Background: an optimization exercise with open tools, aiming at small area and a short achievable clock period. Do not read the settings as production practice. RTL that was checked went through simulation tests only; none was proved equivalent to the original. Not every run is shown, and edits may drop behaviour that the tests do not exercise. The RTL of runs 6 to 8 and 19 to 22 was laid out without a check of its function.

==> design/flow/design.v <==
module multiply
  (
   input wire [15:0]  x,
   input wire [23:0]  d,    
   output wire [15:0] z0,
   output wire [15:0] z1,
   output wire        zg,
   output wire [5:0]  zl0,
   output wire [5:0]  zl1
   );
   wire [17:0] xs = {x[15], x, 1'b0};
   wire one0 = d[0], two0 = d[1], neg0 = d[2];
   wire [16:0] pp0 = (({17{one0}} & xs[17:1]) | ({17{two0}} & xs[16:0])) ^ {17{neg0}};
   wire one1 = d[3], two1 = d[4], neg1 = d[5];
   wire [16:0] pp1 = (({17{one1}} & xs[17:1]) | ({17{two1}} & xs[16:0])) ^ {17{neg1}};
   wire one2 = d[6], two2 = d[7], neg2 = d[8];
   wire [16:0] pp2 = (({17{one2}} & xs[17:1]) | ({17{two2}} & xs[16:0])) ^ {17{neg2}};
   wire one3 = d[9], two3 = d[10], neg3 = d[11];
   wire [16:0] pp3 = (({17{one3}} & xs[17:1]) | ({17{two3}} & xs[16:0])) ^ {17{neg3}};
   wire one4 = d[12], two4 = d[13], neg4 = d[14];
   wire [16:0] pp4 = (({17{one4}} & xs[17:1]) | ({17{two4}} & xs[16:0])) ^ {17{neg4}};
   wire one5 = d[15], two5 = d[16], neg5 = d[17];
   wire [16:0] pp5 = (({17{one5}} & xs[17:1]) | ({17{two5}} & xs[16:0])) ^ {17{neg5}};
   wire one6 = d[18], two6 = d[19], neg6 = d[20];
   wire [16:0] pp6 = (({17{one6}} & xs[17:1]) | ({17{two6}} & xs[16:0])) ^ {17{neg6}};
   wire one7 = d[21], two7 = d[22], neg7 = d[23];
   wire [16:0] pp7 = (({17{one7}} & xs[17:1]) | ({17{two7}} & xs[16:0])) ^ {17{neg7}};
   wire n0 = pp0[10] ^ pp1[8];
   wire n1 = pp0[10] & pp1[8];
   wire n2 = pp0[11] ^ pp1[9];
   wire n3 = pp0[11] & pp1[9];
   wire n4 = pp0[12] ^ pp1[10] ^ pp2[8];
   wire n5 = (pp0[12] & pp1[10]) | (pp0[12] & pp2[8]) | (pp1[10] & pp2[8]);
   wire n6 = pp3[6] ^ pp4[4];
   wire n7 = pp3[6] & pp4[4];
   wire n8 = pp0[13] ^ pp1[11] ^ pp2[9];
   wire n9 = (pp0[13] & pp1[11]) | (pp0[13] & pp2[9]) | (pp1[11] & pp2[9]);
   wire n10 = pp3[7] ^ pp4[5];
   wire n11 = pp3[7] & pp4[5];
   wire n12 = pp0[14] ^ pp1[12] ^ pp2[10];
   wire n13 = (pp0[14] & pp1[12]) | (pp0[14] & pp2[10]) | (pp1[12] & pp2[10]);
   wire n14 = pp3[8] ^ pp4[6] ^ pp5[4];
   wire n15 = (pp3[8] & pp4[6]) | (pp3[8] & pp5[4]) | (pp4[6] & pp5[4]);
   wire n16 = pp6[2] ^ pp7[0];
   wire n17 = pp6[2] & pp7[0];
   wire n18 = pp0[15] ^ pp1[13] ^ pp2[11];
   wire n19 = (pp0[15] & pp1[13]) | (pp0[15] & pp2[11]) | (pp1[13] & pp2[11]);
   wire n20 = pp3[9] ^ pp4[7] ^ pp5[5];
   wire n21 = (pp3[9] & pp4[7]) | (pp3[9] & pp5[5]) | (pp4[7] & pp5[5]);
   wire n22 = pp6[3] ^ pp7[1];
   wire n23 = pp6[3] & pp7[1];
   wire n24 = ~pp0[16] ^ pp1[14] ^ pp2[12];
   wire n25 = (~pp0[16] & pp1[14]) | (~pp0[16] & pp2[12]) | (pp1[14] & pp2[12]);
   wire n26 = pp3[10] ^ pp4[8] ^ pp5[6];
   wire n27 = (pp3[10] & pp4[8]) | (pp3[10] & pp5[6]) | (pp4[8] & pp5[6]);
   wire n28 = pp6[4] ^ pp7[2];
   wire n29 = pp6[4] & pp7[2];
   wire n30 = pp1[15] ^ pp2[13] ^ pp3[11];
   wire n31 = (pp1[15] & pp2[13]) | (pp1[15] & pp3[11]) | (pp2[13] & pp3[11]);
   wire n32 = pp4[9] ^ pp5[7] ^ pp6[5];
   wire n33 = (pp4[9] & pp5[7]) | (pp4[9] & pp6[5]) | (pp5[7] & pp6[5]);
   wire n34 = ~pp1[16] ^ pp2[14] ^ pp3[12];
   wire n35 = (~pp1[16] & pp2[14]) | (~pp1[16] & pp3[12]) | (pp2[14] & pp3[12]);
   wire n36 = pp4[10] ^ pp5[8];
   wire n37 = pp4[10] & pp5[8];
   wire n38 = pp2[15] ^ pp3[13] ^ pp4[11];
   wire n39 = (pp2[15] & pp3[13]) | (pp2[15] & pp4[11]) | (pp3[13] & pp4[11]);
   wire n40 = ~pp2[16] ^ pp3[14];
   wire n41 = ~pp2[16] & pp3[14];
   wire n42 = pp0[6] ^ pp1[4];
   wire n43 = pp0[6] & pp1[4];
   wire n44 = pp0[7] ^ pp1[5];
   wire n45 = pp0[7] & pp1[5];
   wire n46 = pp0[8] ^ pp1[6] ^ pp2[4];
   wire n47 = (pp0[8] & pp1[6]) | (pp0[8] & pp2[4]) | (pp1[6] & pp2[4]);
   wire n48 = pp3[2] ^ pp4[0];
   wire n49 = pp3[2] & pp4[0];
   wire n50 = pp0[9] ^ pp1[7] ^ pp2[5];
   wire n51 = (pp0[9] & pp1[7]) | (pp0[9] & pp2[5]) | (pp1[7] & pp2[5]);
   wire n52 = pp3[3] ^ pp4[1];
   wire n53 = pp3[3] & pp4[1];
   wire n54 = n0 ^ pp2[6] ^ pp3[4];
   wire n55 = (n0 & pp2[6]) | (n0 & pp3[4]) | (pp2[6] & pp3[4]);
   wire n56 = pp4[2] ^ pp5[0] ^ neg5;
   wire n57 = (pp4[2] & pp5[0]) | (pp4[2] & neg5) | (pp5[0] & neg5);
   wire n58 = n1 ^ n2 ^ pp2[7];
   wire n59 = (n1 & n2) | (n1 & pp2[7]) | (n2 & pp2[7]);
   wire n60 = pp3[5] ^ pp4[3] ^ pp5[1];
   wire n61 = (pp3[5] & pp4[3]) | (pp3[5] & pp5[1]) | (pp4[3] & pp5[1]);
   wire n62 = n3 ^ n4 ^ n6;
   wire n63 = (n3 & n4) | (n3 & n6) | (n4 & n6);
   wire n64 = pp5[2] ^ pp6[0] ^ neg6;
   wire n65 = (pp5[2] & pp6[0]) | (pp5[2] & neg6) | (pp6[0] & neg6);
   wire n66 = n5 ^ n7 ^ n8;
   wire n67 = (n5 & n7) | (n5 & n8) | (n7 & n8);
   wire n68 = n10 ^ pp5[3] ^ pp6[1];
   wire n69 = (n10 & pp5[3]) | (n10 & pp6[1]) | (pp5[3] & pp6[1]);
   wire n70 = n9 ^ n11 ^ n12;
   wire n71 = (n9 & n11) | (n9 & n12) | (n11 & n12);
   wire n72 = n14 ^ n16 ^ neg7;
   wire n73 = (n14 & n16) | (n14 & neg7) | (n16 & neg7);
   wire n74 = n13 ^ n15 ^ n17;
   wire n75 = (n13 & n15) | (n13 & n17) | (n15 & n17);
   wire n76 = n18 ^ n20 ^ n22;
   wire n77 = (n18 & n20) | (n18 & n22) | (n20 & n22);
   wire n78 = n19 ^ n21 ^ n23;
   wire n79 = (n19 & n21) | (n19 & n23) | (n21 & n23);
   wire n80 = n24 ^ n26 ^ n28;
   wire n81 = (n24 & n26) | (n24 & n28) | (n26 & n28);
   wire n82 = n25 ^ n27 ^ n29;
   wire n83 = (n25 & n27) | (n25 & n29) | (n27 & n29);
   wire n84 = n30 ^ n32 ^ pp7[3];
   wire n85 = (n30 & n32) | (n30 & pp7[3]) | (n32 & pp7[3]);
   wire n86 = n31 ^ n33 ^ n34;
   wire n87 = (n31 & n33) | (n31 & n34) | (n33 & n34);
   wire n88 = n36 ^ pp6[6] ^ pp7[4];
   wire n89 = (n36 & pp6[6]) | (n36 & pp7[4]) | (pp6[6] & pp7[4]);
   wire n90 = n35 ^ n37 ^ n38;
   wire n91 = (n35 & n37) | (n35 & n38) | (n37 & n38);
   wire n92 = pp5[9] ^ pp6[7] ^ pp7[5];
   wire n93 = (pp5[9] & pp6[7]) | (pp5[9] & pp7[5]) | (pp6[7] & pp7[5]);
   wire n94 = n39 ^ n40 ^ pp4[12];
   wire n95 = (n39 & n40) | (n39 & pp4[12]) | (n40 & pp4[12]);
   wire n96 = pp5[10] ^ pp6[8] ^ pp7[6];
   wire n97 = (pp5[10] & pp6[8]) | (pp5[10] & pp7[6]) | (pp6[8] & pp7[6]);
   wire n98 = n41 ^ pp3[15] ^ pp4[13];
   wire n99 = (n41 & pp3[15]) | (n41 & pp4[13]) | (pp3[15] & pp4[13]);
   wire n100 = pp5[11] ^ pp6[9] ^ pp7[7];
   wire n101 = (pp5[11] & pp6[9]) | (pp5[11] & pp7[7]) | (pp6[9] & pp7[7]);
   wire n102 = ~pp3[16] ^ pp4[14] ^ pp5[12];
   wire n103 = (~pp3[16] & pp4[14]) | (~pp3[16] & pp5[12]) | (pp4[14] & pp5[12]);
   wire n104 = pp6[10] ^ pp7[8];
   wire n105 = pp6[10] & pp7[8];
   wire n106 = pp4[15] ^ pp5[13] ^ pp6[11];
   wire n107 = (pp4[15] & pp5[13]) | (pp4[15] & pp6[11]) | (pp5[13] & pp6[11]);
   wire n108 = ~pp4[16] ^ pp5[14];
   wire n109 = ~pp4[16] & pp5[14];
   wire n110 = pp0[4] ^ pp1[2];
   wire n111 = pp0[4] & pp1[2];
   wire n112 = pp0[5] ^ pp1[3];
   wire n113 = pp0[5] & pp1[3];
   wire n114 = n42 ^ pp2[2] ^ pp3[0];
   wire n115 = (n42 & pp2[2]) | (n42 & pp3[0]) | (pp2[2] & pp3[0]);
   wire n116 = n43 ^ n44 ^ pp2[3];
   wire n117 = (n43 & n44) | (n43 & pp2[3]) | (n44 & pp2[3]);
   wire n118 = n45 ^ n46 ^ n48;
   wire n119 = (n45 & n46) | (n45 & n48) | (n46 & n48);
   wire n120 = n47 ^ n49 ^ n50;
   wire n121 = (n47 & n49) | (n47 & n50) | (n49 & n50);
   wire n122 = n51 ^ n53 ^ n54;
   wire n123 = (n51 & n53) | (n51 & n54) | (n53 & n54);
   wire n124 = n55 ^ n57 ^ n58;
   wire n125 = (n55 & n57) | (n55 & n58) | (n57 & n58);
   wire n126 = n59 ^ n61 ^ n62;
   wire n127 = (n59 & n61) | (n59 & n62) | (n61 & n62);
   wire n128 = n63 ^ n65 ^ n66;
   wire n129 = (n63 & n65) | (n63 & n66) | (n65 & n66);
   wire n130 = n67 ^ n69 ^ n70;
   wire n131 = (n67 & n69) | (n67 & n70) | (n69 & n70);
   wire n132 = n71 ^ n73 ^ n74;
   wire n133 = (n71 & n73) | (n71 & n74) | (n73 & n74);
   wire n134 = n75 ^ n77 ^ n78;
   wire n135 = (n75 & n77) | (n75 & n78) | (n77 & n78);
   wire n136 = n79 ^ n81 ^ n82;
   wire n137 = (n79 & n81) | (n79 & n82) | (n81 & n82);
   wire n138 = n83 ^ n85 ^ n86;
   wire n139 = (n83 & n85) | (n83 & n86) | (n85 & n86);
   wire n140 = n87 ^ n89 ^ n90;
   wire n141 = (n87 & n89) | (n87 & n90) | (n89 & n90);
   wire n142 = n91 ^ n93 ^ n94;
   wire n143 = (n91 & n93) | (n91 & n94) | (n93 & n94);
   wire n144 = n95 ^ n97 ^ n98;
   wire n145 = (n95 & n97) | (n95 & n98) | (n97 & n98);
   wire n146 = n99 ^ n101 ^ n102;
   wire n147 = (n99 & n101) | (n99 & n102) | (n101 & n102);
   wire n148 = n103 ^ n105 ^ n106;
   wire n149 = (n103 & n105) | (n103 & n106) | (n105 & n106);
   wire n150 = n107 ^ n108 ^ pp6[12];
   wire n151 = (n107 & n108) | (n107 & pp6[12]) | (n108 & pp6[12]);
   wire n152 = n109 ^ pp5[15] ^ pp6[13];
   wire n153 = (n109 & pp5[15]) | (n109 & pp6[13]) | (pp5[15] & pp6[13]);
   wire n154 = ~pp5[16] ^ pp6[14];
   wire n155 = ~pp5[16] & pp6[14];
   wire n156 = pp0[2] ^ pp1[0];
   wire n157 = pp0[2] & pp1[0];
   wire n158 = pp0[3] ^ pp1[1];
   wire n159 = pp0[3] & pp1[1];
   wire n160 = n110 ^ pp2[0] ^ neg2;
   wire n161 = (n110 & pp2[0]) | (n110 & neg2) | (pp2[0] & neg2);
   wire n162 = n111 ^ n112 ^ pp2[1];
   wire n163 = (n111 & n112) | (n111 & pp2[1]) | (n112 & pp2[1]);
   wire n164 = n113 ^ n114 ^ neg3;
   wire n165 = (n113 & n114) | (n113 & neg3) | (n114 & neg3);
   wire n166 = n115 ^ n116 ^ pp3[1];
   wire n167 = (n115 & n116) | (n115 & pp3[1]) | (n116 & pp3[1]);
   wire n168 = n117 ^ n118 ^ neg4;
   wire n169 = (n117 & n118) | (n117 & neg4) | (n118 & neg4);
   wire n170 = n119 ^ n120 ^ n52;
   wire n171 = (n119 & n120) | (n119 & n52) | (n120 & n52);
   wire n172 = n121 ^ n122 ^ n56;
   wire n173 = (n121 & n122) | (n121 & n56) | (n122 & n56);
   wire n174 = n123 ^ n124 ^ n60;
   wire n175 = (n123 & n124) | (n123 & n60) | (n124 & n60);
   wire n176 = n125 ^ n126 ^ n64;
   wire n177 = (n125 & n126) | (n125 & n64) | (n126 & n64);
   wire n178 = n127 ^ n128 ^ n68;
   wire n179 = (n127 & n128) | (n127 & n68) | (n128 & n68);
   wire n180 = n129 ^ n130 ^ n72;
   wire n181 = (n129 & n130) | (n129 & n72) | (n130 & n72);
   wire n182 = n131 ^ n132 ^ n76;
   wire n183 = (n131 & n132) | (n131 & n76) | (n132 & n76);
   wire n184 = n133 ^ n134 ^ n80;
   wire n185 = (n133 & n134) | (n133 & n80) | (n134 & n80);
   wire n186 = n135 ^ n136 ^ n84;
   wire n187 = (n135 & n136) | (n135 & n84) | (n136 & n84);
   wire n188 = n137 ^ n138 ^ n88;
   wire n189 = (n137 & n138) | (n137 & n88) | (n138 & n88);
   wire n190 = n139 ^ n140 ^ n92;
   wire n191 = (n139 & n140) | (n139 & n92) | (n140 & n92);
   wire n192 = n141 ^ n142 ^ n96;
   wire n193 = (n141 & n142) | (n141 & n96) | (n142 & n96);
   wire n194 = n143 ^ n144 ^ n100;
   wire n195 = (n143 & n144) | (n143 & n100) | (n144 & n100);
   wire n196 = n145 ^ n146 ^ n104;
   wire n197 = (n145 & n146) | (n145 & n104) | (n146 & n104);
   wire n198 = n147 ^ n148 ^ pp7[9];
   wire n199 = (n147 & n148) | (n147 & pp7[9]) | (n148 & pp7[9]);
   wire n200 = n149 ^ n150 ^ pp7[10];
   wire n201 = (n149 & n150) | (n149 & pp7[10]) | (n150 & pp7[10]);
   wire n202 = n151 ^ n152 ^ pp7[11];
   wire n203 = (n151 & n152) | (n151 & pp7[11]) | (n152 & pp7[11]);
   wire n204 = n153 ^ n154 ^ pp7[12];
   wire n205 = (n153 & n154) | (n153 & pp7[12]) | (n154 & pp7[12]);
   wire n206 = n155 ^ pp6[15] ^ pp7[13];
   wire n207 = (n155 & pp6[15]) | (n155 & pp7[13]) | (pp6[15] & pp7[13]);
   wire n208 = ~pp6[16] ^ pp7[14];
   wire n209 = ~pp6[16] & pp7[14];
   wire n210 = pp0[0] & neg0;
   wire n211 = pp0[0] | neg0;
   wire n212 = n156 & neg1;
   wire n213 = n156 | neg1;
   wire n214 = n157 & n158;
   wire n215 = n157 | n158;
   wire n216 = n159 & n160;
   wire n217 = n159 | n160;
   wire n218 = n161 & n162;
   wire n219 = n161 | n162;
   wire n220 = n163 & n164;
   wire n221 = n163 | n164;
   wire n222 = n165 & n166;
   wire n223 = n165 | n166;
   wire n224 = n167 & n168;
   wire n225 = n167 | n168;
   wire n226 = pp0[1] & n210;
   wire n227 = pp0[1] & n211;
   wire n228 = n214 | (n215 & n212);
   wire n229 = n215 & n213;
   wire n230 = n228 | (n229 & n226);
   wire n231 = n229 & n227;
   wire n232 = n218 | (n219 & n216);
   wire n233 = n219 & n217;
   wire n234 = n224 | (n225 & n222);
   wire n235 = n225 & n223;
   wire n236 = n234 | (n235 & n220);
   wire n237 = n235 & n221;
   wire n238 = n236 | (n237 & n232);
   wire n239 = n237 & n233;
   wire n240 = n238 | (n239 & n230);
   wire n241 = n239 & n231;
   assign zg = n240;
   assign zl0 = {n179, n177, n175, n173, n171, n169};
   assign zl1 = {n180, n178, n176, n174, n172, n170};
   assign z0 = {~pp7[16], n209, n207, n205, n203, n201, n199, n197, n195, n193, n191, n189, n187, n185, n183, n181};
   assign z1 = {1'b0, pp7[15], n208, n206, n204, n202, n200, n198, n196, n194, n192, n190, n188, n186, n184, n182};
endmodule
module recode
  (
   input wire [15:0]  y,
   output wire [23:0] d
   );
   wire [16:0] yy = {y, 1'b0};
   genvar j;
   generate
      for (j = 0; j < 8; j = j + 1) begin: dig
         wire b2 = yy[2*j+2], b1 = yy[2*j+1], b0 = yy[2*j];
         assign d[3*j]   = b1 ^ b0;
         assign d[3*j+1] = (b2 & ~b1 & ~b0) | (~b2 & b1 & b0);
         assign d[3*j+2] = b2 & ~(b1 & b0);
      end
   endgenerate
endmodule
module summult
  (
   input wire         clk,
   input wire         first,
   input wire [15:0]  a0,
   input wire [15:0]  a1,
   input wire         ag,
   input wire [5:0]  al0,
   input wire [5:0]  al1,
   input wire [15:0]  b0,
   input wire [15:0]  b1,
   input wire         bg,
   input wire [5:0]  bl0,
   input wire [5:0]  bl1,
   output reg [15:0]  sum
   );
   reg [15:0] acc0, acc1;
   wire [15:0] q0 = first ? 16'hAAB0 : acc0;
   wire [15:0] q1 = first ? 16'h0000 : acc1;
   wire s0 = al0[0] & al1[0];
   wire s1 = al0[0] | al1[0];
   wire s2 = al0[1] & al1[1];
   wire s3 = al0[1] | al1[1];
   wire s4 = al0[2] & al1[2];
   wire s5 = al0[2] | al1[2];
   wire s6 = al0[3] & al1[3];
   wire s7 = al0[3] | al1[3];
   wire s8 = al0[4] & al1[4];
   wire s9 = al0[4] | al1[4];
   wire s10 = al0[5] & al1[5];
   wire s11 = al0[5] | al1[5];
   wire s12 = s2 | (s3 & s0);
   wire s13 = s3 & s1;
   wire s14 = s12 | (s13 & ag);
   wire s15 = s6 | (s7 & s4);
   wire s16 = s7 & s5;
   wire s17 = s10 | (s11 & s8);
   wire s18 = s11 & s9;
   wire s19 = s17 | (s18 & s15);
   wire s20 = s18 & s16;
   wire s21 = s19 | (s20 & s14);
   wire s22 = bl0[0] & bl1[0];
   wire s23 = bl0[0] | bl1[0];
   wire s24 = bl0[1] & bl1[1];
   wire s25 = bl0[1] | bl1[1];
   wire s26 = bl0[2] & bl1[2];
   wire s27 = bl0[2] | bl1[2];
   wire s28 = bl0[3] & bl1[3];
   wire s29 = bl0[3] | bl1[3];
   wire s30 = bl0[4] & bl1[4];
   wire s31 = bl0[4] | bl1[4];
   wire s32 = bl0[5] & bl1[5];
   wire s33 = bl0[5] | bl1[5];
   wire s34 = s24 | (s25 & s22);
   wire s35 = s25 & s23;
   wire s36 = s34 | (s35 & bg);
   wire s37 = s28 | (s29 & s26);
   wire s38 = s29 & s27;
   wire s39 = s32 | (s33 & s30);
   wire s40 = s33 & s31;
   wire s41 = s39 | (s40 & s37);
   wire s42 = s40 & s38;
   wire s43 = s41 | (s42 & s36);
   wire s44 = q0[0] ^ q1[0] ^ a0[0];
   wire s45 = (q0[0] & q1[0]) | (q0[0] & a0[0]) | (q1[0] & a0[0]);
   wire s46 = q0[1] ^ q1[1];
   wire s47 = q0[1] & q1[1];
   wire s48 = q0[2] ^ q1[2];
   wire s49 = q0[2] & q1[2];
   wire s50 = q0[3] ^ q1[3];
   wire s51 = q0[3] & q1[3];
   wire s52 = q0[4] ^ q1[4];
   wire s53 = q0[4] & q1[4];
   wire s54 = q0[5] ^ q1[5];
   wire s55 = q0[5] & q1[5];
   wire s56 = q0[6] ^ q1[6];
   wire s57 = q0[6] & q1[6];
   wire s58 = q0[7] ^ q1[7];
   wire s59 = q0[7] & q1[7];
   wire s60 = q0[8] ^ q1[8];
   wire s61 = q0[8] & q1[8];
   wire s62 = q0[9] ^ q1[9];
   wire s63 = q0[9] & q1[9];
   wire s64 = q0[10] ^ q1[10];
   wire s65 = q0[10] & q1[10];
   wire s66 = q0[11] ^ q1[11];
   wire s67 = q0[11] & q1[11];
   wire s68 = q0[12] ^ q1[12];
   wire s69 = q0[12] & q1[12];
   wire s70 = q0[13] ^ q1[13];
   wire s71 = q0[13] & q1[13];
   wire s72 = q0[14] ^ q1[14];
   wire s73 = q0[14] & q1[14];
   wire s74 = q0[15] ^ q1[15];
   wire s75 = q0[15] & q1[15];
   wire s76 = s44 ^ a1[0] ^ b0[0];
   wire s77 = (s44 & a1[0]) | (s44 & b0[0]) | (a1[0] & b0[0]);
   wire s78 = s45 ^ s46 ^ a0[1];
   wire s79 = (s45 & s46) | (s45 & a0[1]) | (s46 & a0[1]);
   wire s80 = a1[1] ^ b0[1];
   wire s81 = a1[1] & b0[1];
   wire s82 = s47 ^ s48 ^ a0[2];
   wire s83 = (s47 & s48) | (s47 & a0[2]) | (s48 & a0[2]);
   wire s84 = a1[2] ^ b0[2] ^ b1[2];
   wire s85 = (a1[2] & b0[2]) | (a1[2] & b1[2]) | (b0[2] & b1[2]);
   wire s86 = s49 ^ s50 ^ a0[3];
   wire s87 = (s49 & s50) | (s49 & a0[3]) | (s50 & a0[3]);
   wire s88 = a1[3] ^ b0[3] ^ b1[3];
   wire s89 = (a1[3] & b0[3]) | (a1[3] & b1[3]) | (b0[3] & b1[3]);
   wire s90 = s51 ^ s52 ^ a0[4];
   wire s91 = (s51 & s52) | (s51 & a0[4]) | (s52 & a0[4]);
   wire s92 = a1[4] ^ b0[4] ^ b1[4];
   wire s93 = (a1[4] & b0[4]) | (a1[4] & b1[4]) | (b0[4] & b1[4]);
   wire s94 = s53 ^ s54 ^ a0[5];
   wire s95 = (s53 & s54) | (s53 & a0[5]) | (s54 & a0[5]);
   wire s96 = a1[5] ^ b0[5] ^ b1[5];
   wire s97 = (a1[5] & b0[5]) | (a1[5] & b1[5]) | (b0[5] & b1[5]);
   wire s98 = s55 ^ s56 ^ a0[6];
   wire s99 = (s55 & s56) | (s55 & a0[6]) | (s56 & a0[6]);
   wire s100 = a1[6] ^ b0[6] ^ b1[6];
   wire s101 = (a1[6] & b0[6]) | (a1[6] & b1[6]) | (b0[6] & b1[6]);
   wire s102 = s57 ^ s58 ^ a0[7];
   wire s103 = (s57 & s58) | (s57 & a0[7]) | (s58 & a0[7]);
   wire s104 = a1[7] ^ b0[7] ^ b1[7];
   wire s105 = (a1[7] & b0[7]) | (a1[7] & b1[7]) | (b0[7] & b1[7]);
   wire s106 = s59 ^ s60 ^ a0[8];
   wire s107 = (s59 & s60) | (s59 & a0[8]) | (s60 & a0[8]);
   wire s108 = a1[8] ^ b0[8] ^ b1[8];
   wire s109 = (a1[8] & b0[8]) | (a1[8] & b1[8]) | (b0[8] & b1[8]);
   wire s110 = s61 ^ s62 ^ a0[9];
   wire s111 = (s61 & s62) | (s61 & a0[9]) | (s62 & a0[9]);
   wire s112 = a1[9] ^ b0[9] ^ b1[9];
   wire s113 = (a1[9] & b0[9]) | (a1[9] & b1[9]) | (b0[9] & b1[9]);
   wire s114 = s63 ^ s64 ^ a0[10];
   wire s115 = (s63 & s64) | (s63 & a0[10]) | (s64 & a0[10]);
   wire s116 = a1[10] ^ b0[10] ^ b1[10];
   wire s117 = (a1[10] & b0[10]) | (a1[10] & b1[10]) | (b0[10] & b1[10]);
   wire s118 = s65 ^ s66 ^ a0[11];
   wire s119 = (s65 & s66) | (s65 & a0[11]) | (s66 & a0[11]);
   wire s120 = a1[11] ^ b0[11] ^ b1[11];
   wire s121 = (a1[11] & b0[11]) | (a1[11] & b1[11]) | (b0[11] & b1[11]);
   wire s122 = s67 ^ s68 ^ a0[12];
   wire s123 = (s67 & s68) | (s67 & a0[12]) | (s68 & a0[12]);
   wire s124 = a1[12] ^ b0[12] ^ b1[12];
   wire s125 = (a1[12] & b0[12]) | (a1[12] & b1[12]) | (b0[12] & b1[12]);
   wire s126 = s69 ^ s70 ^ a0[13];
   wire s127 = (s69 & s70) | (s69 & a0[13]) | (s70 & a0[13]);
   wire s128 = a1[13] ^ b0[13] ^ b1[13];
   wire s129 = (a1[13] & b0[13]) | (a1[13] & b1[13]) | (b0[13] & b1[13]);
   wire s130 = s71 ^ s72 ^ a0[14];
   wire s131 = (s71 & s72) | (s71 & a0[14]) | (s72 & a0[14]);
   wire s132 = a1[14] ^ b0[14] ^ b1[14];
   wire s133 = (a1[14] & b0[14]) | (a1[14] & b1[14]) | (b0[14] & b1[14]);
   wire s134 = s73 ^ s74 ^ a0[15];
   wire s135 = (s73 & s74) | (s73 & a0[15]) | (s74 & a0[15]);
   wire s136 = a1[15] ^ b0[15] ^ b1[15];
   wire s137 = (a1[15] & b0[15]) | (a1[15] & b1[15]) | (b0[15] & b1[15]);
   wire s138 = s76 ^ b1[0];
   wire s139 = s76 & b1[0];
   wire s140 = s77 ^ s78 ^ s80;
   wire s141 = (s77 & s78) | (s77 & s80) | (s78 & s80);
   wire s142 = s79 ^ s81 ^ s82;
   wire s143 = (s79 & s81) | (s79 & s82) | (s81 & s82);
   wire s144 = s83 ^ s85 ^ s86;
   wire s145 = (s83 & s85) | (s83 & s86) | (s85 & s86);
   wire s146 = s87 ^ s89 ^ s90;
   wire s147 = (s87 & s89) | (s87 & s90) | (s89 & s90);
   wire s148 = s91 ^ s93 ^ s94;
   wire s149 = (s91 & s93) | (s91 & s94) | (s93 & s94);
   wire s150 = s95 ^ s97 ^ s98;
   wire s151 = (s95 & s97) | (s95 & s98) | (s97 & s98);
   wire s152 = s99 ^ s101 ^ s102;
   wire s153 = (s99 & s101) | (s99 & s102) | (s101 & s102);
   wire s154 = s103 ^ s105 ^ s106;
   wire s155 = (s103 & s105) | (s103 & s106) | (s105 & s106);
   wire s156 = s107 ^ s109 ^ s110;
   wire s157 = (s107 & s109) | (s107 & s110) | (s109 & s110);
   wire s158 = s111 ^ s113 ^ s114;
   wire s159 = (s111 & s113) | (s111 & s114) | (s113 & s114);
   wire s160 = s115 ^ s117 ^ s118;
   wire s161 = (s115 & s117) | (s115 & s118) | (s117 & s118);
   wire s162 = s119 ^ s121 ^ s122;
   wire s163 = (s119 & s121) | (s119 & s122) | (s121 & s122);
   wire s164 = s123 ^ s125 ^ s126;
   wire s165 = (s123 & s125) | (s123 & s126) | (s125 & s126);
   wire s166 = s127 ^ s129 ^ s130;
   wire s167 = (s127 & s129) | (s127 & s130) | (s129 & s130);
   wire s168 = s131 ^ s133 ^ s134;
   wire s169 = (s131 & s133) | (s131 & s134) | (s133 & s134);
   wire s170 = s138 ^ s21;
   wire s171 = s138 & s21;
   wire s172 = s139 ^ s140 ^ b1[1];
   wire s173 = (s139 & s140) | (s139 & b1[1]) | (s140 & b1[1]);
   wire s174 = s141 ^ s142 ^ s84;
   wire s175 = (s141 & s142) | (s141 & s84) | (s142 & s84);
   wire s176 = s143 ^ s144 ^ s88;
   wire s177 = (s143 & s144) | (s143 & s88) | (s144 & s88);
   wire s178 = s145 ^ s146 ^ s92;
   wire s179 = (s145 & s146) | (s145 & s92) | (s146 & s92);
   wire s180 = s147 ^ s148 ^ s96;
   wire s181 = (s147 & s148) | (s147 & s96) | (s148 & s96);
   wire s182 = s149 ^ s150 ^ s100;
   wire s183 = (s149 & s150) | (s149 & s100) | (s150 & s100);
   wire s184 = s151 ^ s152 ^ s104;
   wire s185 = (s151 & s152) | (s151 & s104) | (s152 & s104);
   wire s186 = s153 ^ s154 ^ s108;
   wire s187 = (s153 & s154) | (s153 & s108) | (s154 & s108);
   wire s188 = s155 ^ s156 ^ s112;
   wire s189 = (s155 & s156) | (s155 & s112) | (s156 & s112);
   wire s190 = s157 ^ s158 ^ s116;
   wire s191 = (s157 & s158) | (s157 & s116) | (s158 & s116);
   wire s192 = s159 ^ s160 ^ s120;
   wire s193 = (s159 & s160) | (s159 & s120) | (s160 & s120);
   wire s194 = s161 ^ s162 ^ s124;
   wire s195 = (s161 & s162) | (s161 & s124) | (s162 & s124);
   wire s196 = s163 ^ s164 ^ s128;
   wire s197 = (s163 & s164) | (s163 & s128) | (s164 & s128);
   wire s198 = s165 ^ s166 ^ s132;
   wire s199 = (s165 & s166) | (s165 & s132) | (s166 & s132);
   wire s200 = s167 ^ s168 ^ s136;
   wire s201 = (s167 & s168) | (s167 & s136) | (s168 & s136);
   wire [15:0] r0 = {s199, s197, s195, s193, s191, s189, s187, s185, s183, s181, s179, s177, s175, s173, s171, s170};
   wire [15:0] r1 = {s200, s198, s196, s194, s192, s190, s188, s186, s184, s182, s180, s178, s176, s174, s172, s43};
   always @(posedge clk) begin
      acc0 <= r0;
      acc1 <= r1;
      sum <= acc0 + acc1;
   end
endmodule
module filter
  #(
    parameter WIDTH = 32,
    parameter MWIDTH = 1,
    parameter FLTLEN = 8,
    parameter ID = 123
    )
   (
    input wire                   clk,
    input wire                   rst_n,
    input wire [WIDTH-1:0]       in_data,
    input wire                   in_nd,
    input wire [MWIDTH-1:0]      in_m,
    input wire [32-1:0]  in_msg,
    input wire                   in_msg_nd,
    output wire [WIDTH-1:0]      out_data,
    output wire                  out_nd,
    output wire [MWIDTH-1:0]     out_m,
    output wire                  error
    );
   integer j;
   reg [1:0] g;
   always @(posedge clk)
     if (!rst_n)
       g <= 2'd0;
     else
       g <= g + 2'd1;
   wire last = (g == 2'd3);
   reg [2:0]   which_pos;
   reg         setting_taps;
   reg         tap_set_error;
   assign error = tap_set_error;
   wire hdr    = in_msg[32-1];
   wire our_id = (in_msg[16:7] == ID);
   always @(posedge clk)
     if (!rst_n) begin
        setting_taps <= 1'b0;
        tap_set_error <= 1'b0;
     end else if (in_msg_nd) begin
        if (hdr) begin
           if (setting_taps)
             tap_set_error <= 1'b1;
           if (our_id) begin
              which_pos <= 3'd0;
              setting_taps <= 1'b1;
           end
        end else if (setting_taps) begin
           if (which_pos == 3'd7) begin
              which_pos <= 3'd0;
              setting_taps <= 1'b0;
           end else
             which_pos <= which_pos + 3'd1;
        end
     end
   reg [15:0]  tr [0:7];
   reg [7:0]   tv;
   wire [2:0]  wslot = which_pos - {g, 1'b0} - 3'd2;
   wire        twr = in_msg_nd & setting_taps;
   reg [15:0]  tr_d [0:7];
   reg [7:0]   tv_d;
   always @* begin
      for (j = 0; j < 8; j = j + 1) begin
         tr_d[j] = (twr && wslot == j) ? in_msg[15:0] : tr[(j+2)%8];
         tv_d[j] = rst_n & ((twr && wslot == j) | tv[(j+2)%8]);
      end
   end
   always @(posedge clk)
     for (j = 0; j < 8; j = j + 1)
       tr[j] <= tr_d[j];
   always @(posedge clk)
     tv <= tv_d;
   reg [31:0]  inbuf;
   reg         mbuf;
   reg         pending;
   always @(posedge clk)
     if (in_nd) begin
        inbuf <= in_data;
        mbuf <= in_m;
     end
   always @(posedge clk)
     if (!rst_n)
       pending <= 1'b0;
     else
       pending <= in_nd | (pending & ~last);
   wire ins = pending & last;
   reg [31:0]  hr [0:7];
   reg [7:0]   hv;
   always @(posedge clk)
     if (ins) begin
        hr[0] <= inbuf;
        for (j = 1; j < 8; j = j + 1)
          hr[j] <= hr[(j+1)%8];
     end else
       for (j = 0; j < 8; j = j + 1)
         hr[j] <= hr[(j+2)%8];
   wire [7:0]  hv_d = !rst_n ? 8'd0 :
                      ins ? ({hv[0], hv[7:1]} | 8'd1) : {hv[1:0], hv[7:2]};
   always @(posedge clk)
     hv <= hv_d;
   reg [6:0]   q;
   always @(posedge clk)
     if (!rst_n)
       q <= 7'd0;
     else
       q <= {q[5:0], ins};
   assign out_nd = q[6];
   reg mframe, mout;
   always @(posedge clk)
     if (last) begin
        mout <= mframe;
        if (pending)
          mframe <= mbuf;
     end
   assign out_m = mout;
   wire [15:0] ta_d = tr[2] & {16{tv[2] & hv_d[0]}};
   wire [15:0] tb_d = tr[3] & {16{tv[3] & hv_d[1]}};
   wire [23:0] da_d, db_d;
   recode rca (.y(ta_d), .d(da_d));
   recode rcb (.y(tb_d), .d(db_d));
   reg [23:0]  da, db;
   always @(posedge clk) begin
      da <= da_d;
      db <= db_d;
   end
   localparam K = 8;             
   localparam W = 14 - K;
   wire [15:0]  ra0, ra1, rb0, rb1, ia0, ia1, ib0, ib1;
   wire         rag, rbg, iag, ibg;
   wire [W-1:0] ral0, ral1, rbl0, rbl1, ial0, ial1, ibl0, ibl1;
   multiply mra (.x(hr[0][31:16]), .d(da), .z0(ra0), .z1(ra1), .zg(rag), .zl0(ral0), .zl1(ral1));
   multiply mrb (.x(hr[1][31:16]), .d(db), .z0(rb0), .z1(rb1), .zg(rbg), .zl0(rbl0), .zl1(rbl1));
   multiply mia (.x(hr[0][15:0]),  .d(da), .z0(ia0), .z1(ia1), .zg(iag), .zl0(ial0), .zl1(ial1));
   multiply mib (.x(hr[1][15:0]),  .d(db), .z0(ib0), .z1(ib1), .zg(ibg), .zl0(ibl0), .zl1(ibl1));
   reg [15:0]  pra0, pra1, prb0, prb1, pia0, pia1, pib0, pib1;
   reg         prag, prbg, piag, pibg;
   reg [W-1:0] pral0, pral1, prbl0, prbl1, pial0, pial1, pibl0, pibl1;
   always @(posedge clk) begin
      pra0 <= ra0; pra1 <= ra1; prag <= rag; pral0 <= ral0; pral1 <= ral1;
      prb0 <= rb0; prb1 <= rb1; prbg <= rbg; prbl0 <= rbl0; prbl1 <= rbl1;
      pia0 <= ia0; pia1 <= ia1; piag <= iag; pial0 <= ial0; pial1 <= ial1;
      pib0 <= ib0; pib1 <= ib1; pibg <= ibg; pibl0 <= ibl0; pibl1 <= ibl1;
   end
   wire [15:0] acc_re, acc_im;
   summult sre (.clk(clk), .first(q[1]),
                .a0(pra0), .a1(pra1), .ag(prag), .al0(pral0), .al1(pral1),
                .b0(prb0), .b1(prb1), .bg(prbg), .bl0(prbl0), .bl1(prbl1),
                .sum(acc_re));
   summult sim (.clk(clk), .first(q[1]),
                .a0(pia0), .a1(pia1), .ag(piag), .al0(pial0), .al1(pial1),
                .b0(pib0), .b1(pib1), .bg(pibg), .bl0(pibl0), .bl1(pibl1),
                .sum(acc_im));
   assign out_data = {acc_re, acc_im};
endmodule
==> design/flow/flow/run.sh <==
#!/bin/bash
# Standard layout, with timing repair aiming past the 10 ns constraint and
# regular buffers on the ports. Each tool's log stays under orfs/logs/.
set -euo pipefail
bash standard.sh SETUP_SLACK_MARGIN=6.5 "BUFFER_PORTS_ARGS=-buffer_cell sky130_fd_sc_hd__buf_2" finish > make_finish.log 2>&1
==> design/flow/standard.sh <==
#!/bin/bash
# synth_recipe.tcl (not shown) runs the flow's synth.tcl, then flattens the netlist and writes it again
# the make line also repeats each setting of config.mk as NAME=value (left out here)
make -C /OpenROAD-flow-scripts/flow DESIGN_CONFIG=/design/flow/config.mk WORK_HOME=/design/flow/orfs CLKGATE_MAP_FILE= SYNTH_SCRIPT=/design/flow/synth_recipe.tcl "${@:-finish}"
==> design/flow/config.mk <==
export PLATFORM = sky130hd
export DESIGN_NAME = filter
export DESIGN_NICKNAME = filter
export VERILOG_FILES = /design/flow/design.v
export SDC_FILE = /design/flow/constraint.sdc
export NUM_CORES = 4
export LEC_CHECK = 0
export ABC_CLOCK_PERIOD_IN_PS = 3400
export CAP_MARGIN = 20
export CORE_MARGIN = 2
export CORE_UTILIZATION = 40
export SLEW_MARGIN = 20
==> design/flow/constraint.sdc <==
create_clock -name core_clock -period 10.0 [get_ports {clk}]
set_input_delay 2.0000 -clock core_clock [delete_from_list [all_inputs] [get_ports {clk}]]
set_output_delay 2.0000 -clock core_clock [all_outputs]
set_load 0.01 [all_outputs]
==> results by group, run 1 <==
Final layout
  – Buffers, non-clock: 173
  – Final cell count without fillers: 6,220
  – Final Cell Area: 51,000 um^2
  – Sequential cell area: 15,900 um^2
  – Final nets: 5,312

Global routing
  – Initial antenna violation count: 5
  – Gr ovfl total: 0
  – First-pass GRT wire length: 184,000 um

Worst setup path
  – Crit path from: da[17]
  – Crit path max fanout: 34
  – Cell count along the critical path: 7

Placed design
  – Dpl cell area: 47,700 um^2
  – Final Wtd Congestion: 0.854
  – HPWL after DPL: 76,300 um

Synthesis
  – Most common cell in the netlist: nand2_1
  – Ys Warns: 8
  – Synth Area in Compound Gates: 9.96%
  – Mapped Area: 46,100 um^2

Run status
  – Outcome: no timing/DRC/antenna violations

Detailed routing
  – Via density: 5.08

Hold path
  – Worst Hold End: hr[1][5]
  – Min-delay src: hr[2][5]

CTS
  – Root Driver: clkbuf_16
  – Latest clock arrival within the worst-skew pair: 0.70 ns
  – Clock Pin Slew Worst Setup and Hold Paths: 0.07 ns
  – CTS resizes: 40

Timing
  – Period utilization: 34.2%
**Run 1: signal routing as the flow saved it**

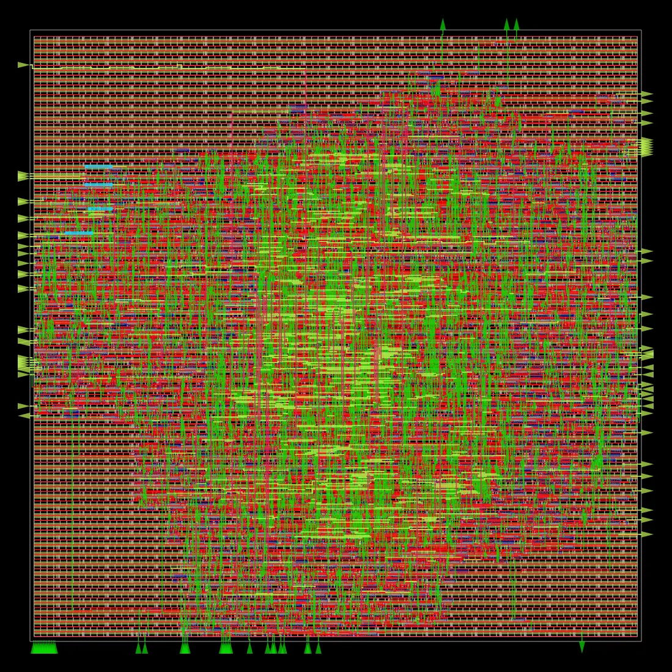
DR WL/cell: 18.6 um
Total Routing Usage GR: 19.7%
WL final: 116,000 um
WL met2: 50,000 um
highest metal used: met5

**Run 1: metal layers overlaid**

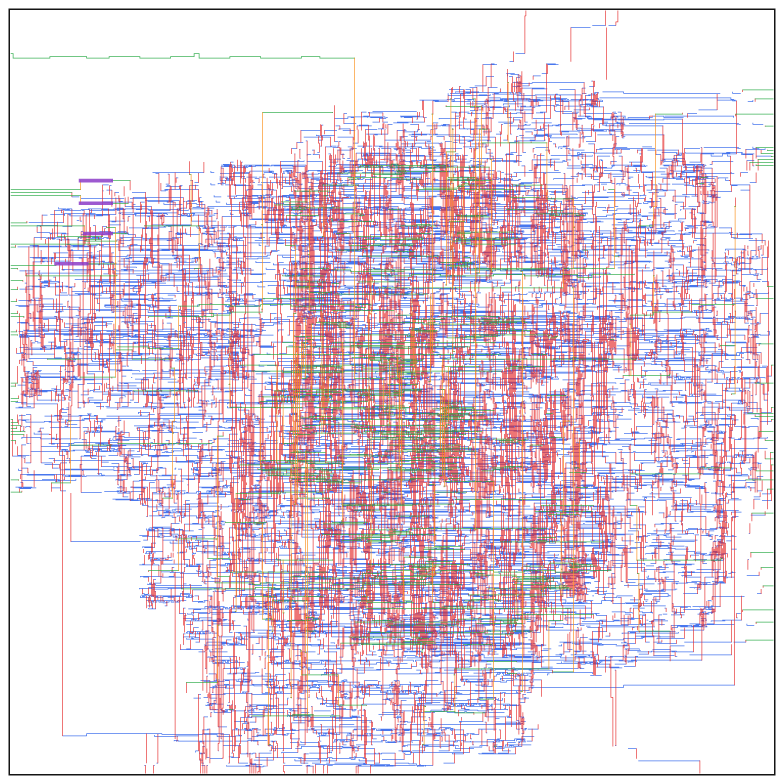
Key: green = metal 3 [wire length 8,300 um]; blue = metal 1 [wire length 52.9 mm]; orange = metal 4 [wire length 4,190 um]; red = metal 2 [wire length 50.0 mm]; purple = metal 5 [wire length 53.4 um]

**Run 1: register map, names as in the netlist**

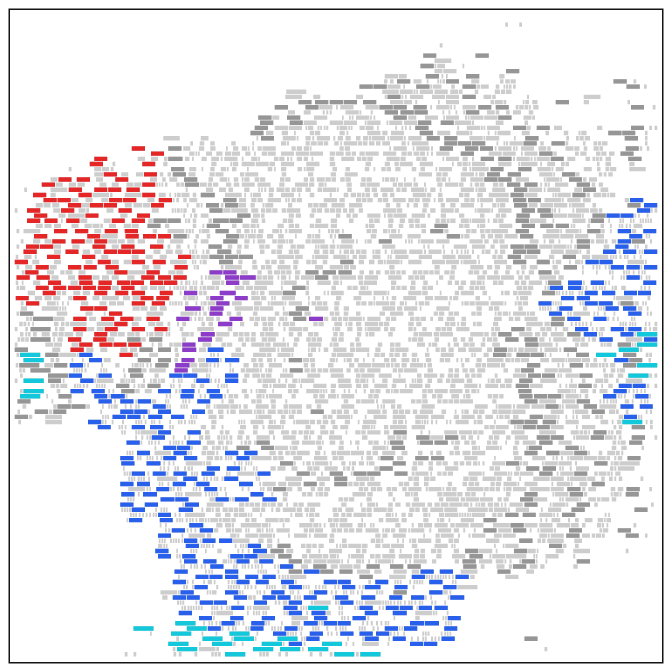
Key: purple = da [flops 24]; cyan = inbuf [flops 32]; blue = hr [flops 256]; red = tr [flops 128]
Another 330 sequential cells are not coloured.

==> inputs of run 2 (changes only) <==
--- a/design/flow/config.mk
+++ b/design/flow/config.mk
@@ -6,5 +6,4 @@
 export NUM_CORES = 4
 export LEC_CHECK = 0
-export ABC_CLOCK_PERIOD_IN_PS = 3400
 export CAP_MARGIN = 20
 export CORE_MARGIN = 2
**Run 2: cells by drive strength**

The bar under the picture is 100 um long.
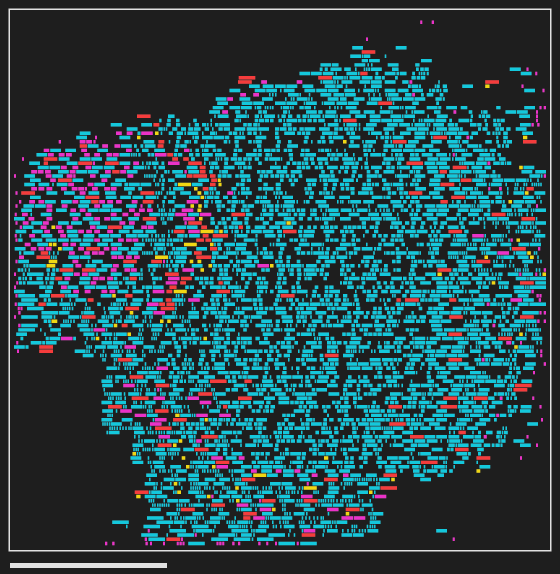
Key: yellow = _3 and _4 cells [cells 76]; magenta = _2 cells [cells 304]; red = _6 and larger [cells 152]; cyan = _0 and _1 cells [cells 4,175]

**Run 2: the whole layout, all layers**

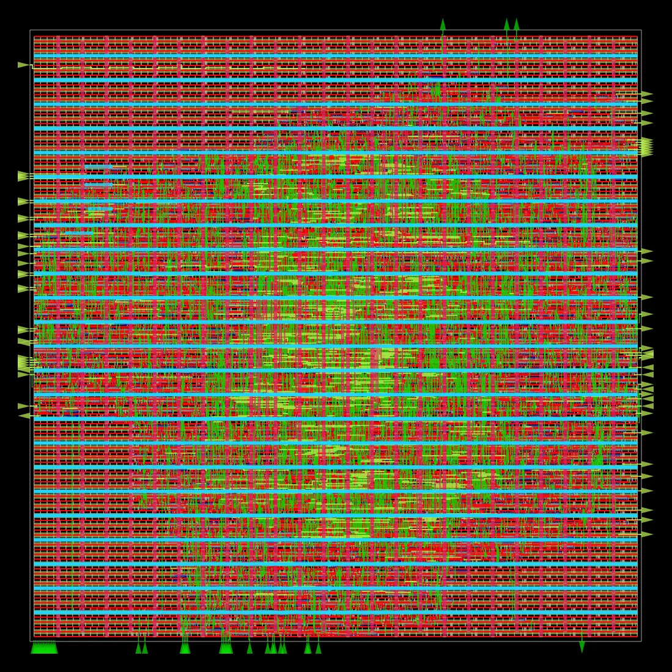
number of top-level pins: 104
Final Cell Area: 51,000 um^2

==> run 2 against run 1 <==
  * Hold slack unchanged
  * Critical path depth unchanged
  * Largest cell class unchanged
  * Highest routed layer unchanged
==> results by group, run 2 <==
Global routing
  – Total Routing Usage GR: 19.7%
  – Initial antenna violation count: 5
  – Gr ovfl total: 0

Worst setup path
  – Crit path max fanout: 34
  – Crit path from: da[17]
  – Cell count along the critical path: 7

Placed design
  – Port Buf Inserts: 89
  – Final Wtd Congestion: 0.854
  – Dpl cell area: 47,700 um^2
  – HPWL after DPL: 76,300 um

Detailed routing
  – WL met2: 50,000 um
  – Highest metal used: met5
  – DR WL/cell: 18.6 um
  – WL final: 116,000 um

Synthesis
  – Synth Area in Compound Gates: 9.96%
  – Ys Warns: 8
  – Most common cell in the netlist: nand2_1
  – Mapped Area: 46,100 um^2

Final layout
  – Sequential cell area: 15,900 um^2
  – Final nets: 5,312
  – Number of fill cells in the layout: 10,826
  – Final cell count without fillers: 6,220
  – Buffers, non-clock: 173

Timing
  – Period utilization: 34.2%

Run status
  – Outcome: no timing/DRC/antenna violations

CTS
  – CTS resizes: 40
  – Clock Pin Slew Worst Setup and Hold Paths: 0.07 ns
  – Root Driver: clkbuf_16

Hold path
  – Min-delay src: hr[2][5]
  – Worst Hold End: hr[1][5]
**Run 2: layout detail**

Window x 238 to 278, y 238 to 278 um. Cells in grey, sequential cells in the stronger grey; small squares are vias.
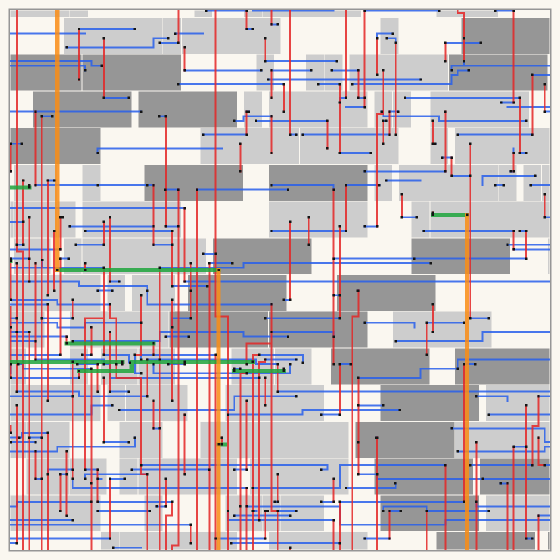
Key: red = metal 2; green = metal 3; blue = metal 1; orange = metal 4
Sequential cells in the window: 23. Netlist names of flops here include pia1 (6), pib1 (6), pia0 (5). 90 logic cells have their middle in the window. Most frequent: inv_1 (23), fa_1 (23), dfxtp_1 (23).

==> inputs of run 3 (changes only) <==
--- a/design/flow/config.mk
+++ b/design/flow/config.mk
@@ -9,3 +9,4 @@
 export CORE_MARGIN = 2
 export CORE_UTILIZATION = 40
+export CTS_BUF_LIST = sky130_fd_sc_hd__clkbuf_4
 export SLEW_MARGIN = 20
**Run 3: register map, names as in the netlist**

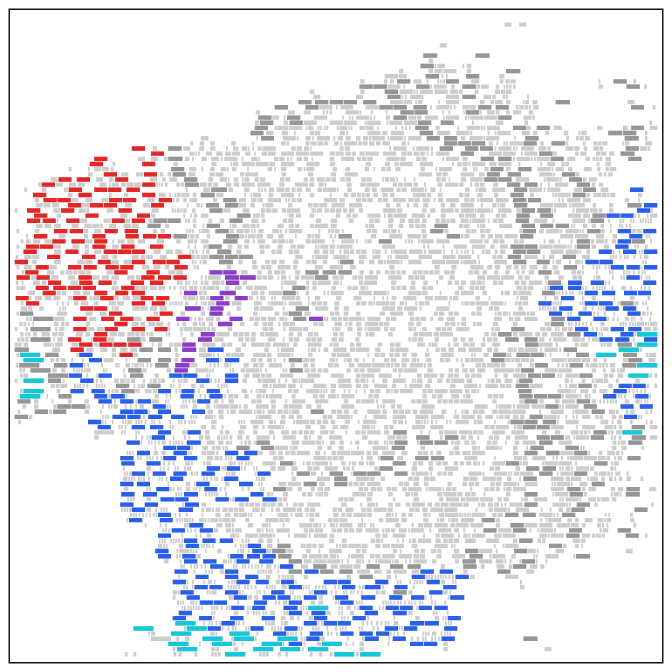
Layout Utilization: 44.3%
Sequential cell area: 15,900 um^2

**Run 3: signal routing as the flow saved it**

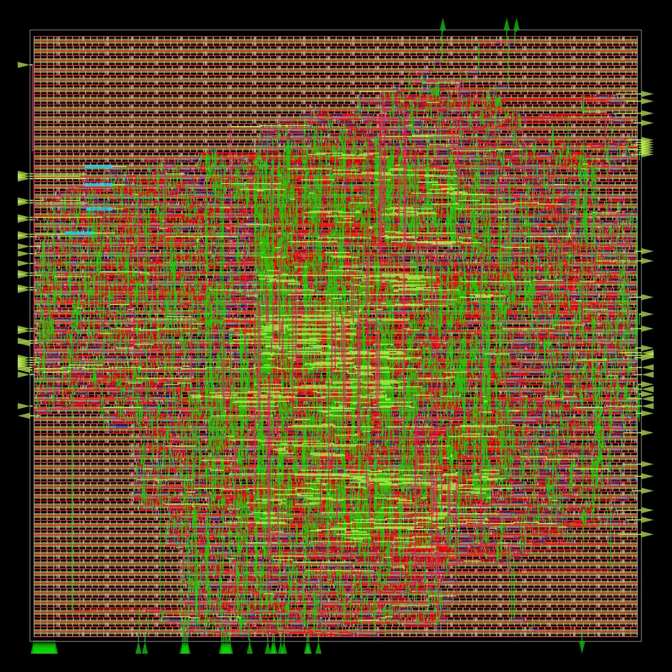
Total Routing Usage GR: 20.0%
DR WL/cell: 18.0 um
WL met1: 52,100 um

==> run 3 against run 2 <==
  * Routed wire length rose by 0.12%
  * Critical path type is now reg2out
  * Area after synthesis unchanged
  * Clock skew is 0.034 ns higher
  * Via count up 2.2%
  * Largest cell class unchanged
  * Still clean on timing, DRC and antenna
  * Highest routed layer unchanged
  * Sequential cell count stayed put
  * Core utilization shrank 0.29 points
  * Setup slack worse by 0.20 ns
==> results by group, run 3 <==
Run status
  – Outcome: no timing/DRC/antenna violations

Synthesis
  – Simple-Gate Fraction of Synth Area: 9.66%
  – Mapped Area: 46,100 um^2
  – Most common cell in the netlist: nand2_1
  – Proportion of netlist area held by the largest area contributor: 31.8%
  – Flops & latches, synth: 770
  – Synth Area in Compound Gates: 9.96%
  – Mapped Avg Cell Area: 9.69 um^2
  – Ys Warns: 8

Timing
  – Period utilization: 36.3%
  – Setup ws final: 6.37 ns

CTS
  – Htree depth: 4
  – Root Driver: clkbuf_4
  – Latest clock arrival within the worst-skew pair: 1.11 ns
  – CTS resizes: 57
  – Total CTS buffers: 198
  – CTS tree: done
  – Clock Pin Slew Worst Setup and Hold Paths: 0.07 ns

Placed design
  – Dpl cell area: 47,700 um^2
  – HPWL after DPL: 76,300 um
  – Final Wtd Congestion: 0.854

Final layout
  – Final cell count without fillers: 6,413
  – Clk cell area share: 4.95%
  – Number of fill cells in the layout: 10,980
  – Buffers, non-clock: 172

Detailed routing
  – Highest metal used: met5
  – Via density: 5.03
  – Residual DRC: 0
  – WL met2: 50,600 um

Global routing
  – GR peak layer: met2
  – Initial antenna violation count: 7
  – Gr ovfl total: 0
  – First-pass GRT wire length: 185,000 um

Worst setup path
  – Crit path max fanout: 1
  – Crit path from: mout
  – Cell count along the critical path: 1

Hold path
  – Min-delay src: hr[7][13]
  – Worst Hold End: hr[5][13]

Die
  – Core ar.: 114,000 um^2
  – Number of top-level pins: 104
**Run 3: the whole layout, all layers**

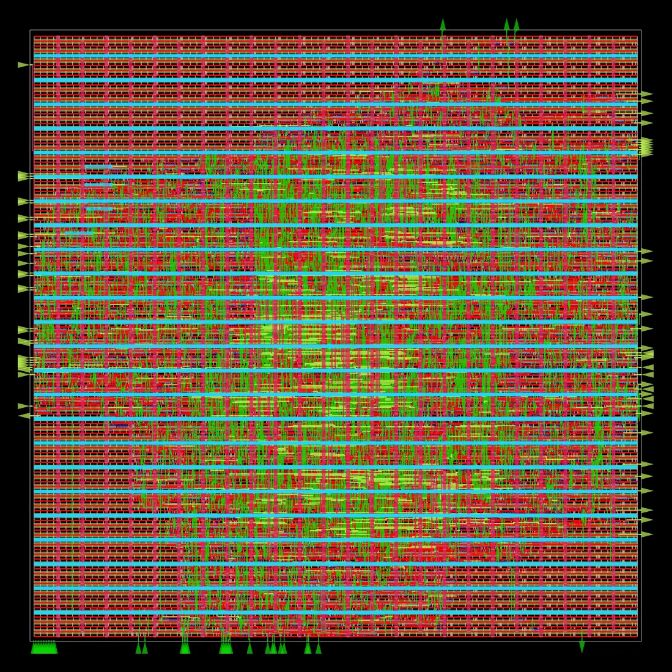
FP Rows: 124
Die Wd: 344 um
DIE AREA: 118,000 um^2
WL final: 116,000 um
Final Cell Area: 50,600 um^2

**Run 3: layout detail**

Window x 238 to 278, y 238 to 278 um. Cells in grey, sequential cells in the stronger grey; small squares are vias.
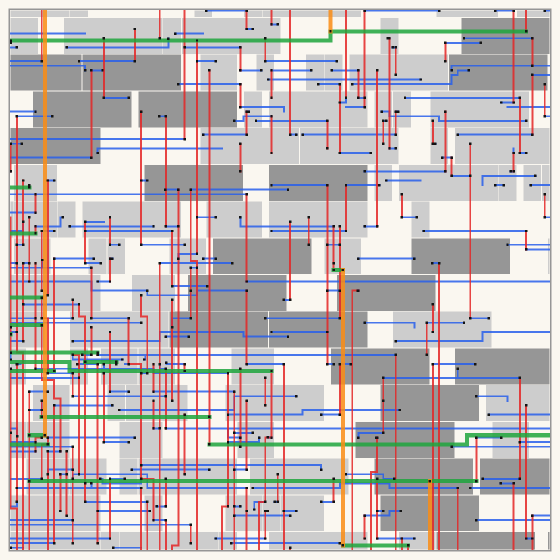
Key: orange = metal 4; red = metal 2; green = metal 3; blue = metal 1
Netlist names of flops here include pia1 (6), pib1 (6), pia0 (5). Most frequent: inv_1 (23), dfxtp_1 (23), fa_1 (22). Sequential cells in the window: 23. 92 logic cells have their middle in the window.

**Run 3: cells by drive strength**

The bar under the picture is 100 um long.
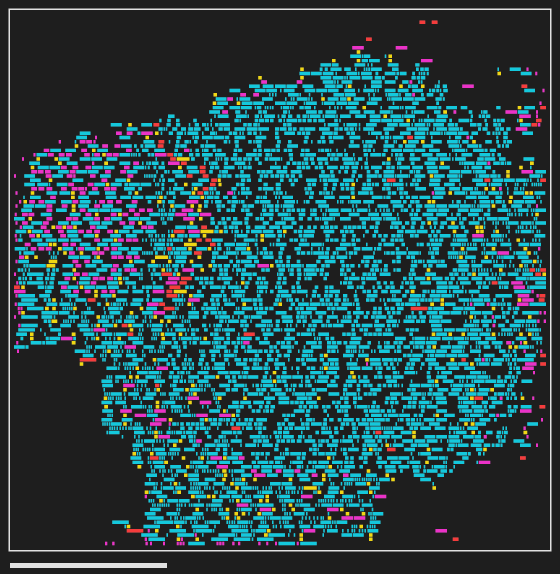

==> inputs of run 4 (changes only) <==
--- a/design/flow/config.mk
+++ b/design/flow/config.mk
@@ -9,4 +9,4 @@
 export CORE_MARGIN = 2
 export CORE_UTILIZATION = 40
-export CTS_BUF_LIST = sky130_fd_sc_hd__clkbuf_4
+export CTS_BUF_LIST = sky130_fd_sc_hd__clkbuf_2 sky130_fd_sc_hd__clkbuf_4 sky130_fd_sc_hd__clkbuf_8
 export SLEW_MARGIN = 20
**Run 4: cells by drive strength**

The bar under the picture is 100 um long.
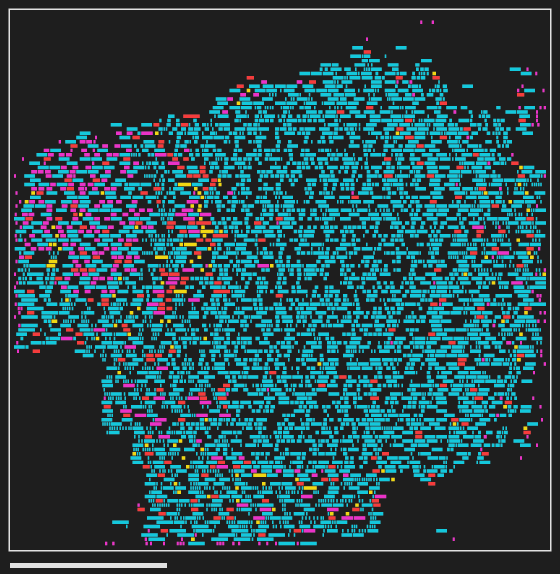
area added between synthesis and finish: 10.2%
setup ws final: 6.55 ns
Final Cell Area: 50,800 um^2
Buffers, non-clock: 172

**Run 4: register map, names as in the netlist**

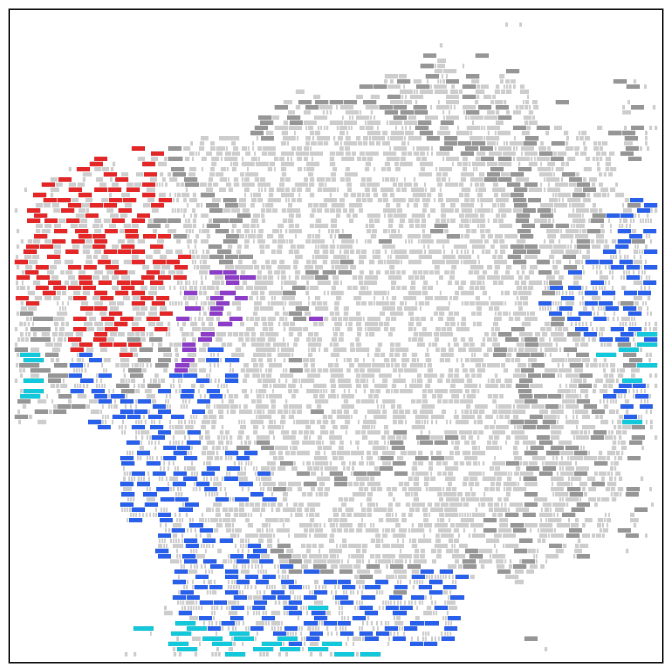
Key: purple = da [flops 24]; blue = hr [flops 256]; cyan = inbuf [flops 32]; red = tr [flops 128]

**Run 4: signal routing as the flow saved it**

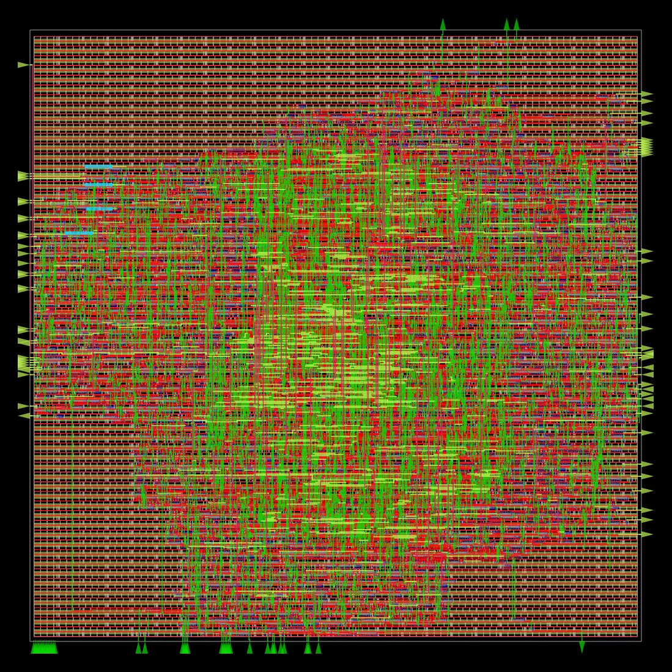
WL final: 116,000 um
WL met2: 50,500 um

**Run 4: the whole layout, all layers**

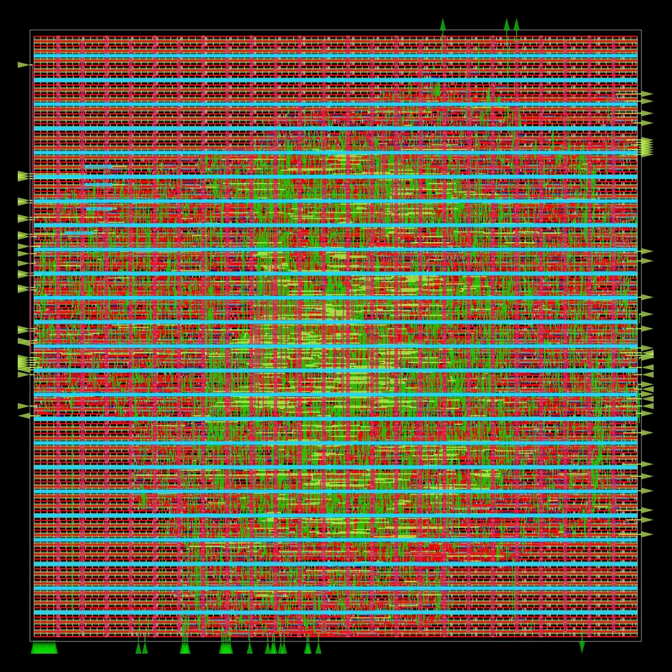
Layout Utilization: 44.5%
final cell count without fillers: 6,307
DIE HEIGHT: 344 um

==> run 4 against run 3 <==
  * Still clean on timing, DRC and antenna
  * Die area stayed put
  * Synthesized cell count stayed put
  * Clock-buffer cell count shrank 72
  * First-iteration DRC count up 3.7%
  * Sequential share of layout area decreased by 0.17 points
  * Via count shrank 1.2%
  * Fmax increased by 5.1%
  * Final area grew 0.42%
  * Routed wire length up 0.38%
  * Final cell count decreased by 1.7%
  * Sequential cell count stayed put
==> results by group, run 4 <==
Run status
  – Outcome: no timing/DRC/antenna violations

Hold path
  – Worst Hold End: hr[1][5]
  – Min-delay src: hr[2][5]

Placed design
  – HPWL after DPL: 76,300 um
  – Final Wtd Congestion: 0.854
  – Port Buf Inserts: 89

CTS
  – Root Driver: clkbuf_8
  – Latest clock arrival within the worst-skew pair: 0.87 ns
  – CTS resizes: 40
  – CTS tree: done
  – Total CTS buffers: 134
  – Clock Pin Slew Worst Setup and Hold Paths: 0.06 ns

Die
  – FP Rows: 124
  – Core ar.: 114,000 um^2
  – Number of top-level pins: 104
  – Die Wd: 344 um

Global routing
  – First-pass GRT wire length: 185,000 um
  – Gr ovfl total: 0
  – Total Routing Usage GR: 19.9%
  – GR peak layer: met2

Final layout
  – Number of fill cells in the layout: 10,870
  – Sequential cell area: 15,900 um^2
  – Clk cell area share: 5.70%
  – Final nets: 5,361

Synthesis
  – Ys Warns: 8
  – Simple-Gate Fraction of Synth Area: 9.66%
  – Most common cell in the netlist: nand2_1
  – Mapped Avg Cell Area: 9.69 um^2
  – Synth Area in Compound Gates: 9.96%

Detailed routing
  – WL met1: 52,900 um
  – Via density: 5.05
  – DR WL/cell: 18.4 um
  – Residual DRC: 0
  – Highest metal used: met5

Timing
  – Period utilization: 34.5%

Worst setup path
  – Crit path max fanout: 32
  – Crit path from: da[16]
  – Cell count along the critical path: 8
**Run 4: layout detail**

Window x 238 to 278, y 238 to 278 um. Cells in grey, sequential cells in the stronger grey; small squares are vias.
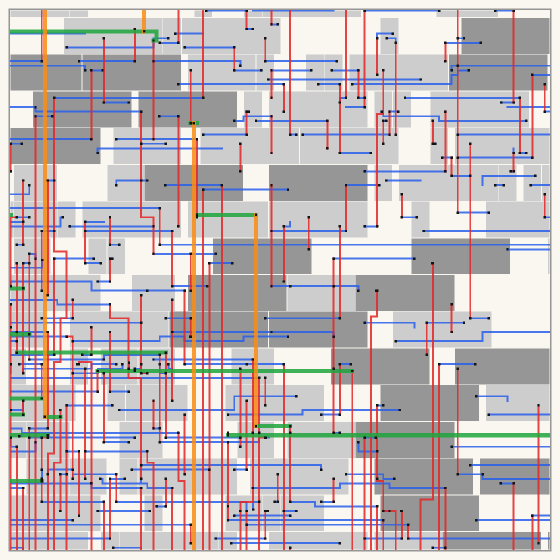

==> inputs of run 5 (changes only) <==
==> design/flow/flow/run.sh (replaced) <==
#!/bin/bash
# Standard layout, with timing repair aiming past the 10 ns constraint and
# regular buffers on the ports. Each tool's log stays under orfs/logs/.
set -euo pipefail
bash standard.sh SETUP_SLACK_MARGIN=0 "BUFFER_PORTS_ARGS=-buffer_cell sky130_fd_sc_hd__buf_2" finish > make_finish.log 2>&1
--- a/design/flow/config.mk
+++ b/design/flow/config.mk
@@ -9,4 +9,3 @@
 export CORE_MARGIN = 2
 export CORE_UTILIZATION = 40
-export CTS_BUF_LIST = sky130_fd_sc_hd__clkbuf_2 sky130_fd_sc_hd__clkbuf_4 sky130_fd_sc_hd__clkbuf_8
 export SLEW_MARGIN = 20
**Run 5: layout detail**

Window x 238 to 278, y 238 to 278 um. Cells in grey, sequential cells in the stronger grey; small squares are vias.
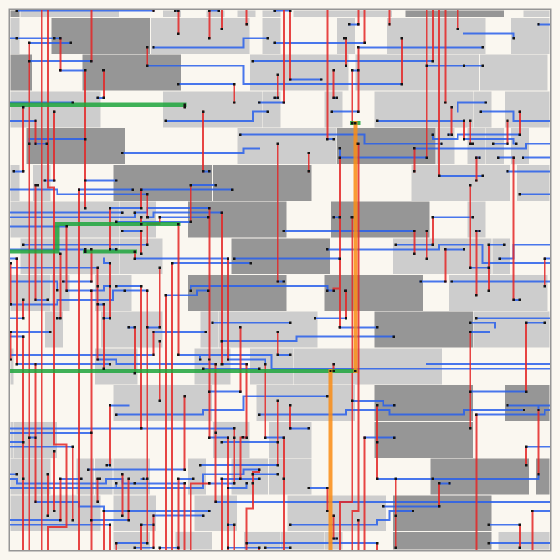

**Run 5: signal routing as the flow saved it**

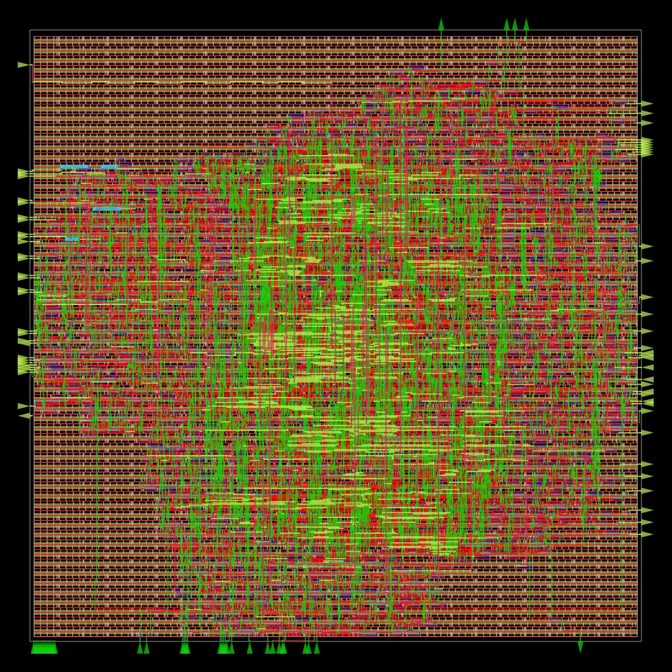
metal3 WL: 8430 um
via count: 31,751
Total Routing Usage GR: 19.8%

**Run 5: metal layers overlaid**

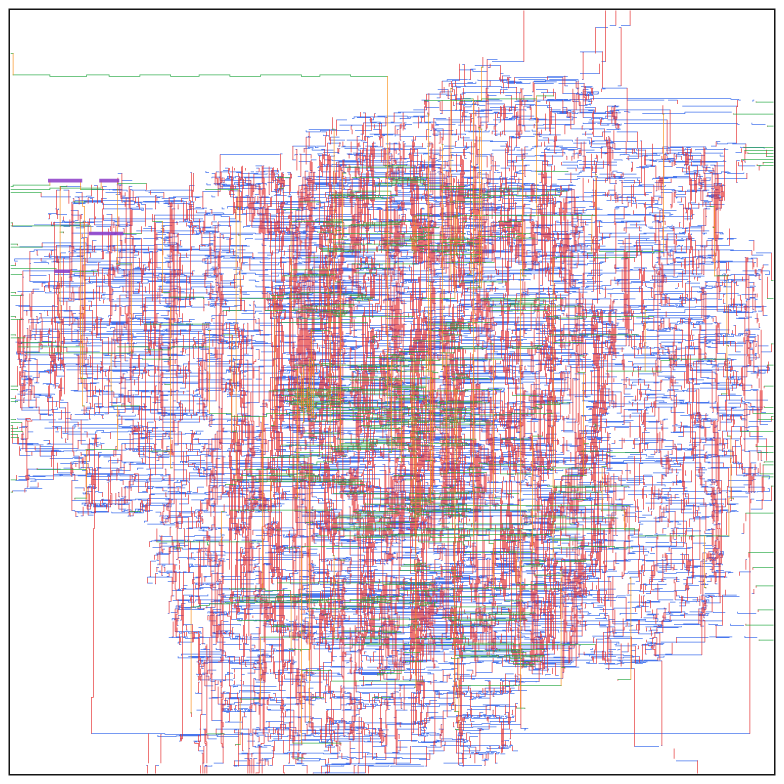
Key: blue = metal 1 [wire length 52.1 mm]; green = metal 3 [wire length 8,430 um]; purple = metal 5 [wire length 40.5 um]; red = metal 2 [wire length 50.8 mm]; orange = metal 4 [wire length 4,550 um]

**Run 5: cells by drive strength**

The bar under the picture is 100 um long.
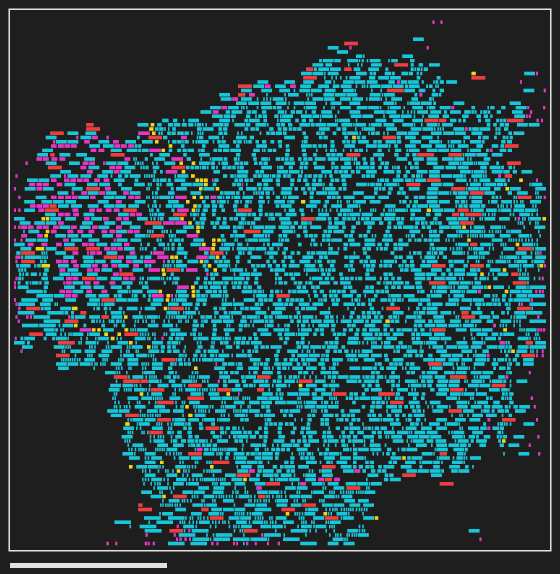
Key: cyan = _0 and _1 cells [cells 4,205]; magenta = _2 cells [cells 281]; red = _6 and larger [cells 126]; yellow = _3 and _4 cells [cells 98]

==> run 5 against run 4 <==
  * Clock skew increased by 0.013 ns
  * Critical endpoint unchanged
  * Register-to-register slack got worse by 0.39 ns
  * Largest cell class unchanged
  * Clock-buffer cell count decreased by 77
  * Global-route usage decreased by 0.099 points
  * Synthesized cell count unchanged
  * Final area about the same
  * Sequential share of layout area decreased by 0.13 points
  * Routed wire length about the same
  * Final cell count decreased by 1.3%
  * Critical path depth unchanged
  * First-iteration DRC count increased by 8.0%
==> results by group, run 5 <==
Run status
  – Outcome: no timing/DRC/antenna violations

Die
  – Core ar.: 114,000 um^2
  – FP Rows: 124
  – DIE AREA: 118,000 um^2
  – DIE HEIGHT: 344 um

CTS
  – Htree depth: 3
  – Clock Pin Slew Worst Setup and Hold Paths: 0.06 ns
  – CTS tree: done
  – CTS resizes: 0
  – Latest clock arrival within the worst-skew pair: 0.70 ns

Detailed routing
  – Highest metal used: met5
  – WL met1: 52,100 um
  – Via density: 5.10
  – DR WL/cell: 18.6 um
  – WL met2: 50,800 um
  – WL final: 116,000 um

Placed design
  – HPWL after DPL: 76,700 um
  – Port Buf Inserts: 89
  – Dpl cell area: 47,700 um^2
  – Final Wtd Congestion: 0.862

Final layout
  – Area added between synthesis and finish: 10.2%
  – Final nets: 5,313
  – Final cell count without fillers: 6,223
  – Clk cell area share: 6.19%
  – Most flops, register: hr
  – Final Cell Area: 50,900 um^2
  – Commonest non-fill, non-tap cell in the layout: nand2_1
  – Layout Utilization: 44.5%
  – Non-CTS inverters: 531
  – Sequential cell area: 15,800 um^2

Synthesis
  – Proportion of netlist area held by the largest area contributor: 31.8%
  – Most common cell in the netlist: nand2_1
  – Yosys cell types: 55
  – Ys Warns: 8
  – Synth Area in Compound Gates: 9.96%
  – Mux contribution to synthesized area: 3.37%
  – Mapped Area: 46,100 um^2
  – Flops & latches, synth: 770
  – Mapped Avg Cell Area: 9.69 um^2
  – Post-synth top cells: nand2_1 (849), dfxtp_1 (732), inv_1 (527)

Global routing
  – Gr ovfl total: 0
  – First-pass GRT wire length: 184,000 um
  – GR peak layer: met2
  – Initial antenna violation count: 4

Worst setup path
  – Cell count along the critical path: 8
  – Crit path max fanout: 20
  – Crit path from: da[14]

Hold path
  – Min-delay src: hr[3][1]
  – Worst Hold End: hr[2][1]

Timing
  – Period utilization: 38.3%
  – Setup ws final: 6.17 ns
**Run 5: the whole layout, all layers**

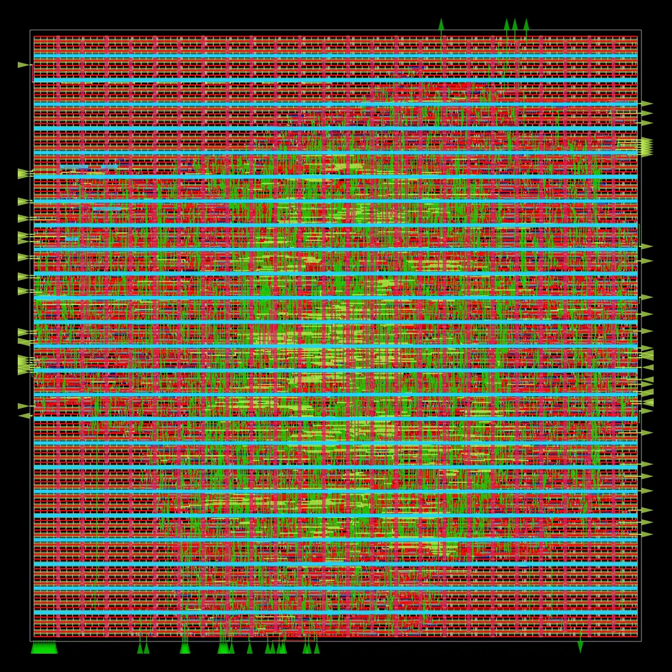

==> inputs of run 6 (changes only) <==
--- a/design/flow/design.v
+++ b/design/flow/design.v
@@ -603,15 +603,19 @@
      else
        pending <= in_nd | (pending & ~last);
-   wire ins = pending & last;
+   reg ins, ins_n;
+   wire ins_d = rst_n & (g == 2'd2) & (in_nd | pending);
+   always @(posedge clk) begin
+      ins <= ins_d;
+      ins_n <= ~ins_d;
+   end
    reg [31:0]  hr [0:7];
    reg [7:0]   hv;
-   always @(posedge clk)
-     if (ins) begin
-        hr[0] <= inbuf;
-        for (j = 1; j < 8; j = j + 1)
-          hr[j] <= hr[(j+1)%8];
-     end else
-       for (j = 0; j < 8; j = j + 1)
-         hr[j] <= hr[(j+2)%8];
+   always @(posedge clk) begin
+      hr[0] <= ins ? inbuf : hr[2];
+      for (j = 1; j < 4; j = j + 1)
+        hr[j] <= ins ? hr[j+1] : hr[j+2];
+      for (j = 4; j < 8; j = j + 1)
+        hr[j] <= !ins_n ? hr[(j+1)%8] : hr[(j+2)%8];
+   end
    wire [7:0]  hv_d = !rst_n ? 8'd0 :
                       ins ? ({hv[0], hv[7:1]} | 8'd1) : {hv[1:0], hv[7:2]};
@@ -625,4 +629,7 @@
        q <= {q[5:0], ins};
    assign out_nd = q[6];
+   reg first_n;
+   always @(posedge clk)
+     first_n <= ~(rst_n & q[0]);
    reg mframe, mout;
    always @(posedge clk)
@@ -638,8 +645,10 @@
    recode rca (.y(ta_d), .d(da_d));
    recode rcb (.y(tb_d), .d(db_d));
-   reg [23:0]  da, db;
+   reg [23:0]  da, db, da_n, db_n;
    always @(posedge clk) begin
       da <= da_d;
       db <= db_d;
+      da_n <= ~da_d;
+      db_n <= ~db_d;
    end
    localparam K = 8;             
@@ -650,6 +659,6 @@
    multiply mra (.x(hr[0][31:16]), .d(da), .z0(ra0), .z1(ra1), .zg(rag), .zl0(ral0), .zl1(ral1));
    multiply mrb (.x(hr[1][31:16]), .d(db), .z0(rb0), .z1(rb1), .zg(rbg), .zl0(rbl0), .zl1(rbl1));
-   multiply mia (.x(hr[0][15:0]),  .d(da), .z0(ia0), .z1(ia1), .zg(iag), .zl0(ial0), .zl1(ial1));
-   multiply mib (.x(hr[1][15:0]),  .d(db), .z0(ib0), .z1(ib1), .zg(ibg), .zl0(ibl0), .zl1(ibl1));
+   multiply mia (.x(hr[0][15:0]),  .d(~da_n), .z0(ia0), .z1(ia1), .zg(iag), .zl0(ial0), .zl1(ial1));
+   multiply mib (.x(hr[1][15:0]),  .d(~db_n), .z0(ib0), .z1(ib1), .zg(ibg), .zl0(ibl0), .zl1(ibl1));
    reg [15:0]  pra0, pra1, prb0, prb1, pia0, pia1, pib0, pib1;
    reg         prag, prbg, piag, pibg;
@@ -666,5 +675,5 @@
                 .b0(prb0), .b1(prb1), .bg(prbg), .bl0(prbl0), .bl1(prbl1),
                 .sum(acc_re));
-   summult sim (.clk(clk), .first(q[1]),
+   summult sim (.clk(clk), .first(~first_n),
                 .a0(pia0), .a1(pia1), .ag(piag), .al0(pial0), .al1(pial1),
                 .b0(pib0), .b1(pib1), .bg(pibg), .bl0(pibl0), .bl1(pibl1),
==> design/flow/flow/run.sh (replaced) <==
#!/bin/bash
# Standard layout, with timing repair aiming past the 10 ns constraint and
# regular buffers on the ports. Each tool's log stays under orfs/logs/.
set -euo pipefail
bash standard.sh SETUP_SLACK_MARGIN=6.5 "BUFFER_PORTS_ARGS=-buffer_cell sky130_fd_sc_hd__buf_2" finish > make_finish.log 2>&1
**Run 6: the whole layout, all layers**

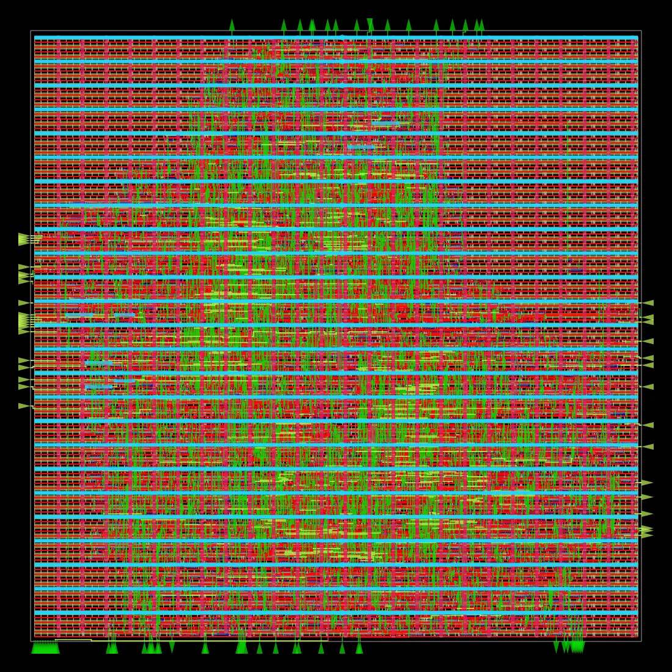
FP Rows: 125
Layout Utilization: 44.7%
DIE HEIGHT: 347 um
DIE AREA: 120,000 um^2
WL final: 108,000 um

**Run 6: pin map**

Pins as bars across the die edge, other pins in grey.
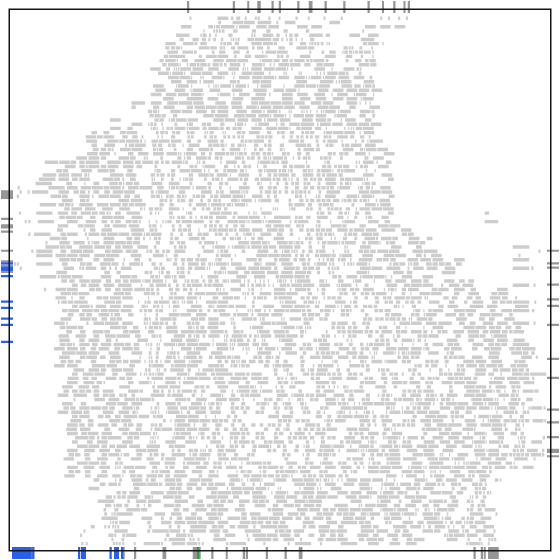
Key: blue = in_msg [pins 32, direction input, edge 23 bottom, 9 left]; green = out_m [pins 1, direction output, edge bottom]

**Run 6: metal layers overlaid**

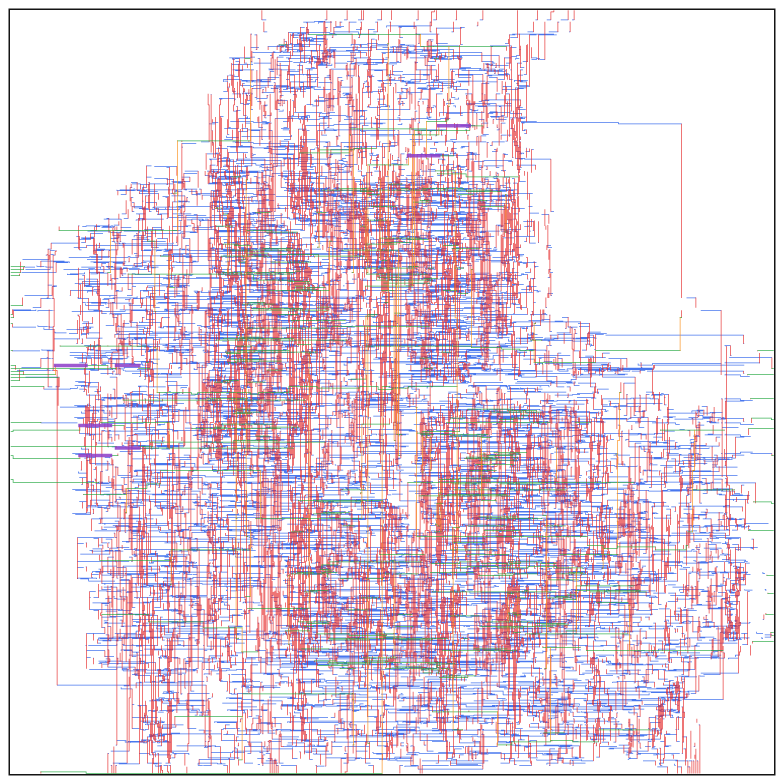
Key: blue = metal 1 [wire length 50.5 mm]; red = metal 2 [wire length 49.0 mm]; purple = metal 5 [wire length 89.2 um]; green = metal 3 [wire length 5,950 um]; orange = metal 4 [wire length 2,900 um]

**Run 6: register map, names as in the netlist**

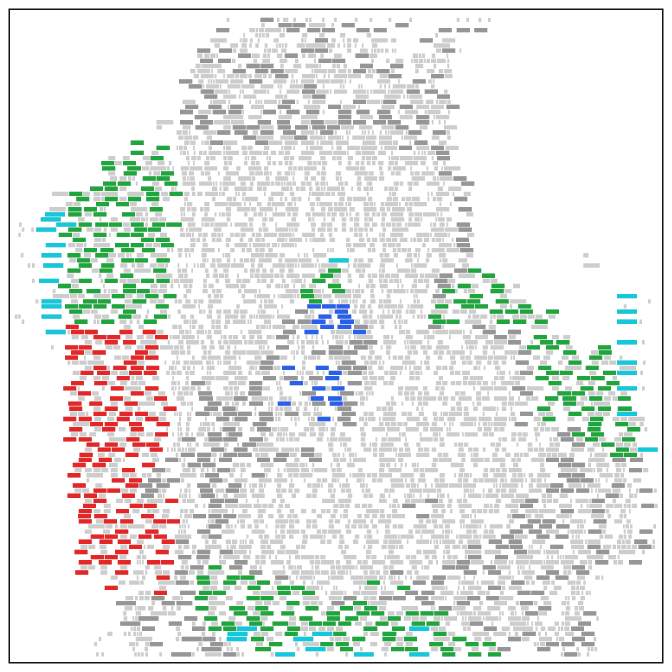
Key: red = tr [flops 128]; cyan = inbuf [flops 32, where widely spread]; blue = db_n [flops 24, where middle]; green = hr [flops 256, where widely spread]

==> run 6 against run 5 <==
  * Highest routed layer unchanged
  * Hold slack better by 0.045 ns
  * Final area up 2.3%
  * Largest cell class unchanged
==> results by group, run 6 <==
Worst setup path
  – Crit path from: da_n[21]
  – Crit path max fanout: 17

Synthesis
  – Mapped Avg Cell Area: 10.8 um^2
  – Synth Area in Compound Gates: 9.02%
  – Yosys cell types: 57
  – Flops & latches, synth: 821
  – Mapped Area: 47,000 um^2
  – Post-synth top cells: dfxtp_1 (783), inv_1 (594), fa_1 (440)
  – Proportion of netlist area held by the largest area contributor: 33.4%
  – Mux contribution to synthesized area: 9.22%
  – Simple-Gate Fraction of Synth Area: 3.74%
  – Most common cell in the netlist: dfxtp_1

Final layout
  – Area added between synthesis and finish: 10.8%
  – Number of fill cells in the layout: 10,911
  – Most flops, register: hr
  – Commonest non-fill, non-tap cell in the layout: dfxtp_1
  – Buffers, non-clock: 169
  – Sequential cell area: 16,900 um^2
  – Final nets: 4,963
  – Clk cell area share: 5.87%

Global routing
  – GR peak layer: met2
  – Gr ovfl total: 0
  – First-pass GRT wire length: 175,000 um
  – Total Routing Usage GR: 18.2%
  – Initial antenna violation count: 7

Detailed routing
  – WL met1: 50,500 um
  – Metal3 WL: 5950 um
  – Residual DRC: 0
  – WL met2: 49,000 um
  – Via count: 29,724
  – Via density: 5.05

CTS
  – Htree depth: 3
  – CTS resizes: 71
  – CTS tree: done
  – Total CTS buffers: 88

Placed design
  – Dpl cell area: 48,500 um^2
  – Port Buf Inserts: 89

Run status
  – Outcome: no timing/DRC/antenna violations

Hold path
  – Min-delay src: mframe
  – Worst Hold End: mout

Die
  – Core ar.: 116,000 um^2
  – Number of top-level pins: 104

Timing
  – Setup ws final: 6.60 ns
**Run 6: cells by drive strength**

The bar under the picture is 100 um long.
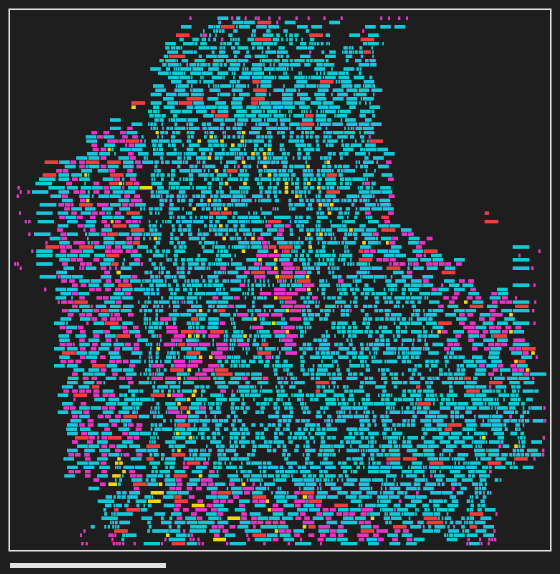

==> inputs of run 7 (changes only) <==
==> design/flow/flow/run.sh (replaced) <==
#!/bin/bash
# Standard layout, with timing repair aiming past the 10 ns constraint and
# regular buffers on the ports. Each tool's log stays under orfs/logs/.
set -euo pipefail
bash standard.sh SETUP_SLACK_MARGIN=6.8 "BUFFER_PORTS_ARGS=-buffer_cell sky130_fd_sc_hd__buf_2" finish > make_finish.log 2>&1
**Run 7: cells by drive strength**

The bar under the picture is 100 um long.
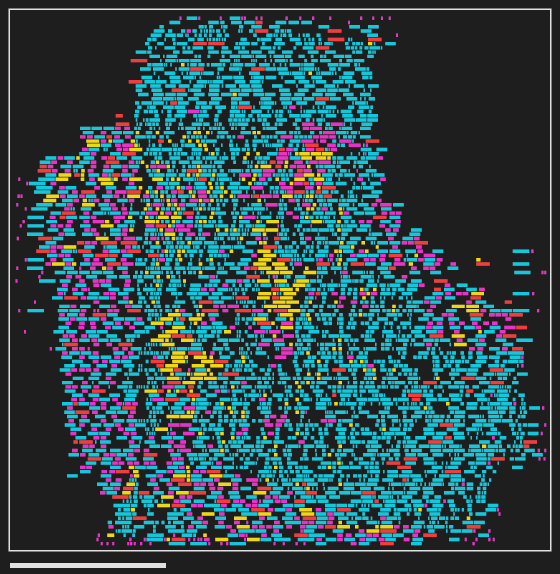
Key: red = _6 and larger [cells 166]; cyan = _0 and _1 cells [cells 3,317]; magenta = _2 cells [cells 667]; yellow = _3 and _4 cells [cells 376]

**Run 7: pin map**

Pins as bars across the die edge, other pins in grey.
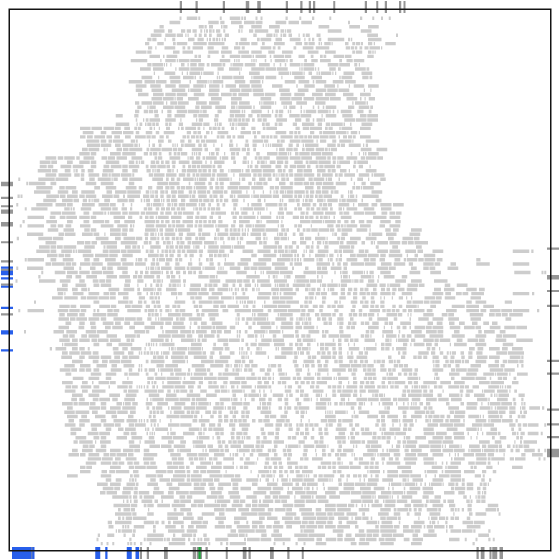
Key: blue = in_msg [pins 32, direction input, edge 23 bottom, 9 left]; green = out_m [pins 1, direction output, edge bottom]

==> run 7 against run 6 <==
  * Die area stayed put
  * Clock-buffer cell count is 4 lower
  * Final area is 5.4% higher
  * Critical path depth is 3 higher
  * Final cell count is 2.8% higher
  * Core utilization is 2.4 points higher
  * First-iteration DRC count is 21% higher
  * Setup slack better by 0.19 ns
  * Non-clock buffer count is 157 higher
  * Sequential cell count stayed put
  * Via count is 4.3% higher
  * Critical path type unchanged
  * Critical endpoint is now pibl1[3]
==> results by group, run 7 <==
CTS
  – Root Driver: clkbuf_16
  – Htree depth: 3
  – Clock Pin Slew Worst Setup and Hold Paths: 0.06 ns
  – Total CTS buffers: 88

Worst setup path
  – Crit path from: hr[1][7]
  – Crit path max fanout: 4

Global routing
  – Gr ovfl total: 0
  – GR peak layer: met2
  – First-pass GRT wire length: 177,000 um
  – Total Routing Usage GR: 18.5%

Placed design
  – HPWL after DPL: 77,700 um
  – Port Buf Inserts: 89

Die
  – FP Rows: 125
  – Core ar.: 116,000 um^2
  – DIE AREA: 120,000 um^2

Final layout
  – Clk cell area share: 5.86%
  – Final nets: 5,128
  – Buffers, non-clock: 326
  – Area added between synthesis and finish: 16.8%
  – Sequential cell area: 17,200 um^2

Detailed routing
  – DR WL/cell: 18.9 um
  – Highest metal used: met5
  – Via count: 31,001
  – WL met2: 52,500 um

Run status
  – Outcome: no timing/DRC/antenna violations

Synthesis
  – Most common cell in the netlist: dfxtp_1
  – Mapped Area: 47,000 um^2
  – Mapped Avg Cell Area: 10.8 um^2
**Run 7: the whole layout, all layers**

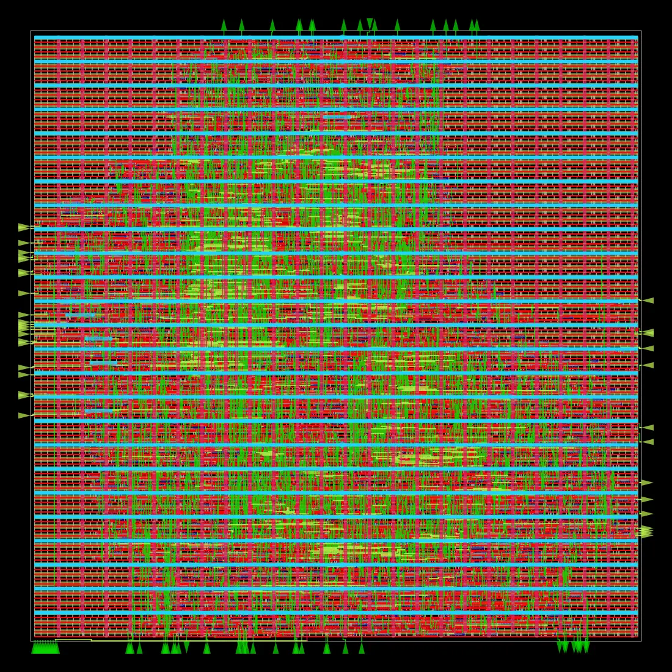
final cell count without fillers: 6,051
Die Wd: 347 um

**Run 7: register map, names as in the netlist**

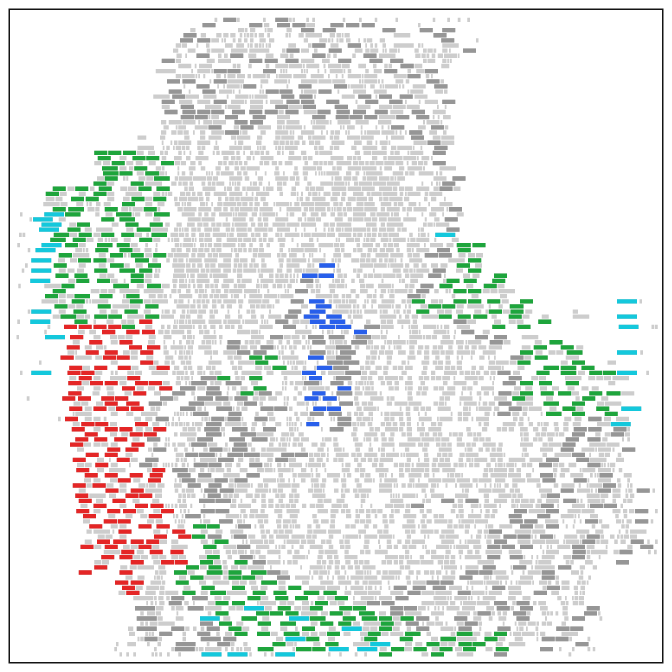
Key: cyan = inbuf [flops 32, where widely spread]; red = tr [flops 128]; green = hr [flops 256, where widely spread]; blue = db_n [flops 24, where middle]
Another 381 sequential cells are not coloured.

**Run 7: metal layers overlaid**

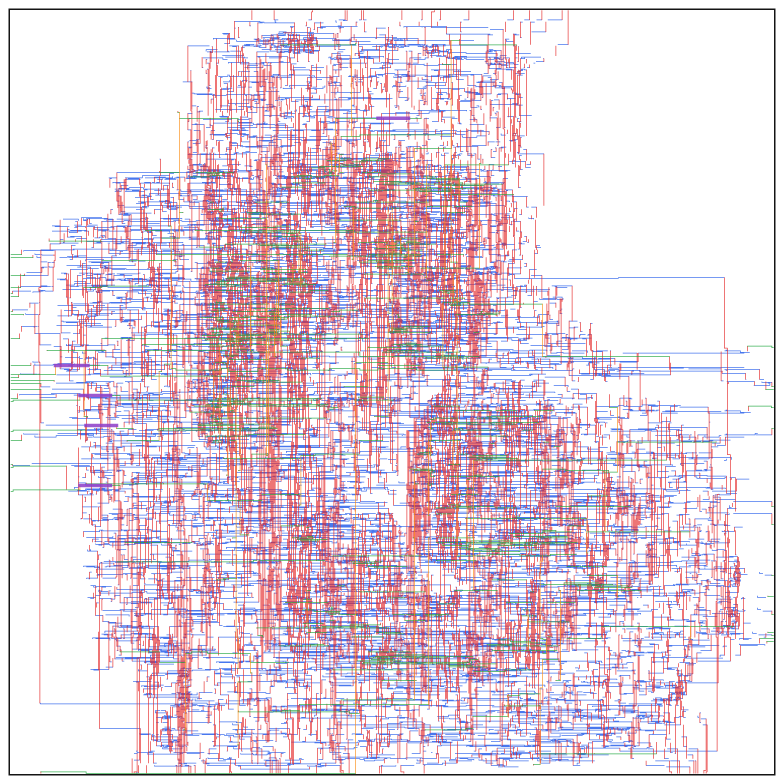

==> inputs of run 8 (changes only) <==
==> design/flow/flow/run.sh (replaced) <==
#!/bin/bash
# Standard layout, with timing repair aiming past the 10 ns constraint and
# regular buffers on the ports. Each tool's log stays under orfs/logs/.
set -euo pipefail
bash standard.sh SETUP_SLACK_MARGIN=7.0 "BUFFER_PORTS_ARGS=-buffer_cell sky130_fd_sc_hd__buf_2" finish > make_finish.log 2>&1
**Run 8: metal layers overlaid**

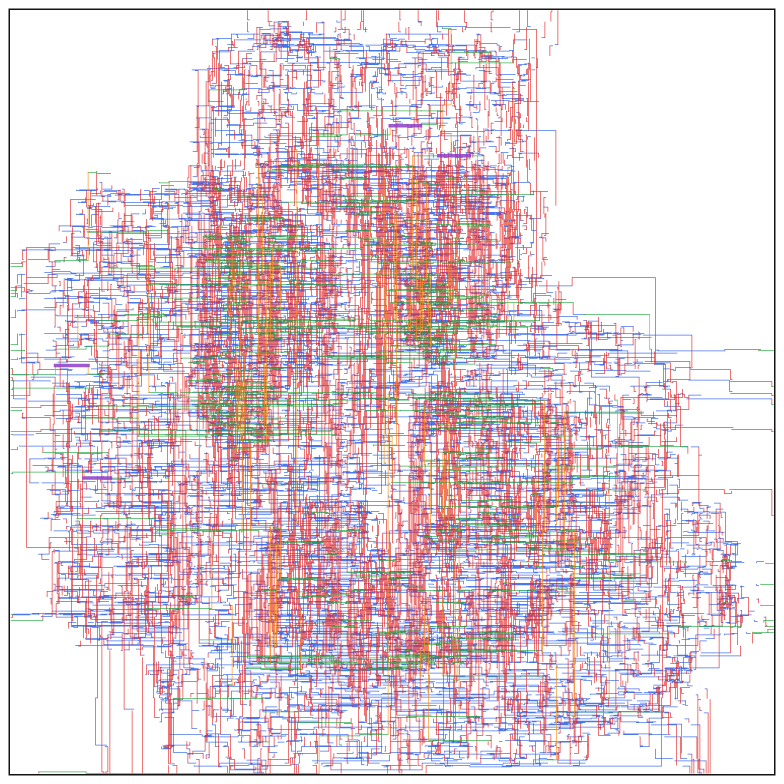
via count: 31,930
DR WL/cell: 19.4 um
Total Routing Usage GR: 19.7%
WL final: 121,000 um

**Run 8: signal routing as the flow saved it**

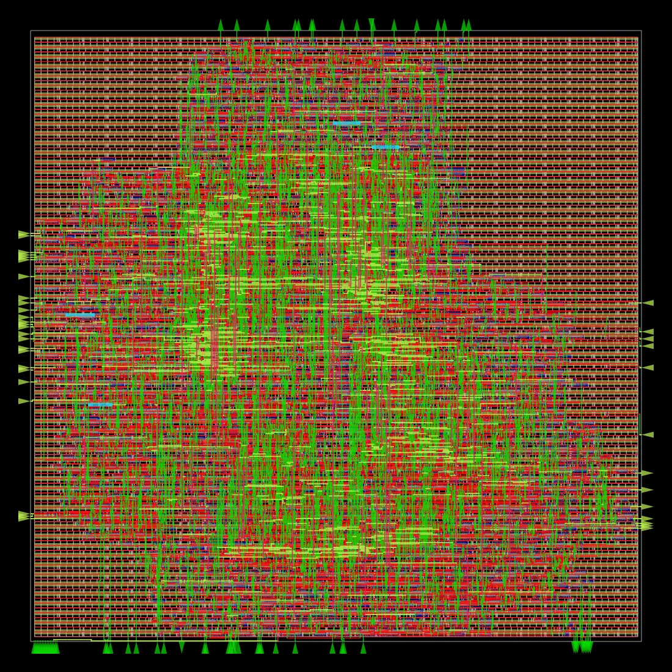
WL met1: 53,100 um
WL met2: 55,000 um
metal3 WL: 8110 um

==> run 8 against run 7 <==
  * Synthesized cell count stayed put
  * Critical endpoint unchanged
  * Core utilization is 2.3 points higher
  * Still clean
==> results by group, run 8 <==
Global routing
  – Initial antenna violation count: 5
  – First-pass GRT wire length: 187,000 um
  – GR peak layer: met2

Synthesis
  – Synth Area in Compound Gates: 9.02%
  – Proportion of netlist area held by the largest area contributor: 33.4%
  – Post-synth top cells: dfxtp_1 (783), inv_1 (594), fa_1 (440)
  – Mapped Avg Cell Area: 10.8 um^2
  – Mux contribution to synthesized area: 9.22%
  – Simple-Gate Fraction of Synth Area: 3.74%
  – Ys Warns: 8

Final layout
  – Final nets: 5,275
  – Buffers, non-clock: 473
  – Non-CTS inverters: 623
  – Clk cell area share: 5.60%
  – Most flops, register: hr
  – Area added between synthesis and finish: 22.5%

Worst setup path
  – Cell count along the critical path: 12

Hold path
  – Min-delay src: mbuf
  – Worst Hold End: mframe

CTS
  – CTS tree: done
  – Htree depth: 3

Detailed routing
  – Via density: 5.15
  – Highest metal used: met5

Run status
  – Outcome: no timing/DRC/antenna violations

Die
  – DIE HEIGHT: 347 um
  – DIE AREA: 120,000 um^2

Placed design
  – HPWL after DPL: 77,800 um
**Run 8: register map, names as in the netlist**

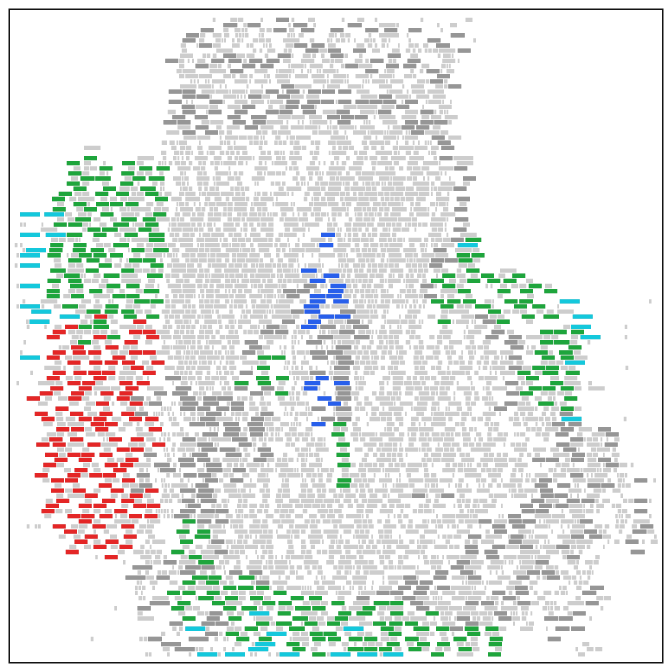
Seq/total area: 30.0%
Sequential cell area: 17,300 um^2
Layout Utilization: 49.5%

**Run 8: layout detail**

Window x 240 to 280, y 240 to 280 um. Cells in grey, sequential cells in the stronger grey; small squares are vias.
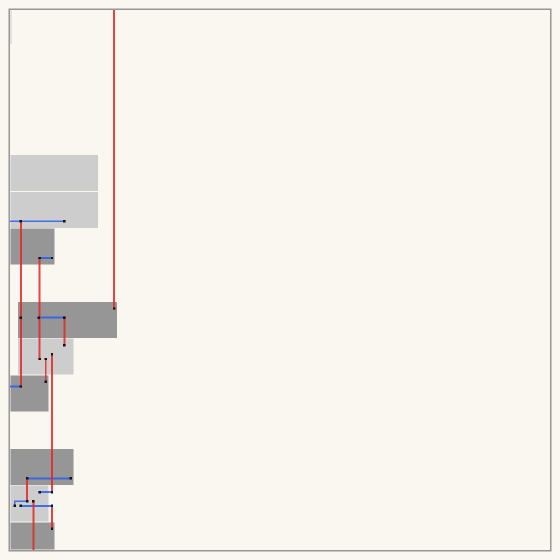
Key: red = metal 2; blue = metal 1
Most frequent: maj3_2 (2), dfxtp_1 (2). 6 logic cells have their middle in the window. Netlist names of flops here include pibl1 (1), sim.acc1 (1). Sequential cells in the window: 2.

**Run 8: the whole layout, all layers**

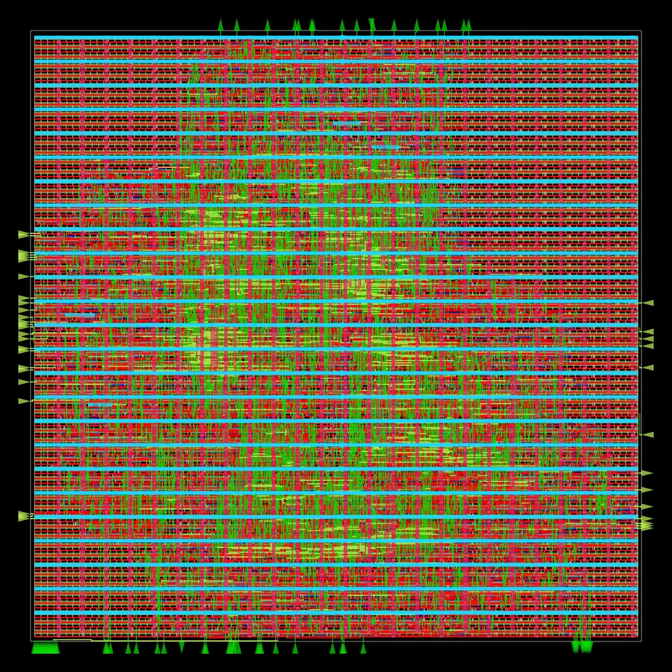

==> inputs of run 9 (changes only) <==
--- a/design/flow/design.v
+++ b/design/flow/design.v
@@ -603,19 +603,15 @@
      else
        pending <= in_nd | (pending & ~last);
-   reg ins, ins_n;
-   wire ins_d = rst_n & (g == 2'd2) & (in_nd | pending);
-   always @(posedge clk) begin
-      ins <= ins_d;
-      ins_n <= ~ins_d;
-   end
+   wire ins = pending & last;
    reg [31:0]  hr [0:7];
    reg [7:0]   hv;
-   always @(posedge clk) begin
-      hr[0] <= ins ? inbuf : hr[2];
-      for (j = 1; j < 4; j = j + 1)
-        hr[j] <= ins ? hr[j+1] : hr[j+2];
-      for (j = 4; j < 8; j = j + 1)
-        hr[j] <= !ins_n ? hr[(j+1)%8] : hr[(j+2)%8];
-   end
+   always @(posedge clk)
+     if (ins) begin
+        hr[0] <= inbuf;
+        for (j = 1; j < 8; j = j + 1)
+          hr[j] <= hr[(j+1)%8];
+     end else
+       for (j = 0; j < 8; j = j + 1)
+         hr[j] <= hr[(j+2)%8];
    wire [7:0]  hv_d = !rst_n ? 8'd0 :
                       ins ? ({hv[0], hv[7:1]} | 8'd1) : {hv[1:0], hv[7:2]};
@@ -629,7 +625,4 @@
        q <= {q[5:0], ins};
    assign out_nd = q[6];
-   reg first_n;
-   always @(posedge clk)
-     first_n <= ~(rst_n & q[0]);
    reg mframe, mout;
    always @(posedge clk)
@@ -645,10 +638,8 @@
    recode rca (.y(ta_d), .d(da_d));
    recode rcb (.y(tb_d), .d(db_d));
-   reg [23:0]  da, db, da_n, db_n;
+   reg [23:0]  da, db;
    always @(posedge clk) begin
       da <= da_d;
       db <= db_d;
-      da_n <= ~da_d;
-      db_n <= ~db_d;
    end
    localparam K = 8;             
@@ -659,6 +650,6 @@
    multiply mra (.x(hr[0][31:16]), .d(da), .z0(ra0), .z1(ra1), .zg(rag), .zl0(ral0), .zl1(ral1));
    multiply mrb (.x(hr[1][31:16]), .d(db), .z0(rb0), .z1(rb1), .zg(rbg), .zl0(rbl0), .zl1(rbl1));
-   multiply mia (.x(hr[0][15:0]),  .d(~da_n), .z0(ia0), .z1(ia1), .zg(iag), .zl0(ial0), .zl1(ial1));
-   multiply mib (.x(hr[1][15:0]),  .d(~db_n), .z0(ib0), .z1(ib1), .zg(ibg), .zl0(ibl0), .zl1(ibl1));
+   multiply mia (.x(hr[0][15:0]),  .d(da), .z0(ia0), .z1(ia1), .zg(iag), .zl0(ial0), .zl1(ial1));
+   multiply mib (.x(hr[1][15:0]),  .d(db), .z0(ib0), .z1(ib1), .zg(ibg), .zl0(ibl0), .zl1(ibl1));
    reg [15:0]  pra0, pra1, prb0, prb1, pia0, pia1, pib0, pib1;
    reg         prag, prbg, piag, pibg;
@@ -675,5 +666,5 @@
                 .b0(prb0), .b1(prb1), .bg(prbg), .bl0(prbl0), .bl1(prbl1),
                 .sum(acc_re));
-   summult sim (.clk(clk), .first(~first_n),
+   summult sim (.clk(clk), .first(q[1]),
                 .a0(pia0), .a1(pia1), .ag(piag), .al0(pial0), .al1(pial1),
                 .b0(pib0), .b1(pib1), .bg(pibg), .bl0(pibl0), .bl1(pibl1),
==> design/flow/flow/run.sh (replaced) <==
#!/bin/bash
# The standard layout with two changes in how it is made:
#  - after the standard synthesis, flow/fapol.py chooses the polarity of each
#    full-adder cell so that fewer inverters are needed (registers and their
#    names are untouched; the netlist computes the same function);
#  - timing repair aims past the 10 ns constraint, and the ports are buffered
#    with buf_2 cells.
# Each step's output goes to a log file of its own here (and ORFS's own logs
# stay under orfs/logs/).
set -euo pipefail
R=orfs/results/sky130hd/filter/base
bash standard.sh synth > make_synth.log 2>&1
cp $R/1_2_yosys.v $R/1_2_yosys_std.v
python3 flow/fapol.py $R/1_2_yosys_std.v $R/1_2_yosys.v > fapol.log 2>&1
rm -f $R/1_synth.odb
bash standard.sh SETUP_SLACK_MARGIN=6.5 "BUFFER_PORTS_ARGS=-buffer_cell sky130_fd_sc_hd__buf_2" finish > make_finish.log 2>&1
==> design/flow/flow/fapol.py (new file) <==
#!/usr/bin/env python3
"""Full-adder polarity clean-up on a Yosys gate netlist (sky130hd).

A full adder is self-dual: FA(~a, ~b, ~c) = (~sum, ~cout). Yosys's
extract_fa leaves many inverters between full adders. This pass chooses,
for each fa cell, whether it computes its true or its complemented outputs
(by taking the complements of all three inputs), so that fewer inverters are
needed, and writes the netlist back with the inverters that the choice needs.
Registers and all other cells are kept as they are, with their names; every
net that is kept carries the same function as before.

Usage: fapol.py IN.v OUT.v
"""
import re, sys
from collections import defaultdict

INV = {"sky130_fd_sc_hd__inv_1", "sky130_fd_sc_hd__inv_2"}
FA = "sky130_fd_sc_hd__fa_1"
OUTPINS = {"X", "Y", "Q", "Q_N", "SUM", "COUT", "HI", "LO"}

cell_re = re.compile(r'^[ \t]*(sky130_fd_sc_hd__\w+)\s+(\S+)\s*\((.*?)\);[ \t]*\n', re.S | re.M)
pin_re = re.compile(r'\.(\w+)\(\s*(.*?)\s*\)\s*(?:,|$)', re.S)


def main(inp, outp):
    txt = open(inp).read()
    cells = []
    for m in cell_re.finditer(txt):
        typ, name, body = m.group(1), m.group(2), m.group(3)
        pins = {}
        for pm in pin_re.finditer(body.strip()):
            pins[pm.group(1)] = pm.group(2).strip()
        cells.append({"typ": typ, "name": name, "pins": pins, "span": m.span()})
    rest = cell_re.sub("", txt)
    if re.search(r'\bassign\b', rest):
        raise SystemExit("fapol: netlist has assign statements; not handled")
    if len(re.findall(r'\bmodule\b', txt)) != 1:
        raise SystemExit("fapol: expected exactly one module")
    hdr = re.search(r'module\s+\S+\s*\((.*?)\);', txt, re.S)
    ports = set(p.strip() for p in hdr.group(1).split(','))

    def is_port(n):
        return n.split('[')[0].strip() in ports

    # the cells must sit together, with nothing else between them
    body_start = cells[0]["span"][0]
    body_end = cells[-1]["span"][1]
    between = txt[body_start:body_end]
    if cell_re.sub("", between).strip():
        raise SystemExit("fapol: unexpected text between cells")

    driver = {}
    for i, c in enumerate(cells):
        for p, n in c["pins"].items():
            if n and p in OUTPINS:
                if n in driver:
                    raise SystemExit(f"fapol: net {n} has two drivers")
                driver[n] = (i, p)

    # removable inverters: out net -> in net
    inv_of = {}
    for i, c in enumerate(cells):
        if c["typ"] in INV and not is_port(c["pins"]["Y"]):
            c["removable"] = True
            inv_of[c["pins"]["Y"]] = c["pins"]["A"]

    def base(n):
        pol = 0
        while n in inv_of:
            n = inv_of[n]
            pol ^= 1
        return n, pol

    fas = [i for i, c in enumerate(cells) if c["typ"] == FA
           and not any(is_port(c["pins"][p]) for p in ("SUM", "COUT"))]
    fa_set = set(fas)
    flip = defaultdict(int)

    # consumers of each base signal: (polarity wanted, cell index)
    req = defaultdict(list)
    for i, c in enumerate(cells):
        if c.get("removable"):
            continue
        for p, n in c["pins"].items():
            if p in OUTPINS or not n:
                continue
            b, pol = base(n)
            req[b].append((pol, i))

    def prod(b):
        d = driver.get(b)
        return flip[d[0]] if d is not None and d[0] in fa_set else 0

    def cost_of(b):
        pp = prod(b)
        for pol, i in req.get(b, []):
            if pol ^ flip[i] != pp:
                return 1
        return 0

    def fa_signals(i):
        c = cells[i]
        return {base(c["pins"][p])[0] for p in ("A", "B", "CIN")} | \
               {c["pins"][p] for p in ("SUM", "COUT")}

    allb = set(req) | set(driver)
    before = sum(cost_of(b) for b in allb)
    for _ in range(30):
        improved = False
        for i in fas:
            sig = fa_signals(i)
            c0 = sum(cost_of(b) for b in sig)
            flip[i] ^= 1
            if sum(cost_of(b) for b in sig) < c0:
                improved = True
            else:
                flip[i] ^= 1
        if not improved:
            break
    after = sum(cost_of(b) for b in allb)
    nflip = sum(flip[i] for i in fas)
    print(f"fapol: inverters {before} -> {after}; {nflip} of {len(fas)} fa cells complemented",
          file=sys.stderr)
    if outp is None:
        return

    # net names: polarity 0 of b keeps the name b; polarity 1 reuses the
    # name of an old inverter output of b if there is one
    inv_names = defaultdict(list)
    for n in inv_of:
        b, pol = base(n)
        if pol == 1:
            inv_names[b].append(n)
    wires = []
    cnt = [0]

    def fresh():
        cnt[0] += 1
        n = f"_fapol{cnt[0]}_"
        wires.append(n)
        return n

    names = {}

    def name_for(b, pol):
        if (b, pol) not in names:
            if pol == 0:
                names[(b, pol)] = b
            elif inv_names[b]:
                names[(b, pol)] = inv_names[b][0]
            else:
                names[(b, pol)] = fresh()
        return names[(b, pol)]

    made = set()
    newcells = []

    def net_at(b, want):
        pp = prod(b)
        if want != pp and (b, want) not in made:
            made.add((b, want))
            cnt[0] += 1
            newcells.append(("sky130_fd_sc_hd__inv_1", f"_fapolinv{cnt[0]}_",
                             {"A": name_for(b, pp), "Y": name_for(b, want)}))
        return name_for(b, want)

    out_cells = []
    for i, c in enumerate(cells):
        if c.get("removable"):
            continue
        f = flip[i]
        pins = {}
        for p, n in c["pins"].items():
            if not n:
                pins[p] = n
            elif p in OUTPINS:
                pins[p] = name_for(n, f)
            else:
                b, pol = base(n)
                pins[p] = net_at(b, pol ^ f)
        out_cells.append((c["typ"], c["name"], pins))

    head = txt[:body_start]
    tail = txt[body_end:]
    decl = "".join(f"  wire {w};\n" for w in wires)
    lines = []
    for typ, name, pins in out_cells + newcells:
        ps = ",\n".join(f"    .{p}({n} )" for p, n in pins.items())
        lines.append(f"  {typ} {name} (\n{ps}\n  );\n")
    open(outp, "w").write(head + decl + "".join(lines) + tail)


if __name__ == "__main__":
    main(sys.argv[1], sys.argv[2] if len(sys.argv) > 2 else None)
**Run 9: the whole layout, all layers**

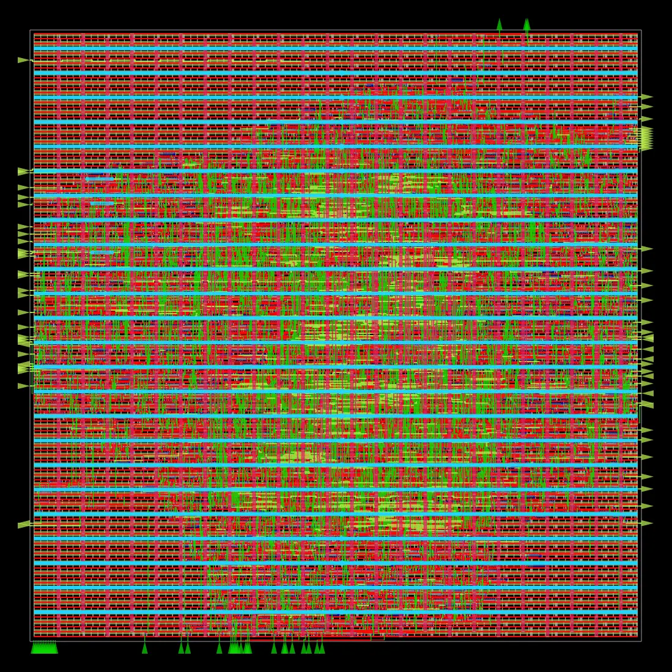
FP Rows: 123
Layout Utilization: 44.4%

**Run 9: register map, names as in the netlist**

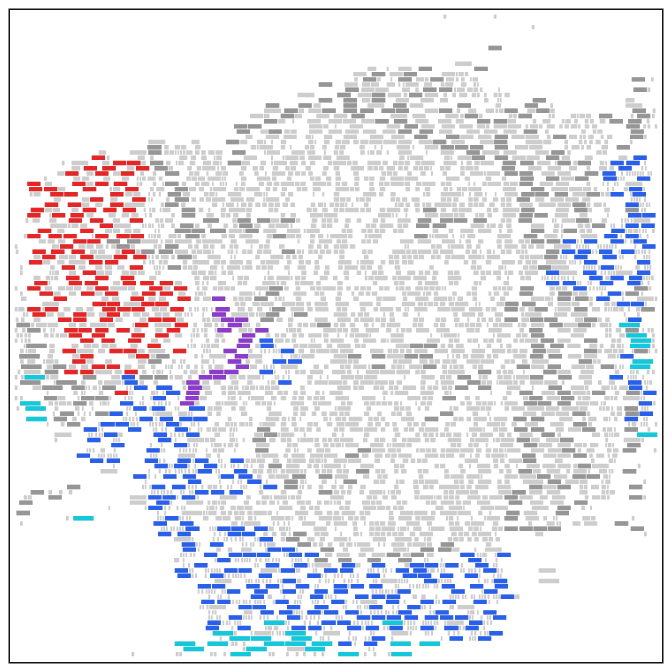
Key: red = tr [flops 128, where left middle]; blue = hr [flops 256]; cyan = inbuf [flops 32]; purple = da [flops 24]
Another 330 sequential cells are not coloured.

==> run 9 against run 8 <==
  * Via count shrank 3.9%
  * Register-to-register slack lost 0.13 ns
  * Fmax shrank 3.8%
  * Final cell count shrank 4.6%
  * Routed wire length shrank 4.1%
  * Hold slack lost 0.020 ns
  * Global-route usage grew 0.63 points
  * Core utilization shrank 5.1 points
  * Setup slack lost 0.13 ns
  * Clock-buffer cell count shrank 1
  * Critical path type unchanged
  * Critical endpoint is now prbg
  * Highest routed layer unchanged
==> results by group, run 9 <==
Final layout
  – Final cell count without fillers: 5,915
  – Final nets: 5,020
  – Fraction of area in multi-input gates: 54.2%
  – Seq/total area: 31.9%
  – Number of fill cells in the layout: 10,740
  – Sequential cell area: 15,900 um^2
  – Clk cell area share: 5.88%
  – Commonest non-fill, non-tap cell in the layout: nand2_1
  – Non-CTS inverters: 224
  – Layout non-clock buf frac: 2.56%
  – Most flops, register: hr

Detailed routing
  – WL met2: 48,900 um
  – Metal3 WL: 8270 um
  – DR WL/cell: 19.6 um
  – Highest metal used: met5
  – Residual DRC: 0
  – WL met1: 52,300 um

Worst setup path
  – Crit-path cells: a22oi_1, xnor2_1, ha_1, inv_1, fa_1, fa_1, nor2_1, maj3_1, maj3_1, a21o_1
  – CP top delay family: adder cells
  – Crit path from: hr[1][21]
  – Worst Reg-to-Reg Cells: 10
  – Cell count along the critical path: 10
  – Crit path max fanout: 17

Hold path
  – Worst Hold End: hr[3][11]
  – Min-delay src: hr[4][11]

Placed design
  – Final Wtd Congestion: 0.852
  – Port Buf Inserts: 89
  – Dpl cell area: 46,600 um^2
  – HPWL after DPL: 76,100 um

Timing
  – Period utilization: 34.4%
  – Final min period: 3.44 ns

Synthesis
  – Syn Inst Count: 4,456
  – Ys Warns: 8
  – Mapped Avg Cell Area: 10.1 um^2
  – Mapped Area: 45,000 um^2

Die
  – Die Wd: 339 um
  – DIE AREA: 115,000 um^2
  – Core ar.: 112,000 um^2
  – DIE HEIGHT: 339 um
  – Tapcells: 1,500
  – Number of top-level pins: 104

CTS
  – CTS tree: done
  – CTS resizes: 27
  – Root Driver: clkbuf_16
  – Clock Pin Slew Worst Setup and Hold Paths: 0.06 ns
  – Total CTS buffers: 84
  – CTS Sinks: 770
  – Latest clock arrival within the worst-skew pair: 0.69 ns
  – Htree depth: 3

Global routing
  – Gr ovfl total: 0
  – First-pass GRT wire length: 185,000 um
  – GR peak layer: met2

Run status
  – Outcome: no timing/DRC/antenna violations
**Run 9: signal routing as the flow saved it**

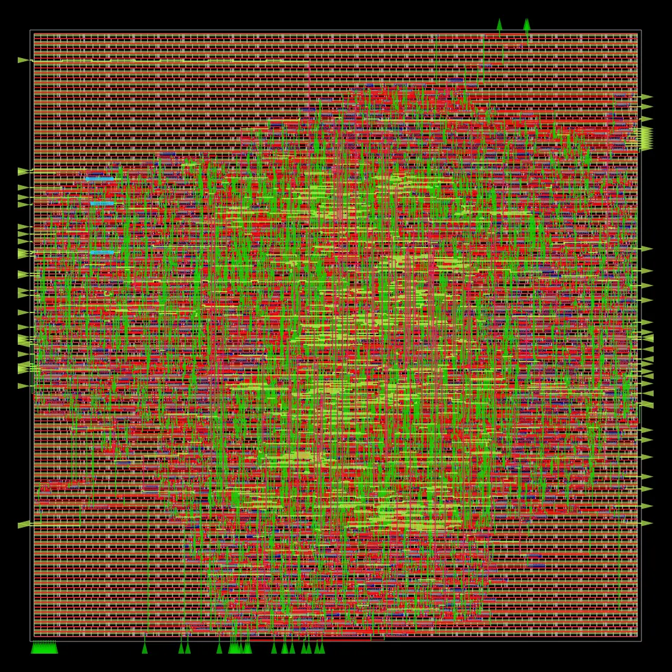
via count: 30,674
Total Routing Usage GR: 20.3%
WL final: 116,000 um

**Run 9: cells by drive strength**

The bar under the picture is 100 um long.
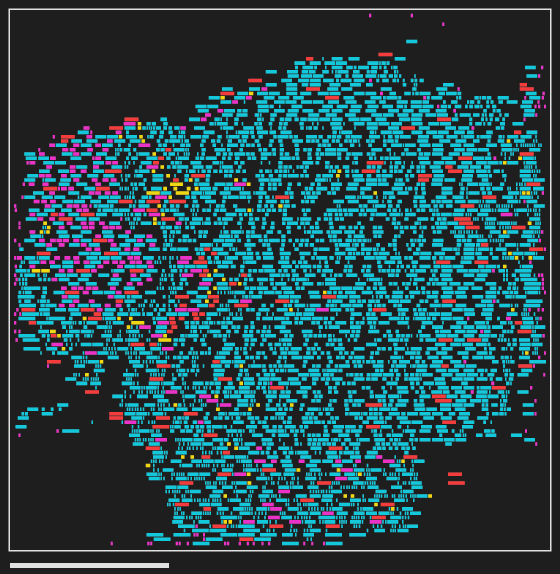
setup ws final: 6.56 ns
Final Cell Area: 49,700 um^2
area added between synthesis and finish: 10.5%
Buffers, non-clock: 188

**Run 9: metal layers overlaid**

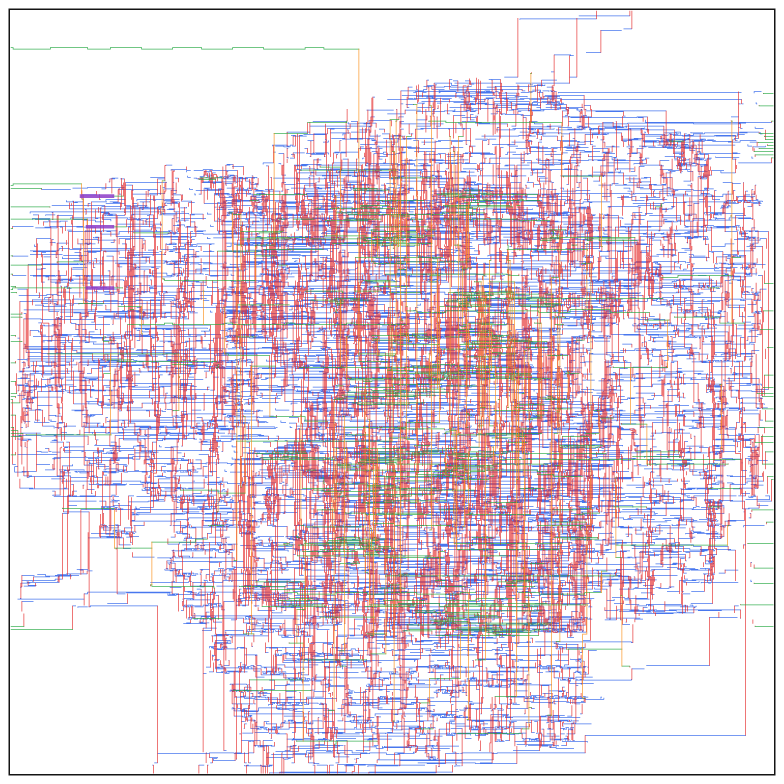

==> inputs of run 10 (changes only) <==
--- a/design/flow/flow/run.sh
+++ b/design/flow/flow/run.sh
@@ -14,3 +14,3 @@
 python3 flow/fapol.py $R/1_2_yosys_std.v $R/1_2_yosys.v > fapol.log 2>&1
 rm -f $R/1_synth.odb
-bash standard.sh SETUP_SLACK_MARGIN=6.5 "BUFFER_PORTS_ARGS=-buffer_cell sky130_fd_sc_hd__buf_2" finish > make_finish.log 2>&1
+bash standard.sh SETUP_SLACK_MARGIN=6.9 "BUFFER_PORTS_ARGS=-buffer_cell sky130_fd_sc_hd__buf_2" finish > make_finish.log 2>&1
**Run 10: metal layers overlaid**

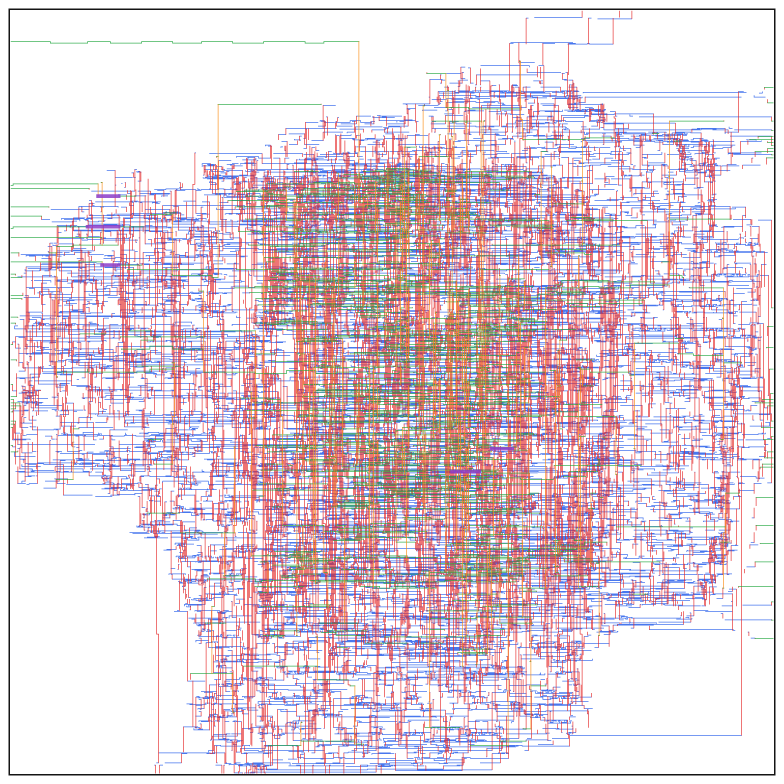
DR WL/cell: 21.6 um
Total Routing Usage GR: 22.0%
via count: 32,531
WL final: 131,000 um

**Run 10: layout detail**

Window x 235 to 275, y 235 to 275 um. Cells in grey, sequential cells in the stronger grey; small squares are vias.
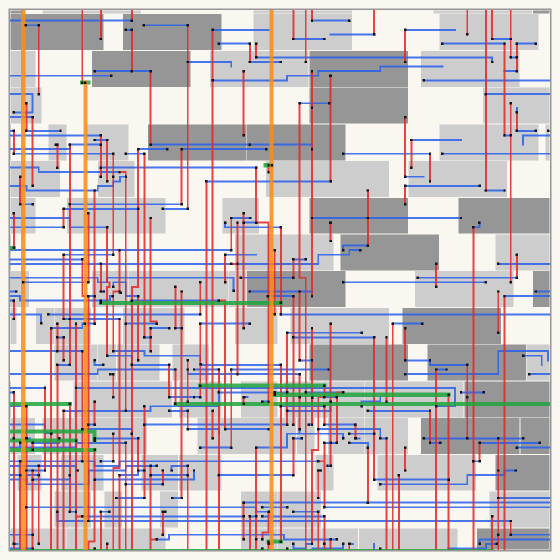

==> run 10 against run 9 <==
  * Non-clock buffer count up 163
  * Fmax rose by 5.3%
  * Critical path depth is 9 lower
  * Final area is 8.9% higher
  * Via count rose by 6.1%
  * Core utilization rose by 4.0 points
  * Hold slack got worse by 0.0079 ns
  * Setup slack improved by 0.17 ns
  * Global-route usage is 1.6 points higher
==> results by group, run 10 <==
Hold path
  – Min-delay src: hr[5][2]
  – Worst Hold End: hr[3][2]

Global routing
  – Initial antenna violation count: 6
  – First-pass GRT wire length: 197,000 um

Worst setup path
  – CP top delay family: flip-flops
  – Cell count along the critical path: 1
  – Crit-path cells: buf_2
  – Worst Reg-to-Reg Cells: 8

Placed design
  – Dpl cell area: 46,600 um^2
  – HPWL after DPL: 76,200 um
  – Final Wtd Congestion: 0.850

Die
  – Core ar.: 112,000 um^2
  – Number of top-level pins: 104
  – DIE AREA: 115,000 um^2
  – Tapcells: 1,500

Run status
  – Outcome: no timing/DRC/antenna violations

Detailed routing
  – Via density: 5.35
  – WL met2: 56,200 um
  – Highest metal used: met5

CTS
  – Latest clock arrival within the worst-skew pair: 0.71 ns
  – Total CTS buffers: 88
  – Clock Pin Slew Worst Setup and Hold Paths: 0.06 ns
  – CTS Sinks: 770
  – CTS resizes: 321
  – Htree depth: 3

Timing
  – Final min period: 3.27 ns
  – Period utilization: 32.7%

Synthesis
  – Syn Inst Count: 4,456
  – Ys Warns: 8

Final layout
  – Layout non-clock buf frac: 7.93%
  – Most flops, register: hr
  – Final cell count without fillers: 6,086
  – Area added between synthesis and finish: 20.4%
  – Fraction of area in multi-input gates: 51.6%
  – Buffers, non-clock: 351
  – Seq/total area: 29.6%
  – Final nets: 5,187
**Run 10: the whole layout, all layers**

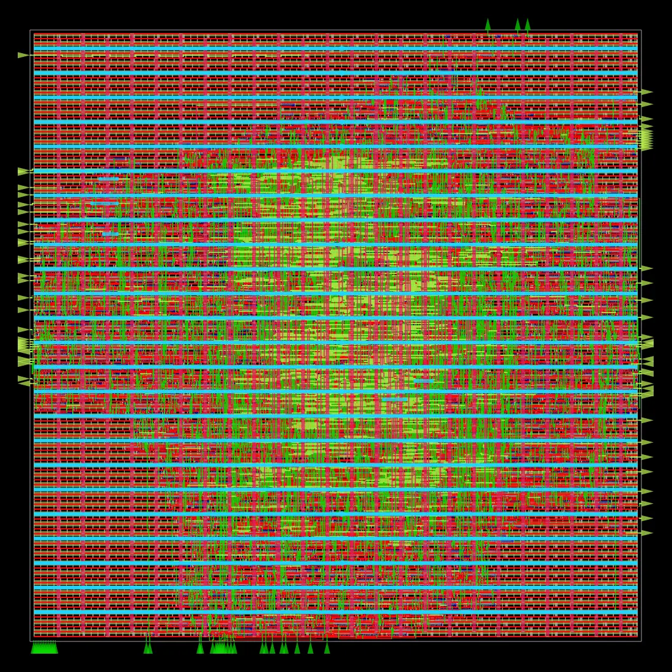
Layout Utilization: 48.3%
DIE HEIGHT: 339 um
Final Cell Area: 54,200 um^2

**Run 10: signal routing as the flow saved it**

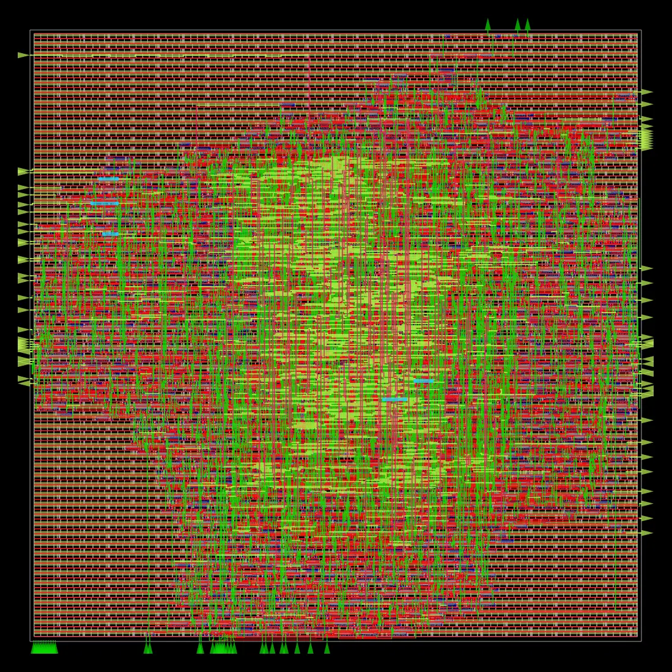
WL met1: 55,300 um
metal3 WL: 12,900 um

**Run 10: cells by drive strength**

The bar under the picture is 100 um long.
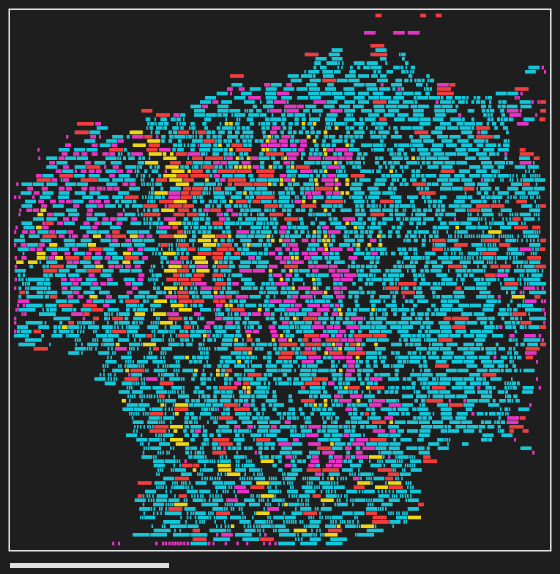

==> inputs of run 11 (changes only) <==
--- a/design/flow/flow/run.sh
+++ b/design/flow/flow/run.sh
@@ -14,3 +14,3 @@
 python3 flow/fapol.py $R/1_2_yosys_std.v $R/1_2_yosys.v > fapol.log 2>&1
 rm -f $R/1_synth.odb
-bash standard.sh SETUP_SLACK_MARGIN=6.9 "BUFFER_PORTS_ARGS=-buffer_cell sky130_fd_sc_hd__buf_2" finish > make_finish.log 2>&1
+bash standard.sh SETUP_SLACK_MARGIN=6.7 "BUFFER_PORTS_ARGS=-buffer_cell sky130_fd_sc_hd__buf_2" finish > make_finish.log 2>&1
--- a/design/flow/config.mk
+++ b/design/flow/config.mk
@@ -8,4 +8,4 @@
 export CAP_MARGIN = 20
 export CORE_MARGIN = 2
-export CORE_UTILIZATION = 40
+export CORE_UTILIZATION = 55
 export SLEW_MARGIN = 20
**Run 11: cells by drive strength**

The bar under the picture is 100 um long.
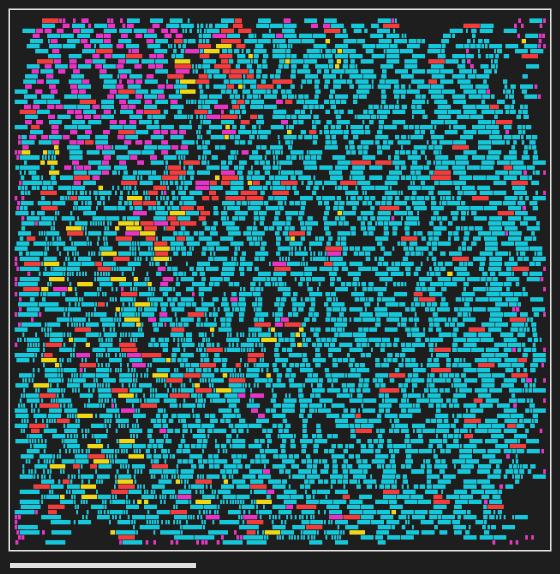
Key: red = _6 and larger [cells 187]; magenta = _2 cells [cells 290]; yellow = _3 and _4 cells [cells 90]; cyan = _0 and _1 cells [cells 3,854]

**Run 11: layout detail**

Window x 198 to 238, y 198 to 238 um. Cells in grey, sequential cells in the stronger grey; small squares are vias.
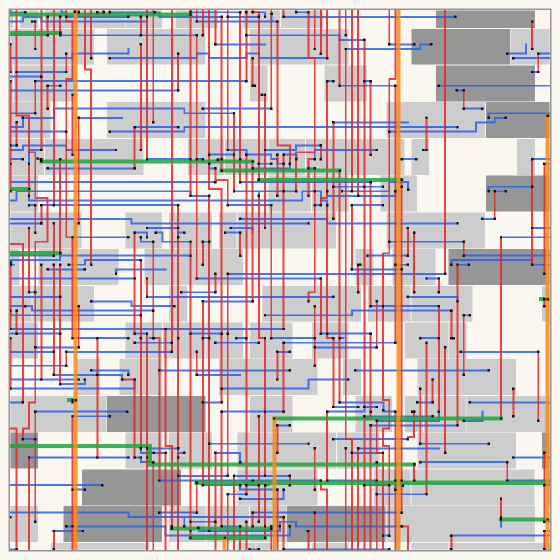

**Run 11: the whole layout, all layers**

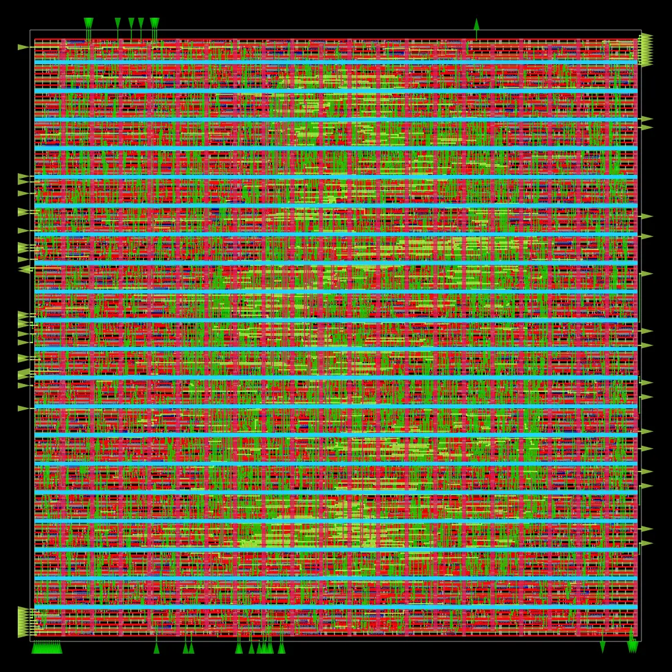
DIE HEIGHT: 290 um
DIE AREA: 84,100 um^2
final cell count without fillers: 5,481
FP Rows: 104
Layout Utilization: 61.8%

**Run 11: signal routing as the flow saved it**

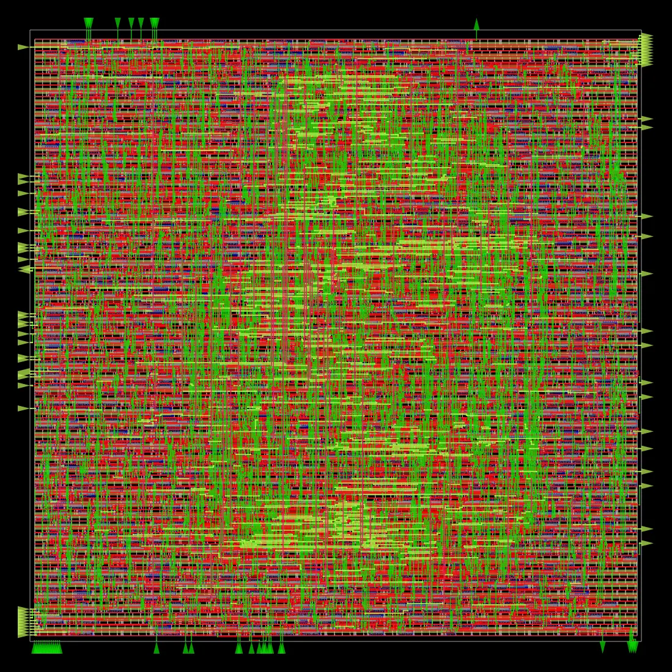
Total Routing Usage GR: 26.8%
WL final: 115,000 um
DR WL/cell: 20.9 um
via count: 30,760
WL met2: 50,800 um

==> run 11 against run 10 <==
  * Still clean on timing, DRC and antenna
  * Synthesized cell count unchanged
  * Area after synthesis unchanged
  * Via count down 5.4%
  * Critical path depth up 9
==> results by group, run 11 <==
Placed design
  – Final Wtd Congestion: 0.833
  – Dpl cell area: 46,000 um^2

Worst setup path
  – CP top delay family: adder cells
  – Crit path from: db[5]
  – Worst Reg-to-Reg Cells: 10
  – Crit-path cells: buf_8, xnor2_1, ha_1, inv_1, fa_1, fa_1, nor2_1, maj3_1, maj3_1, a21o_1
  – Crit path max fanout: 38
  – Cell count along the critical path: 10

Die
  – Core ar.: 80,800 um^2
  – Tapcells: 1,060
  – Die Wd: 290 um

Timing
  – Period utilization: 32.7%
  – Setup ws final: 6.73 ns
  – Final min period: 3.27 ns

Detailed routing
  – Metal3 WL: 8450 um
  – WL met1: 51,400 um
  – Highest metal used: met4
  – Residual DRC: 0
  – Via density: 5.61

Final layout
  – Final Cell Area: 50,000 um^2
  – Final nets: 5,026
  – Area added between synthesis and finish: 11.0%
  – Fraction of area in multi-input gates: 54.0%
  – Layout non-clock buf frac: 3.57%
  – Non-CTS inverters: 224
  – Buffers, non-clock: 192
  – Most flops, register: hr
  – Commonest non-fill, non-tap cell in the layout: nand2_1
  – Clk cell area share: 6.08%
  – Seq/total area: 32.0%
  – Sequential cell area: 16,000 um^2
  – Area-dominant class: multi-input gates

CTS
  – Latest clock arrival within the worst-skew pair: 0.67 ns
  – CTS resizes: 76
  – Clock Pin Slew Worst Setup and Hold Paths: 0.06 ns
  – CTS tree: done
  – Root Driver: clkbuf_16
  – Htree depth: 3

Run status
  – Outcome: no timing/DRC/antenna violations

Synthesis
  – Syn Inst Count: 4,456
  – Ys Warns: 8
  – Mapped Avg Cell Area: 10.1 um^2

Global routing
  – First-pass GRT wire length: 179,000 um
  – Initial antenna violation count: 1
  – Gr ovfl total: 0

Hold path
  – Min-delay src: mframe
**Run 11: register map, names as in the netlist**

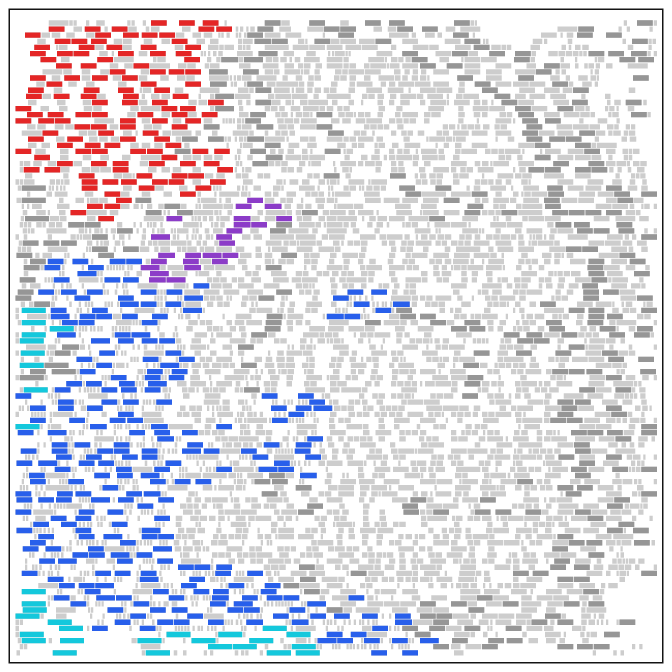

==> inputs of run 12 (changes only) <==
--- a/design/flow/config.mk
+++ b/design/flow/config.mk
@@ -8,4 +8,4 @@
 export CAP_MARGIN = 20
 export CORE_MARGIN = 2
-export CORE_UTILIZATION = 55
+export CORE_UTILIZATION = 40
 export SLEW_MARGIN = 20
**Run 12: register map, names as in the netlist**

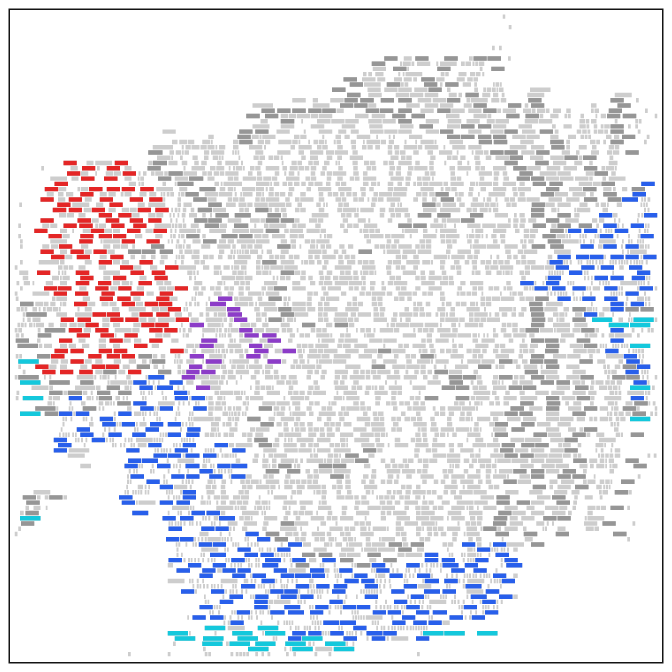
Key: red = tr [flops 128, where left middle]; purple = da [flops 24]; cyan = inbuf [flops 32]; blue = hr [flops 256]

**Run 12: cells by drive strength**

The bar under the picture is 100 um long.
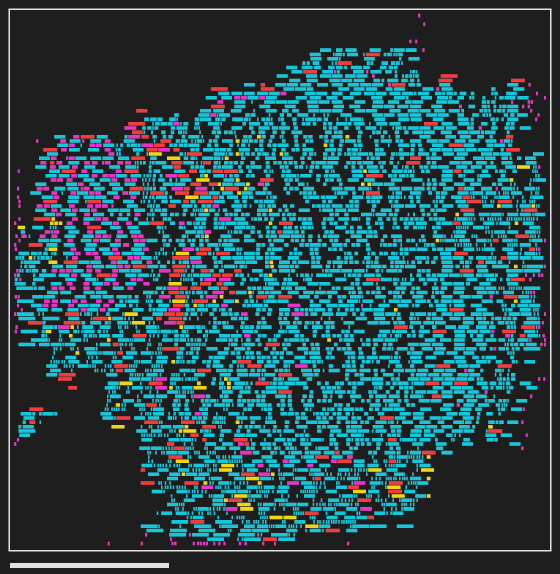
Key: magenta = _2 cells [cells 294]; yellow = _3 and _4 cells [cells 102]; red = _6 and larger [cells 181]; cyan = _0 and _1 cells [cells 3,856]

==> run 12 against run 11 <==
  * Still clean on timing, DRC and antenna
  * Area after synthesis did not move
  * Via count rose by 0.78%
  * Sequential share of layout area fell by 0.43 points
  * First-iteration DRC count rose by 6.6%
  * Final cell count rose by 8.2%
  * Global-route usage fell by 6.7 points
  * Non-clock buffer count rose by 19
  * Final area rose by 1.2%
  * Routed wire length rose by 3.4%
  * Largest cell class unchanged
  * Highest routed layer is now met5
==> results by group, run 12 <==
Final layout
  – Number of fill cells in the layout: 10,586
  – Commonest non-fill, non-tap cell in the layout: nand2_1
  – Non-CTS inverters: 224
  – Buffers, non-clock: 211
  – Area-dominant class: multi-input gates
  – Final nets: 5,045
  – Seq/total area: 31.5%
  – Area added between synthesis and finish: 12.3%
  – Most flops, register: hr
  – Layout non-clock buf frac: 3.93%
  – Clk cell area share: 5.71%
  – Layout Utilization: 45.1%
  – Sequential cell area: 15,900 um^2

Hold path
  – Worst Hold End: hr[1][4]
  – Min-delay src: hr[2][4]

Detailed routing
  – Metal3 WL: 8950 um
  – Via count: 31,000
  – Via density: 5.23
  – Highest metal used: met5
  – WL met2: 51,500 um
  – Residual DRC: 0

Timing
  – Final min period: 3.25 ns
  – Period utilization: 32.5%

Global routing
  – First-pass GRT wire length: 183,000 um
  – GR peak layer: met2

CTS
  – Clock Pin Slew Worst Setup and Hold Paths: 0.06 ns
  – CTS Sinks: 770
  – Htree depth: 3
  – Latest clock arrival within the worst-skew pair: 0.68 ns

Placed design
  – Port Buf Inserts: 89
  – Final Wtd Congestion: 0.862
  – HPWL after DPL: 75,500 um

Worst setup path
  – Crit-path cells: buf_12, a22oi_2, xnor2_1, ha_1, inv_1, fa_1, fa_1, nor2_1, maj3_1, maj3_1, a21o_1
  – Crit path from: db[4]
  – Cell count along the critical path: 11
  – Crit path max fanout: 16
  – CP top delay family: adder cells

Synthesis
  – Mapped Avg Cell Area: 10.1 um^2

Run status
  – Outcome: no timing/DRC/antenna violations

Die
  – Number of top-level pins: 104
  – Die Wd: 339 um
  – Core ar.: 112,000 um^2
  – DIE HEIGHT: 339 um
**Run 12: signal routing as the flow saved it**

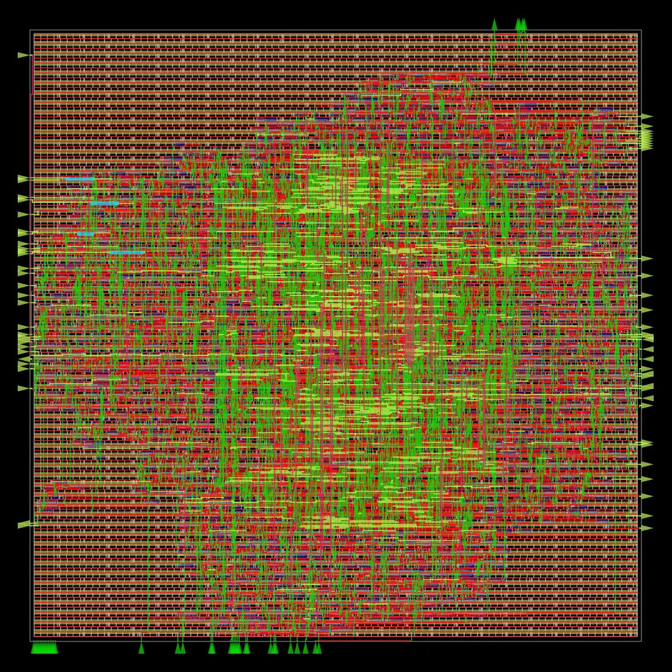
DR WL/cell: 20.0 um
WL met1: 52,800 um
Total Routing Usage GR: 20.1%

**Run 12: the whole layout, all layers**

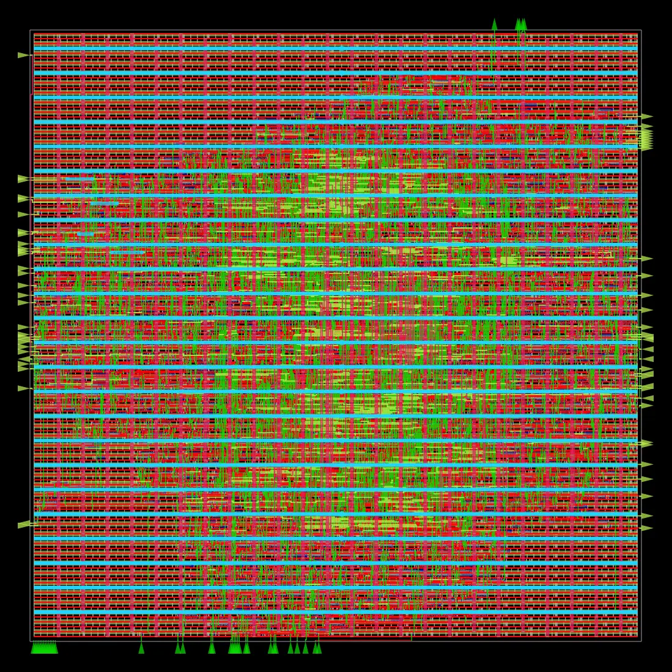
FP Rows: 123
Final Cell Area: 50,500 um^2
final cell count without fillers: 5,933
WL final: 118,000 um

**Run 12: layout detail**

Window x 235 to 275, y 235 to 275 um. Cells in grey, sequential cells in the stronger grey; small squares are vias.
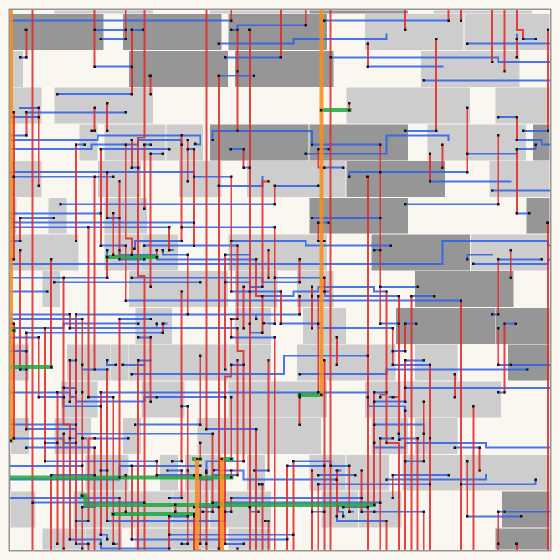

==> inputs of run 13 (changes only) <==
--- a/design/flow/config.mk
+++ b/design/flow/config.mk
@@ -9,3 +9,6 @@
 export CORE_MARGIN = 2
 export CORE_UTILIZATION = 40
+export CTS_BUF_LIST = sky130_fd_sc_hd__clkbuf_8
+export CTS_CLUSTER_DIAMETER = 80
+export CTS_CLUSTER_SIZE = 15
 export SLEW_MARGIN = 20
**Run 13: layout detail**

Window x 235 to 275, y 235 to 275 um. Cells in grey, sequential cells in the stronger grey; small squares are vias.
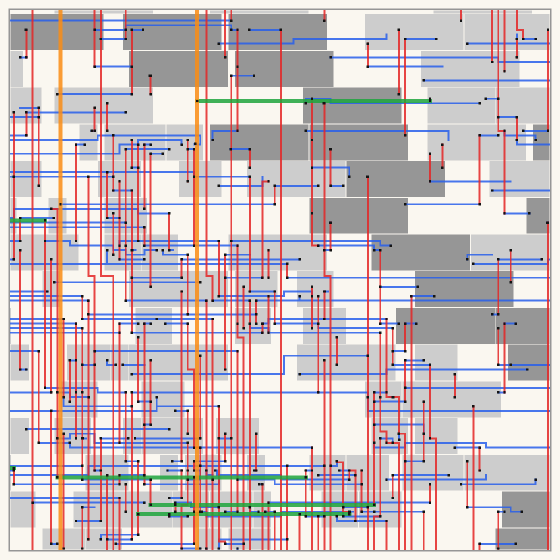
Key: green = metal 3; blue = metal 1; red = metal 2; orange = metal 4
Sequential cells in the window: 15. Netlist names of flops here include pib1 (6), pib0 (4), pia1 (3). Most frequent: fa_1 (17), a22oi_1 (15), dfxtp_1 (15). 78 logic cells have their middle in the window.

**Run 13: register map, names as in the netlist**

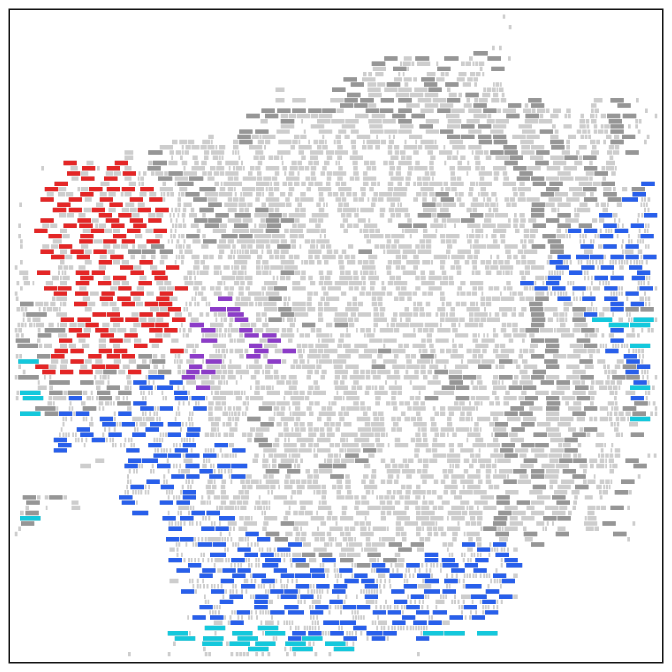
Key: cyan = inbuf [flops 32]; red = tr [flops 128, where left middle]; blue = hr [flops 256]; purple = da [flops 24]

==> run 13 against run 12 <==
  * Still clean on timing, DRC and antenna
  * Non-clock buffer count shrank 5
  * Core utilization shrank 1.5 points
  * Clock skew grew 0.0075 ns
  * Fmax shrank 1.5%
  * Register-to-register slack lost 0.04 ns
  * Die area is the same
  * Synthesized cell count is the same
  * First-iteration DRC count grew 4.1%
  * Sequential cell count is the same
  * Routed wire length shrank 0.22%
  * Setup slack lost 0.048 ns
==> results by group, run 13 <==
Final layout
  – Buffers, non-clock: 206
  – Seq/total area: 32.6%
  – Sequential cell area: 16,000 um^2

Die
  – FP Rows: 123
  – Tapcells: 1,500
  – Core ar.: 112,000 um^2

Detailed routing
  – WL final: 118,000 um
  – Metal3 WL: 9410 um
  – WL met1: 52,500 um

Global routing
  – Total Routing Usage GR: 20.0%
  – First-pass GRT wire length: 182,000 um
  – GR peak layer: met2

CTS
  – Htree depth: 3
  – CTS resizes: 92
  – Total CTS buffers: 66
  – Clock Pin Slew Worst Setup and Hold Paths: 0.09 ns
  – Root Driver: clkbuf_8
  – CTS tree: done

Run status
  – Outcome: no timing/DRC/antenna violations

Timing
  – Period utilization: 33.0%

Hold path
  – Min-delay src: hr[5][1]

Worst setup path
  – Crit path max fanout: 1

Placed design
  – HPWL after DPL: 75,500 um

Synthesis
  – Syn Inst Count: 4,456
**Run 13: the whole layout, all layers**

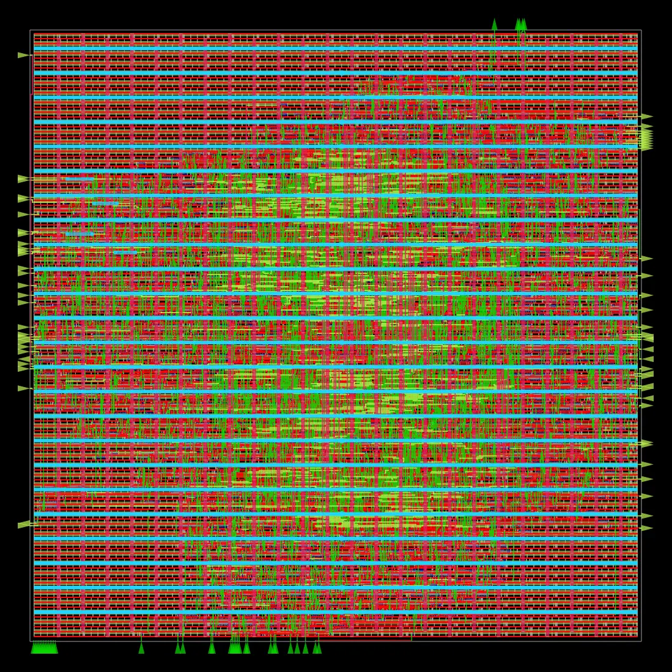
final cell count without fillers: 5,879
Die Wd: 339 um

**Run 13: metal layers overlaid**

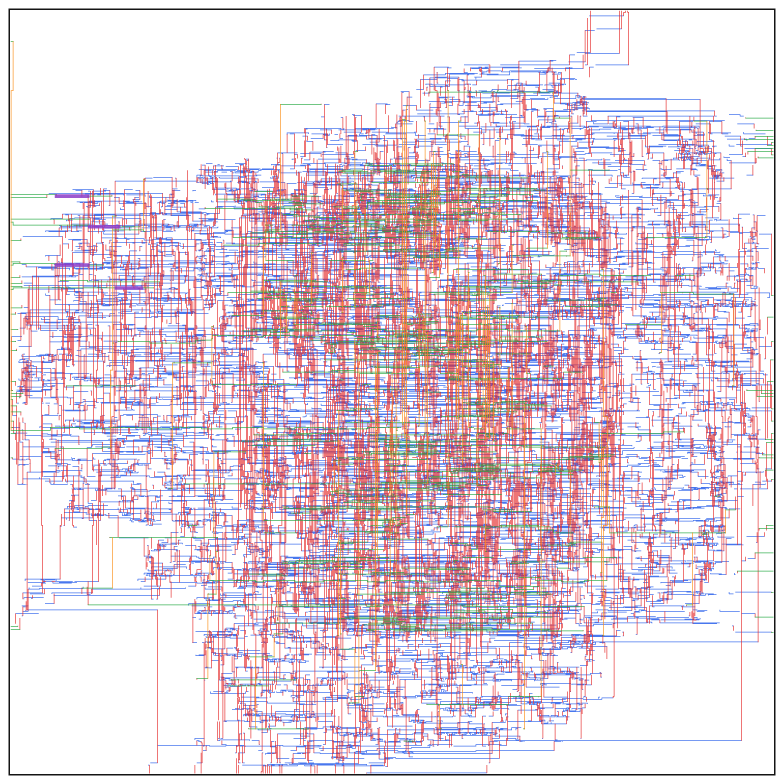
Key: green = metal 3 [wire length 9,410 um]; orange = metal 4 [wire length 4,910 um]; red = metal 2 [wire length 51.4 mm]; purple = metal 5 [wire length 51.5 um]; blue = metal 1 [wire length 52.5 mm]

**Run 13: cells by drive strength**

The bar under the picture is 100 um long.
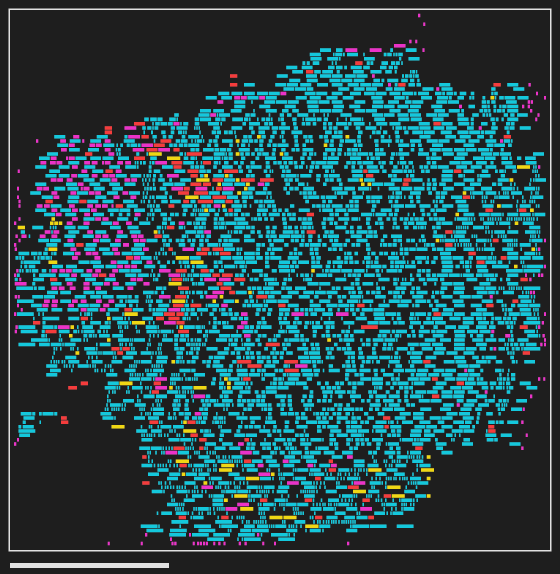

==> inputs of run 14 (changes only) <==
--- a/design/flow/config.mk
+++ b/design/flow/config.mk
@@ -10,5 +10,5 @@
 export CORE_UTILIZATION = 40
 export CTS_BUF_LIST = sky130_fd_sc_hd__clkbuf_8
-export CTS_CLUSTER_DIAMETER = 80
-export CTS_CLUSTER_SIZE = 15
+export CTS_CLUSTER_DIAMETER = 90
+export CTS_CLUSTER_SIZE = 18
 export SLEW_MARGIN = 20
**Run 14: cells by drive strength**

The bar under the picture is 100 um long.
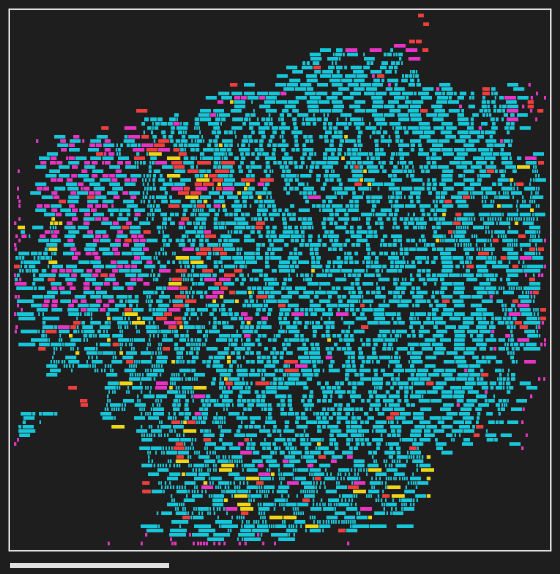
Buffers, non-clock: 202
setup ws final: 6.64 ns

**Run 14: signal routing as the flow saved it**

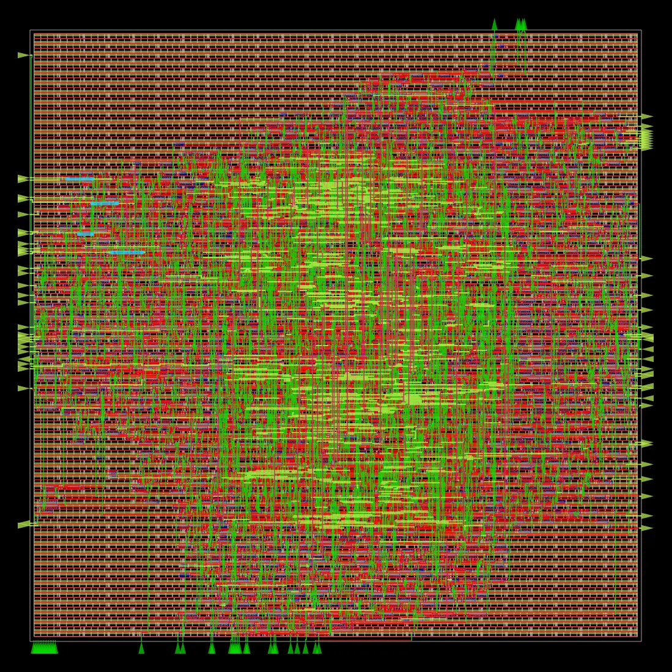
metal3 WL: 8900 um
WL met2: 51,400 um

**Run 14: metal layers overlaid**

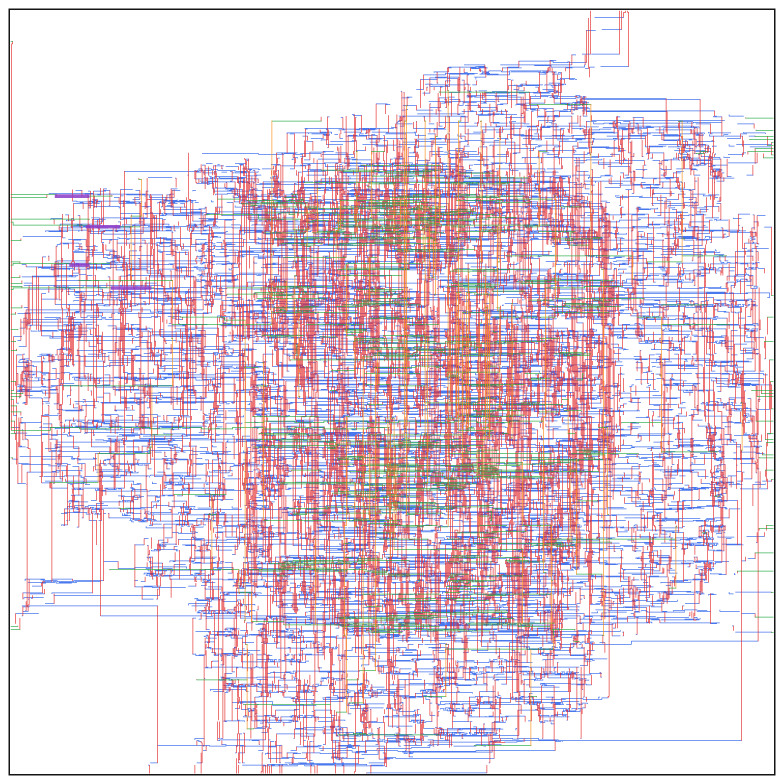
via count: 30,599
WL final: 117,000 um

**Run 14: register map, names as in the netlist**

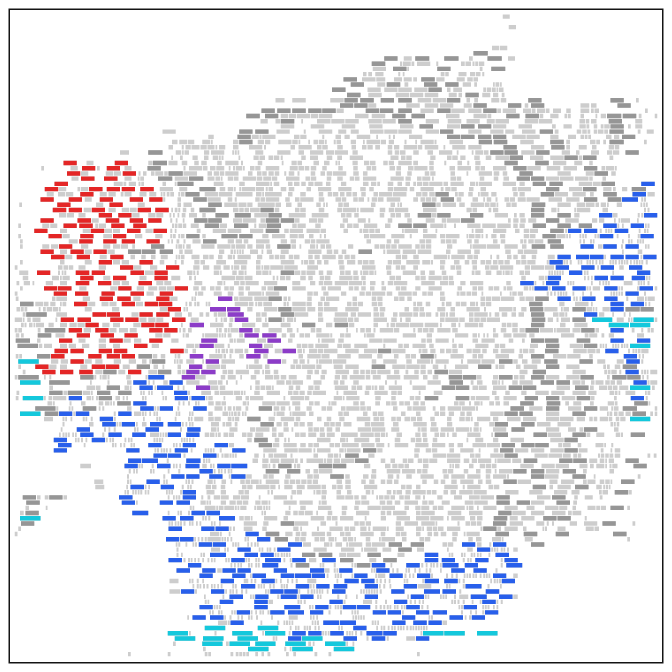
Key: purple = da [flops 24]; blue = hr [flops 256]; cyan = inbuf [flops 32]; red = tr [flops 128, where left middle]
Another 330 sequential cells are not coloured.

==> run 14 against run 13 <==
  * Still clean on timing, DRC and antenna
  * Fmax is 1.7% lower
  * Area after synthesis stayed put
  * First-iteration DRC count is 8.7% lower
  * Critical path depth stayed put
  * Clock skew is 0.032 ns higher
  * Routed wire length is 0.74% lower
  * Critical path type unchanged
  * Critical endpoint unchanged
  * Highest routed layer unchanged
==> results by group, run 14 <==
Worst setup path
  – CP top delay family: flip-flops
  – Worst Reg-to-Reg Cells: 9
  – Crit-path cells: buf_2
  – Cell count along the critical path: 1
  – Crit path max fanout: 1

Detailed routing
  – WL met1: 52,700 um
  – Highest metal used: met5
  – Residual DRC: 0
  – Via density: 5.23
  – DR WL/cell: 20.1 um

Final layout
  – Area added between synthesis and finish: 8.16%
  – Final Cell Area: 48,700 um^2
  – Final cell count without fillers: 5,851
  – Area-dominant class: multi-input gates
  – Most flops, register: hr
  – Final nets: 5,002
  – Layout Utilization: 43.4%
  – Commonest non-fill, non-tap cell in the layout: nand2_1
  – Sequential cell area: 16,000 um^2
  – Non-CTS inverters: 224
  – Number of fill cells in the layout: 10,787
  – Layout non-clock buf frac: 4.20%

CTS
  – Root Driver: clkbuf_8
  – Latest clock arrival within the worst-skew pair: 0.80 ns
  – Htree depth: 2
  – Clock Pin Slew Worst Setup and Hold Paths: 0.11 ns
  – CTS Sinks: 770
  – Total CTS buffers: 52

Synthesis
  – Syn Inst Count: 4,456
  – Mapped Avg Cell Area: 10.1 um^2
  – Ys Warns: 8
  – Mapped Area: 45,000 um^2

Die
  – Core ar.: 112,000 um^2
  – FP Rows: 123
  – DIE HEIGHT: 339 um
  – DIE AREA: 115,000 um^2
  – Die Wd: 339 um
  – Number of top-level pins: 104
  – Tapcells: 1,500

Hold path
  – Worst Hold End: hr[2][3]
  – Min-delay src: hr[3][3]

Timing
  – Final min period: 3.36 ns
  – Period utilization: 33.6%

Global routing
  – Initial antenna violation count: 5
  – First-pass GRT wire length: 182,000 um
  – Gr ovfl total: 0

Placed design
  – Final Wtd Congestion: 0.862
  – Port Buf Inserts: 89

Run status
  – Outcome: no timing/DRC/antenna violations
**Run 14: the whole layout, all layers**

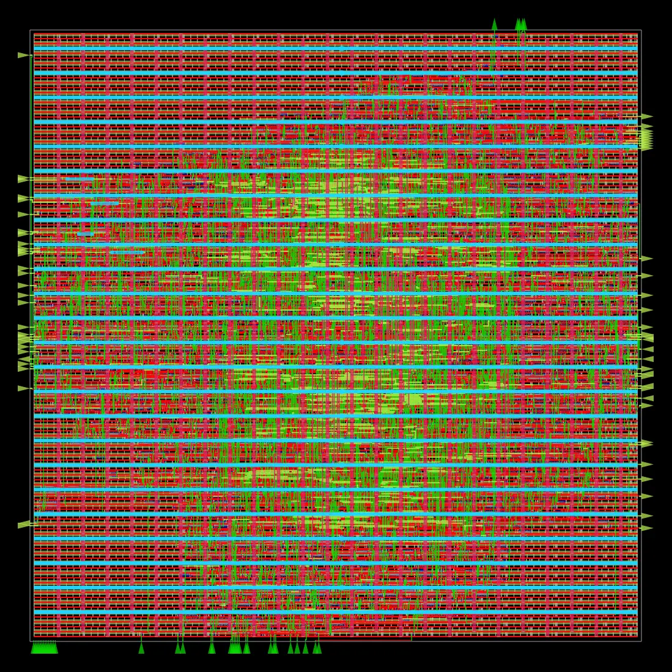

==> inputs of run 15 (changes only) <==
--- a/design/flow/flow/run.sh
+++ b/design/flow/flow/run.sh
@@ -14,3 +14,3 @@
 python3 flow/fapol.py $R/1_2_yosys_std.v $R/1_2_yosys.v > fapol.log 2>&1
 rm -f $R/1_synth.odb
-bash standard.sh SETUP_SLACK_MARGIN=6.7 "BUFFER_PORTS_ARGS=-buffer_cell sky130_fd_sc_hd__buf_2" finish > make_finish.log 2>&1
+bash standard.sh SETUP_SLACK_MARGIN=6.6 "BUFFER_PORTS_ARGS=-buffer_cell sky130_fd_sc_hd__buf_2" finish > make_finish.log 2>&1
**Run 15: the whole layout, all layers**

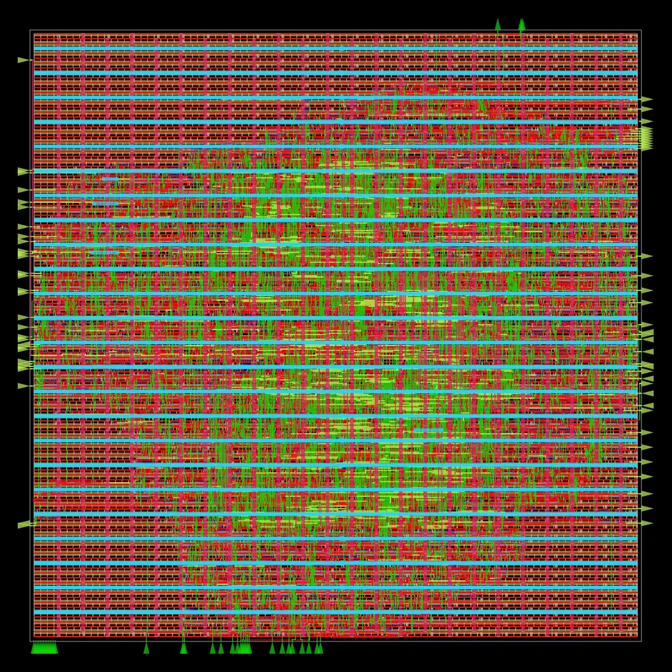
final cell count without fillers: 5,841
Final Cell Area: 48,100 um^2
WL final: 116,000 um
Layout Utilization: 42.9%

**Run 15: register map, names as in the netlist**

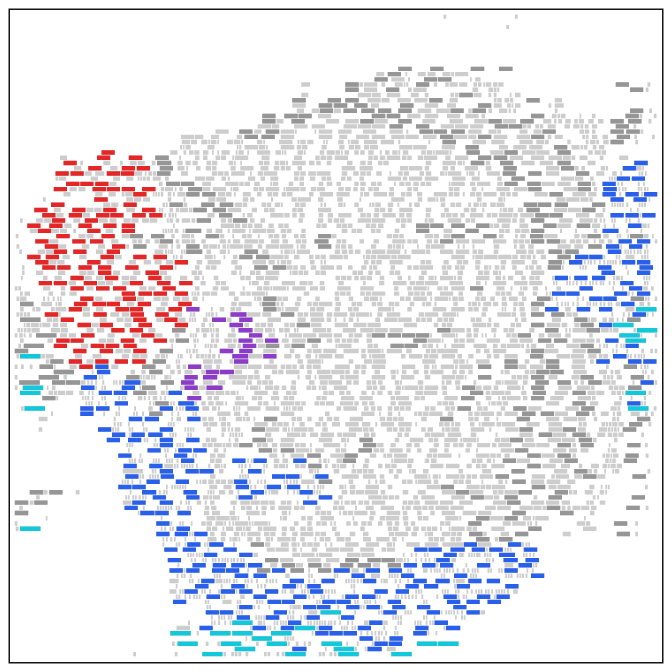
Key: blue = hr [flops 256]; red = tr [flops 128, where left middle]; cyan = inbuf [flops 32]; purple = da [flops 24]

**Run 15: metal layers overlaid**

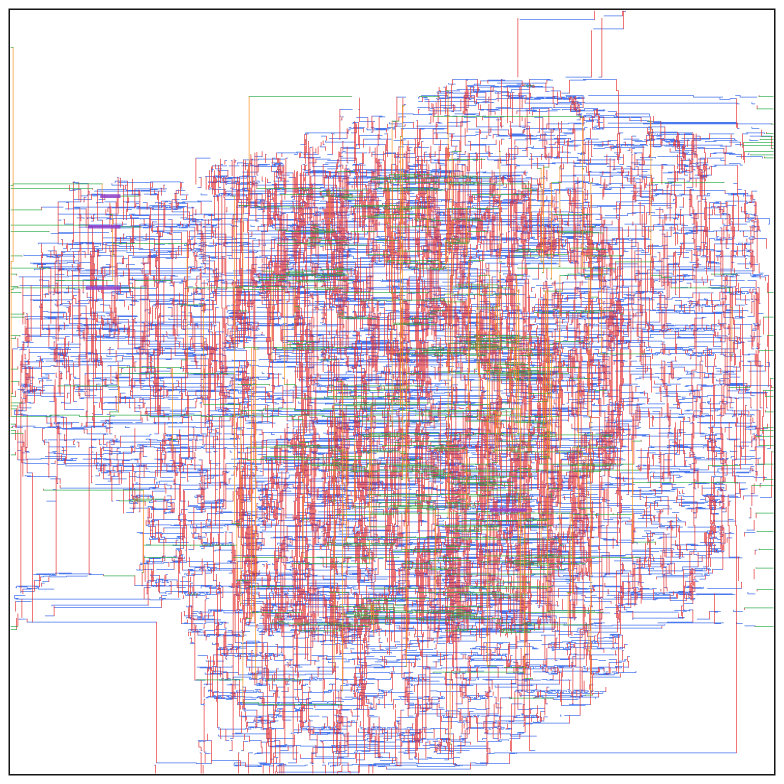
Key: purple = metal 5 [wire length 48.8 um]; red = metal 2 [wire length 51.1 mm]; green = metal 3 [wire length 7,790 um]; orange = metal 4 [wire length 5,000 um]; blue = metal 1 [wire length 52.0 mm]

**Run 15: layout detail**

Window x 235 to 275, y 235 to 275 um. Cells in grey, sequential cells in the stronger grey; small squares are vias.
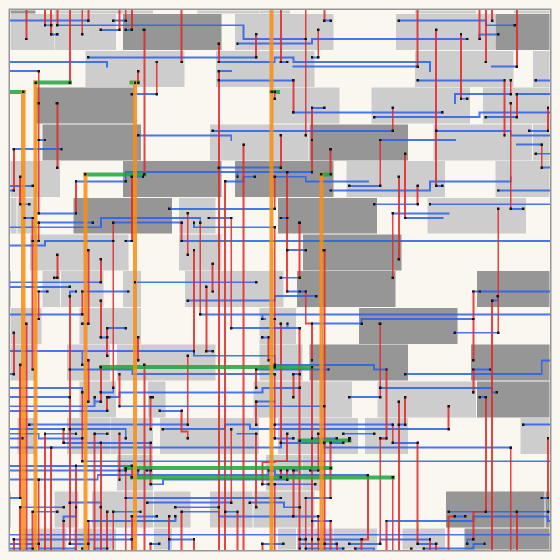

==> run 15 against run 14 <==
  * Synthesized cell count unchanged
  * Setup slack improved by 0.020 ns
  * Via count decreased by 0.97%
==> results by group, run 15 <==
Run status
  – Outcome: no timing/DRC/antenna violations

Worst setup path
  – Worst Reg-to-Reg Cells: 9
  – Crit path max fanout: 1
  – Crit path from: mout

Synthesis
  – Mapped Avg Cell Area: 10.1 um^2
  – Mapped Area: 45,000 um^2

Global routing
  – Initial antenna violation count: 7
  – Gr ovfl total: 0

Final layout
  – Buffers, non-clock: 187
  – Fraction of area in multi-input gates: 56.0%
  – Final nets: 4,988
  – Area added between synthesis and finish: 6.80%
  – Non-CTS inverters: 224

Detailed routing
  – Via count: 30,302
  – DR WL/cell: 19.8 um
  – Residual DRC: 0
  – WL met2: 51,100 um

CTS
  – CTS resizes: 48
  – Root Driver: clkbuf_8
  – CTS tree: done
  – Clock Pin Slew Worst Setup and Hold Paths: 0.11 ns
  – Total CTS buffers: 53

Placed design
  – Dpl cell area: 46,600 um^2
  – HPWL after DPL: 76,200 um

Die
  – DIE HEIGHT: 339 um
  – Die Wd: 339 um
  – DIE AREA: 115,000 um^2
  – Tapcells: 1,500

Timing
  – Setup ws final: 6.66 ns
**Run 15: cells by drive strength**

The bar under the picture is 100 um long.
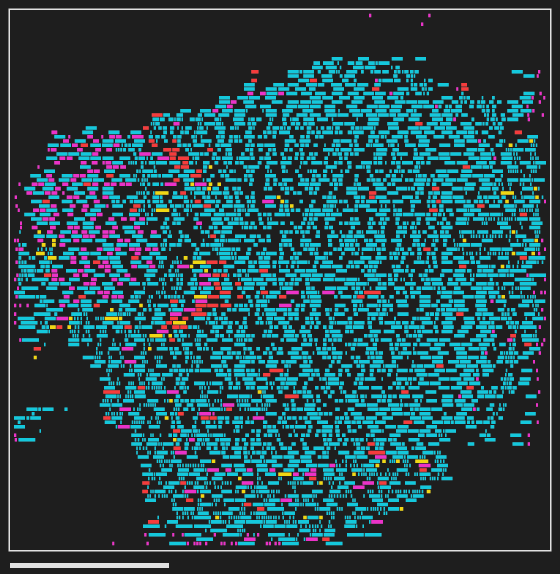

==> inputs of run 16 (changes only) <==
--- a/design/flow/flow/run.sh
+++ b/design/flow/flow/run.sh
@@ -14,3 +14,3 @@
 python3 flow/fapol.py $R/1_2_yosys_std.v $R/1_2_yosys.v > fapol.log 2>&1
 rm -f $R/1_synth.odb
-bash standard.sh SETUP_SLACK_MARGIN=6.6 "BUFFER_PORTS_ARGS=-buffer_cell sky130_fd_sc_hd__buf_2" finish > make_finish.log 2>&1
+bash standard.sh SETUP_SLACK_MARGIN=6.8 "BUFFER_PORTS_ARGS=-buffer_cell sky130_fd_sc_hd__buf_2" finish > make_finish.log 2>&1
--- a/design/flow/config.mk
+++ b/design/flow/config.mk
@@ -9,6 +9,6 @@
 export CORE_MARGIN = 2
 export CORE_UTILIZATION = 40
-export CTS_BUF_LIST = sky130_fd_sc_hd__clkbuf_8
-export CTS_CLUSTER_DIAMETER = 90
-export CTS_CLUSTER_SIZE = 18
+export CTS_BUF_LIST = sky130_fd_sc_hd__clkbuf_8 sky130_fd_sc_hd__clkbuf_16
+export CTS_CLUSTER_DIAMETER = 100
+export CTS_CLUSTER_SIZE = 20
 export SLEW_MARGIN = 20
**Run 16: cells by drive strength**

The bar under the picture is 100 um long.
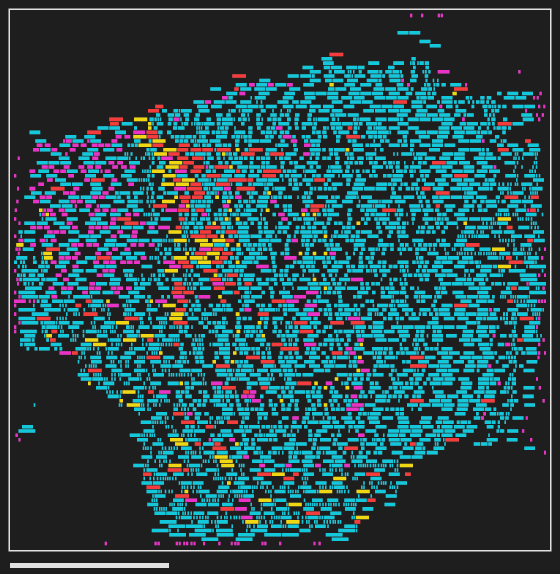
Key: yellow = _3 and _4 cells [cells 121]; cyan = _0 and _1 cells [cells 3,793]; red = _6 and larger [cells 167]; magenta = _2 cells [cells 316]

**Run 16: layout detail**

Window x 235 to 275, y 235 to 275 um. Cells in grey, sequential cells in the stronger grey; small squares are vias.
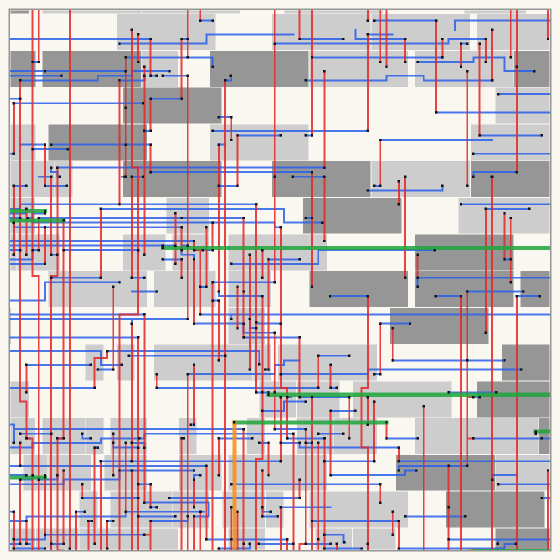
Key: orange = metal 4; blue = metal 1; green = metal 3; red = metal 2
Netlist names of flops here include pib0 (6), pib1 (6), pia0 (2). Most frequent: fa_1 (20), dfxtp_1 (16), a22oi_1 (12). 74 logic cells have their middle in the window. Sequential cells in the window: 16.

==> run 16 against run 15 <==
  * Final cell count increased by 0.98%
  * Die area did not move
  * Clock-buffer cell count down 4
  * Clock skew down 0.016 ns
  * Core utilization up 1.9 points
  * Hold slack better by 0.018 ns
  * Routed wire length is 7.8% higher
  * Sequential share of layout area fell by 1.1 points
  * Via count is 4.0% higher
  * Non-clock buffer count up 67
  * Critical path depth unchanged
  * Register-to-register slack improved by 0.11 ns
  * Critical endpoint unchanged
==> results by group, run 16 <==
Run status
  – Outcome: no timing/DRC/antenna violations

CTS
  – Root Driver: clkbuf_16
  – CTS tree: done
  – Total CTS buffers: 48
  – CTS resizes: 159
  – CTS Sinks: 770
  – Clock Pin Slew Worst Setup and Hold Paths: 0.08 ns
  – Htree depth: 2

Detailed routing
  – Residual DRC: 0
  – WL met1: 53,900 um
  – Metal3 WL: 11,200 um
  – Highest metal used: met5
  – WL met2: 54,300 um
  – Via density: 5.34

Final layout
  – Layout non-clock buf frac: 5.71%
  – Buffers, non-clock: 254
  – Seq/total area: 31.9%
  – Commonest non-fill, non-tap cell in the layout: nand2_1
  – Non-CTS inverters: 224
  – Area-dominant class: multi-input gates
  – Final cell count without fillers: 5,898
  – Final nets: 5,050
  – Layout Utilization: 44.8%
  – Area added between synthesis and finish: 11.5%
  – Fraction of area in multi-input gates: 54.1%

Hold path
  – Worst Hold End: hr[4][16]
  – Min-delay src: hr[5][16]

Global routing
  – GR peak layer: met2
  – Total Routing Usage GR: 21.0%

Worst setup path
  – CP top delay family: flip-flops
  – Crit path from: mout
  – Crit-path cells: buf_2
  – Crit path max fanout: 1
  – Cell count along the critical path: 1

Placed design
  – HPWL after DPL: 76,300 um
  – Final Wtd Congestion: 0.869
  – Port Buf Inserts: 89

Die
  – Tapcells: 1,500
  – Die Wd: 339 um
  – Core ar.: 112,000 um^2

Synthesis
  – Syn Inst Count: 4,456
  – Mapped Avg Cell Area: 10.1 um^2

Timing
  – Period utilization: 32.2%
  – Final min period: 3.22 ns
**Run 16: register map, names as in the netlist**

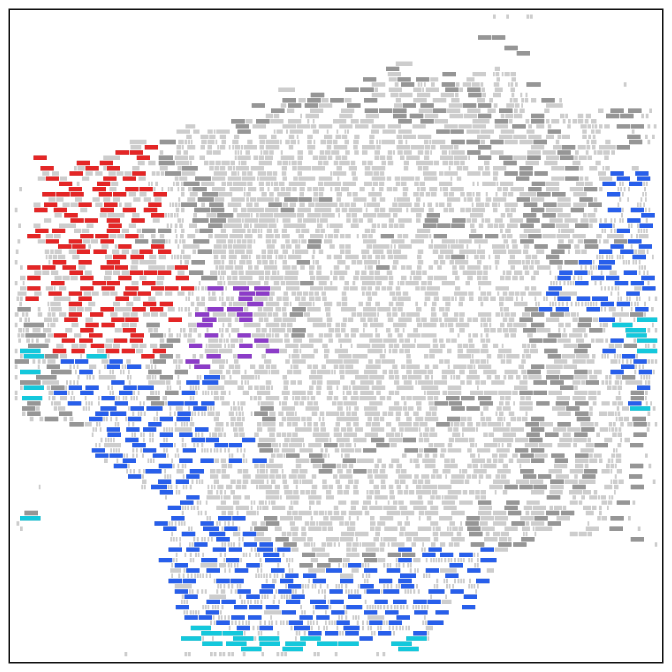
Key: cyan = inbuf [flops 32]; blue = hr [flops 256]; purple = da [flops 24]; red = tr [flops 128, where left middle]
Another 330 sequential cells are not coloured.

**Run 16: signal routing as the flow saved it**

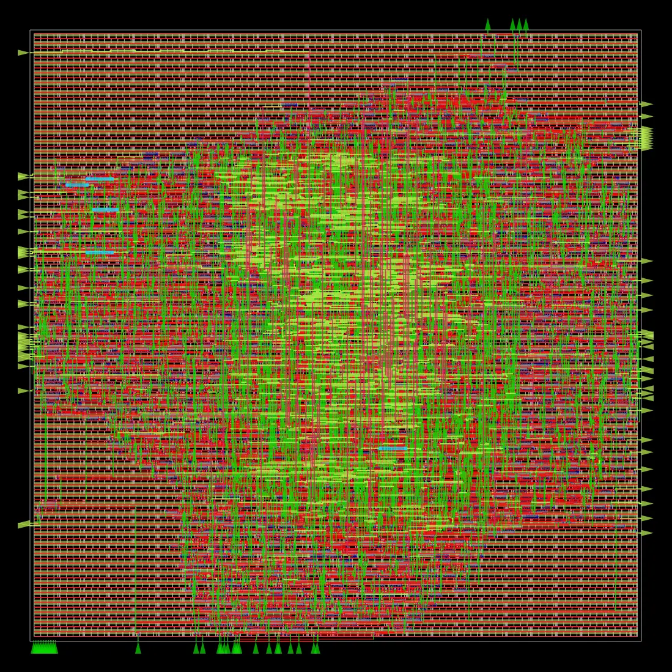
via count: 31,504
DR WL/cell: 21.2 um
WL final: 125,000 um

**Run 16: metal layers overlaid**

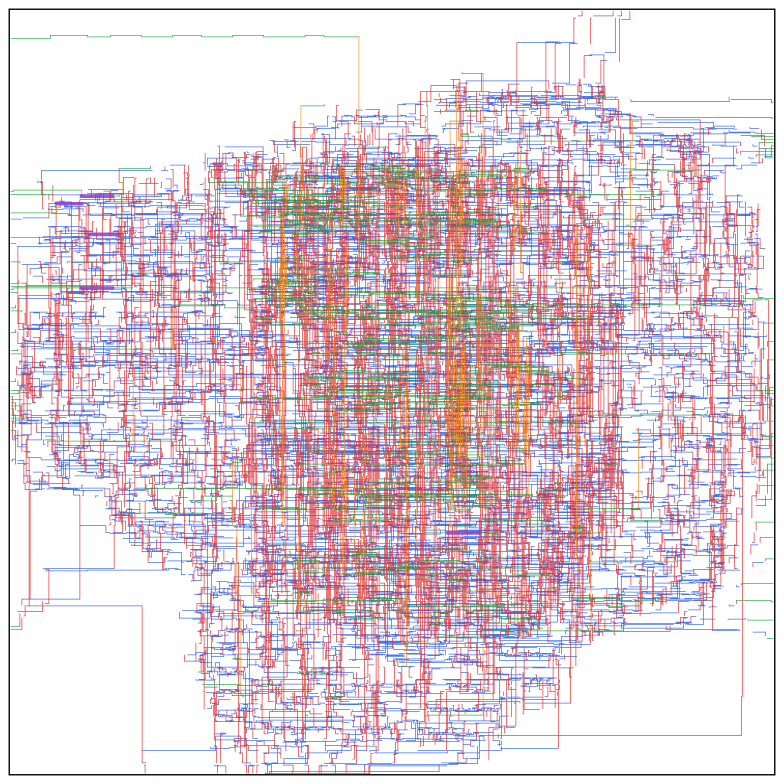

==> inputs of run 17 (changes only) <==
--- a/design/flow/flow/run.sh
+++ b/design/flow/flow/run.sh
@@ -14,3 +14,3 @@
 python3 flow/fapol.py $R/1_2_yosys_std.v $R/1_2_yosys.v > fapol.log 2>&1
 rm -f $R/1_synth.odb
-bash standard.sh SETUP_SLACK_MARGIN=6.8 "BUFFER_PORTS_ARGS=-buffer_cell sky130_fd_sc_hd__buf_2" finish > make_finish.log 2>&1
+bash standard.sh SETUP_SLACK_MARGIN=6.7 "BUFFER_PORTS_ARGS=-buffer_cell sky130_fd_sc_hd__buf_2" finish > make_finish.log 2>&1
--- a/design/flow/config.mk
+++ b/design/flow/config.mk
@@ -12,3 +12,4 @@
 export CTS_CLUSTER_DIAMETER = 100
 export CTS_CLUSTER_SIZE = 20
+export PLACE_DENSITY = 0.75
 export SLEW_MARGIN = 20
**Run 17: metal layers overlaid**

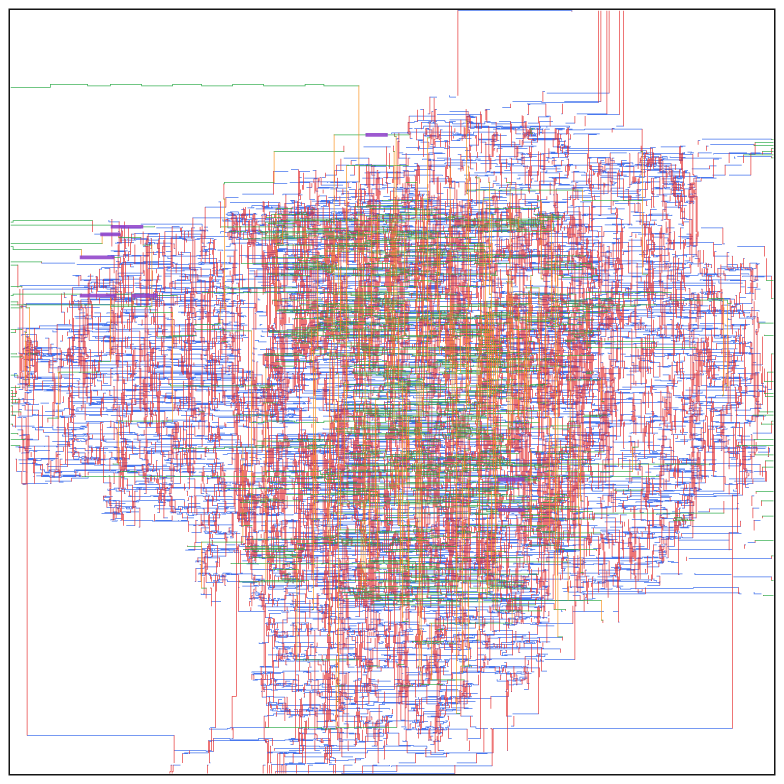
Key: blue = metal 1 [wire length 47.4 mm]; orange = metal 4 [wire length 6,620 um]; purple = metal 5 [wire length 87.4 um]; green = metal 3 [wire length 11,900 um]; red = metal 2 [wire length 49.5 mm]

**Run 17: cells by drive strength**

The bar under the picture is 100 um long.
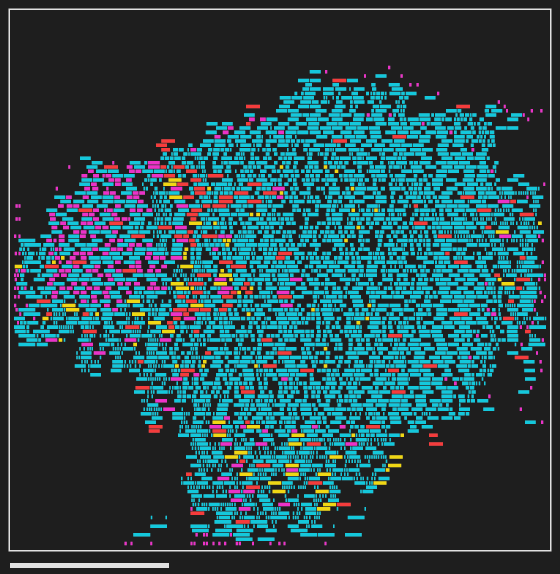
area added between synthesis and finish: 8.76%
Buffers, non-clock: 195
Final Cell Area: 48,900 um^2
setup ws final: 6.69 ns

==> run 17 against run 16 <==
  * Fmax is 2.7% lower
  * Critical path type is now reg2reg
  * Non-clock buffer count down 59
  * Core utilization down 1.1 points
==> results by group, run 17 <==
Detailed routing
  – Via density: 5.40
  – Metal3 WL: 11,900 um
  – Highest metal used: met5
  – Residual DRC: 0
  – DR WL/cell: 19.8 um

Run status
  – Outcome: no timing/DRC/antenna violations

Worst setup path
  – CP top delay family: adder cells
  – Crit path from: hr[1][6]
  – Crit path max fanout: 17
  – Worst Reg-to-Reg Cells: 9

Final layout
  – Layout non-clock buf frac: 3.82%
  – Final nets: 4,991
  – Commonest non-fill, non-tap cell in the layout: nand2_1
  – Sequential cell area: 16,000 um^2
  – Fraction of area in multi-input gates: 55.1%

CTS
  – CTS Sinks: 770
  – Root Driver: clkbuf_16
  – Htree depth: 2

Synthesis
  – Ys Warns: 8
  – Syn Inst Count: 4,456

Die
  – Core ar.: 112,000 um^2
  – Number of top-level pins: 104

Placed design
  – Dpl cell area: 46,400 um^2
  – HPWL after DPL: 74,100 um
  – Port Buf Inserts: 89

Timing
  – Period utilization: 33.1%
  – Final min period: 3.31 ns

Global routing
  – First-pass GRT wire length: 178,000 um
  – GR peak layer: met2
  – Gr ovfl total: 0

Hold path
  – Worst Hold End: hr[1][31]
**Run 17: layout detail**

Window x 235 to 275, y 235 to 275 um. Cells in grey, sequential cells in the stronger grey; small squares are vias.
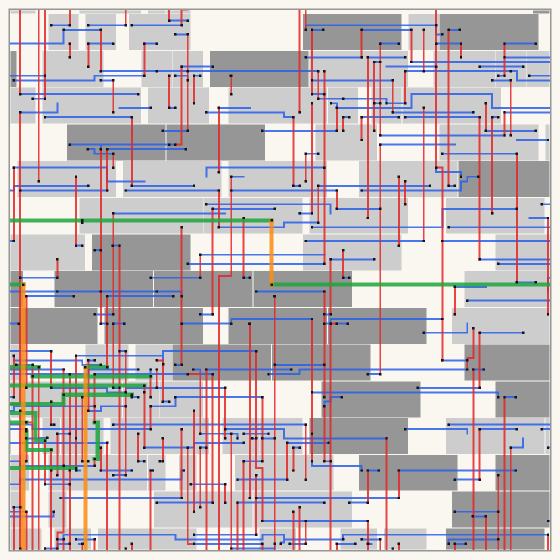

**Run 17: register map, names as in the netlist**

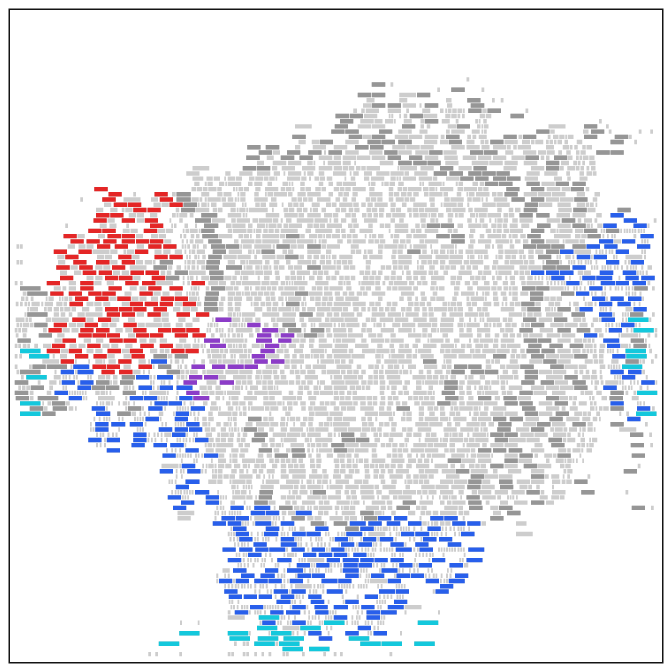
Key: blue = hr [flops 256]; cyan = inbuf [flops 32]; purple = da [flops 24]; red = tr [flops 128, where left middle]

**Run 17: the whole layout, all layers**

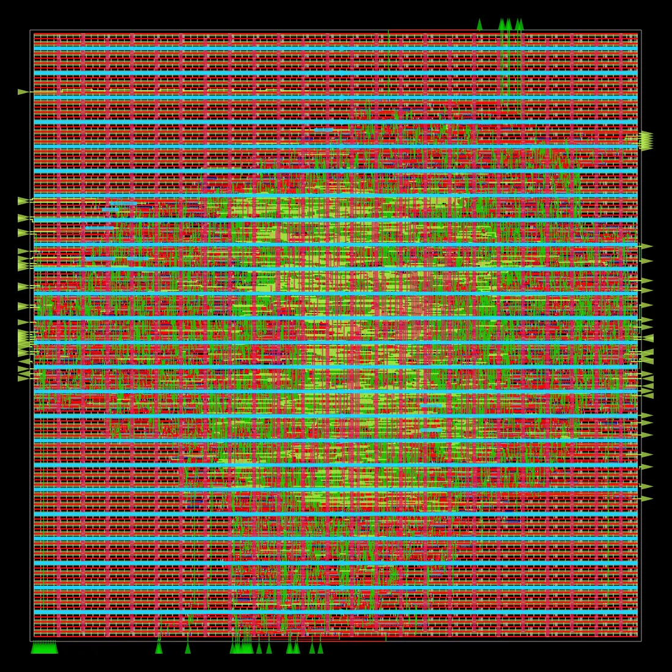

==> inputs of run 18 (changes only) <==
--- a/design/flow/config.mk
+++ b/design/flow/config.mk
@@ -12,4 +12,3 @@
 export CTS_CLUSTER_DIAMETER = 100
 export CTS_CLUSTER_SIZE = 20
-export PLACE_DENSITY = 0.75
 export SLEW_MARGIN = 20
**Run 18: the whole layout, all layers**

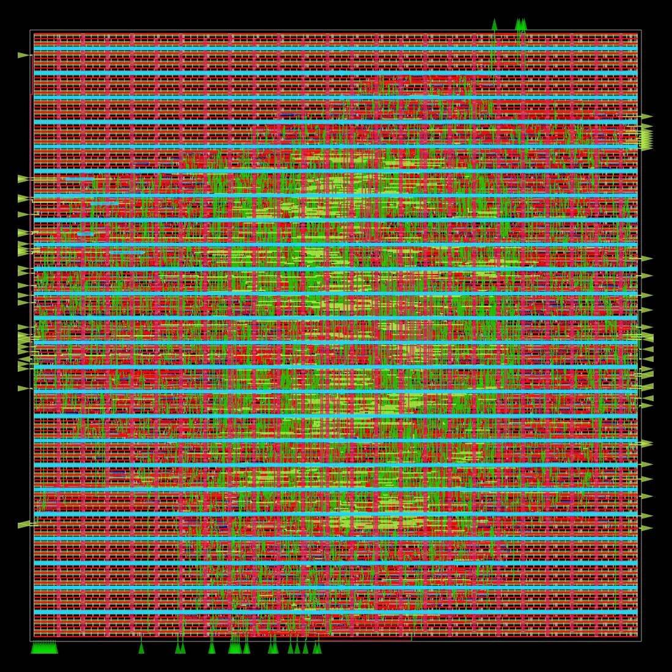
Final Cell Area: 49,100 um^2
final cell count without fillers: 5,849

**Run 18: metal layers overlaid**

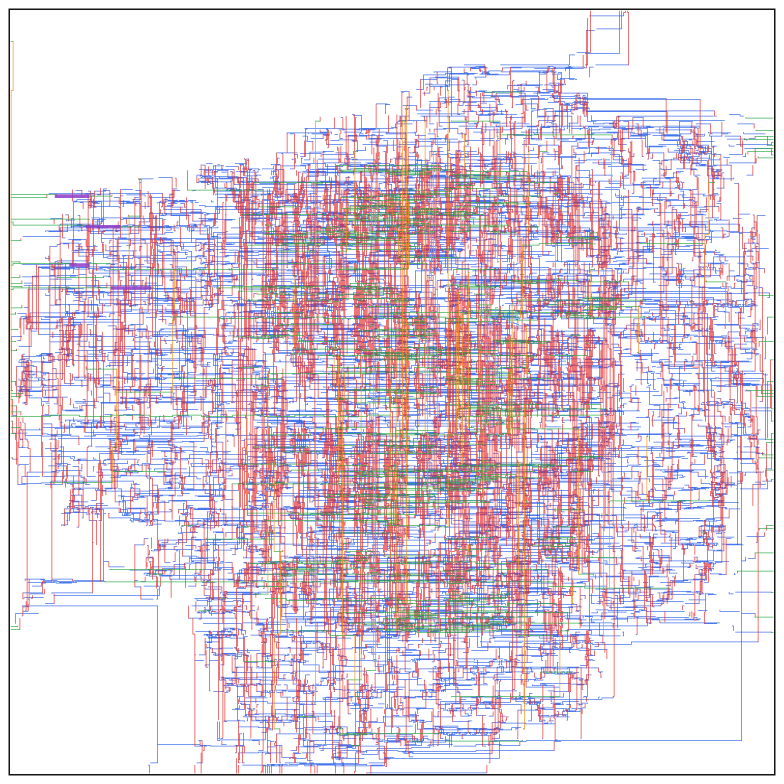
via count: 30,700
DR WL/cell: 20.1 um
Total Routing Usage GR: 19.9%
WL final: 118,000 um

**Run 18: cells by drive strength**

The bar under the picture is 100 um long.
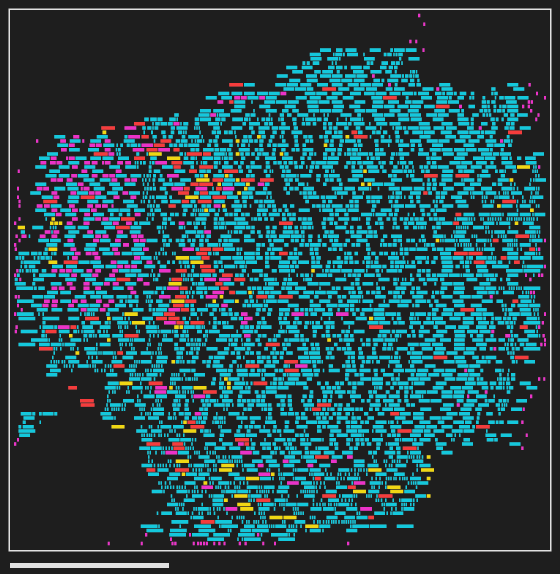
Key: yellow = _3 and _4 cells [cells 87]; magenta = _2 cells [cells 290]; red = _6 and larger [cells 130]; cyan = _0 and _1 cells [cells 3,841]

**Run 18: layout detail**

Window x 235 to 275, y 235 to 275 um. Cells in grey, sequential cells in the stronger grey; small squares are vias.
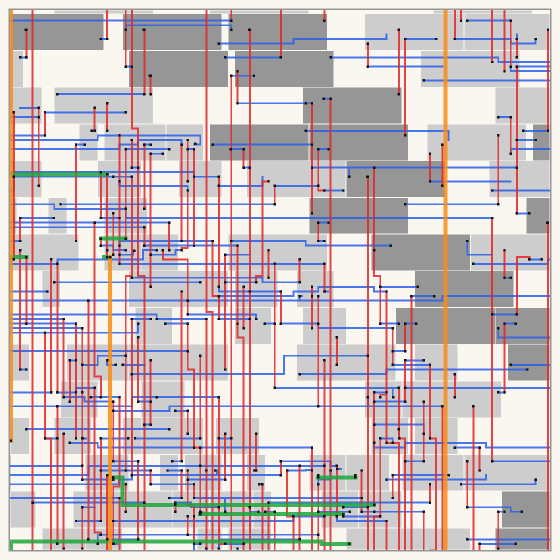
Key: blue = metal 1; red = metal 2; orange = metal 4; green = metal 3
Most frequent: fa_1 (17), a22oi_1 (15), dfxtp_1 (15). Netlist names of flops here include pib1 (6), pib0 (4), pia1 (3). Sequential cells in the window: 15. 78 logic cells have their middle in the window.

==> run 18 against run 17 <==
  * Still clean
  * Area after synthesis unchanged
  * Routed wire length increased by 2.0%
  * Setup slack improved by 0.074 ns
  * Critical path depth unchanged
  * Global-route usage increased by 0.61 points
  * Fmax increased by 2.3%
  * Critical path type unchanged
  * Largest cell class unchanged
==> results by group, run 18 <==
Final layout
  – Clk cell area share: 2.88%
  – Most flops, register: hr
  – Layout Utilization: 43.9%
  – Area added between synthesis and finish: 9.21%
  – Sequential cell area: 15,900 um^2
  – Final nets: 5,002
  – Seq/total area: 32.5%
  – Layout non-clock buf frac: 4.14%
  – Non-CTS inverters: 224

CTS
  – CTS Sinks: 770
  – Root Driver: clkbuf_16
  – CTS tree: done
  – Latest clock arrival within the worst-skew pair: 0.67 ns
  – Htree depth: 2
  – CTS resizes: 91

Die
  – Core ar.: 112,000 um^2
  – Tapcells: 1,500
  – DIE AREA: 115,000 um^2

Detailed routing
  – Metal3 WL: 9230 um
  – WL met1: 52,500 um
  – Residual DRC: 0
  – Highest metal used: met5
  – WL met2: 51,200 um

Placed design
  – Dpl cell area: 46,600 um^2
  – Final Wtd Congestion: 0.862

Synthesis
  – Mapped Area: 45,000 um^2
  – Mapped Avg Cell Area: 10.1 um^2
  – Ys Warns: 8
  – Syn Inst Count: 4,456

Worst setup path
  – Crit path from: da[11]
  – Crit path max fanout: 11
  – Cell count along the critical path: 9
  – Worst Reg-to-Reg Cells: 9

Run status
  – Outcome: no timing/DRC/antenna violations

Global routing
  – Initial antenna violation count: 7
  – GR peak layer: met2

Hold path
  – Worst Hold End: hr[0][27]
**Run 18: register map, names as in the netlist**

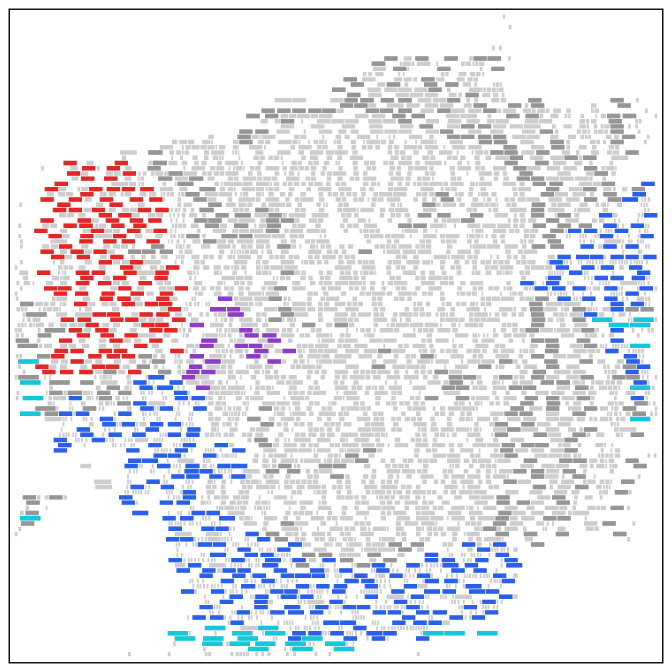

==> inputs of run 19 (changes only) <==
--- a/design/flow/design.v
+++ b/design/flow/design.v
@@ -603,15 +603,19 @@
      else
        pending <= in_nd | (pending & ~last);
-   wire ins = pending & last;
+   reg ins, ins_n;
+   wire ins_d = rst_n & (g == 2'd2) & (in_nd | pending);
+   always @(posedge clk) begin
+      ins <= ins_d;
+      ins_n <= ~ins_d;
+   end
    reg [31:0]  hr [0:7];
    reg [7:0]   hv;
-   always @(posedge clk)
-     if (ins) begin
-        hr[0] <= inbuf;
-        for (j = 1; j < 8; j = j + 1)
-          hr[j] <= hr[(j+1)%8];
-     end else
-       for (j = 0; j < 8; j = j + 1)
-         hr[j] <= hr[(j+2)%8];
+   always @(posedge clk) begin
+      hr[0] <= ins ? inbuf : hr[2];
+      for (j = 1; j < 4; j = j + 1)
+        hr[j] <= ins ? hr[j+1] : hr[j+2];
+      for (j = 4; j < 8; j = j + 1)
+        hr[j] <= !ins_n ? hr[(j+1)%8] : hr[(j+2)%8];
+   end
    wire [7:0]  hv_d = !rst_n ? 8'd0 :
                       ins ? ({hv[0], hv[7:1]} | 8'd1) : {hv[1:0], hv[7:2]};
@@ -625,4 +629,7 @@
        q <= {q[5:0], ins};
    assign out_nd = q[6];
+   reg first_n;
+   always @(posedge clk)
+     first_n <= ~(rst_n & q[0]);
    reg mframe, mout;
    always @(posedge clk)
@@ -638,8 +645,10 @@
    recode rca (.y(ta_d), .d(da_d));
    recode rcb (.y(tb_d), .d(db_d));
-   reg [23:0]  da, db;
+   reg [23:0]  da, db, da_n, db_n;
    always @(posedge clk) begin
       da <= da_d;
       db <= db_d;
+      da_n <= ~da_d;
+      db_n <= ~db_d;
    end
    localparam K = 8;             
@@ -650,6 +659,6 @@
    multiply mra (.x(hr[0][31:16]), .d(da), .z0(ra0), .z1(ra1), .zg(rag), .zl0(ral0), .zl1(ral1));
    multiply mrb (.x(hr[1][31:16]), .d(db), .z0(rb0), .z1(rb1), .zg(rbg), .zl0(rbl0), .zl1(rbl1));
-   multiply mia (.x(hr[0][15:0]),  .d(da), .z0(ia0), .z1(ia1), .zg(iag), .zl0(ial0), .zl1(ial1));
-   multiply mib (.x(hr[1][15:0]),  .d(db), .z0(ib0), .z1(ib1), .zg(ibg), .zl0(ibl0), .zl1(ibl1));
+   multiply mia (.x(hr[0][15:0]),  .d(~da_n), .z0(ia0), .z1(ia1), .zg(iag), .zl0(ial0), .zl1(ial1));
+   multiply mib (.x(hr[1][15:0]),  .d(~db_n), .z0(ib0), .z1(ib1), .zg(ibg), .zl0(ibl0), .zl1(ibl1));
    reg [15:0]  pra0, pra1, prb0, prb1, pia0, pia1, pib0, pib1;
    reg         prag, prbg, piag, pibg;
@@ -666,5 +675,5 @@
                 .b0(prb0), .b1(prb1), .bg(prbg), .bl0(prbl0), .bl1(prbl1),
                 .sum(acc_re));
-   summult sim (.clk(clk), .first(q[1]),
+   summult sim (.clk(clk), .first(~first_n),
                 .a0(pia0), .a1(pia1), .ag(piag), .al0(pial0), .al1(pial1),
                 .b0(pib0), .b1(pib1), .bg(pibg), .bl0(pibl0), .bl1(pibl1),
**Run 19: register map, names as in the netlist**

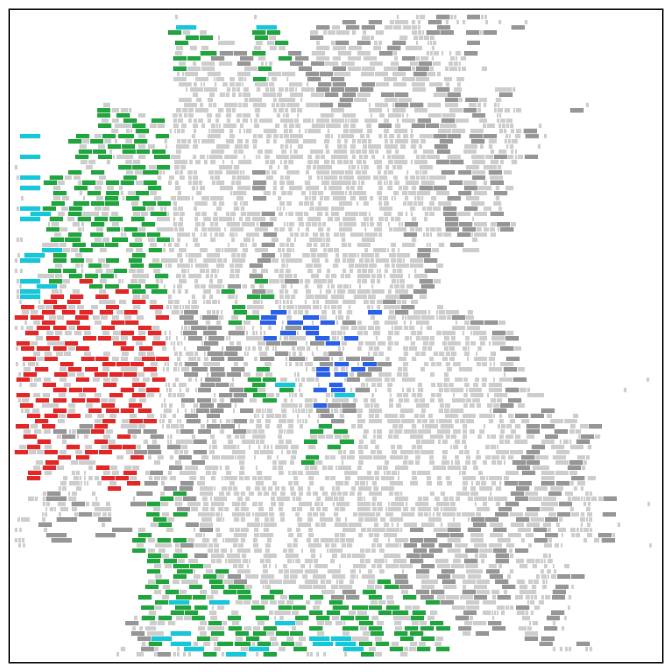
Layout Utilization: 43.8%
Sequential cell area: 17,000 um^2
Seq/total area: 34.2%

**Run 19: the whole layout, all layers**

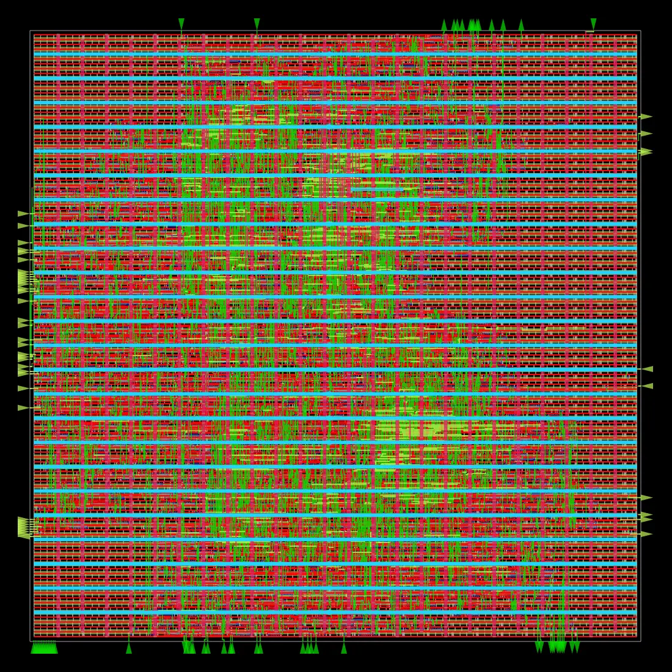
final cell count without fillers: 5,506
FP Rows: 124
DIE AREA: 117,000 um^2
Final Cell Area: 49,800 um^2

**Run 19: signal routing as the flow saved it**

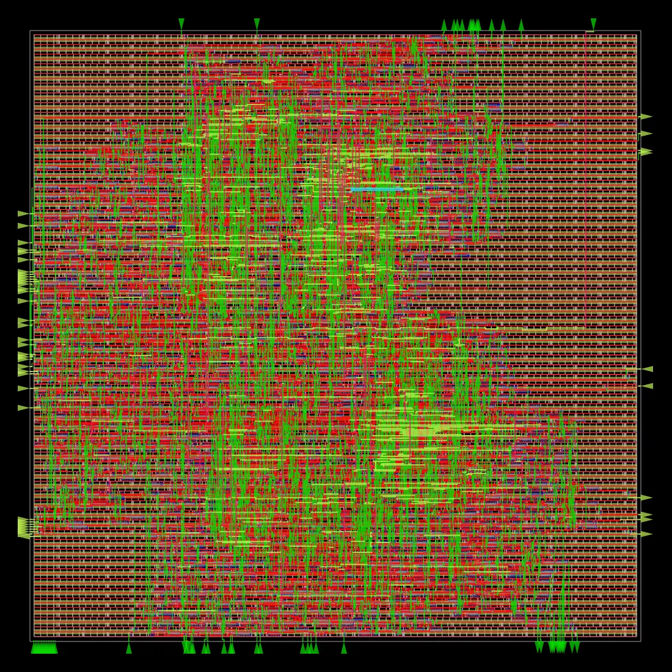
WL final: 109,000 um
WL met2: 48,400 um
WL met1: 51,100 um
via count: 28,770

**Run 19: cells by drive strength**

The bar under the picture is 100 um long.
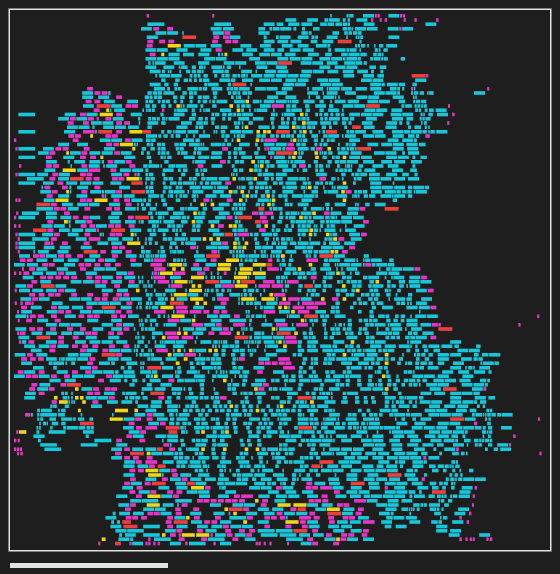
Key: yellow = _3 and _4 cells [cells 189]; red = _6 and larger [cells 70]; magenta = _2 cells [cells 576]; cyan = _0 and _1 cells [cells 3,158]

==> run 19 against run 18 <==
  * Routed wire length is 7.8% lower
  * Via count is 6.3% lower
  * Area after synthesis is 1.7% higher
==> results by group, run 19 <==
Run status
  – Outcome: no timing/DRC/antenna violations

Detailed routing
  – DRT iter0 DRCs: 2,049
  – First-pass detailed-route iteration total: 5
  – Metal3 WL: 6160 um
  – Highest metal used: met5
  – DR WL/cell: 19.7 um
  – Residual DRC: 0

CTS
  – CTS Sinks: 821
  – CTS tree: done
  – CTS resizes: 130
  – Clock Pin Slew Worst Setup and Hold Paths: 0.08 ns
  – Total CTS buffers: 51
  – Root Driver: clkbuf_16
  – Htree depth: 2

Die
  – DIE HEIGHT: 342 um
  – Core ar.: 114,000 um^2
  – Number of top-level pins: 104
  – Tapcells: 1,512

Worst setup path
  – Crit path max fanout: 17
  – Most used cell, CP: fa_1
  – Crit-path cells: o22ai_2, xor2_1, fa_1, inv_1, fa_1, fa_1, nor2_1, a21oi_1, o21ai_0, a221oi_1, nand3_1, o21ai_2
  – CP top delay family: adder cells
  – Crit path from: db_n[6]
  – Cell count along the critical path: 12
  – Bufs and invs on worst path: 1
  – Worst Reg-to-Reg Cells: 12

Timing
  – Final min period: 3.27 ns
  – Period utilization: 32.7%
  – Setup ws final: 6.73 ns

Final layout
  – Buffers, non-clock: 205
  – Fraction of area in multi-input gates: 53.7%
  – Final nets: 4,648
  – Clk cell area share: 3.04%
  – Area-dominant class: multi-input gates
  – Non-CTS inverters: 304
  – Commonest non-fill, non-tap cell in the layout: dfxtp_1
  – Multi-input gates: 2,589
  – Most flops, register: hr
  – Number of fill cells in the layout: 10,725
  – Area added between synthesis and finish: 8.86%

Placed design
  – Final Wtd Congestion: 0.855
  – HPWL after DPL: 77,300 um
  – Dpl cell area: 47,400 um^2
  – Port Buf Inserts: 89

Hold path
  – Min-delay src: mframe
  – Worst Hold End: mout

Synthesis
  – Ys Warns: 8
  – Mapped Avg Cell Area: 11.4 um^2
  – Mapped Area: 45,800 um^2
  – Syn Inst Count: 4,027

Global routing
  – GR peak layer: met2
  – First-pass GRT wire length: 173,000 um
  – Gr ovfl total: 0
  – Total Routing Usage GR: 18.7%
  – Initial antenna violation count: 4
**Run 19: layout detail**

Window x 237 to 277, y 237 to 277 um. Cells in grey, sequential cells in the stronger grey; small squares are vias.
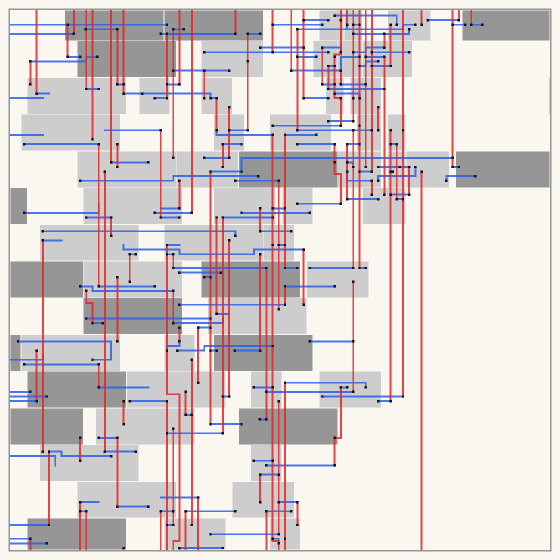

--- run 20: outline of the changes from run 19 ---
design/flow/design.v: 682 -> 665 lines; modules unchanged: 1
  multiply: edited, 275 -> 283 lines
  summult: edited, 229 -> 213 lines
  filter: edited, 162 -> 153 lines
==> module filter as of run 20 <==
module filter
  #(
    parameter WIDTH = 32,
    parameter MWIDTH = 1,
    parameter FLTLEN = 8,
    parameter ID = 123
    )
   (
    input wire                   clk,
    input wire                   rst_n,
    input wire [WIDTH-1:0]       in_data,
    input wire                   in_nd,
    input wire [MWIDTH-1:0]      in_m,
    input wire [32-1:0]  in_msg,
    input wire                   in_msg_nd,
    output wire [WIDTH-1:0]      out_data,
    output wire                  out_nd,
    output wire [MWIDTH-1:0]     out_m,
    output wire                  error
    );
   integer j;
   reg [1:0] g;
   always @(posedge clk)
     if (!rst_n)
       g <= 2'd0;
     else
       g <= g + 2'd1;
   wire last = (g == 2'd3);
   reg [2:0]   which_pos;
   reg         setting_taps;
   reg         tap_set_error;
   assign error = tap_set_error;
   wire hdr    = in_msg[32-1];
   wire our_id = (in_msg[16:7] == ID);
   always @(posedge clk)
     if (!rst_n) begin
        setting_taps <= 1'b0;
        tap_set_error <= 1'b0;
     end else if (in_msg_nd) begin
        if (hdr) begin
           if (setting_taps)
             tap_set_error <= 1'b1;
           if (our_id) begin
              which_pos <= 3'd0;
              setting_taps <= 1'b1;
           end
        end else if (setting_taps) begin
           if (which_pos == 3'd7) begin
              which_pos <= 3'd0;
              setting_taps <= 1'b0;
           end else
             which_pos <= which_pos + 3'd1;
        end
     end
   reg [15:0]  tr [0:7];
   reg [7:0]   tv;
   wire [2:0]  wslot = which_pos - {g, 1'b0} - 3'd2;
   wire        twr = in_msg_nd & setting_taps;
   reg [15:0]  tr_d [0:7];
   reg [7:0]   tv_d;
   always @* begin
      for (j = 0; j < 8; j = j + 1) begin
         tr_d[j] = (twr && wslot == j) ? in_msg[15:0] : tr[(j+2)%8];
         tv_d[j] = rst_n & ((twr && wslot == j) | tv[(j+2)%8]);
      end
   end
   always @(posedge clk)
     for (j = 0; j < 8; j = j + 1)
       tr[j] <= tr_d[j];
   always @(posedge clk)
     tv <= tv_d;
   reg [31:0]  inbuf;
   reg         mbuf;
   reg         pending;
   always @(posedge clk)
     if (in_nd) begin
        inbuf <= in_data;
        mbuf <= in_m;
     end
   always @(posedge clk)
     if (!rst_n)
       pending <= 1'b0;
     else
       pending <= in_nd | (pending & ~last);
   wire ins = pending & last;
   reg [31:0]  hr [0:7];
   reg [7:0]   hv;
   always @(posedge clk)
     if (ins) begin
        hr[0] <= inbuf;
        for (j = 1; j < 8; j = j + 1)
          hr[j] <= hr[(j+1)%8];
     end else
       for (j = 0; j < 8; j = j + 1)
         hr[j] <= hr[(j+2)%8];
   wire [7:0]  hv_d = !rst_n ? 8'd0 :
                      ins ? ({hv[0], hv[7:1]} | 8'd1) : {hv[1:0], hv[7:2]};
   always @(posedge clk)
     hv <= hv_d;
   reg [6:0]   q;
   always @(posedge clk)
     if (!rst_n)
       q <= 7'd0;
     else
       q <= {q[5:0], ins};
   assign out_nd = q[6];
   reg mframe, mout;
   always @(posedge clk)
     if (last) begin
        mout <= mframe;
        if (pending)
          mframe <= mbuf;
     end
   assign out_m = mout;
   wire [15:0] ta_d = tr[2] & {16{tv[2] & hv_d[0]}};
   wire [15:0] tb_d = tr[3] & {16{tv[3] & hv_d[1]}};
   wire [23:0] da_d, db_d;
   recode rca (.y(ta_d), .d(da_d));
   recode rcb (.y(tb_d), .d(db_d));
   reg [23:0]  da, db;
   always @(posedge clk) begin
      da <= da_d;
      db <= db_d;
   end
   localparam K = 10;             
   localparam W = 14 - K;
   wire [15:0]  ra0, ra1, rb0, rb1, ia0, ia1, ib0, ib1;
   wire         rag, rbg, iag, ibg;
   wire [W-1:0] ral0, ral1, rbl0, rbl1, ial0, ial1, ibl0, ibl1;
   multiply mra (.x(hr[0][31:16]), .d(da), .z0(ra0), .z1(ra1), .zg(rag), .zl0(ral0), .zl1(ral1));
   multiply mrb (.x(hr[1][31:16]), .d(db), .z0(rb0), .z1(rb1), .zg(rbg), .zl0(rbl0), .zl1(rbl1));
   multiply mia (.x(hr[0][15:0]),  .d(da), .z0(ia0), .z1(ia1), .zg(iag), .zl0(ial0), .zl1(ial1));
   multiply mib (.x(hr[1][15:0]),  .d(db), .z0(ib0), .z1(ib1), .zg(ibg), .zl0(ibl0), .zl1(ibl1));
   reg [15:0]  pra0, pra1, prb0, prb1, pia0, pia1, pib0, pib1;
   reg         prag, prbg, piag, pibg;
   reg [W-1:0] pral0, pral1, prbl0, prbl1, pial0, pial1, pibl0, pibl1;
   always @(posedge clk) begin
      pra0 <= ra0; pra1 <= ra1; prag <= rag; pral0 <= ral0; pral1 <= ral1;
      prb0 <= rb0; prb1 <= rb1; prbg <= rbg; prbl0 <= rbl0; prbl1 <= rbl1;
      pia0 <= ia0; pia1 <= ia1; piag <= iag; pial0 <= ial0; pial1 <= ial1;
      pib0 <= ib0; pib1 <= ib1; pibg <= ibg; pibl0 <= ibl0; pibl1 <= ibl1;
   end
   wire [15:0] acc_re, acc_im;
   summult sre (.clk(clk), .first(q[1]),
                .a0(pra0), .a1(pra1), .ag(prag), .al0(pral0), .al1(pral1),
                .b0(prb0), .b1(prb1), .bg(prbg), .bl0(prbl0), .bl1(prbl1),
                .sum(acc_re));
   summult sim (.clk(clk), .first(q[1]),
                .a0(pia0), .a1(pia1), .ag(piag), .al0(pial0), .al1(pial1),
                .b0(pib0), .b1(pib1), .bg(pibg), .bl0(pibl0), .bl1(pibl1),
                .sum(acc_im));
   assign out_data = {acc_re, acc_im};
endmodule
**Run 20: layout detail**

Window x 235 to 275, y 235 to 275 um. Cells in grey, sequential cells in the stronger grey; small squares are vias.
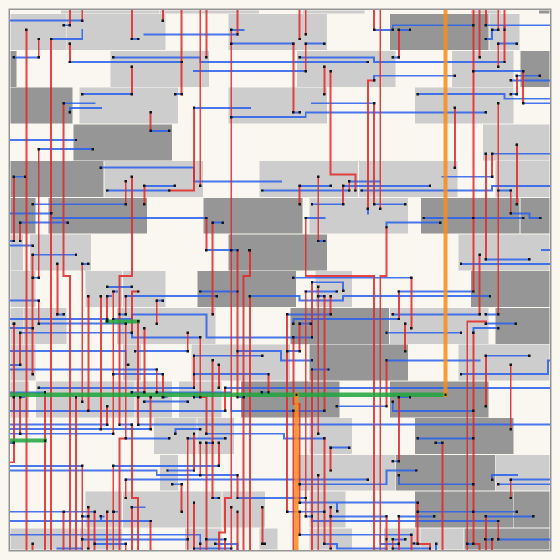

**Run 20: signal routing as the flow saved it**

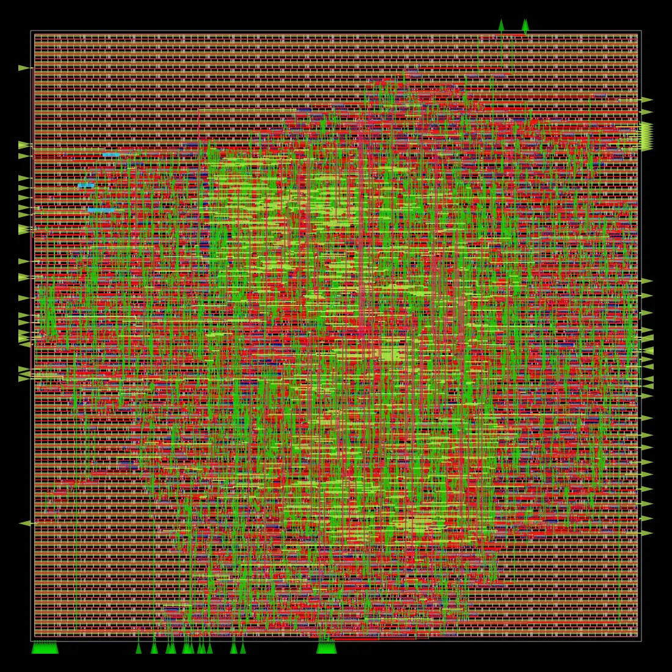
DR WL/cell: 20.2 um
WL met1: 52,000 um
Total Routing Usage GR: 20.6%
WL final: 119,000 um

**Run 20: register map, names as in the netlist**

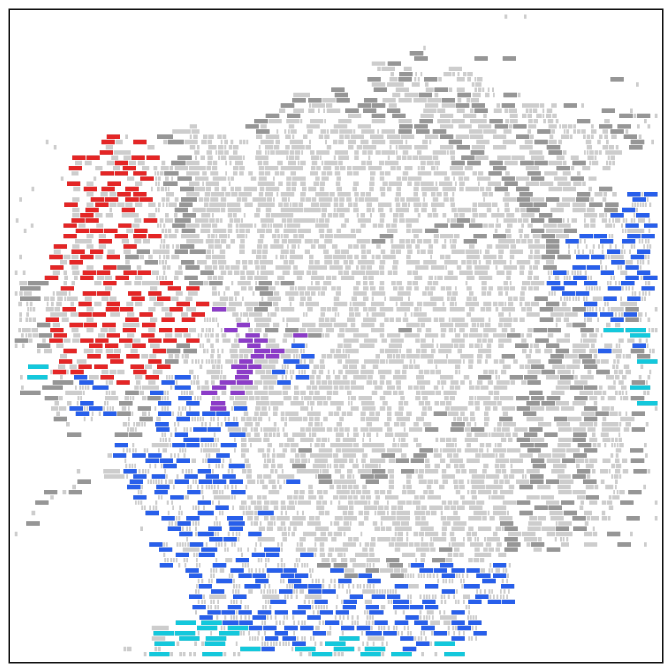
Key: blue = hr [flops 256]; cyan = inbuf [flops 32]; red = tr [flops 128, where left middle]; purple = da [flops 24]

**Run 20: metal layers overlaid**

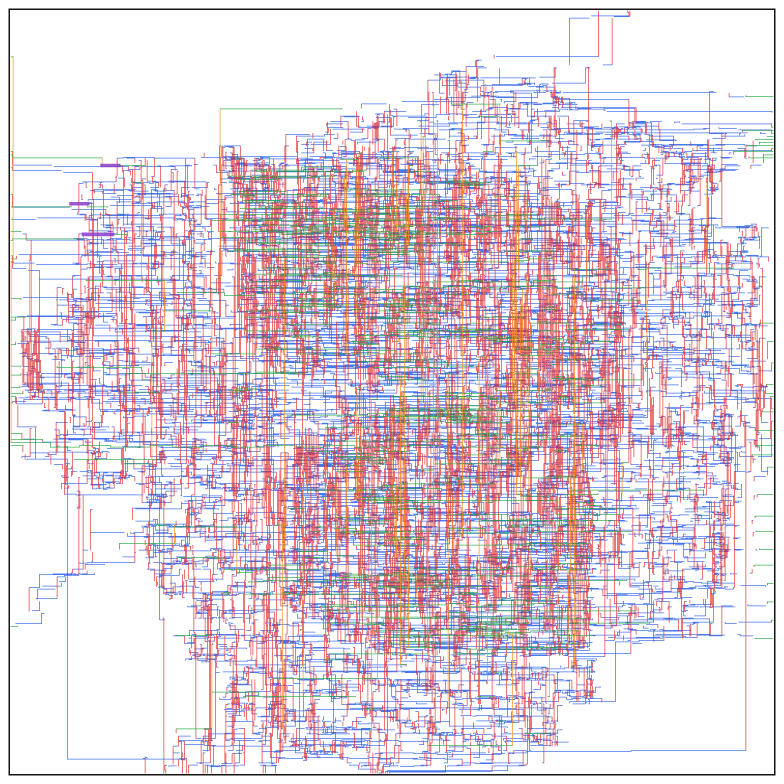
Key: green = metal 3 [wire length 9,160 um]; orange = metal 4 [wire length 6,250 um]; purple = metal 5 [wire length 27.6 um]; red = metal 2 [wire length 51.9 mm]; blue = metal 1 [wire length 52.0 mm]

==> run 20 against run 19 <==
  * Clock skew grew 0.0072 ns
  * Area after synthesis shrank 1.7%
  * Sequential share of layout area shrank 2.8 points
  * Highest routed layer unchanged
  * Core utilization grew 0.72 points
  * Still clean on timing, DRC and antenna
==> results by group, run 20 <==
Final layout
  – Clk cell area share: 2.98%
  – Final Cell Area: 49,800 um^2
  – Commonest non-fill, non-tap cell in the layout: nand2_1
  – Seq/total area: 31.4%
  – Fraction of area in multi-input gates: 55.0%
  – Area-dominant class: multi-input gates
  – Final nets: 5,057
  – Final cell count without fillers: 5,907
  – Most flops, register: hr
  – Multi-input gates: 3,101
  – Buffers, non-clock: 240
  – Area added between synthesis and finish: 10.8%
  – Layout non-clock buf frac: 4.99%
  – Non-CTS inverters: 236

Global routing
  – Initial antenna violation count: 5

Worst setup path
  – CP top delay family: adder cells
  – Crit-path cells: buf_12, a22oi_2, xnor2_1, ha_1, fa_1, fa_1, nand2b_4, o211ai_1, nor4_1, o21ai_1, and3_1, o211ai_1, maj3_2
  – Cell count along the critical path: 13
  – Bufs and invs on worst path: 1
  – Worst Reg-to-Reg Cells: 13

CTS
  – CTS resizes: 177
  – Htree depth: 2
  – CTS tree: done
  – Latest clock arrival within the worst-skew pair: 0.67 ns
  – Root Driver: clkbuf_16
  – Clock Pin Slew Worst Setup and Hold Paths: 0.08 ns

Synthesis
  – Ys Warns: 8
  – Mapped Area: 45,000 um^2

Die
  – FP Rows: 123
  – Core ar.: 112,000 um^2
  – Tapcells: 1,500
  – Number of top-level pins: 104
  – Die Wd: 339 um
  – DIE AREA: 115,000 um^2

Placed design
  – HPWL after DPL: 76,600 um
  – Port Buf Inserts: 89
  – Dpl cell area: 46,500 um^2

Timing
  – Final min period: 3.42 ns
  – Setup ws final: 6.58 ns
  – Period utilization: 34.2%

Hold path
  – Worst Hold End: hr[1][4]

Run status
  – Outcome: no timing/DRC/antenna violations

Detailed routing
  – Via density: 5.27
  – Highest metal used: met5
  – Residual DRC: 0
  – Metal3 WL: 9160 um
**Run 20: cells by drive strength**

The bar under the picture is 100 um long.
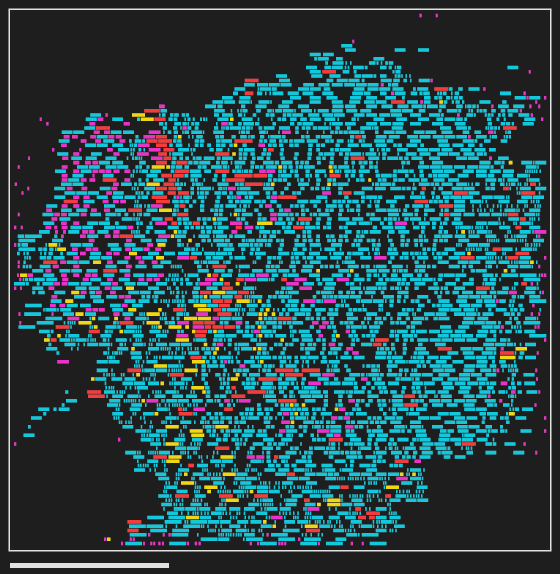

## Run 21: large edit since run 20, in outline
design/flow/design.v: 665 -> 675 lines; modules unchanged: 1
  multiply: edited, 283 -> 271 lines
  summult: edited, 213 -> 235 lines
  filter: edited, 153 -> 153 lines
==> module filter as of run 21 <==
module filter
  #(
    parameter WIDTH = 32,
    parameter MWIDTH = 1,
    parameter FLTLEN = 8,
    parameter ID = 123
    )
   (
    input wire                   clk,
    input wire                   rst_n,
    input wire [WIDTH-1:0]       in_data,
    input wire                   in_nd,
    input wire [MWIDTH-1:0]      in_m,
    input wire [32-1:0]  in_msg,
    input wire                   in_msg_nd,
    output wire [WIDTH-1:0]      out_data,
    output wire                  out_nd,
    output wire [MWIDTH-1:0]     out_m,
    output wire                  error
    );
   integer j;
   reg [1:0] g;
   always @(posedge clk)
     if (!rst_n)
       g <= 2'd0;
     else
       g <= g + 2'd1;
   wire last = (g == 2'd3);
   reg [2:0]   which_pos;
   reg         setting_taps;
   reg         tap_set_error;
   assign error = tap_set_error;
   wire hdr    = in_msg[32-1];
   wire our_id = (in_msg[16:7] == ID);
   always @(posedge clk)
     if (!rst_n) begin
        setting_taps <= 1'b0;
        tap_set_error <= 1'b0;
     end else if (in_msg_nd) begin
        if (hdr) begin
           if (setting_taps)
             tap_set_error <= 1'b1;
           if (our_id) begin
              which_pos <= 3'd0;
              setting_taps <= 1'b1;
           end
        end else if (setting_taps) begin
           if (which_pos == 3'd7) begin
              which_pos <= 3'd0;
              setting_taps <= 1'b0;
           end else
             which_pos <= which_pos + 3'd1;
        end
     end
   reg [15:0]  tr [0:7];
   reg [7:0]   tv;
   wire [2:0]  wslot = which_pos - {g, 1'b0} - 3'd2;
   wire        twr = in_msg_nd & setting_taps;
   reg [15:0]  tr_d [0:7];
   reg [7:0]   tv_d;
   always @* begin
      for (j = 0; j < 8; j = j + 1) begin
         tr_d[j] = (twr && wslot == j) ? in_msg[15:0] : tr[(j+2)%8];
         tv_d[j] = rst_n & ((twr && wslot == j) | tv[(j+2)%8]);
      end
   end
   always @(posedge clk)
     for (j = 0; j < 8; j = j + 1)
       tr[j] <= tr_d[j];
   always @(posedge clk)
     tv <= tv_d;
   reg [31:0]  inbuf;
   reg         mbuf;
   reg         pending;
   always @(posedge clk)
     if (in_nd) begin
        inbuf <= in_data;
        mbuf <= in_m;
     end
   always @(posedge clk)
     if (!rst_n)
       pending <= 1'b0;
     else
       pending <= in_nd | (pending & ~last);
   wire ins = pending & last;
   reg [31:0]  hr [0:7];
   reg [7:0]   hv;
   always @(posedge clk)
     if (ins) begin
        hr[0] <= inbuf;
        for (j = 1; j < 8; j = j + 1)
          hr[j] <= hr[(j+1)%8];
     end else
       for (j = 0; j < 8; j = j + 1)
         hr[j] <= hr[(j+2)%8];
   wire [7:0]  hv_d = !rst_n ? 8'd0 :
                      ins ? ({hv[0], hv[7:1]} | 8'd1) : {hv[1:0], hv[7:2]};
   always @(posedge clk)
     hv <= hv_d;
   reg [6:0]   q;
   always @(posedge clk)
     if (!rst_n)
       q <= 7'd0;
     else
       q <= {q[5:0], ins};
   assign out_nd = q[6];
   reg mframe, mout;
   always @(posedge clk)
     if (last) begin
        mout <= mframe;
        if (pending)
          mframe <= mbuf;
     end
   assign out_m = mout;
   wire [15:0] ta_d = tr[2] & {16{tv[2] & hv_d[0]}};
   wire [15:0] tb_d = tr[3] & {16{tv[3] & hv_d[1]}};
   wire [23:0] da_d, db_d;
   recode rca (.y(ta_d), .d(da_d));
   recode rcb (.y(tb_d), .d(db_d));
   reg [23:0]  da, db;
   always @(posedge clk) begin
      da <= da_d;
      db <= db_d;
   end
   localparam K = 7;             
   localparam W = 14 - K;
   wire [15:0]  ra0, ra1, rb0, rb1, ia0, ia1, ib0, ib1;
   wire         rag, rbg, iag, ibg;
   wire [W-1:0] ral0, ral1, rbl0, rbl1, ial0, ial1, ibl0, ibl1;
   multiply mra (.x(hr[0][31:16]), .d(da), .z0(ra0), .z1(ra1), .zg(rag), .zl0(ral0), .zl1(ral1));
   multiply mrb (.x(hr[1][31:16]), .d(db), .z0(rb0), .z1(rb1), .zg(rbg), .zl0(rbl0), .zl1(rbl1));
   multiply mia (.x(hr[0][15:0]),  .d(da), .z0(ia0), .z1(ia1), .zg(iag), .zl0(ial0), .zl1(ial1));
   multiply mib (.x(hr[1][15:0]),  .d(db), .z0(ib0), .z1(ib1), .zg(ibg), .zl0(ibl0), .zl1(ibl1));
   reg [15:0]  pra0, pra1, prb0, prb1, pia0, pia1, pib0, pib1;
   reg         prag, prbg, piag, pibg;
   reg [W-1:0] pral0, pral1, prbl0, prbl1, pial0, pial1, pibl0, pibl1;
   always @(posedge clk) begin
      pra0 <= ra0; pra1 <= ra1; prag <= rag; pral0 <= ral0; pral1 <= ral1;
      prb0 <= rb0; prb1 <= rb1; prbg <= rbg; prbl0 <= rbl0; prbl1 <= rbl1;
      pia0 <= ia0; pia1 <= ia1; piag <= iag; pial0 <= ial0; pial1 <= ial1;
      pib0 <= ib0; pib1 <= ib1; pibg <= ibg; pibl0 <= ibl0; pibl1 <= ibl1;
   end
   wire [15:0] acc_re, acc_im;
   summult sre (.clk(clk), .first(q[1]),
                .a0(pra0), .a1(pra1), .ag(prag), .al0(pral0), .al1(pral1),
                .b0(prb0), .b1(prb1), .bg(prbg), .bl0(prbl0), .bl1(prbl1),
                .sum(acc_re));
   summult sim (.clk(clk), .first(q[1]),
                .a0(pia0), .a1(pia1), .ag(piag), .al0(pial0), .al1(pial1),
                .b0(pib0), .b1(pib1), .bg(pibg), .bl0(pibl0), .bl1(pibl1),
                .sum(acc_im));
   assign out_data = {acc_re, acc_im};
endmodule
**Run 21: cells by drive strength**

The bar under the picture is 100 um long.
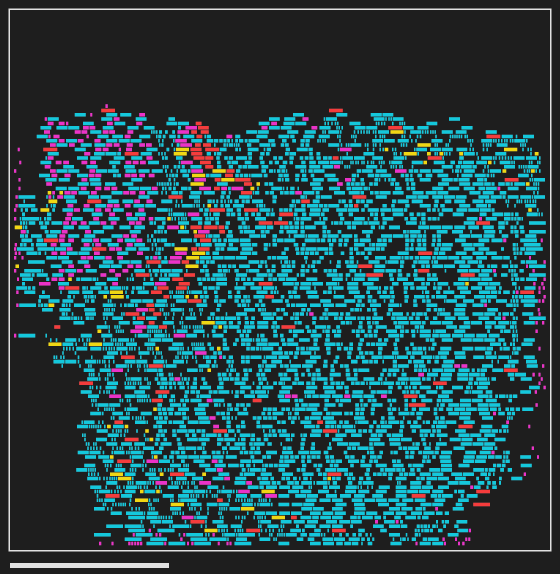
Final Cell Area: 48,600 um^2
setup ws final: 6.76 ns
Buffers, non-clock: 177

**Run 21: register map, names as in the netlist**

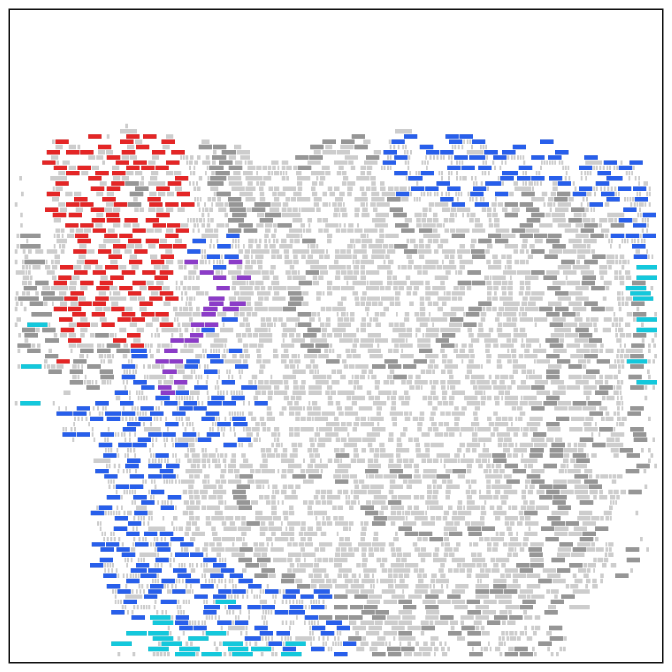
Seq/total area: 33.1%
Sequential cell area: 16,100 um^2
Layout Utilization: 43.8%

==> run 21 against run 20 <==
  * Routed wire length fell by 2.4%
  * Clock-buffer cell count fell by 2
==> results by group, run 21 <==
Run status
  – Outcome: no timing/DRC/antenna violations

Placed design
  – Port Buf Inserts: 89
  – Dpl cell area: 46,500 um^2

Final layout
  – Non-CTS inverters: 154
  – Layout non-clock buf frac: 3.22%
  – Final nets: 4,912
  – Final cell count without fillers: 5,748
  – Fraction of area in multi-input gates: 55.6%
  – Commonest non-fill, non-tap cell in the layout: nand2_1
  – Clk cell area share: 2.92%
  – Most flops, register: hr

CTS
  – Latest clock arrival within the worst-skew pair: 0.66 ns
  – Total CTS buffers: 47
  – Root Driver: clkbuf_16
  – CTS resizes: 69
  – Clock Pin Slew Worst Setup and Hold Paths: 0.08 ns

Worst setup path
  – Crit path from: db[11]
  – Most used cell, CP: fa_1
  – CP top delay family: adder cells
  – Crit path max fanout: 23

Die
  – Tapcells: 1,488
  – Die Wd: 339 um
  – DIE AREA: 115,000 um^2
  – Number of top-level pins: 104

Hold path
  – Min-delay src: hr[2][2]

Synthesis
  – Mapped Area: 44,900 um^2
  – Syn Inst Count: 4,398

Global routing
  – First-pass GRT wire length: 181,000 um
  – Initial antenna violation count: 6

Detailed routing
  – Via count: 30,505
  – WL met2: 50,800 um
  – WL final: 116,000 um
  – First-pass detailed-route iteration total: 6
  – WL met1: 53,300 um
  – Via density: 5.31
  – Residual DRC: 0
**Run 21: layout detail**

Window x 234 to 274, y 234 to 274 um. Cells in grey, sequential cells in the stronger grey; small squares are vias.
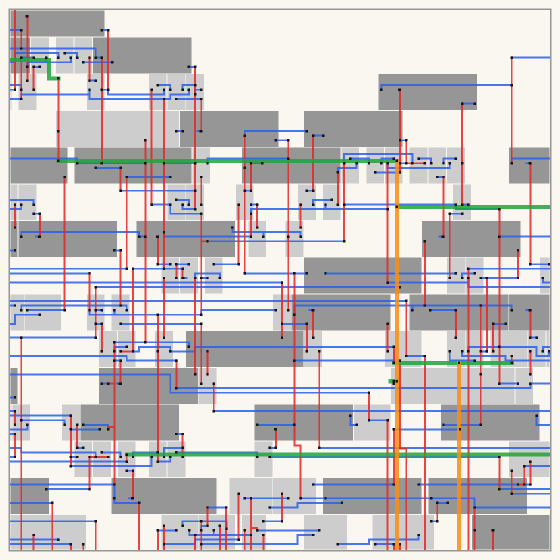

**Run 21: metal layers overlaid**

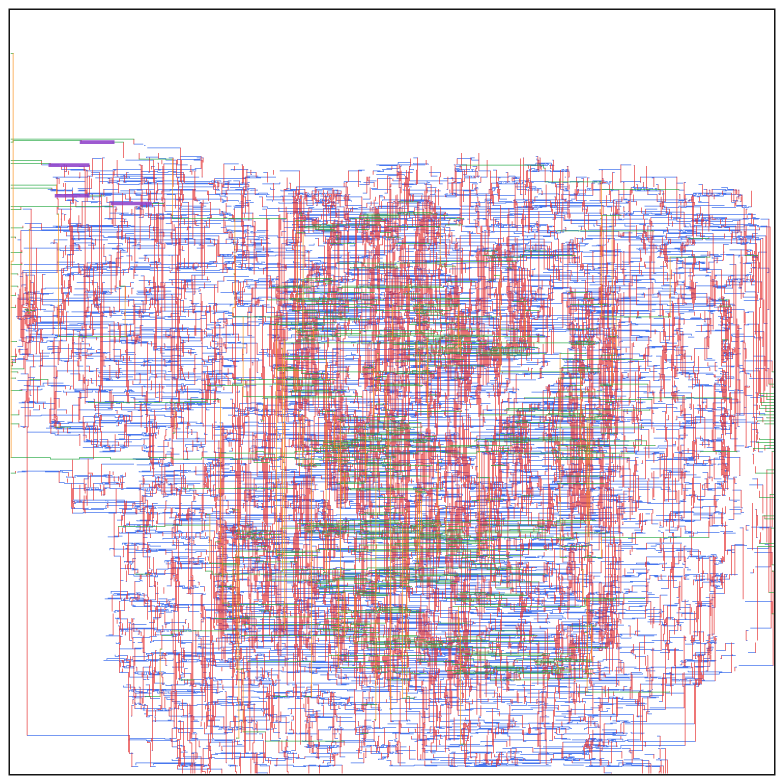
Key: purple = metal 5 [wire length 60.7 um]; red = metal 2 [wire length 50.8 mm]; green = metal 3 [wire length 9,150 um]; orange = metal 4 [wire length 3,140 um]; blue = metal 1 [wire length 53.3 mm]

**Run 21: the whole layout, all layers**

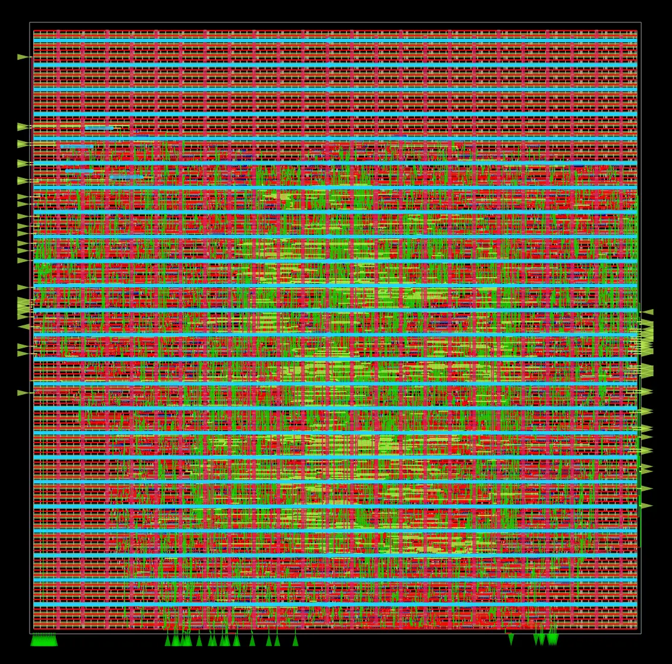

--- run 22: outline of the changes from run 21 ---
design/flow/design.v: 675 -> 687 lines; modules unchanged: 1
  multiply: edited, 271 -> 259 lines
  summult: edited, 235 -> 259 lines
  filter: edited, 153 -> 153 lines
**Run 22: the whole layout, all layers**

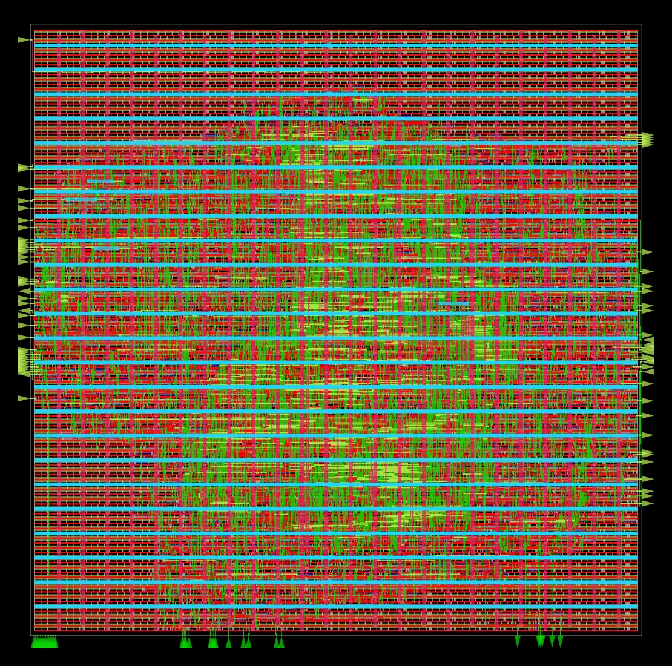
FP Rows: 123
Final Cell Area: 49,300 um^2
final cell count without fillers: 5,815
DIE AREA: 116,000 um^2

**Run 22: register map, names as in the netlist**

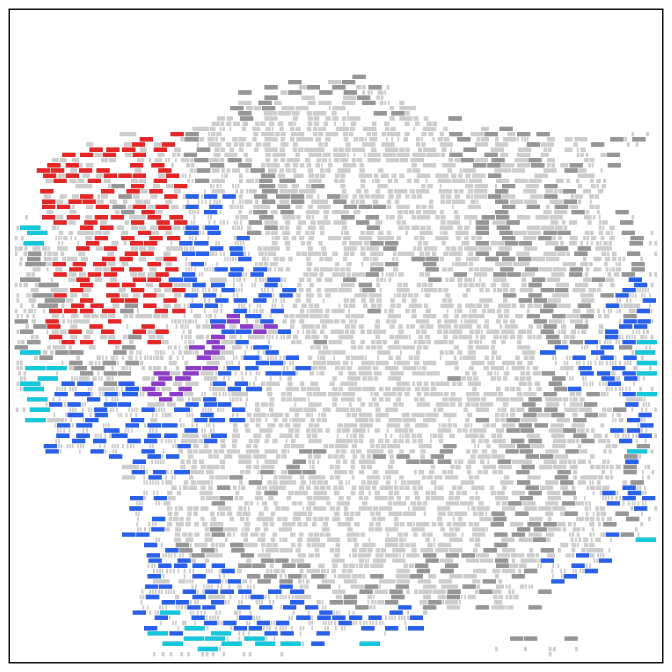
Layout Utilization: 43.8%
Seq/total area: 33.7%
Sequential cell area: 16,600 um^2

**Run 22: cells by drive strength**

The bar under the picture is 100 um long.
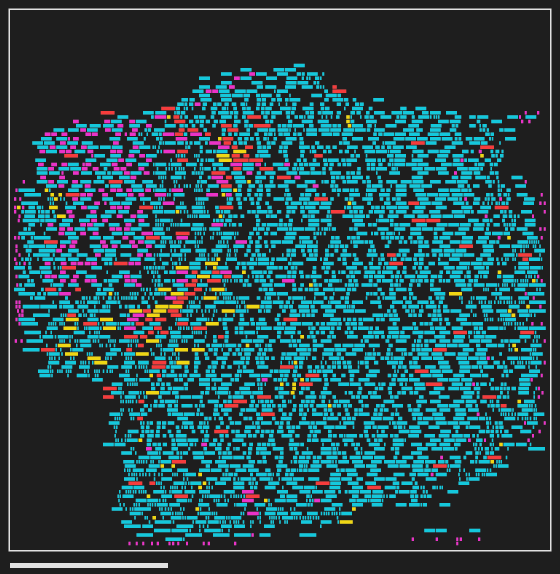
Key: yellow = _3 and _4 cells [cells 90]; cyan = _0 and _1 cells [cells 3,833]; magenta = _2 cells [cells 275]; red = _6 and larger [cells 117]

**Run 22: layout detail**

Window x 236 to 276, y 236 to 276 um. Cells in grey, sequential cells in the stronger grey; small squares are vias.
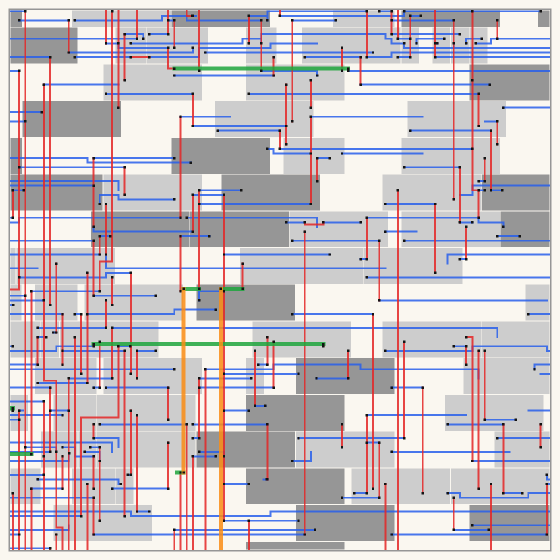
Key: red = metal 2; blue = metal 1; orange = metal 4; green = metal 3
Netlist names of flops here include pib0 (5), pib1 (5), sim.acc0 (3). Most frequent: fa_1 (27), dfxtp_1 (16), inv_1 (6). Sequential cells in the window: 16. 61 logic cells have their middle in the window.

==> run 22 against run 21 <==
  * Clock skew fell by 0.00098 ns
  * Sequential cell count rose by 24
  * Core utilization up 0.052 points
==> results by group, run 22 <==
Run status
  – Outcome: no timing/DRC/antenna violations

Detailed routing
  – WL final: 119,000 um
  – WL met1: 53,800 um
  – Metal3 WL: 8110 um
  – Residual DRC: 0
  – WL met2: 52,800 um
  – Highest metal used: met5
  – DR WL/cell: 20.5 um
  – Via density: 5.31

Worst setup path
  – Crit-path cells: buf_8, a22oi_1, xor2_1, fa_1, inv_1, fa_1, fa_1, fa_1
  – Bufs and invs on worst path: 2
  – Most used cell, CP: fa_1
  – CP top delay family: adder cells
  – Crit path from: da[15]

Final layout
  – Area-dominant class: multi-input gates
  – Area added between synthesis and finish: 8.50%
  – Multi-input gates: 3,107
  – Most flops, register: hr
  – Non-CTS inverters: 138

Die
  – Tapcells: 1,500
  – Number of top-level pins: 104
  – Core ar.: 112,000 um^2
  – DIE HEIGHT: 341 um

CTS
  – Latest clock arrival within the worst-skew pair: 0.66 ns
  – CTS tree: done
  – CTS Sinks: 802
  – Total CTS buffers: 49
  – Clock Pin Slew Worst Setup and Hold Paths: 0.09 ns
  – CTS resizes: 77

Global routing
  – Total Routing Usage GR: 20.1%
  – Gr ovfl total: 0

Synthesis
  – Ys Warns: 8
  – Mapped Area: 45,400 um^2
  – Mapped Avg Cell Area: 10.2 um^2

Hold path
  – Min-delay src: hr[5][18]

Placed design
  – HPWL after DPL: 78,500 um
**Run 22: signal routing as the flow saved it**

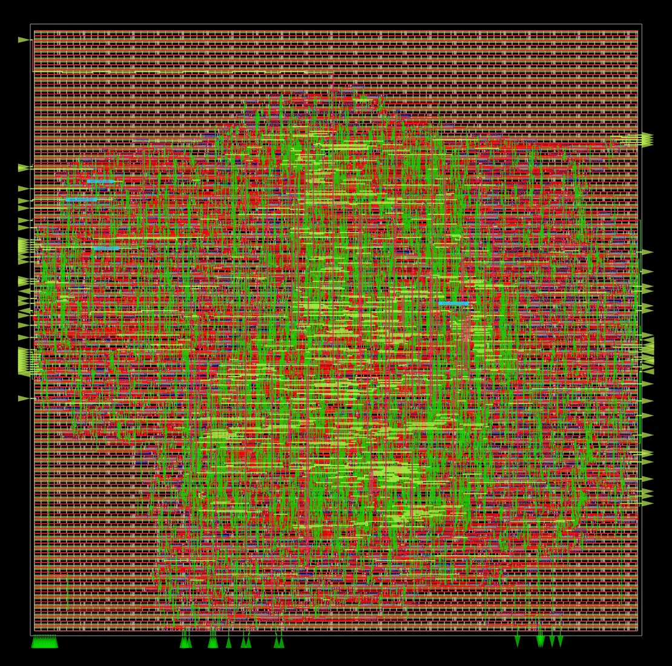

==> run 23: too many edits to list; what changed since run 22 <==
design/flow/design.v: 687 -> 678 lines; modules unchanged: 1
  multiply: edited, 259 -> 266 lines
  summult: edited, 259 -> 243 lines
  filter: edited, 153 -> 153 lines
--- a/design/flow/flow/run.sh
+++ b/design/flow/flow/run.sh
@@ -14,3 +14,3 @@
 python3 flow/fapol.py $R/1_2_yosys_std.v $R/1_2_yosys.v > fapol.log 2>&1
 rm -f $R/1_synth.odb
-bash standard.sh SETUP_SLACK_MARGIN=6.7 "BUFFER_PORTS_ARGS=-buffer_cell sky130_fd_sc_hd__buf_2" finish > make_finish.log 2>&1
+bash standard.sh SETUP_SLACK_MARGIN=6.8 "BUFFER_PORTS_ARGS=-buffer_cell sky130_fd_sc_hd__buf_2" finish > make_finish.log 2>&1
**Run 23: signal routing as the flow saved it**

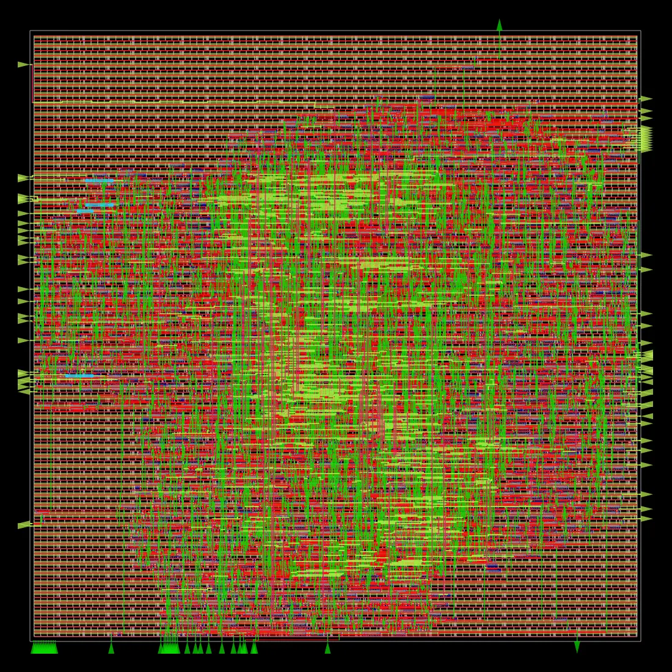
WL final: 121,000 um
via count: 31,101
WL met1: 54,400 um
WL met2: 52,200 um
metal3 WL: 9910 um

**Run 23: cells by drive strength**

The bar under the picture is 100 um long.
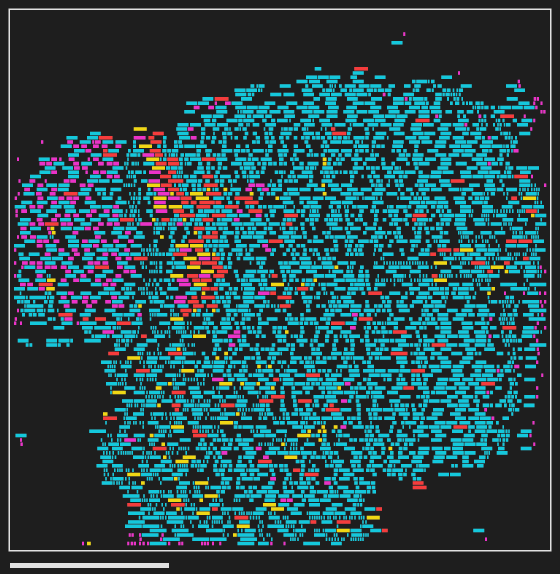
Key: magenta = _2 cells [cells 287]; cyan = _0 and _1 cells [cells 3,800]; red = _6 and larger [cells 143]; yellow = _3 and _4 cells [cells 107]

**Run 23: register map, names as in the netlist**

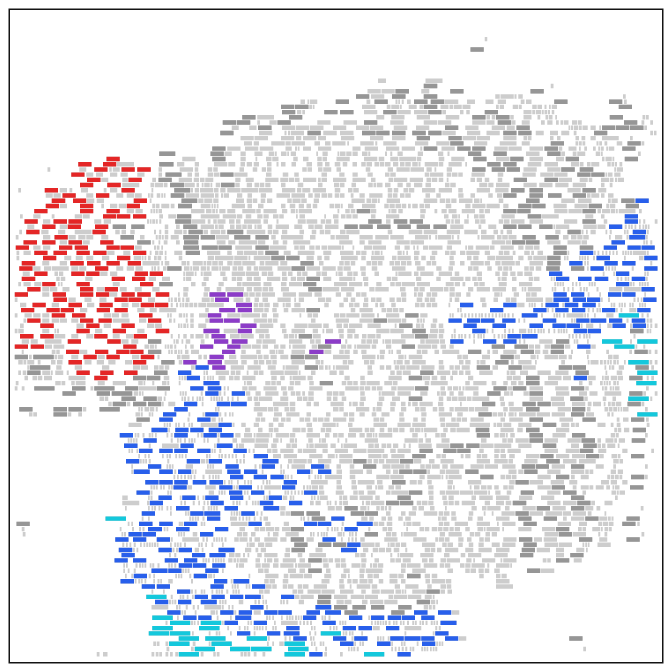
Key: cyan = inbuf [flops 32]; blue = hr [flops 256]; purple = da [flops 24]; red = tr [flops 128, where left middle]

**Run 23: metal layers overlaid**

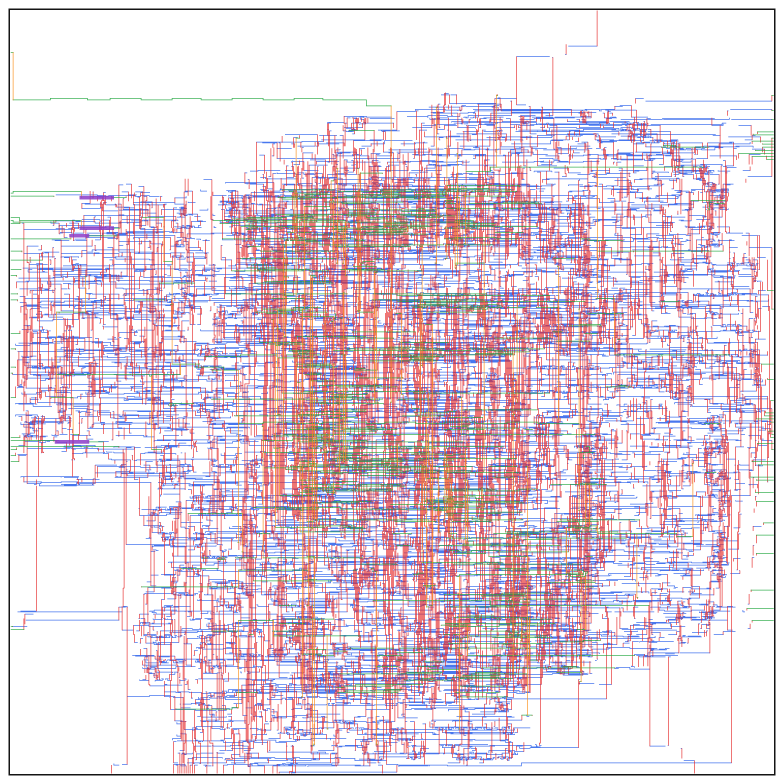
Key: blue = metal 1 [wire length 54.4 mm]; purple = metal 5 [wire length 48.8 um]; green = metal 3 [wire length 9,910 um]; red = metal 2 [wire length 52.2 mm]; orange = metal 4 [wire length 4,420 um]

==> run 23 against run 22 <==
  * Die area decreased by 0.44%
  * Largest cell class unchanged
  * Global-route usage increased by 0.13 points
  * Non-clock buffer count increased by 28
  * Still clean
  * Synthesized cell count decreased by 0.11%
  * Final cell count increased by 0.38%
==> results by group, run 23 <==
CTS
  – CTS tree: done
  – Root Driver: clkbuf_16
  – CTS resizes: 97
  – Total CTS buffers: 48
  – Htree depth: 2
  – CTS Sinks: 786

Synthesis
  – Mapped Avg Cell Area: 10.2 um^2
  – Ys Warns: 8
  – Mapped Area: 45,200 um^2

Detailed routing
  – Via density: 5.33
  – Highest metal used: met5
  – First-pass detailed-route iteration total: 6
  – DRT iter0 DRCs: 2,915
  – DR WL/cell: 20.7 um

Final layout
  – Layout Utilization: 44.2%
  – Sequential cell area: 16,300 um^2
  – Commonest non-fill, non-tap cell in the layout: nand2_1
  – Most flops, register: hr
  – Fraction of area in multi-input gates: 54.7%
  – Buffers, non-clock: 224
  – Final nets: 4,993
  – Multi-input gates: 3,116
  – Seq/total area: 32.8%
  – Final cell count without fillers: 5,837
  – Final Cell Area: 49,700 um^2
  – Layout non-clock buf frac: 4.75%
  – Clk cell area share: 2.82%
  – Non-CTS inverters: 142

Die
  – Die Wd: 340 um
  – Core ar.: 112,000 um^2
  – DIE AREA: 116,000 um^2
  – FP Rows: 123
  – Number of top-level pins: 104

Worst setup path
  – CP top delay family: flip-flops
  – Crit path max fanout: 1
  – Worst Reg-to-Reg Cells: 6
  – Cell count along the critical path: 1
  – Bufs and invs on worst path: 1

Run status
  – Outcome: no timing/DRC/antenna violations

Global routing
  – GR peak layer: met2
  – First-pass GRT wire length: 185,000 um
  – Initial antenna violation count: 5
  – Gr ovfl total: 0
  – Total Routing Usage GR: 20.2%

Timing
  – Final min period: 3.18 ns
  – Setup ws final: 6.82 ns

Placed design
  – Final Wtd Congestion: 0.842
  – Port Buf Inserts: 89
  – Dpl cell area: 46,800 um^2
  – HPWL after DPL: 76,200 um

Hold path
  – Min-delay src: hr[6][26]
  – Worst Hold End: hr[5][26]

[port drivers added, routing unchanged]
The flow's constraints put no driver on any port. The routed layouts listed below were extracted and timed again, unchanged, in two steps. Step 1 sets driving cells, clkbuf_16 on the clock port and buf_2 on the other inputs (assumed; they add their load-dependent delay and slew). Step 2 also shifts input and output timing later by t, the mid clock arrival at the registers, as if the neighbouring blocks saw the same clock. Slacks: ideal ports / drivers / drivers and shift; pairs: ideal ports / drivers.
run	t (ns)	setup slack, ns	worst register clock-pin slew, ns	worst data-port slew with drivers (ns)	cell pins on the clock port's net
run 1	0.748	6.578 / 6.578 / 6.342	0.07 / 0.07	0.06	1
run 2	0.748	6.578 / 6.578 / 6.342	0.07 / 0.07	0.06	1
run 3	1.139	6.375 / 6.302 / 6.343	0.07 / 0.07	0.06	1
run 4	0.903	6.551 / 6.549 / 6.337	0.07 / 0.07	0.06	1
run 5	0.742	6.165 / 6.165 / 6.165	0.06 / 0.06	0.07	1
run 6	0.729	6.596 / 6.596 / 6.079	0.07 / 0.07	0.07	1
run 7	0.734	6.781 / 6.759 / 6.255	0.07 / 0.07	0.06	1
run 8	0.749	6.690 / 6.690 / 6.370	0.07 / 0.07	0.06	1
run 9	0.732	6.559 / 6.559 / 6.210	0.07 / 0.07	0.07	1
run 10	0.754	6.733 / 6.662 / 6.281	0.07 / 0.07	0.06	1
run 11	0.717	6.733 / 6.733 / 6.310	0.06 / 0.06	0.04	1
run 12	0.734	6.747 / 6.735 / 6.277	0.07 / 0.07	0.07	1
run 13	0.815	6.699 / 6.627 / 6.339	0.11 / 0.11	0.07	1
run 14	0.834	6.643 / 6.578 / 6.367	0.12 / 0.12	0.07	1
run 15	0.833	6.663 / 6.591 / 6.255	0.12 / 0.12	0.06	1
run 16	0.738	6.778 / 6.703 / 6.321	0.09 / 0.09	0.07	1
run 17	0.702	6.690 / 6.690 / 6.315	0.09 / 0.09	0.09	1
run 18	0.721	6.764 / 6.714 / 6.320	0.09 / 0.09	0.07	1
run 19	0.736	6.727 / 6.679 / 6.243	0.09 / 0.09	0.05	1
run 20	0.718	6.584 / 6.584 / 6.241	0.09 / 0.09	0.07	1
run 21	0.707	6.757 / 6.727 / 6.314	0.09 / 0.09	0.07	1
run 22	0.711	6.656 / 6.656 / 6.220	0.09 / 0.09	0.07	1
run 23	0.710	6.821 / 6.748 / 6.268	0.09 / 0.09	0.07	1
After both steps every run listed still meets setup and hold. The setup slack of run 23, which loses most, moves by -0.073 ns with the drivers and by -0.553 ns with both steps.
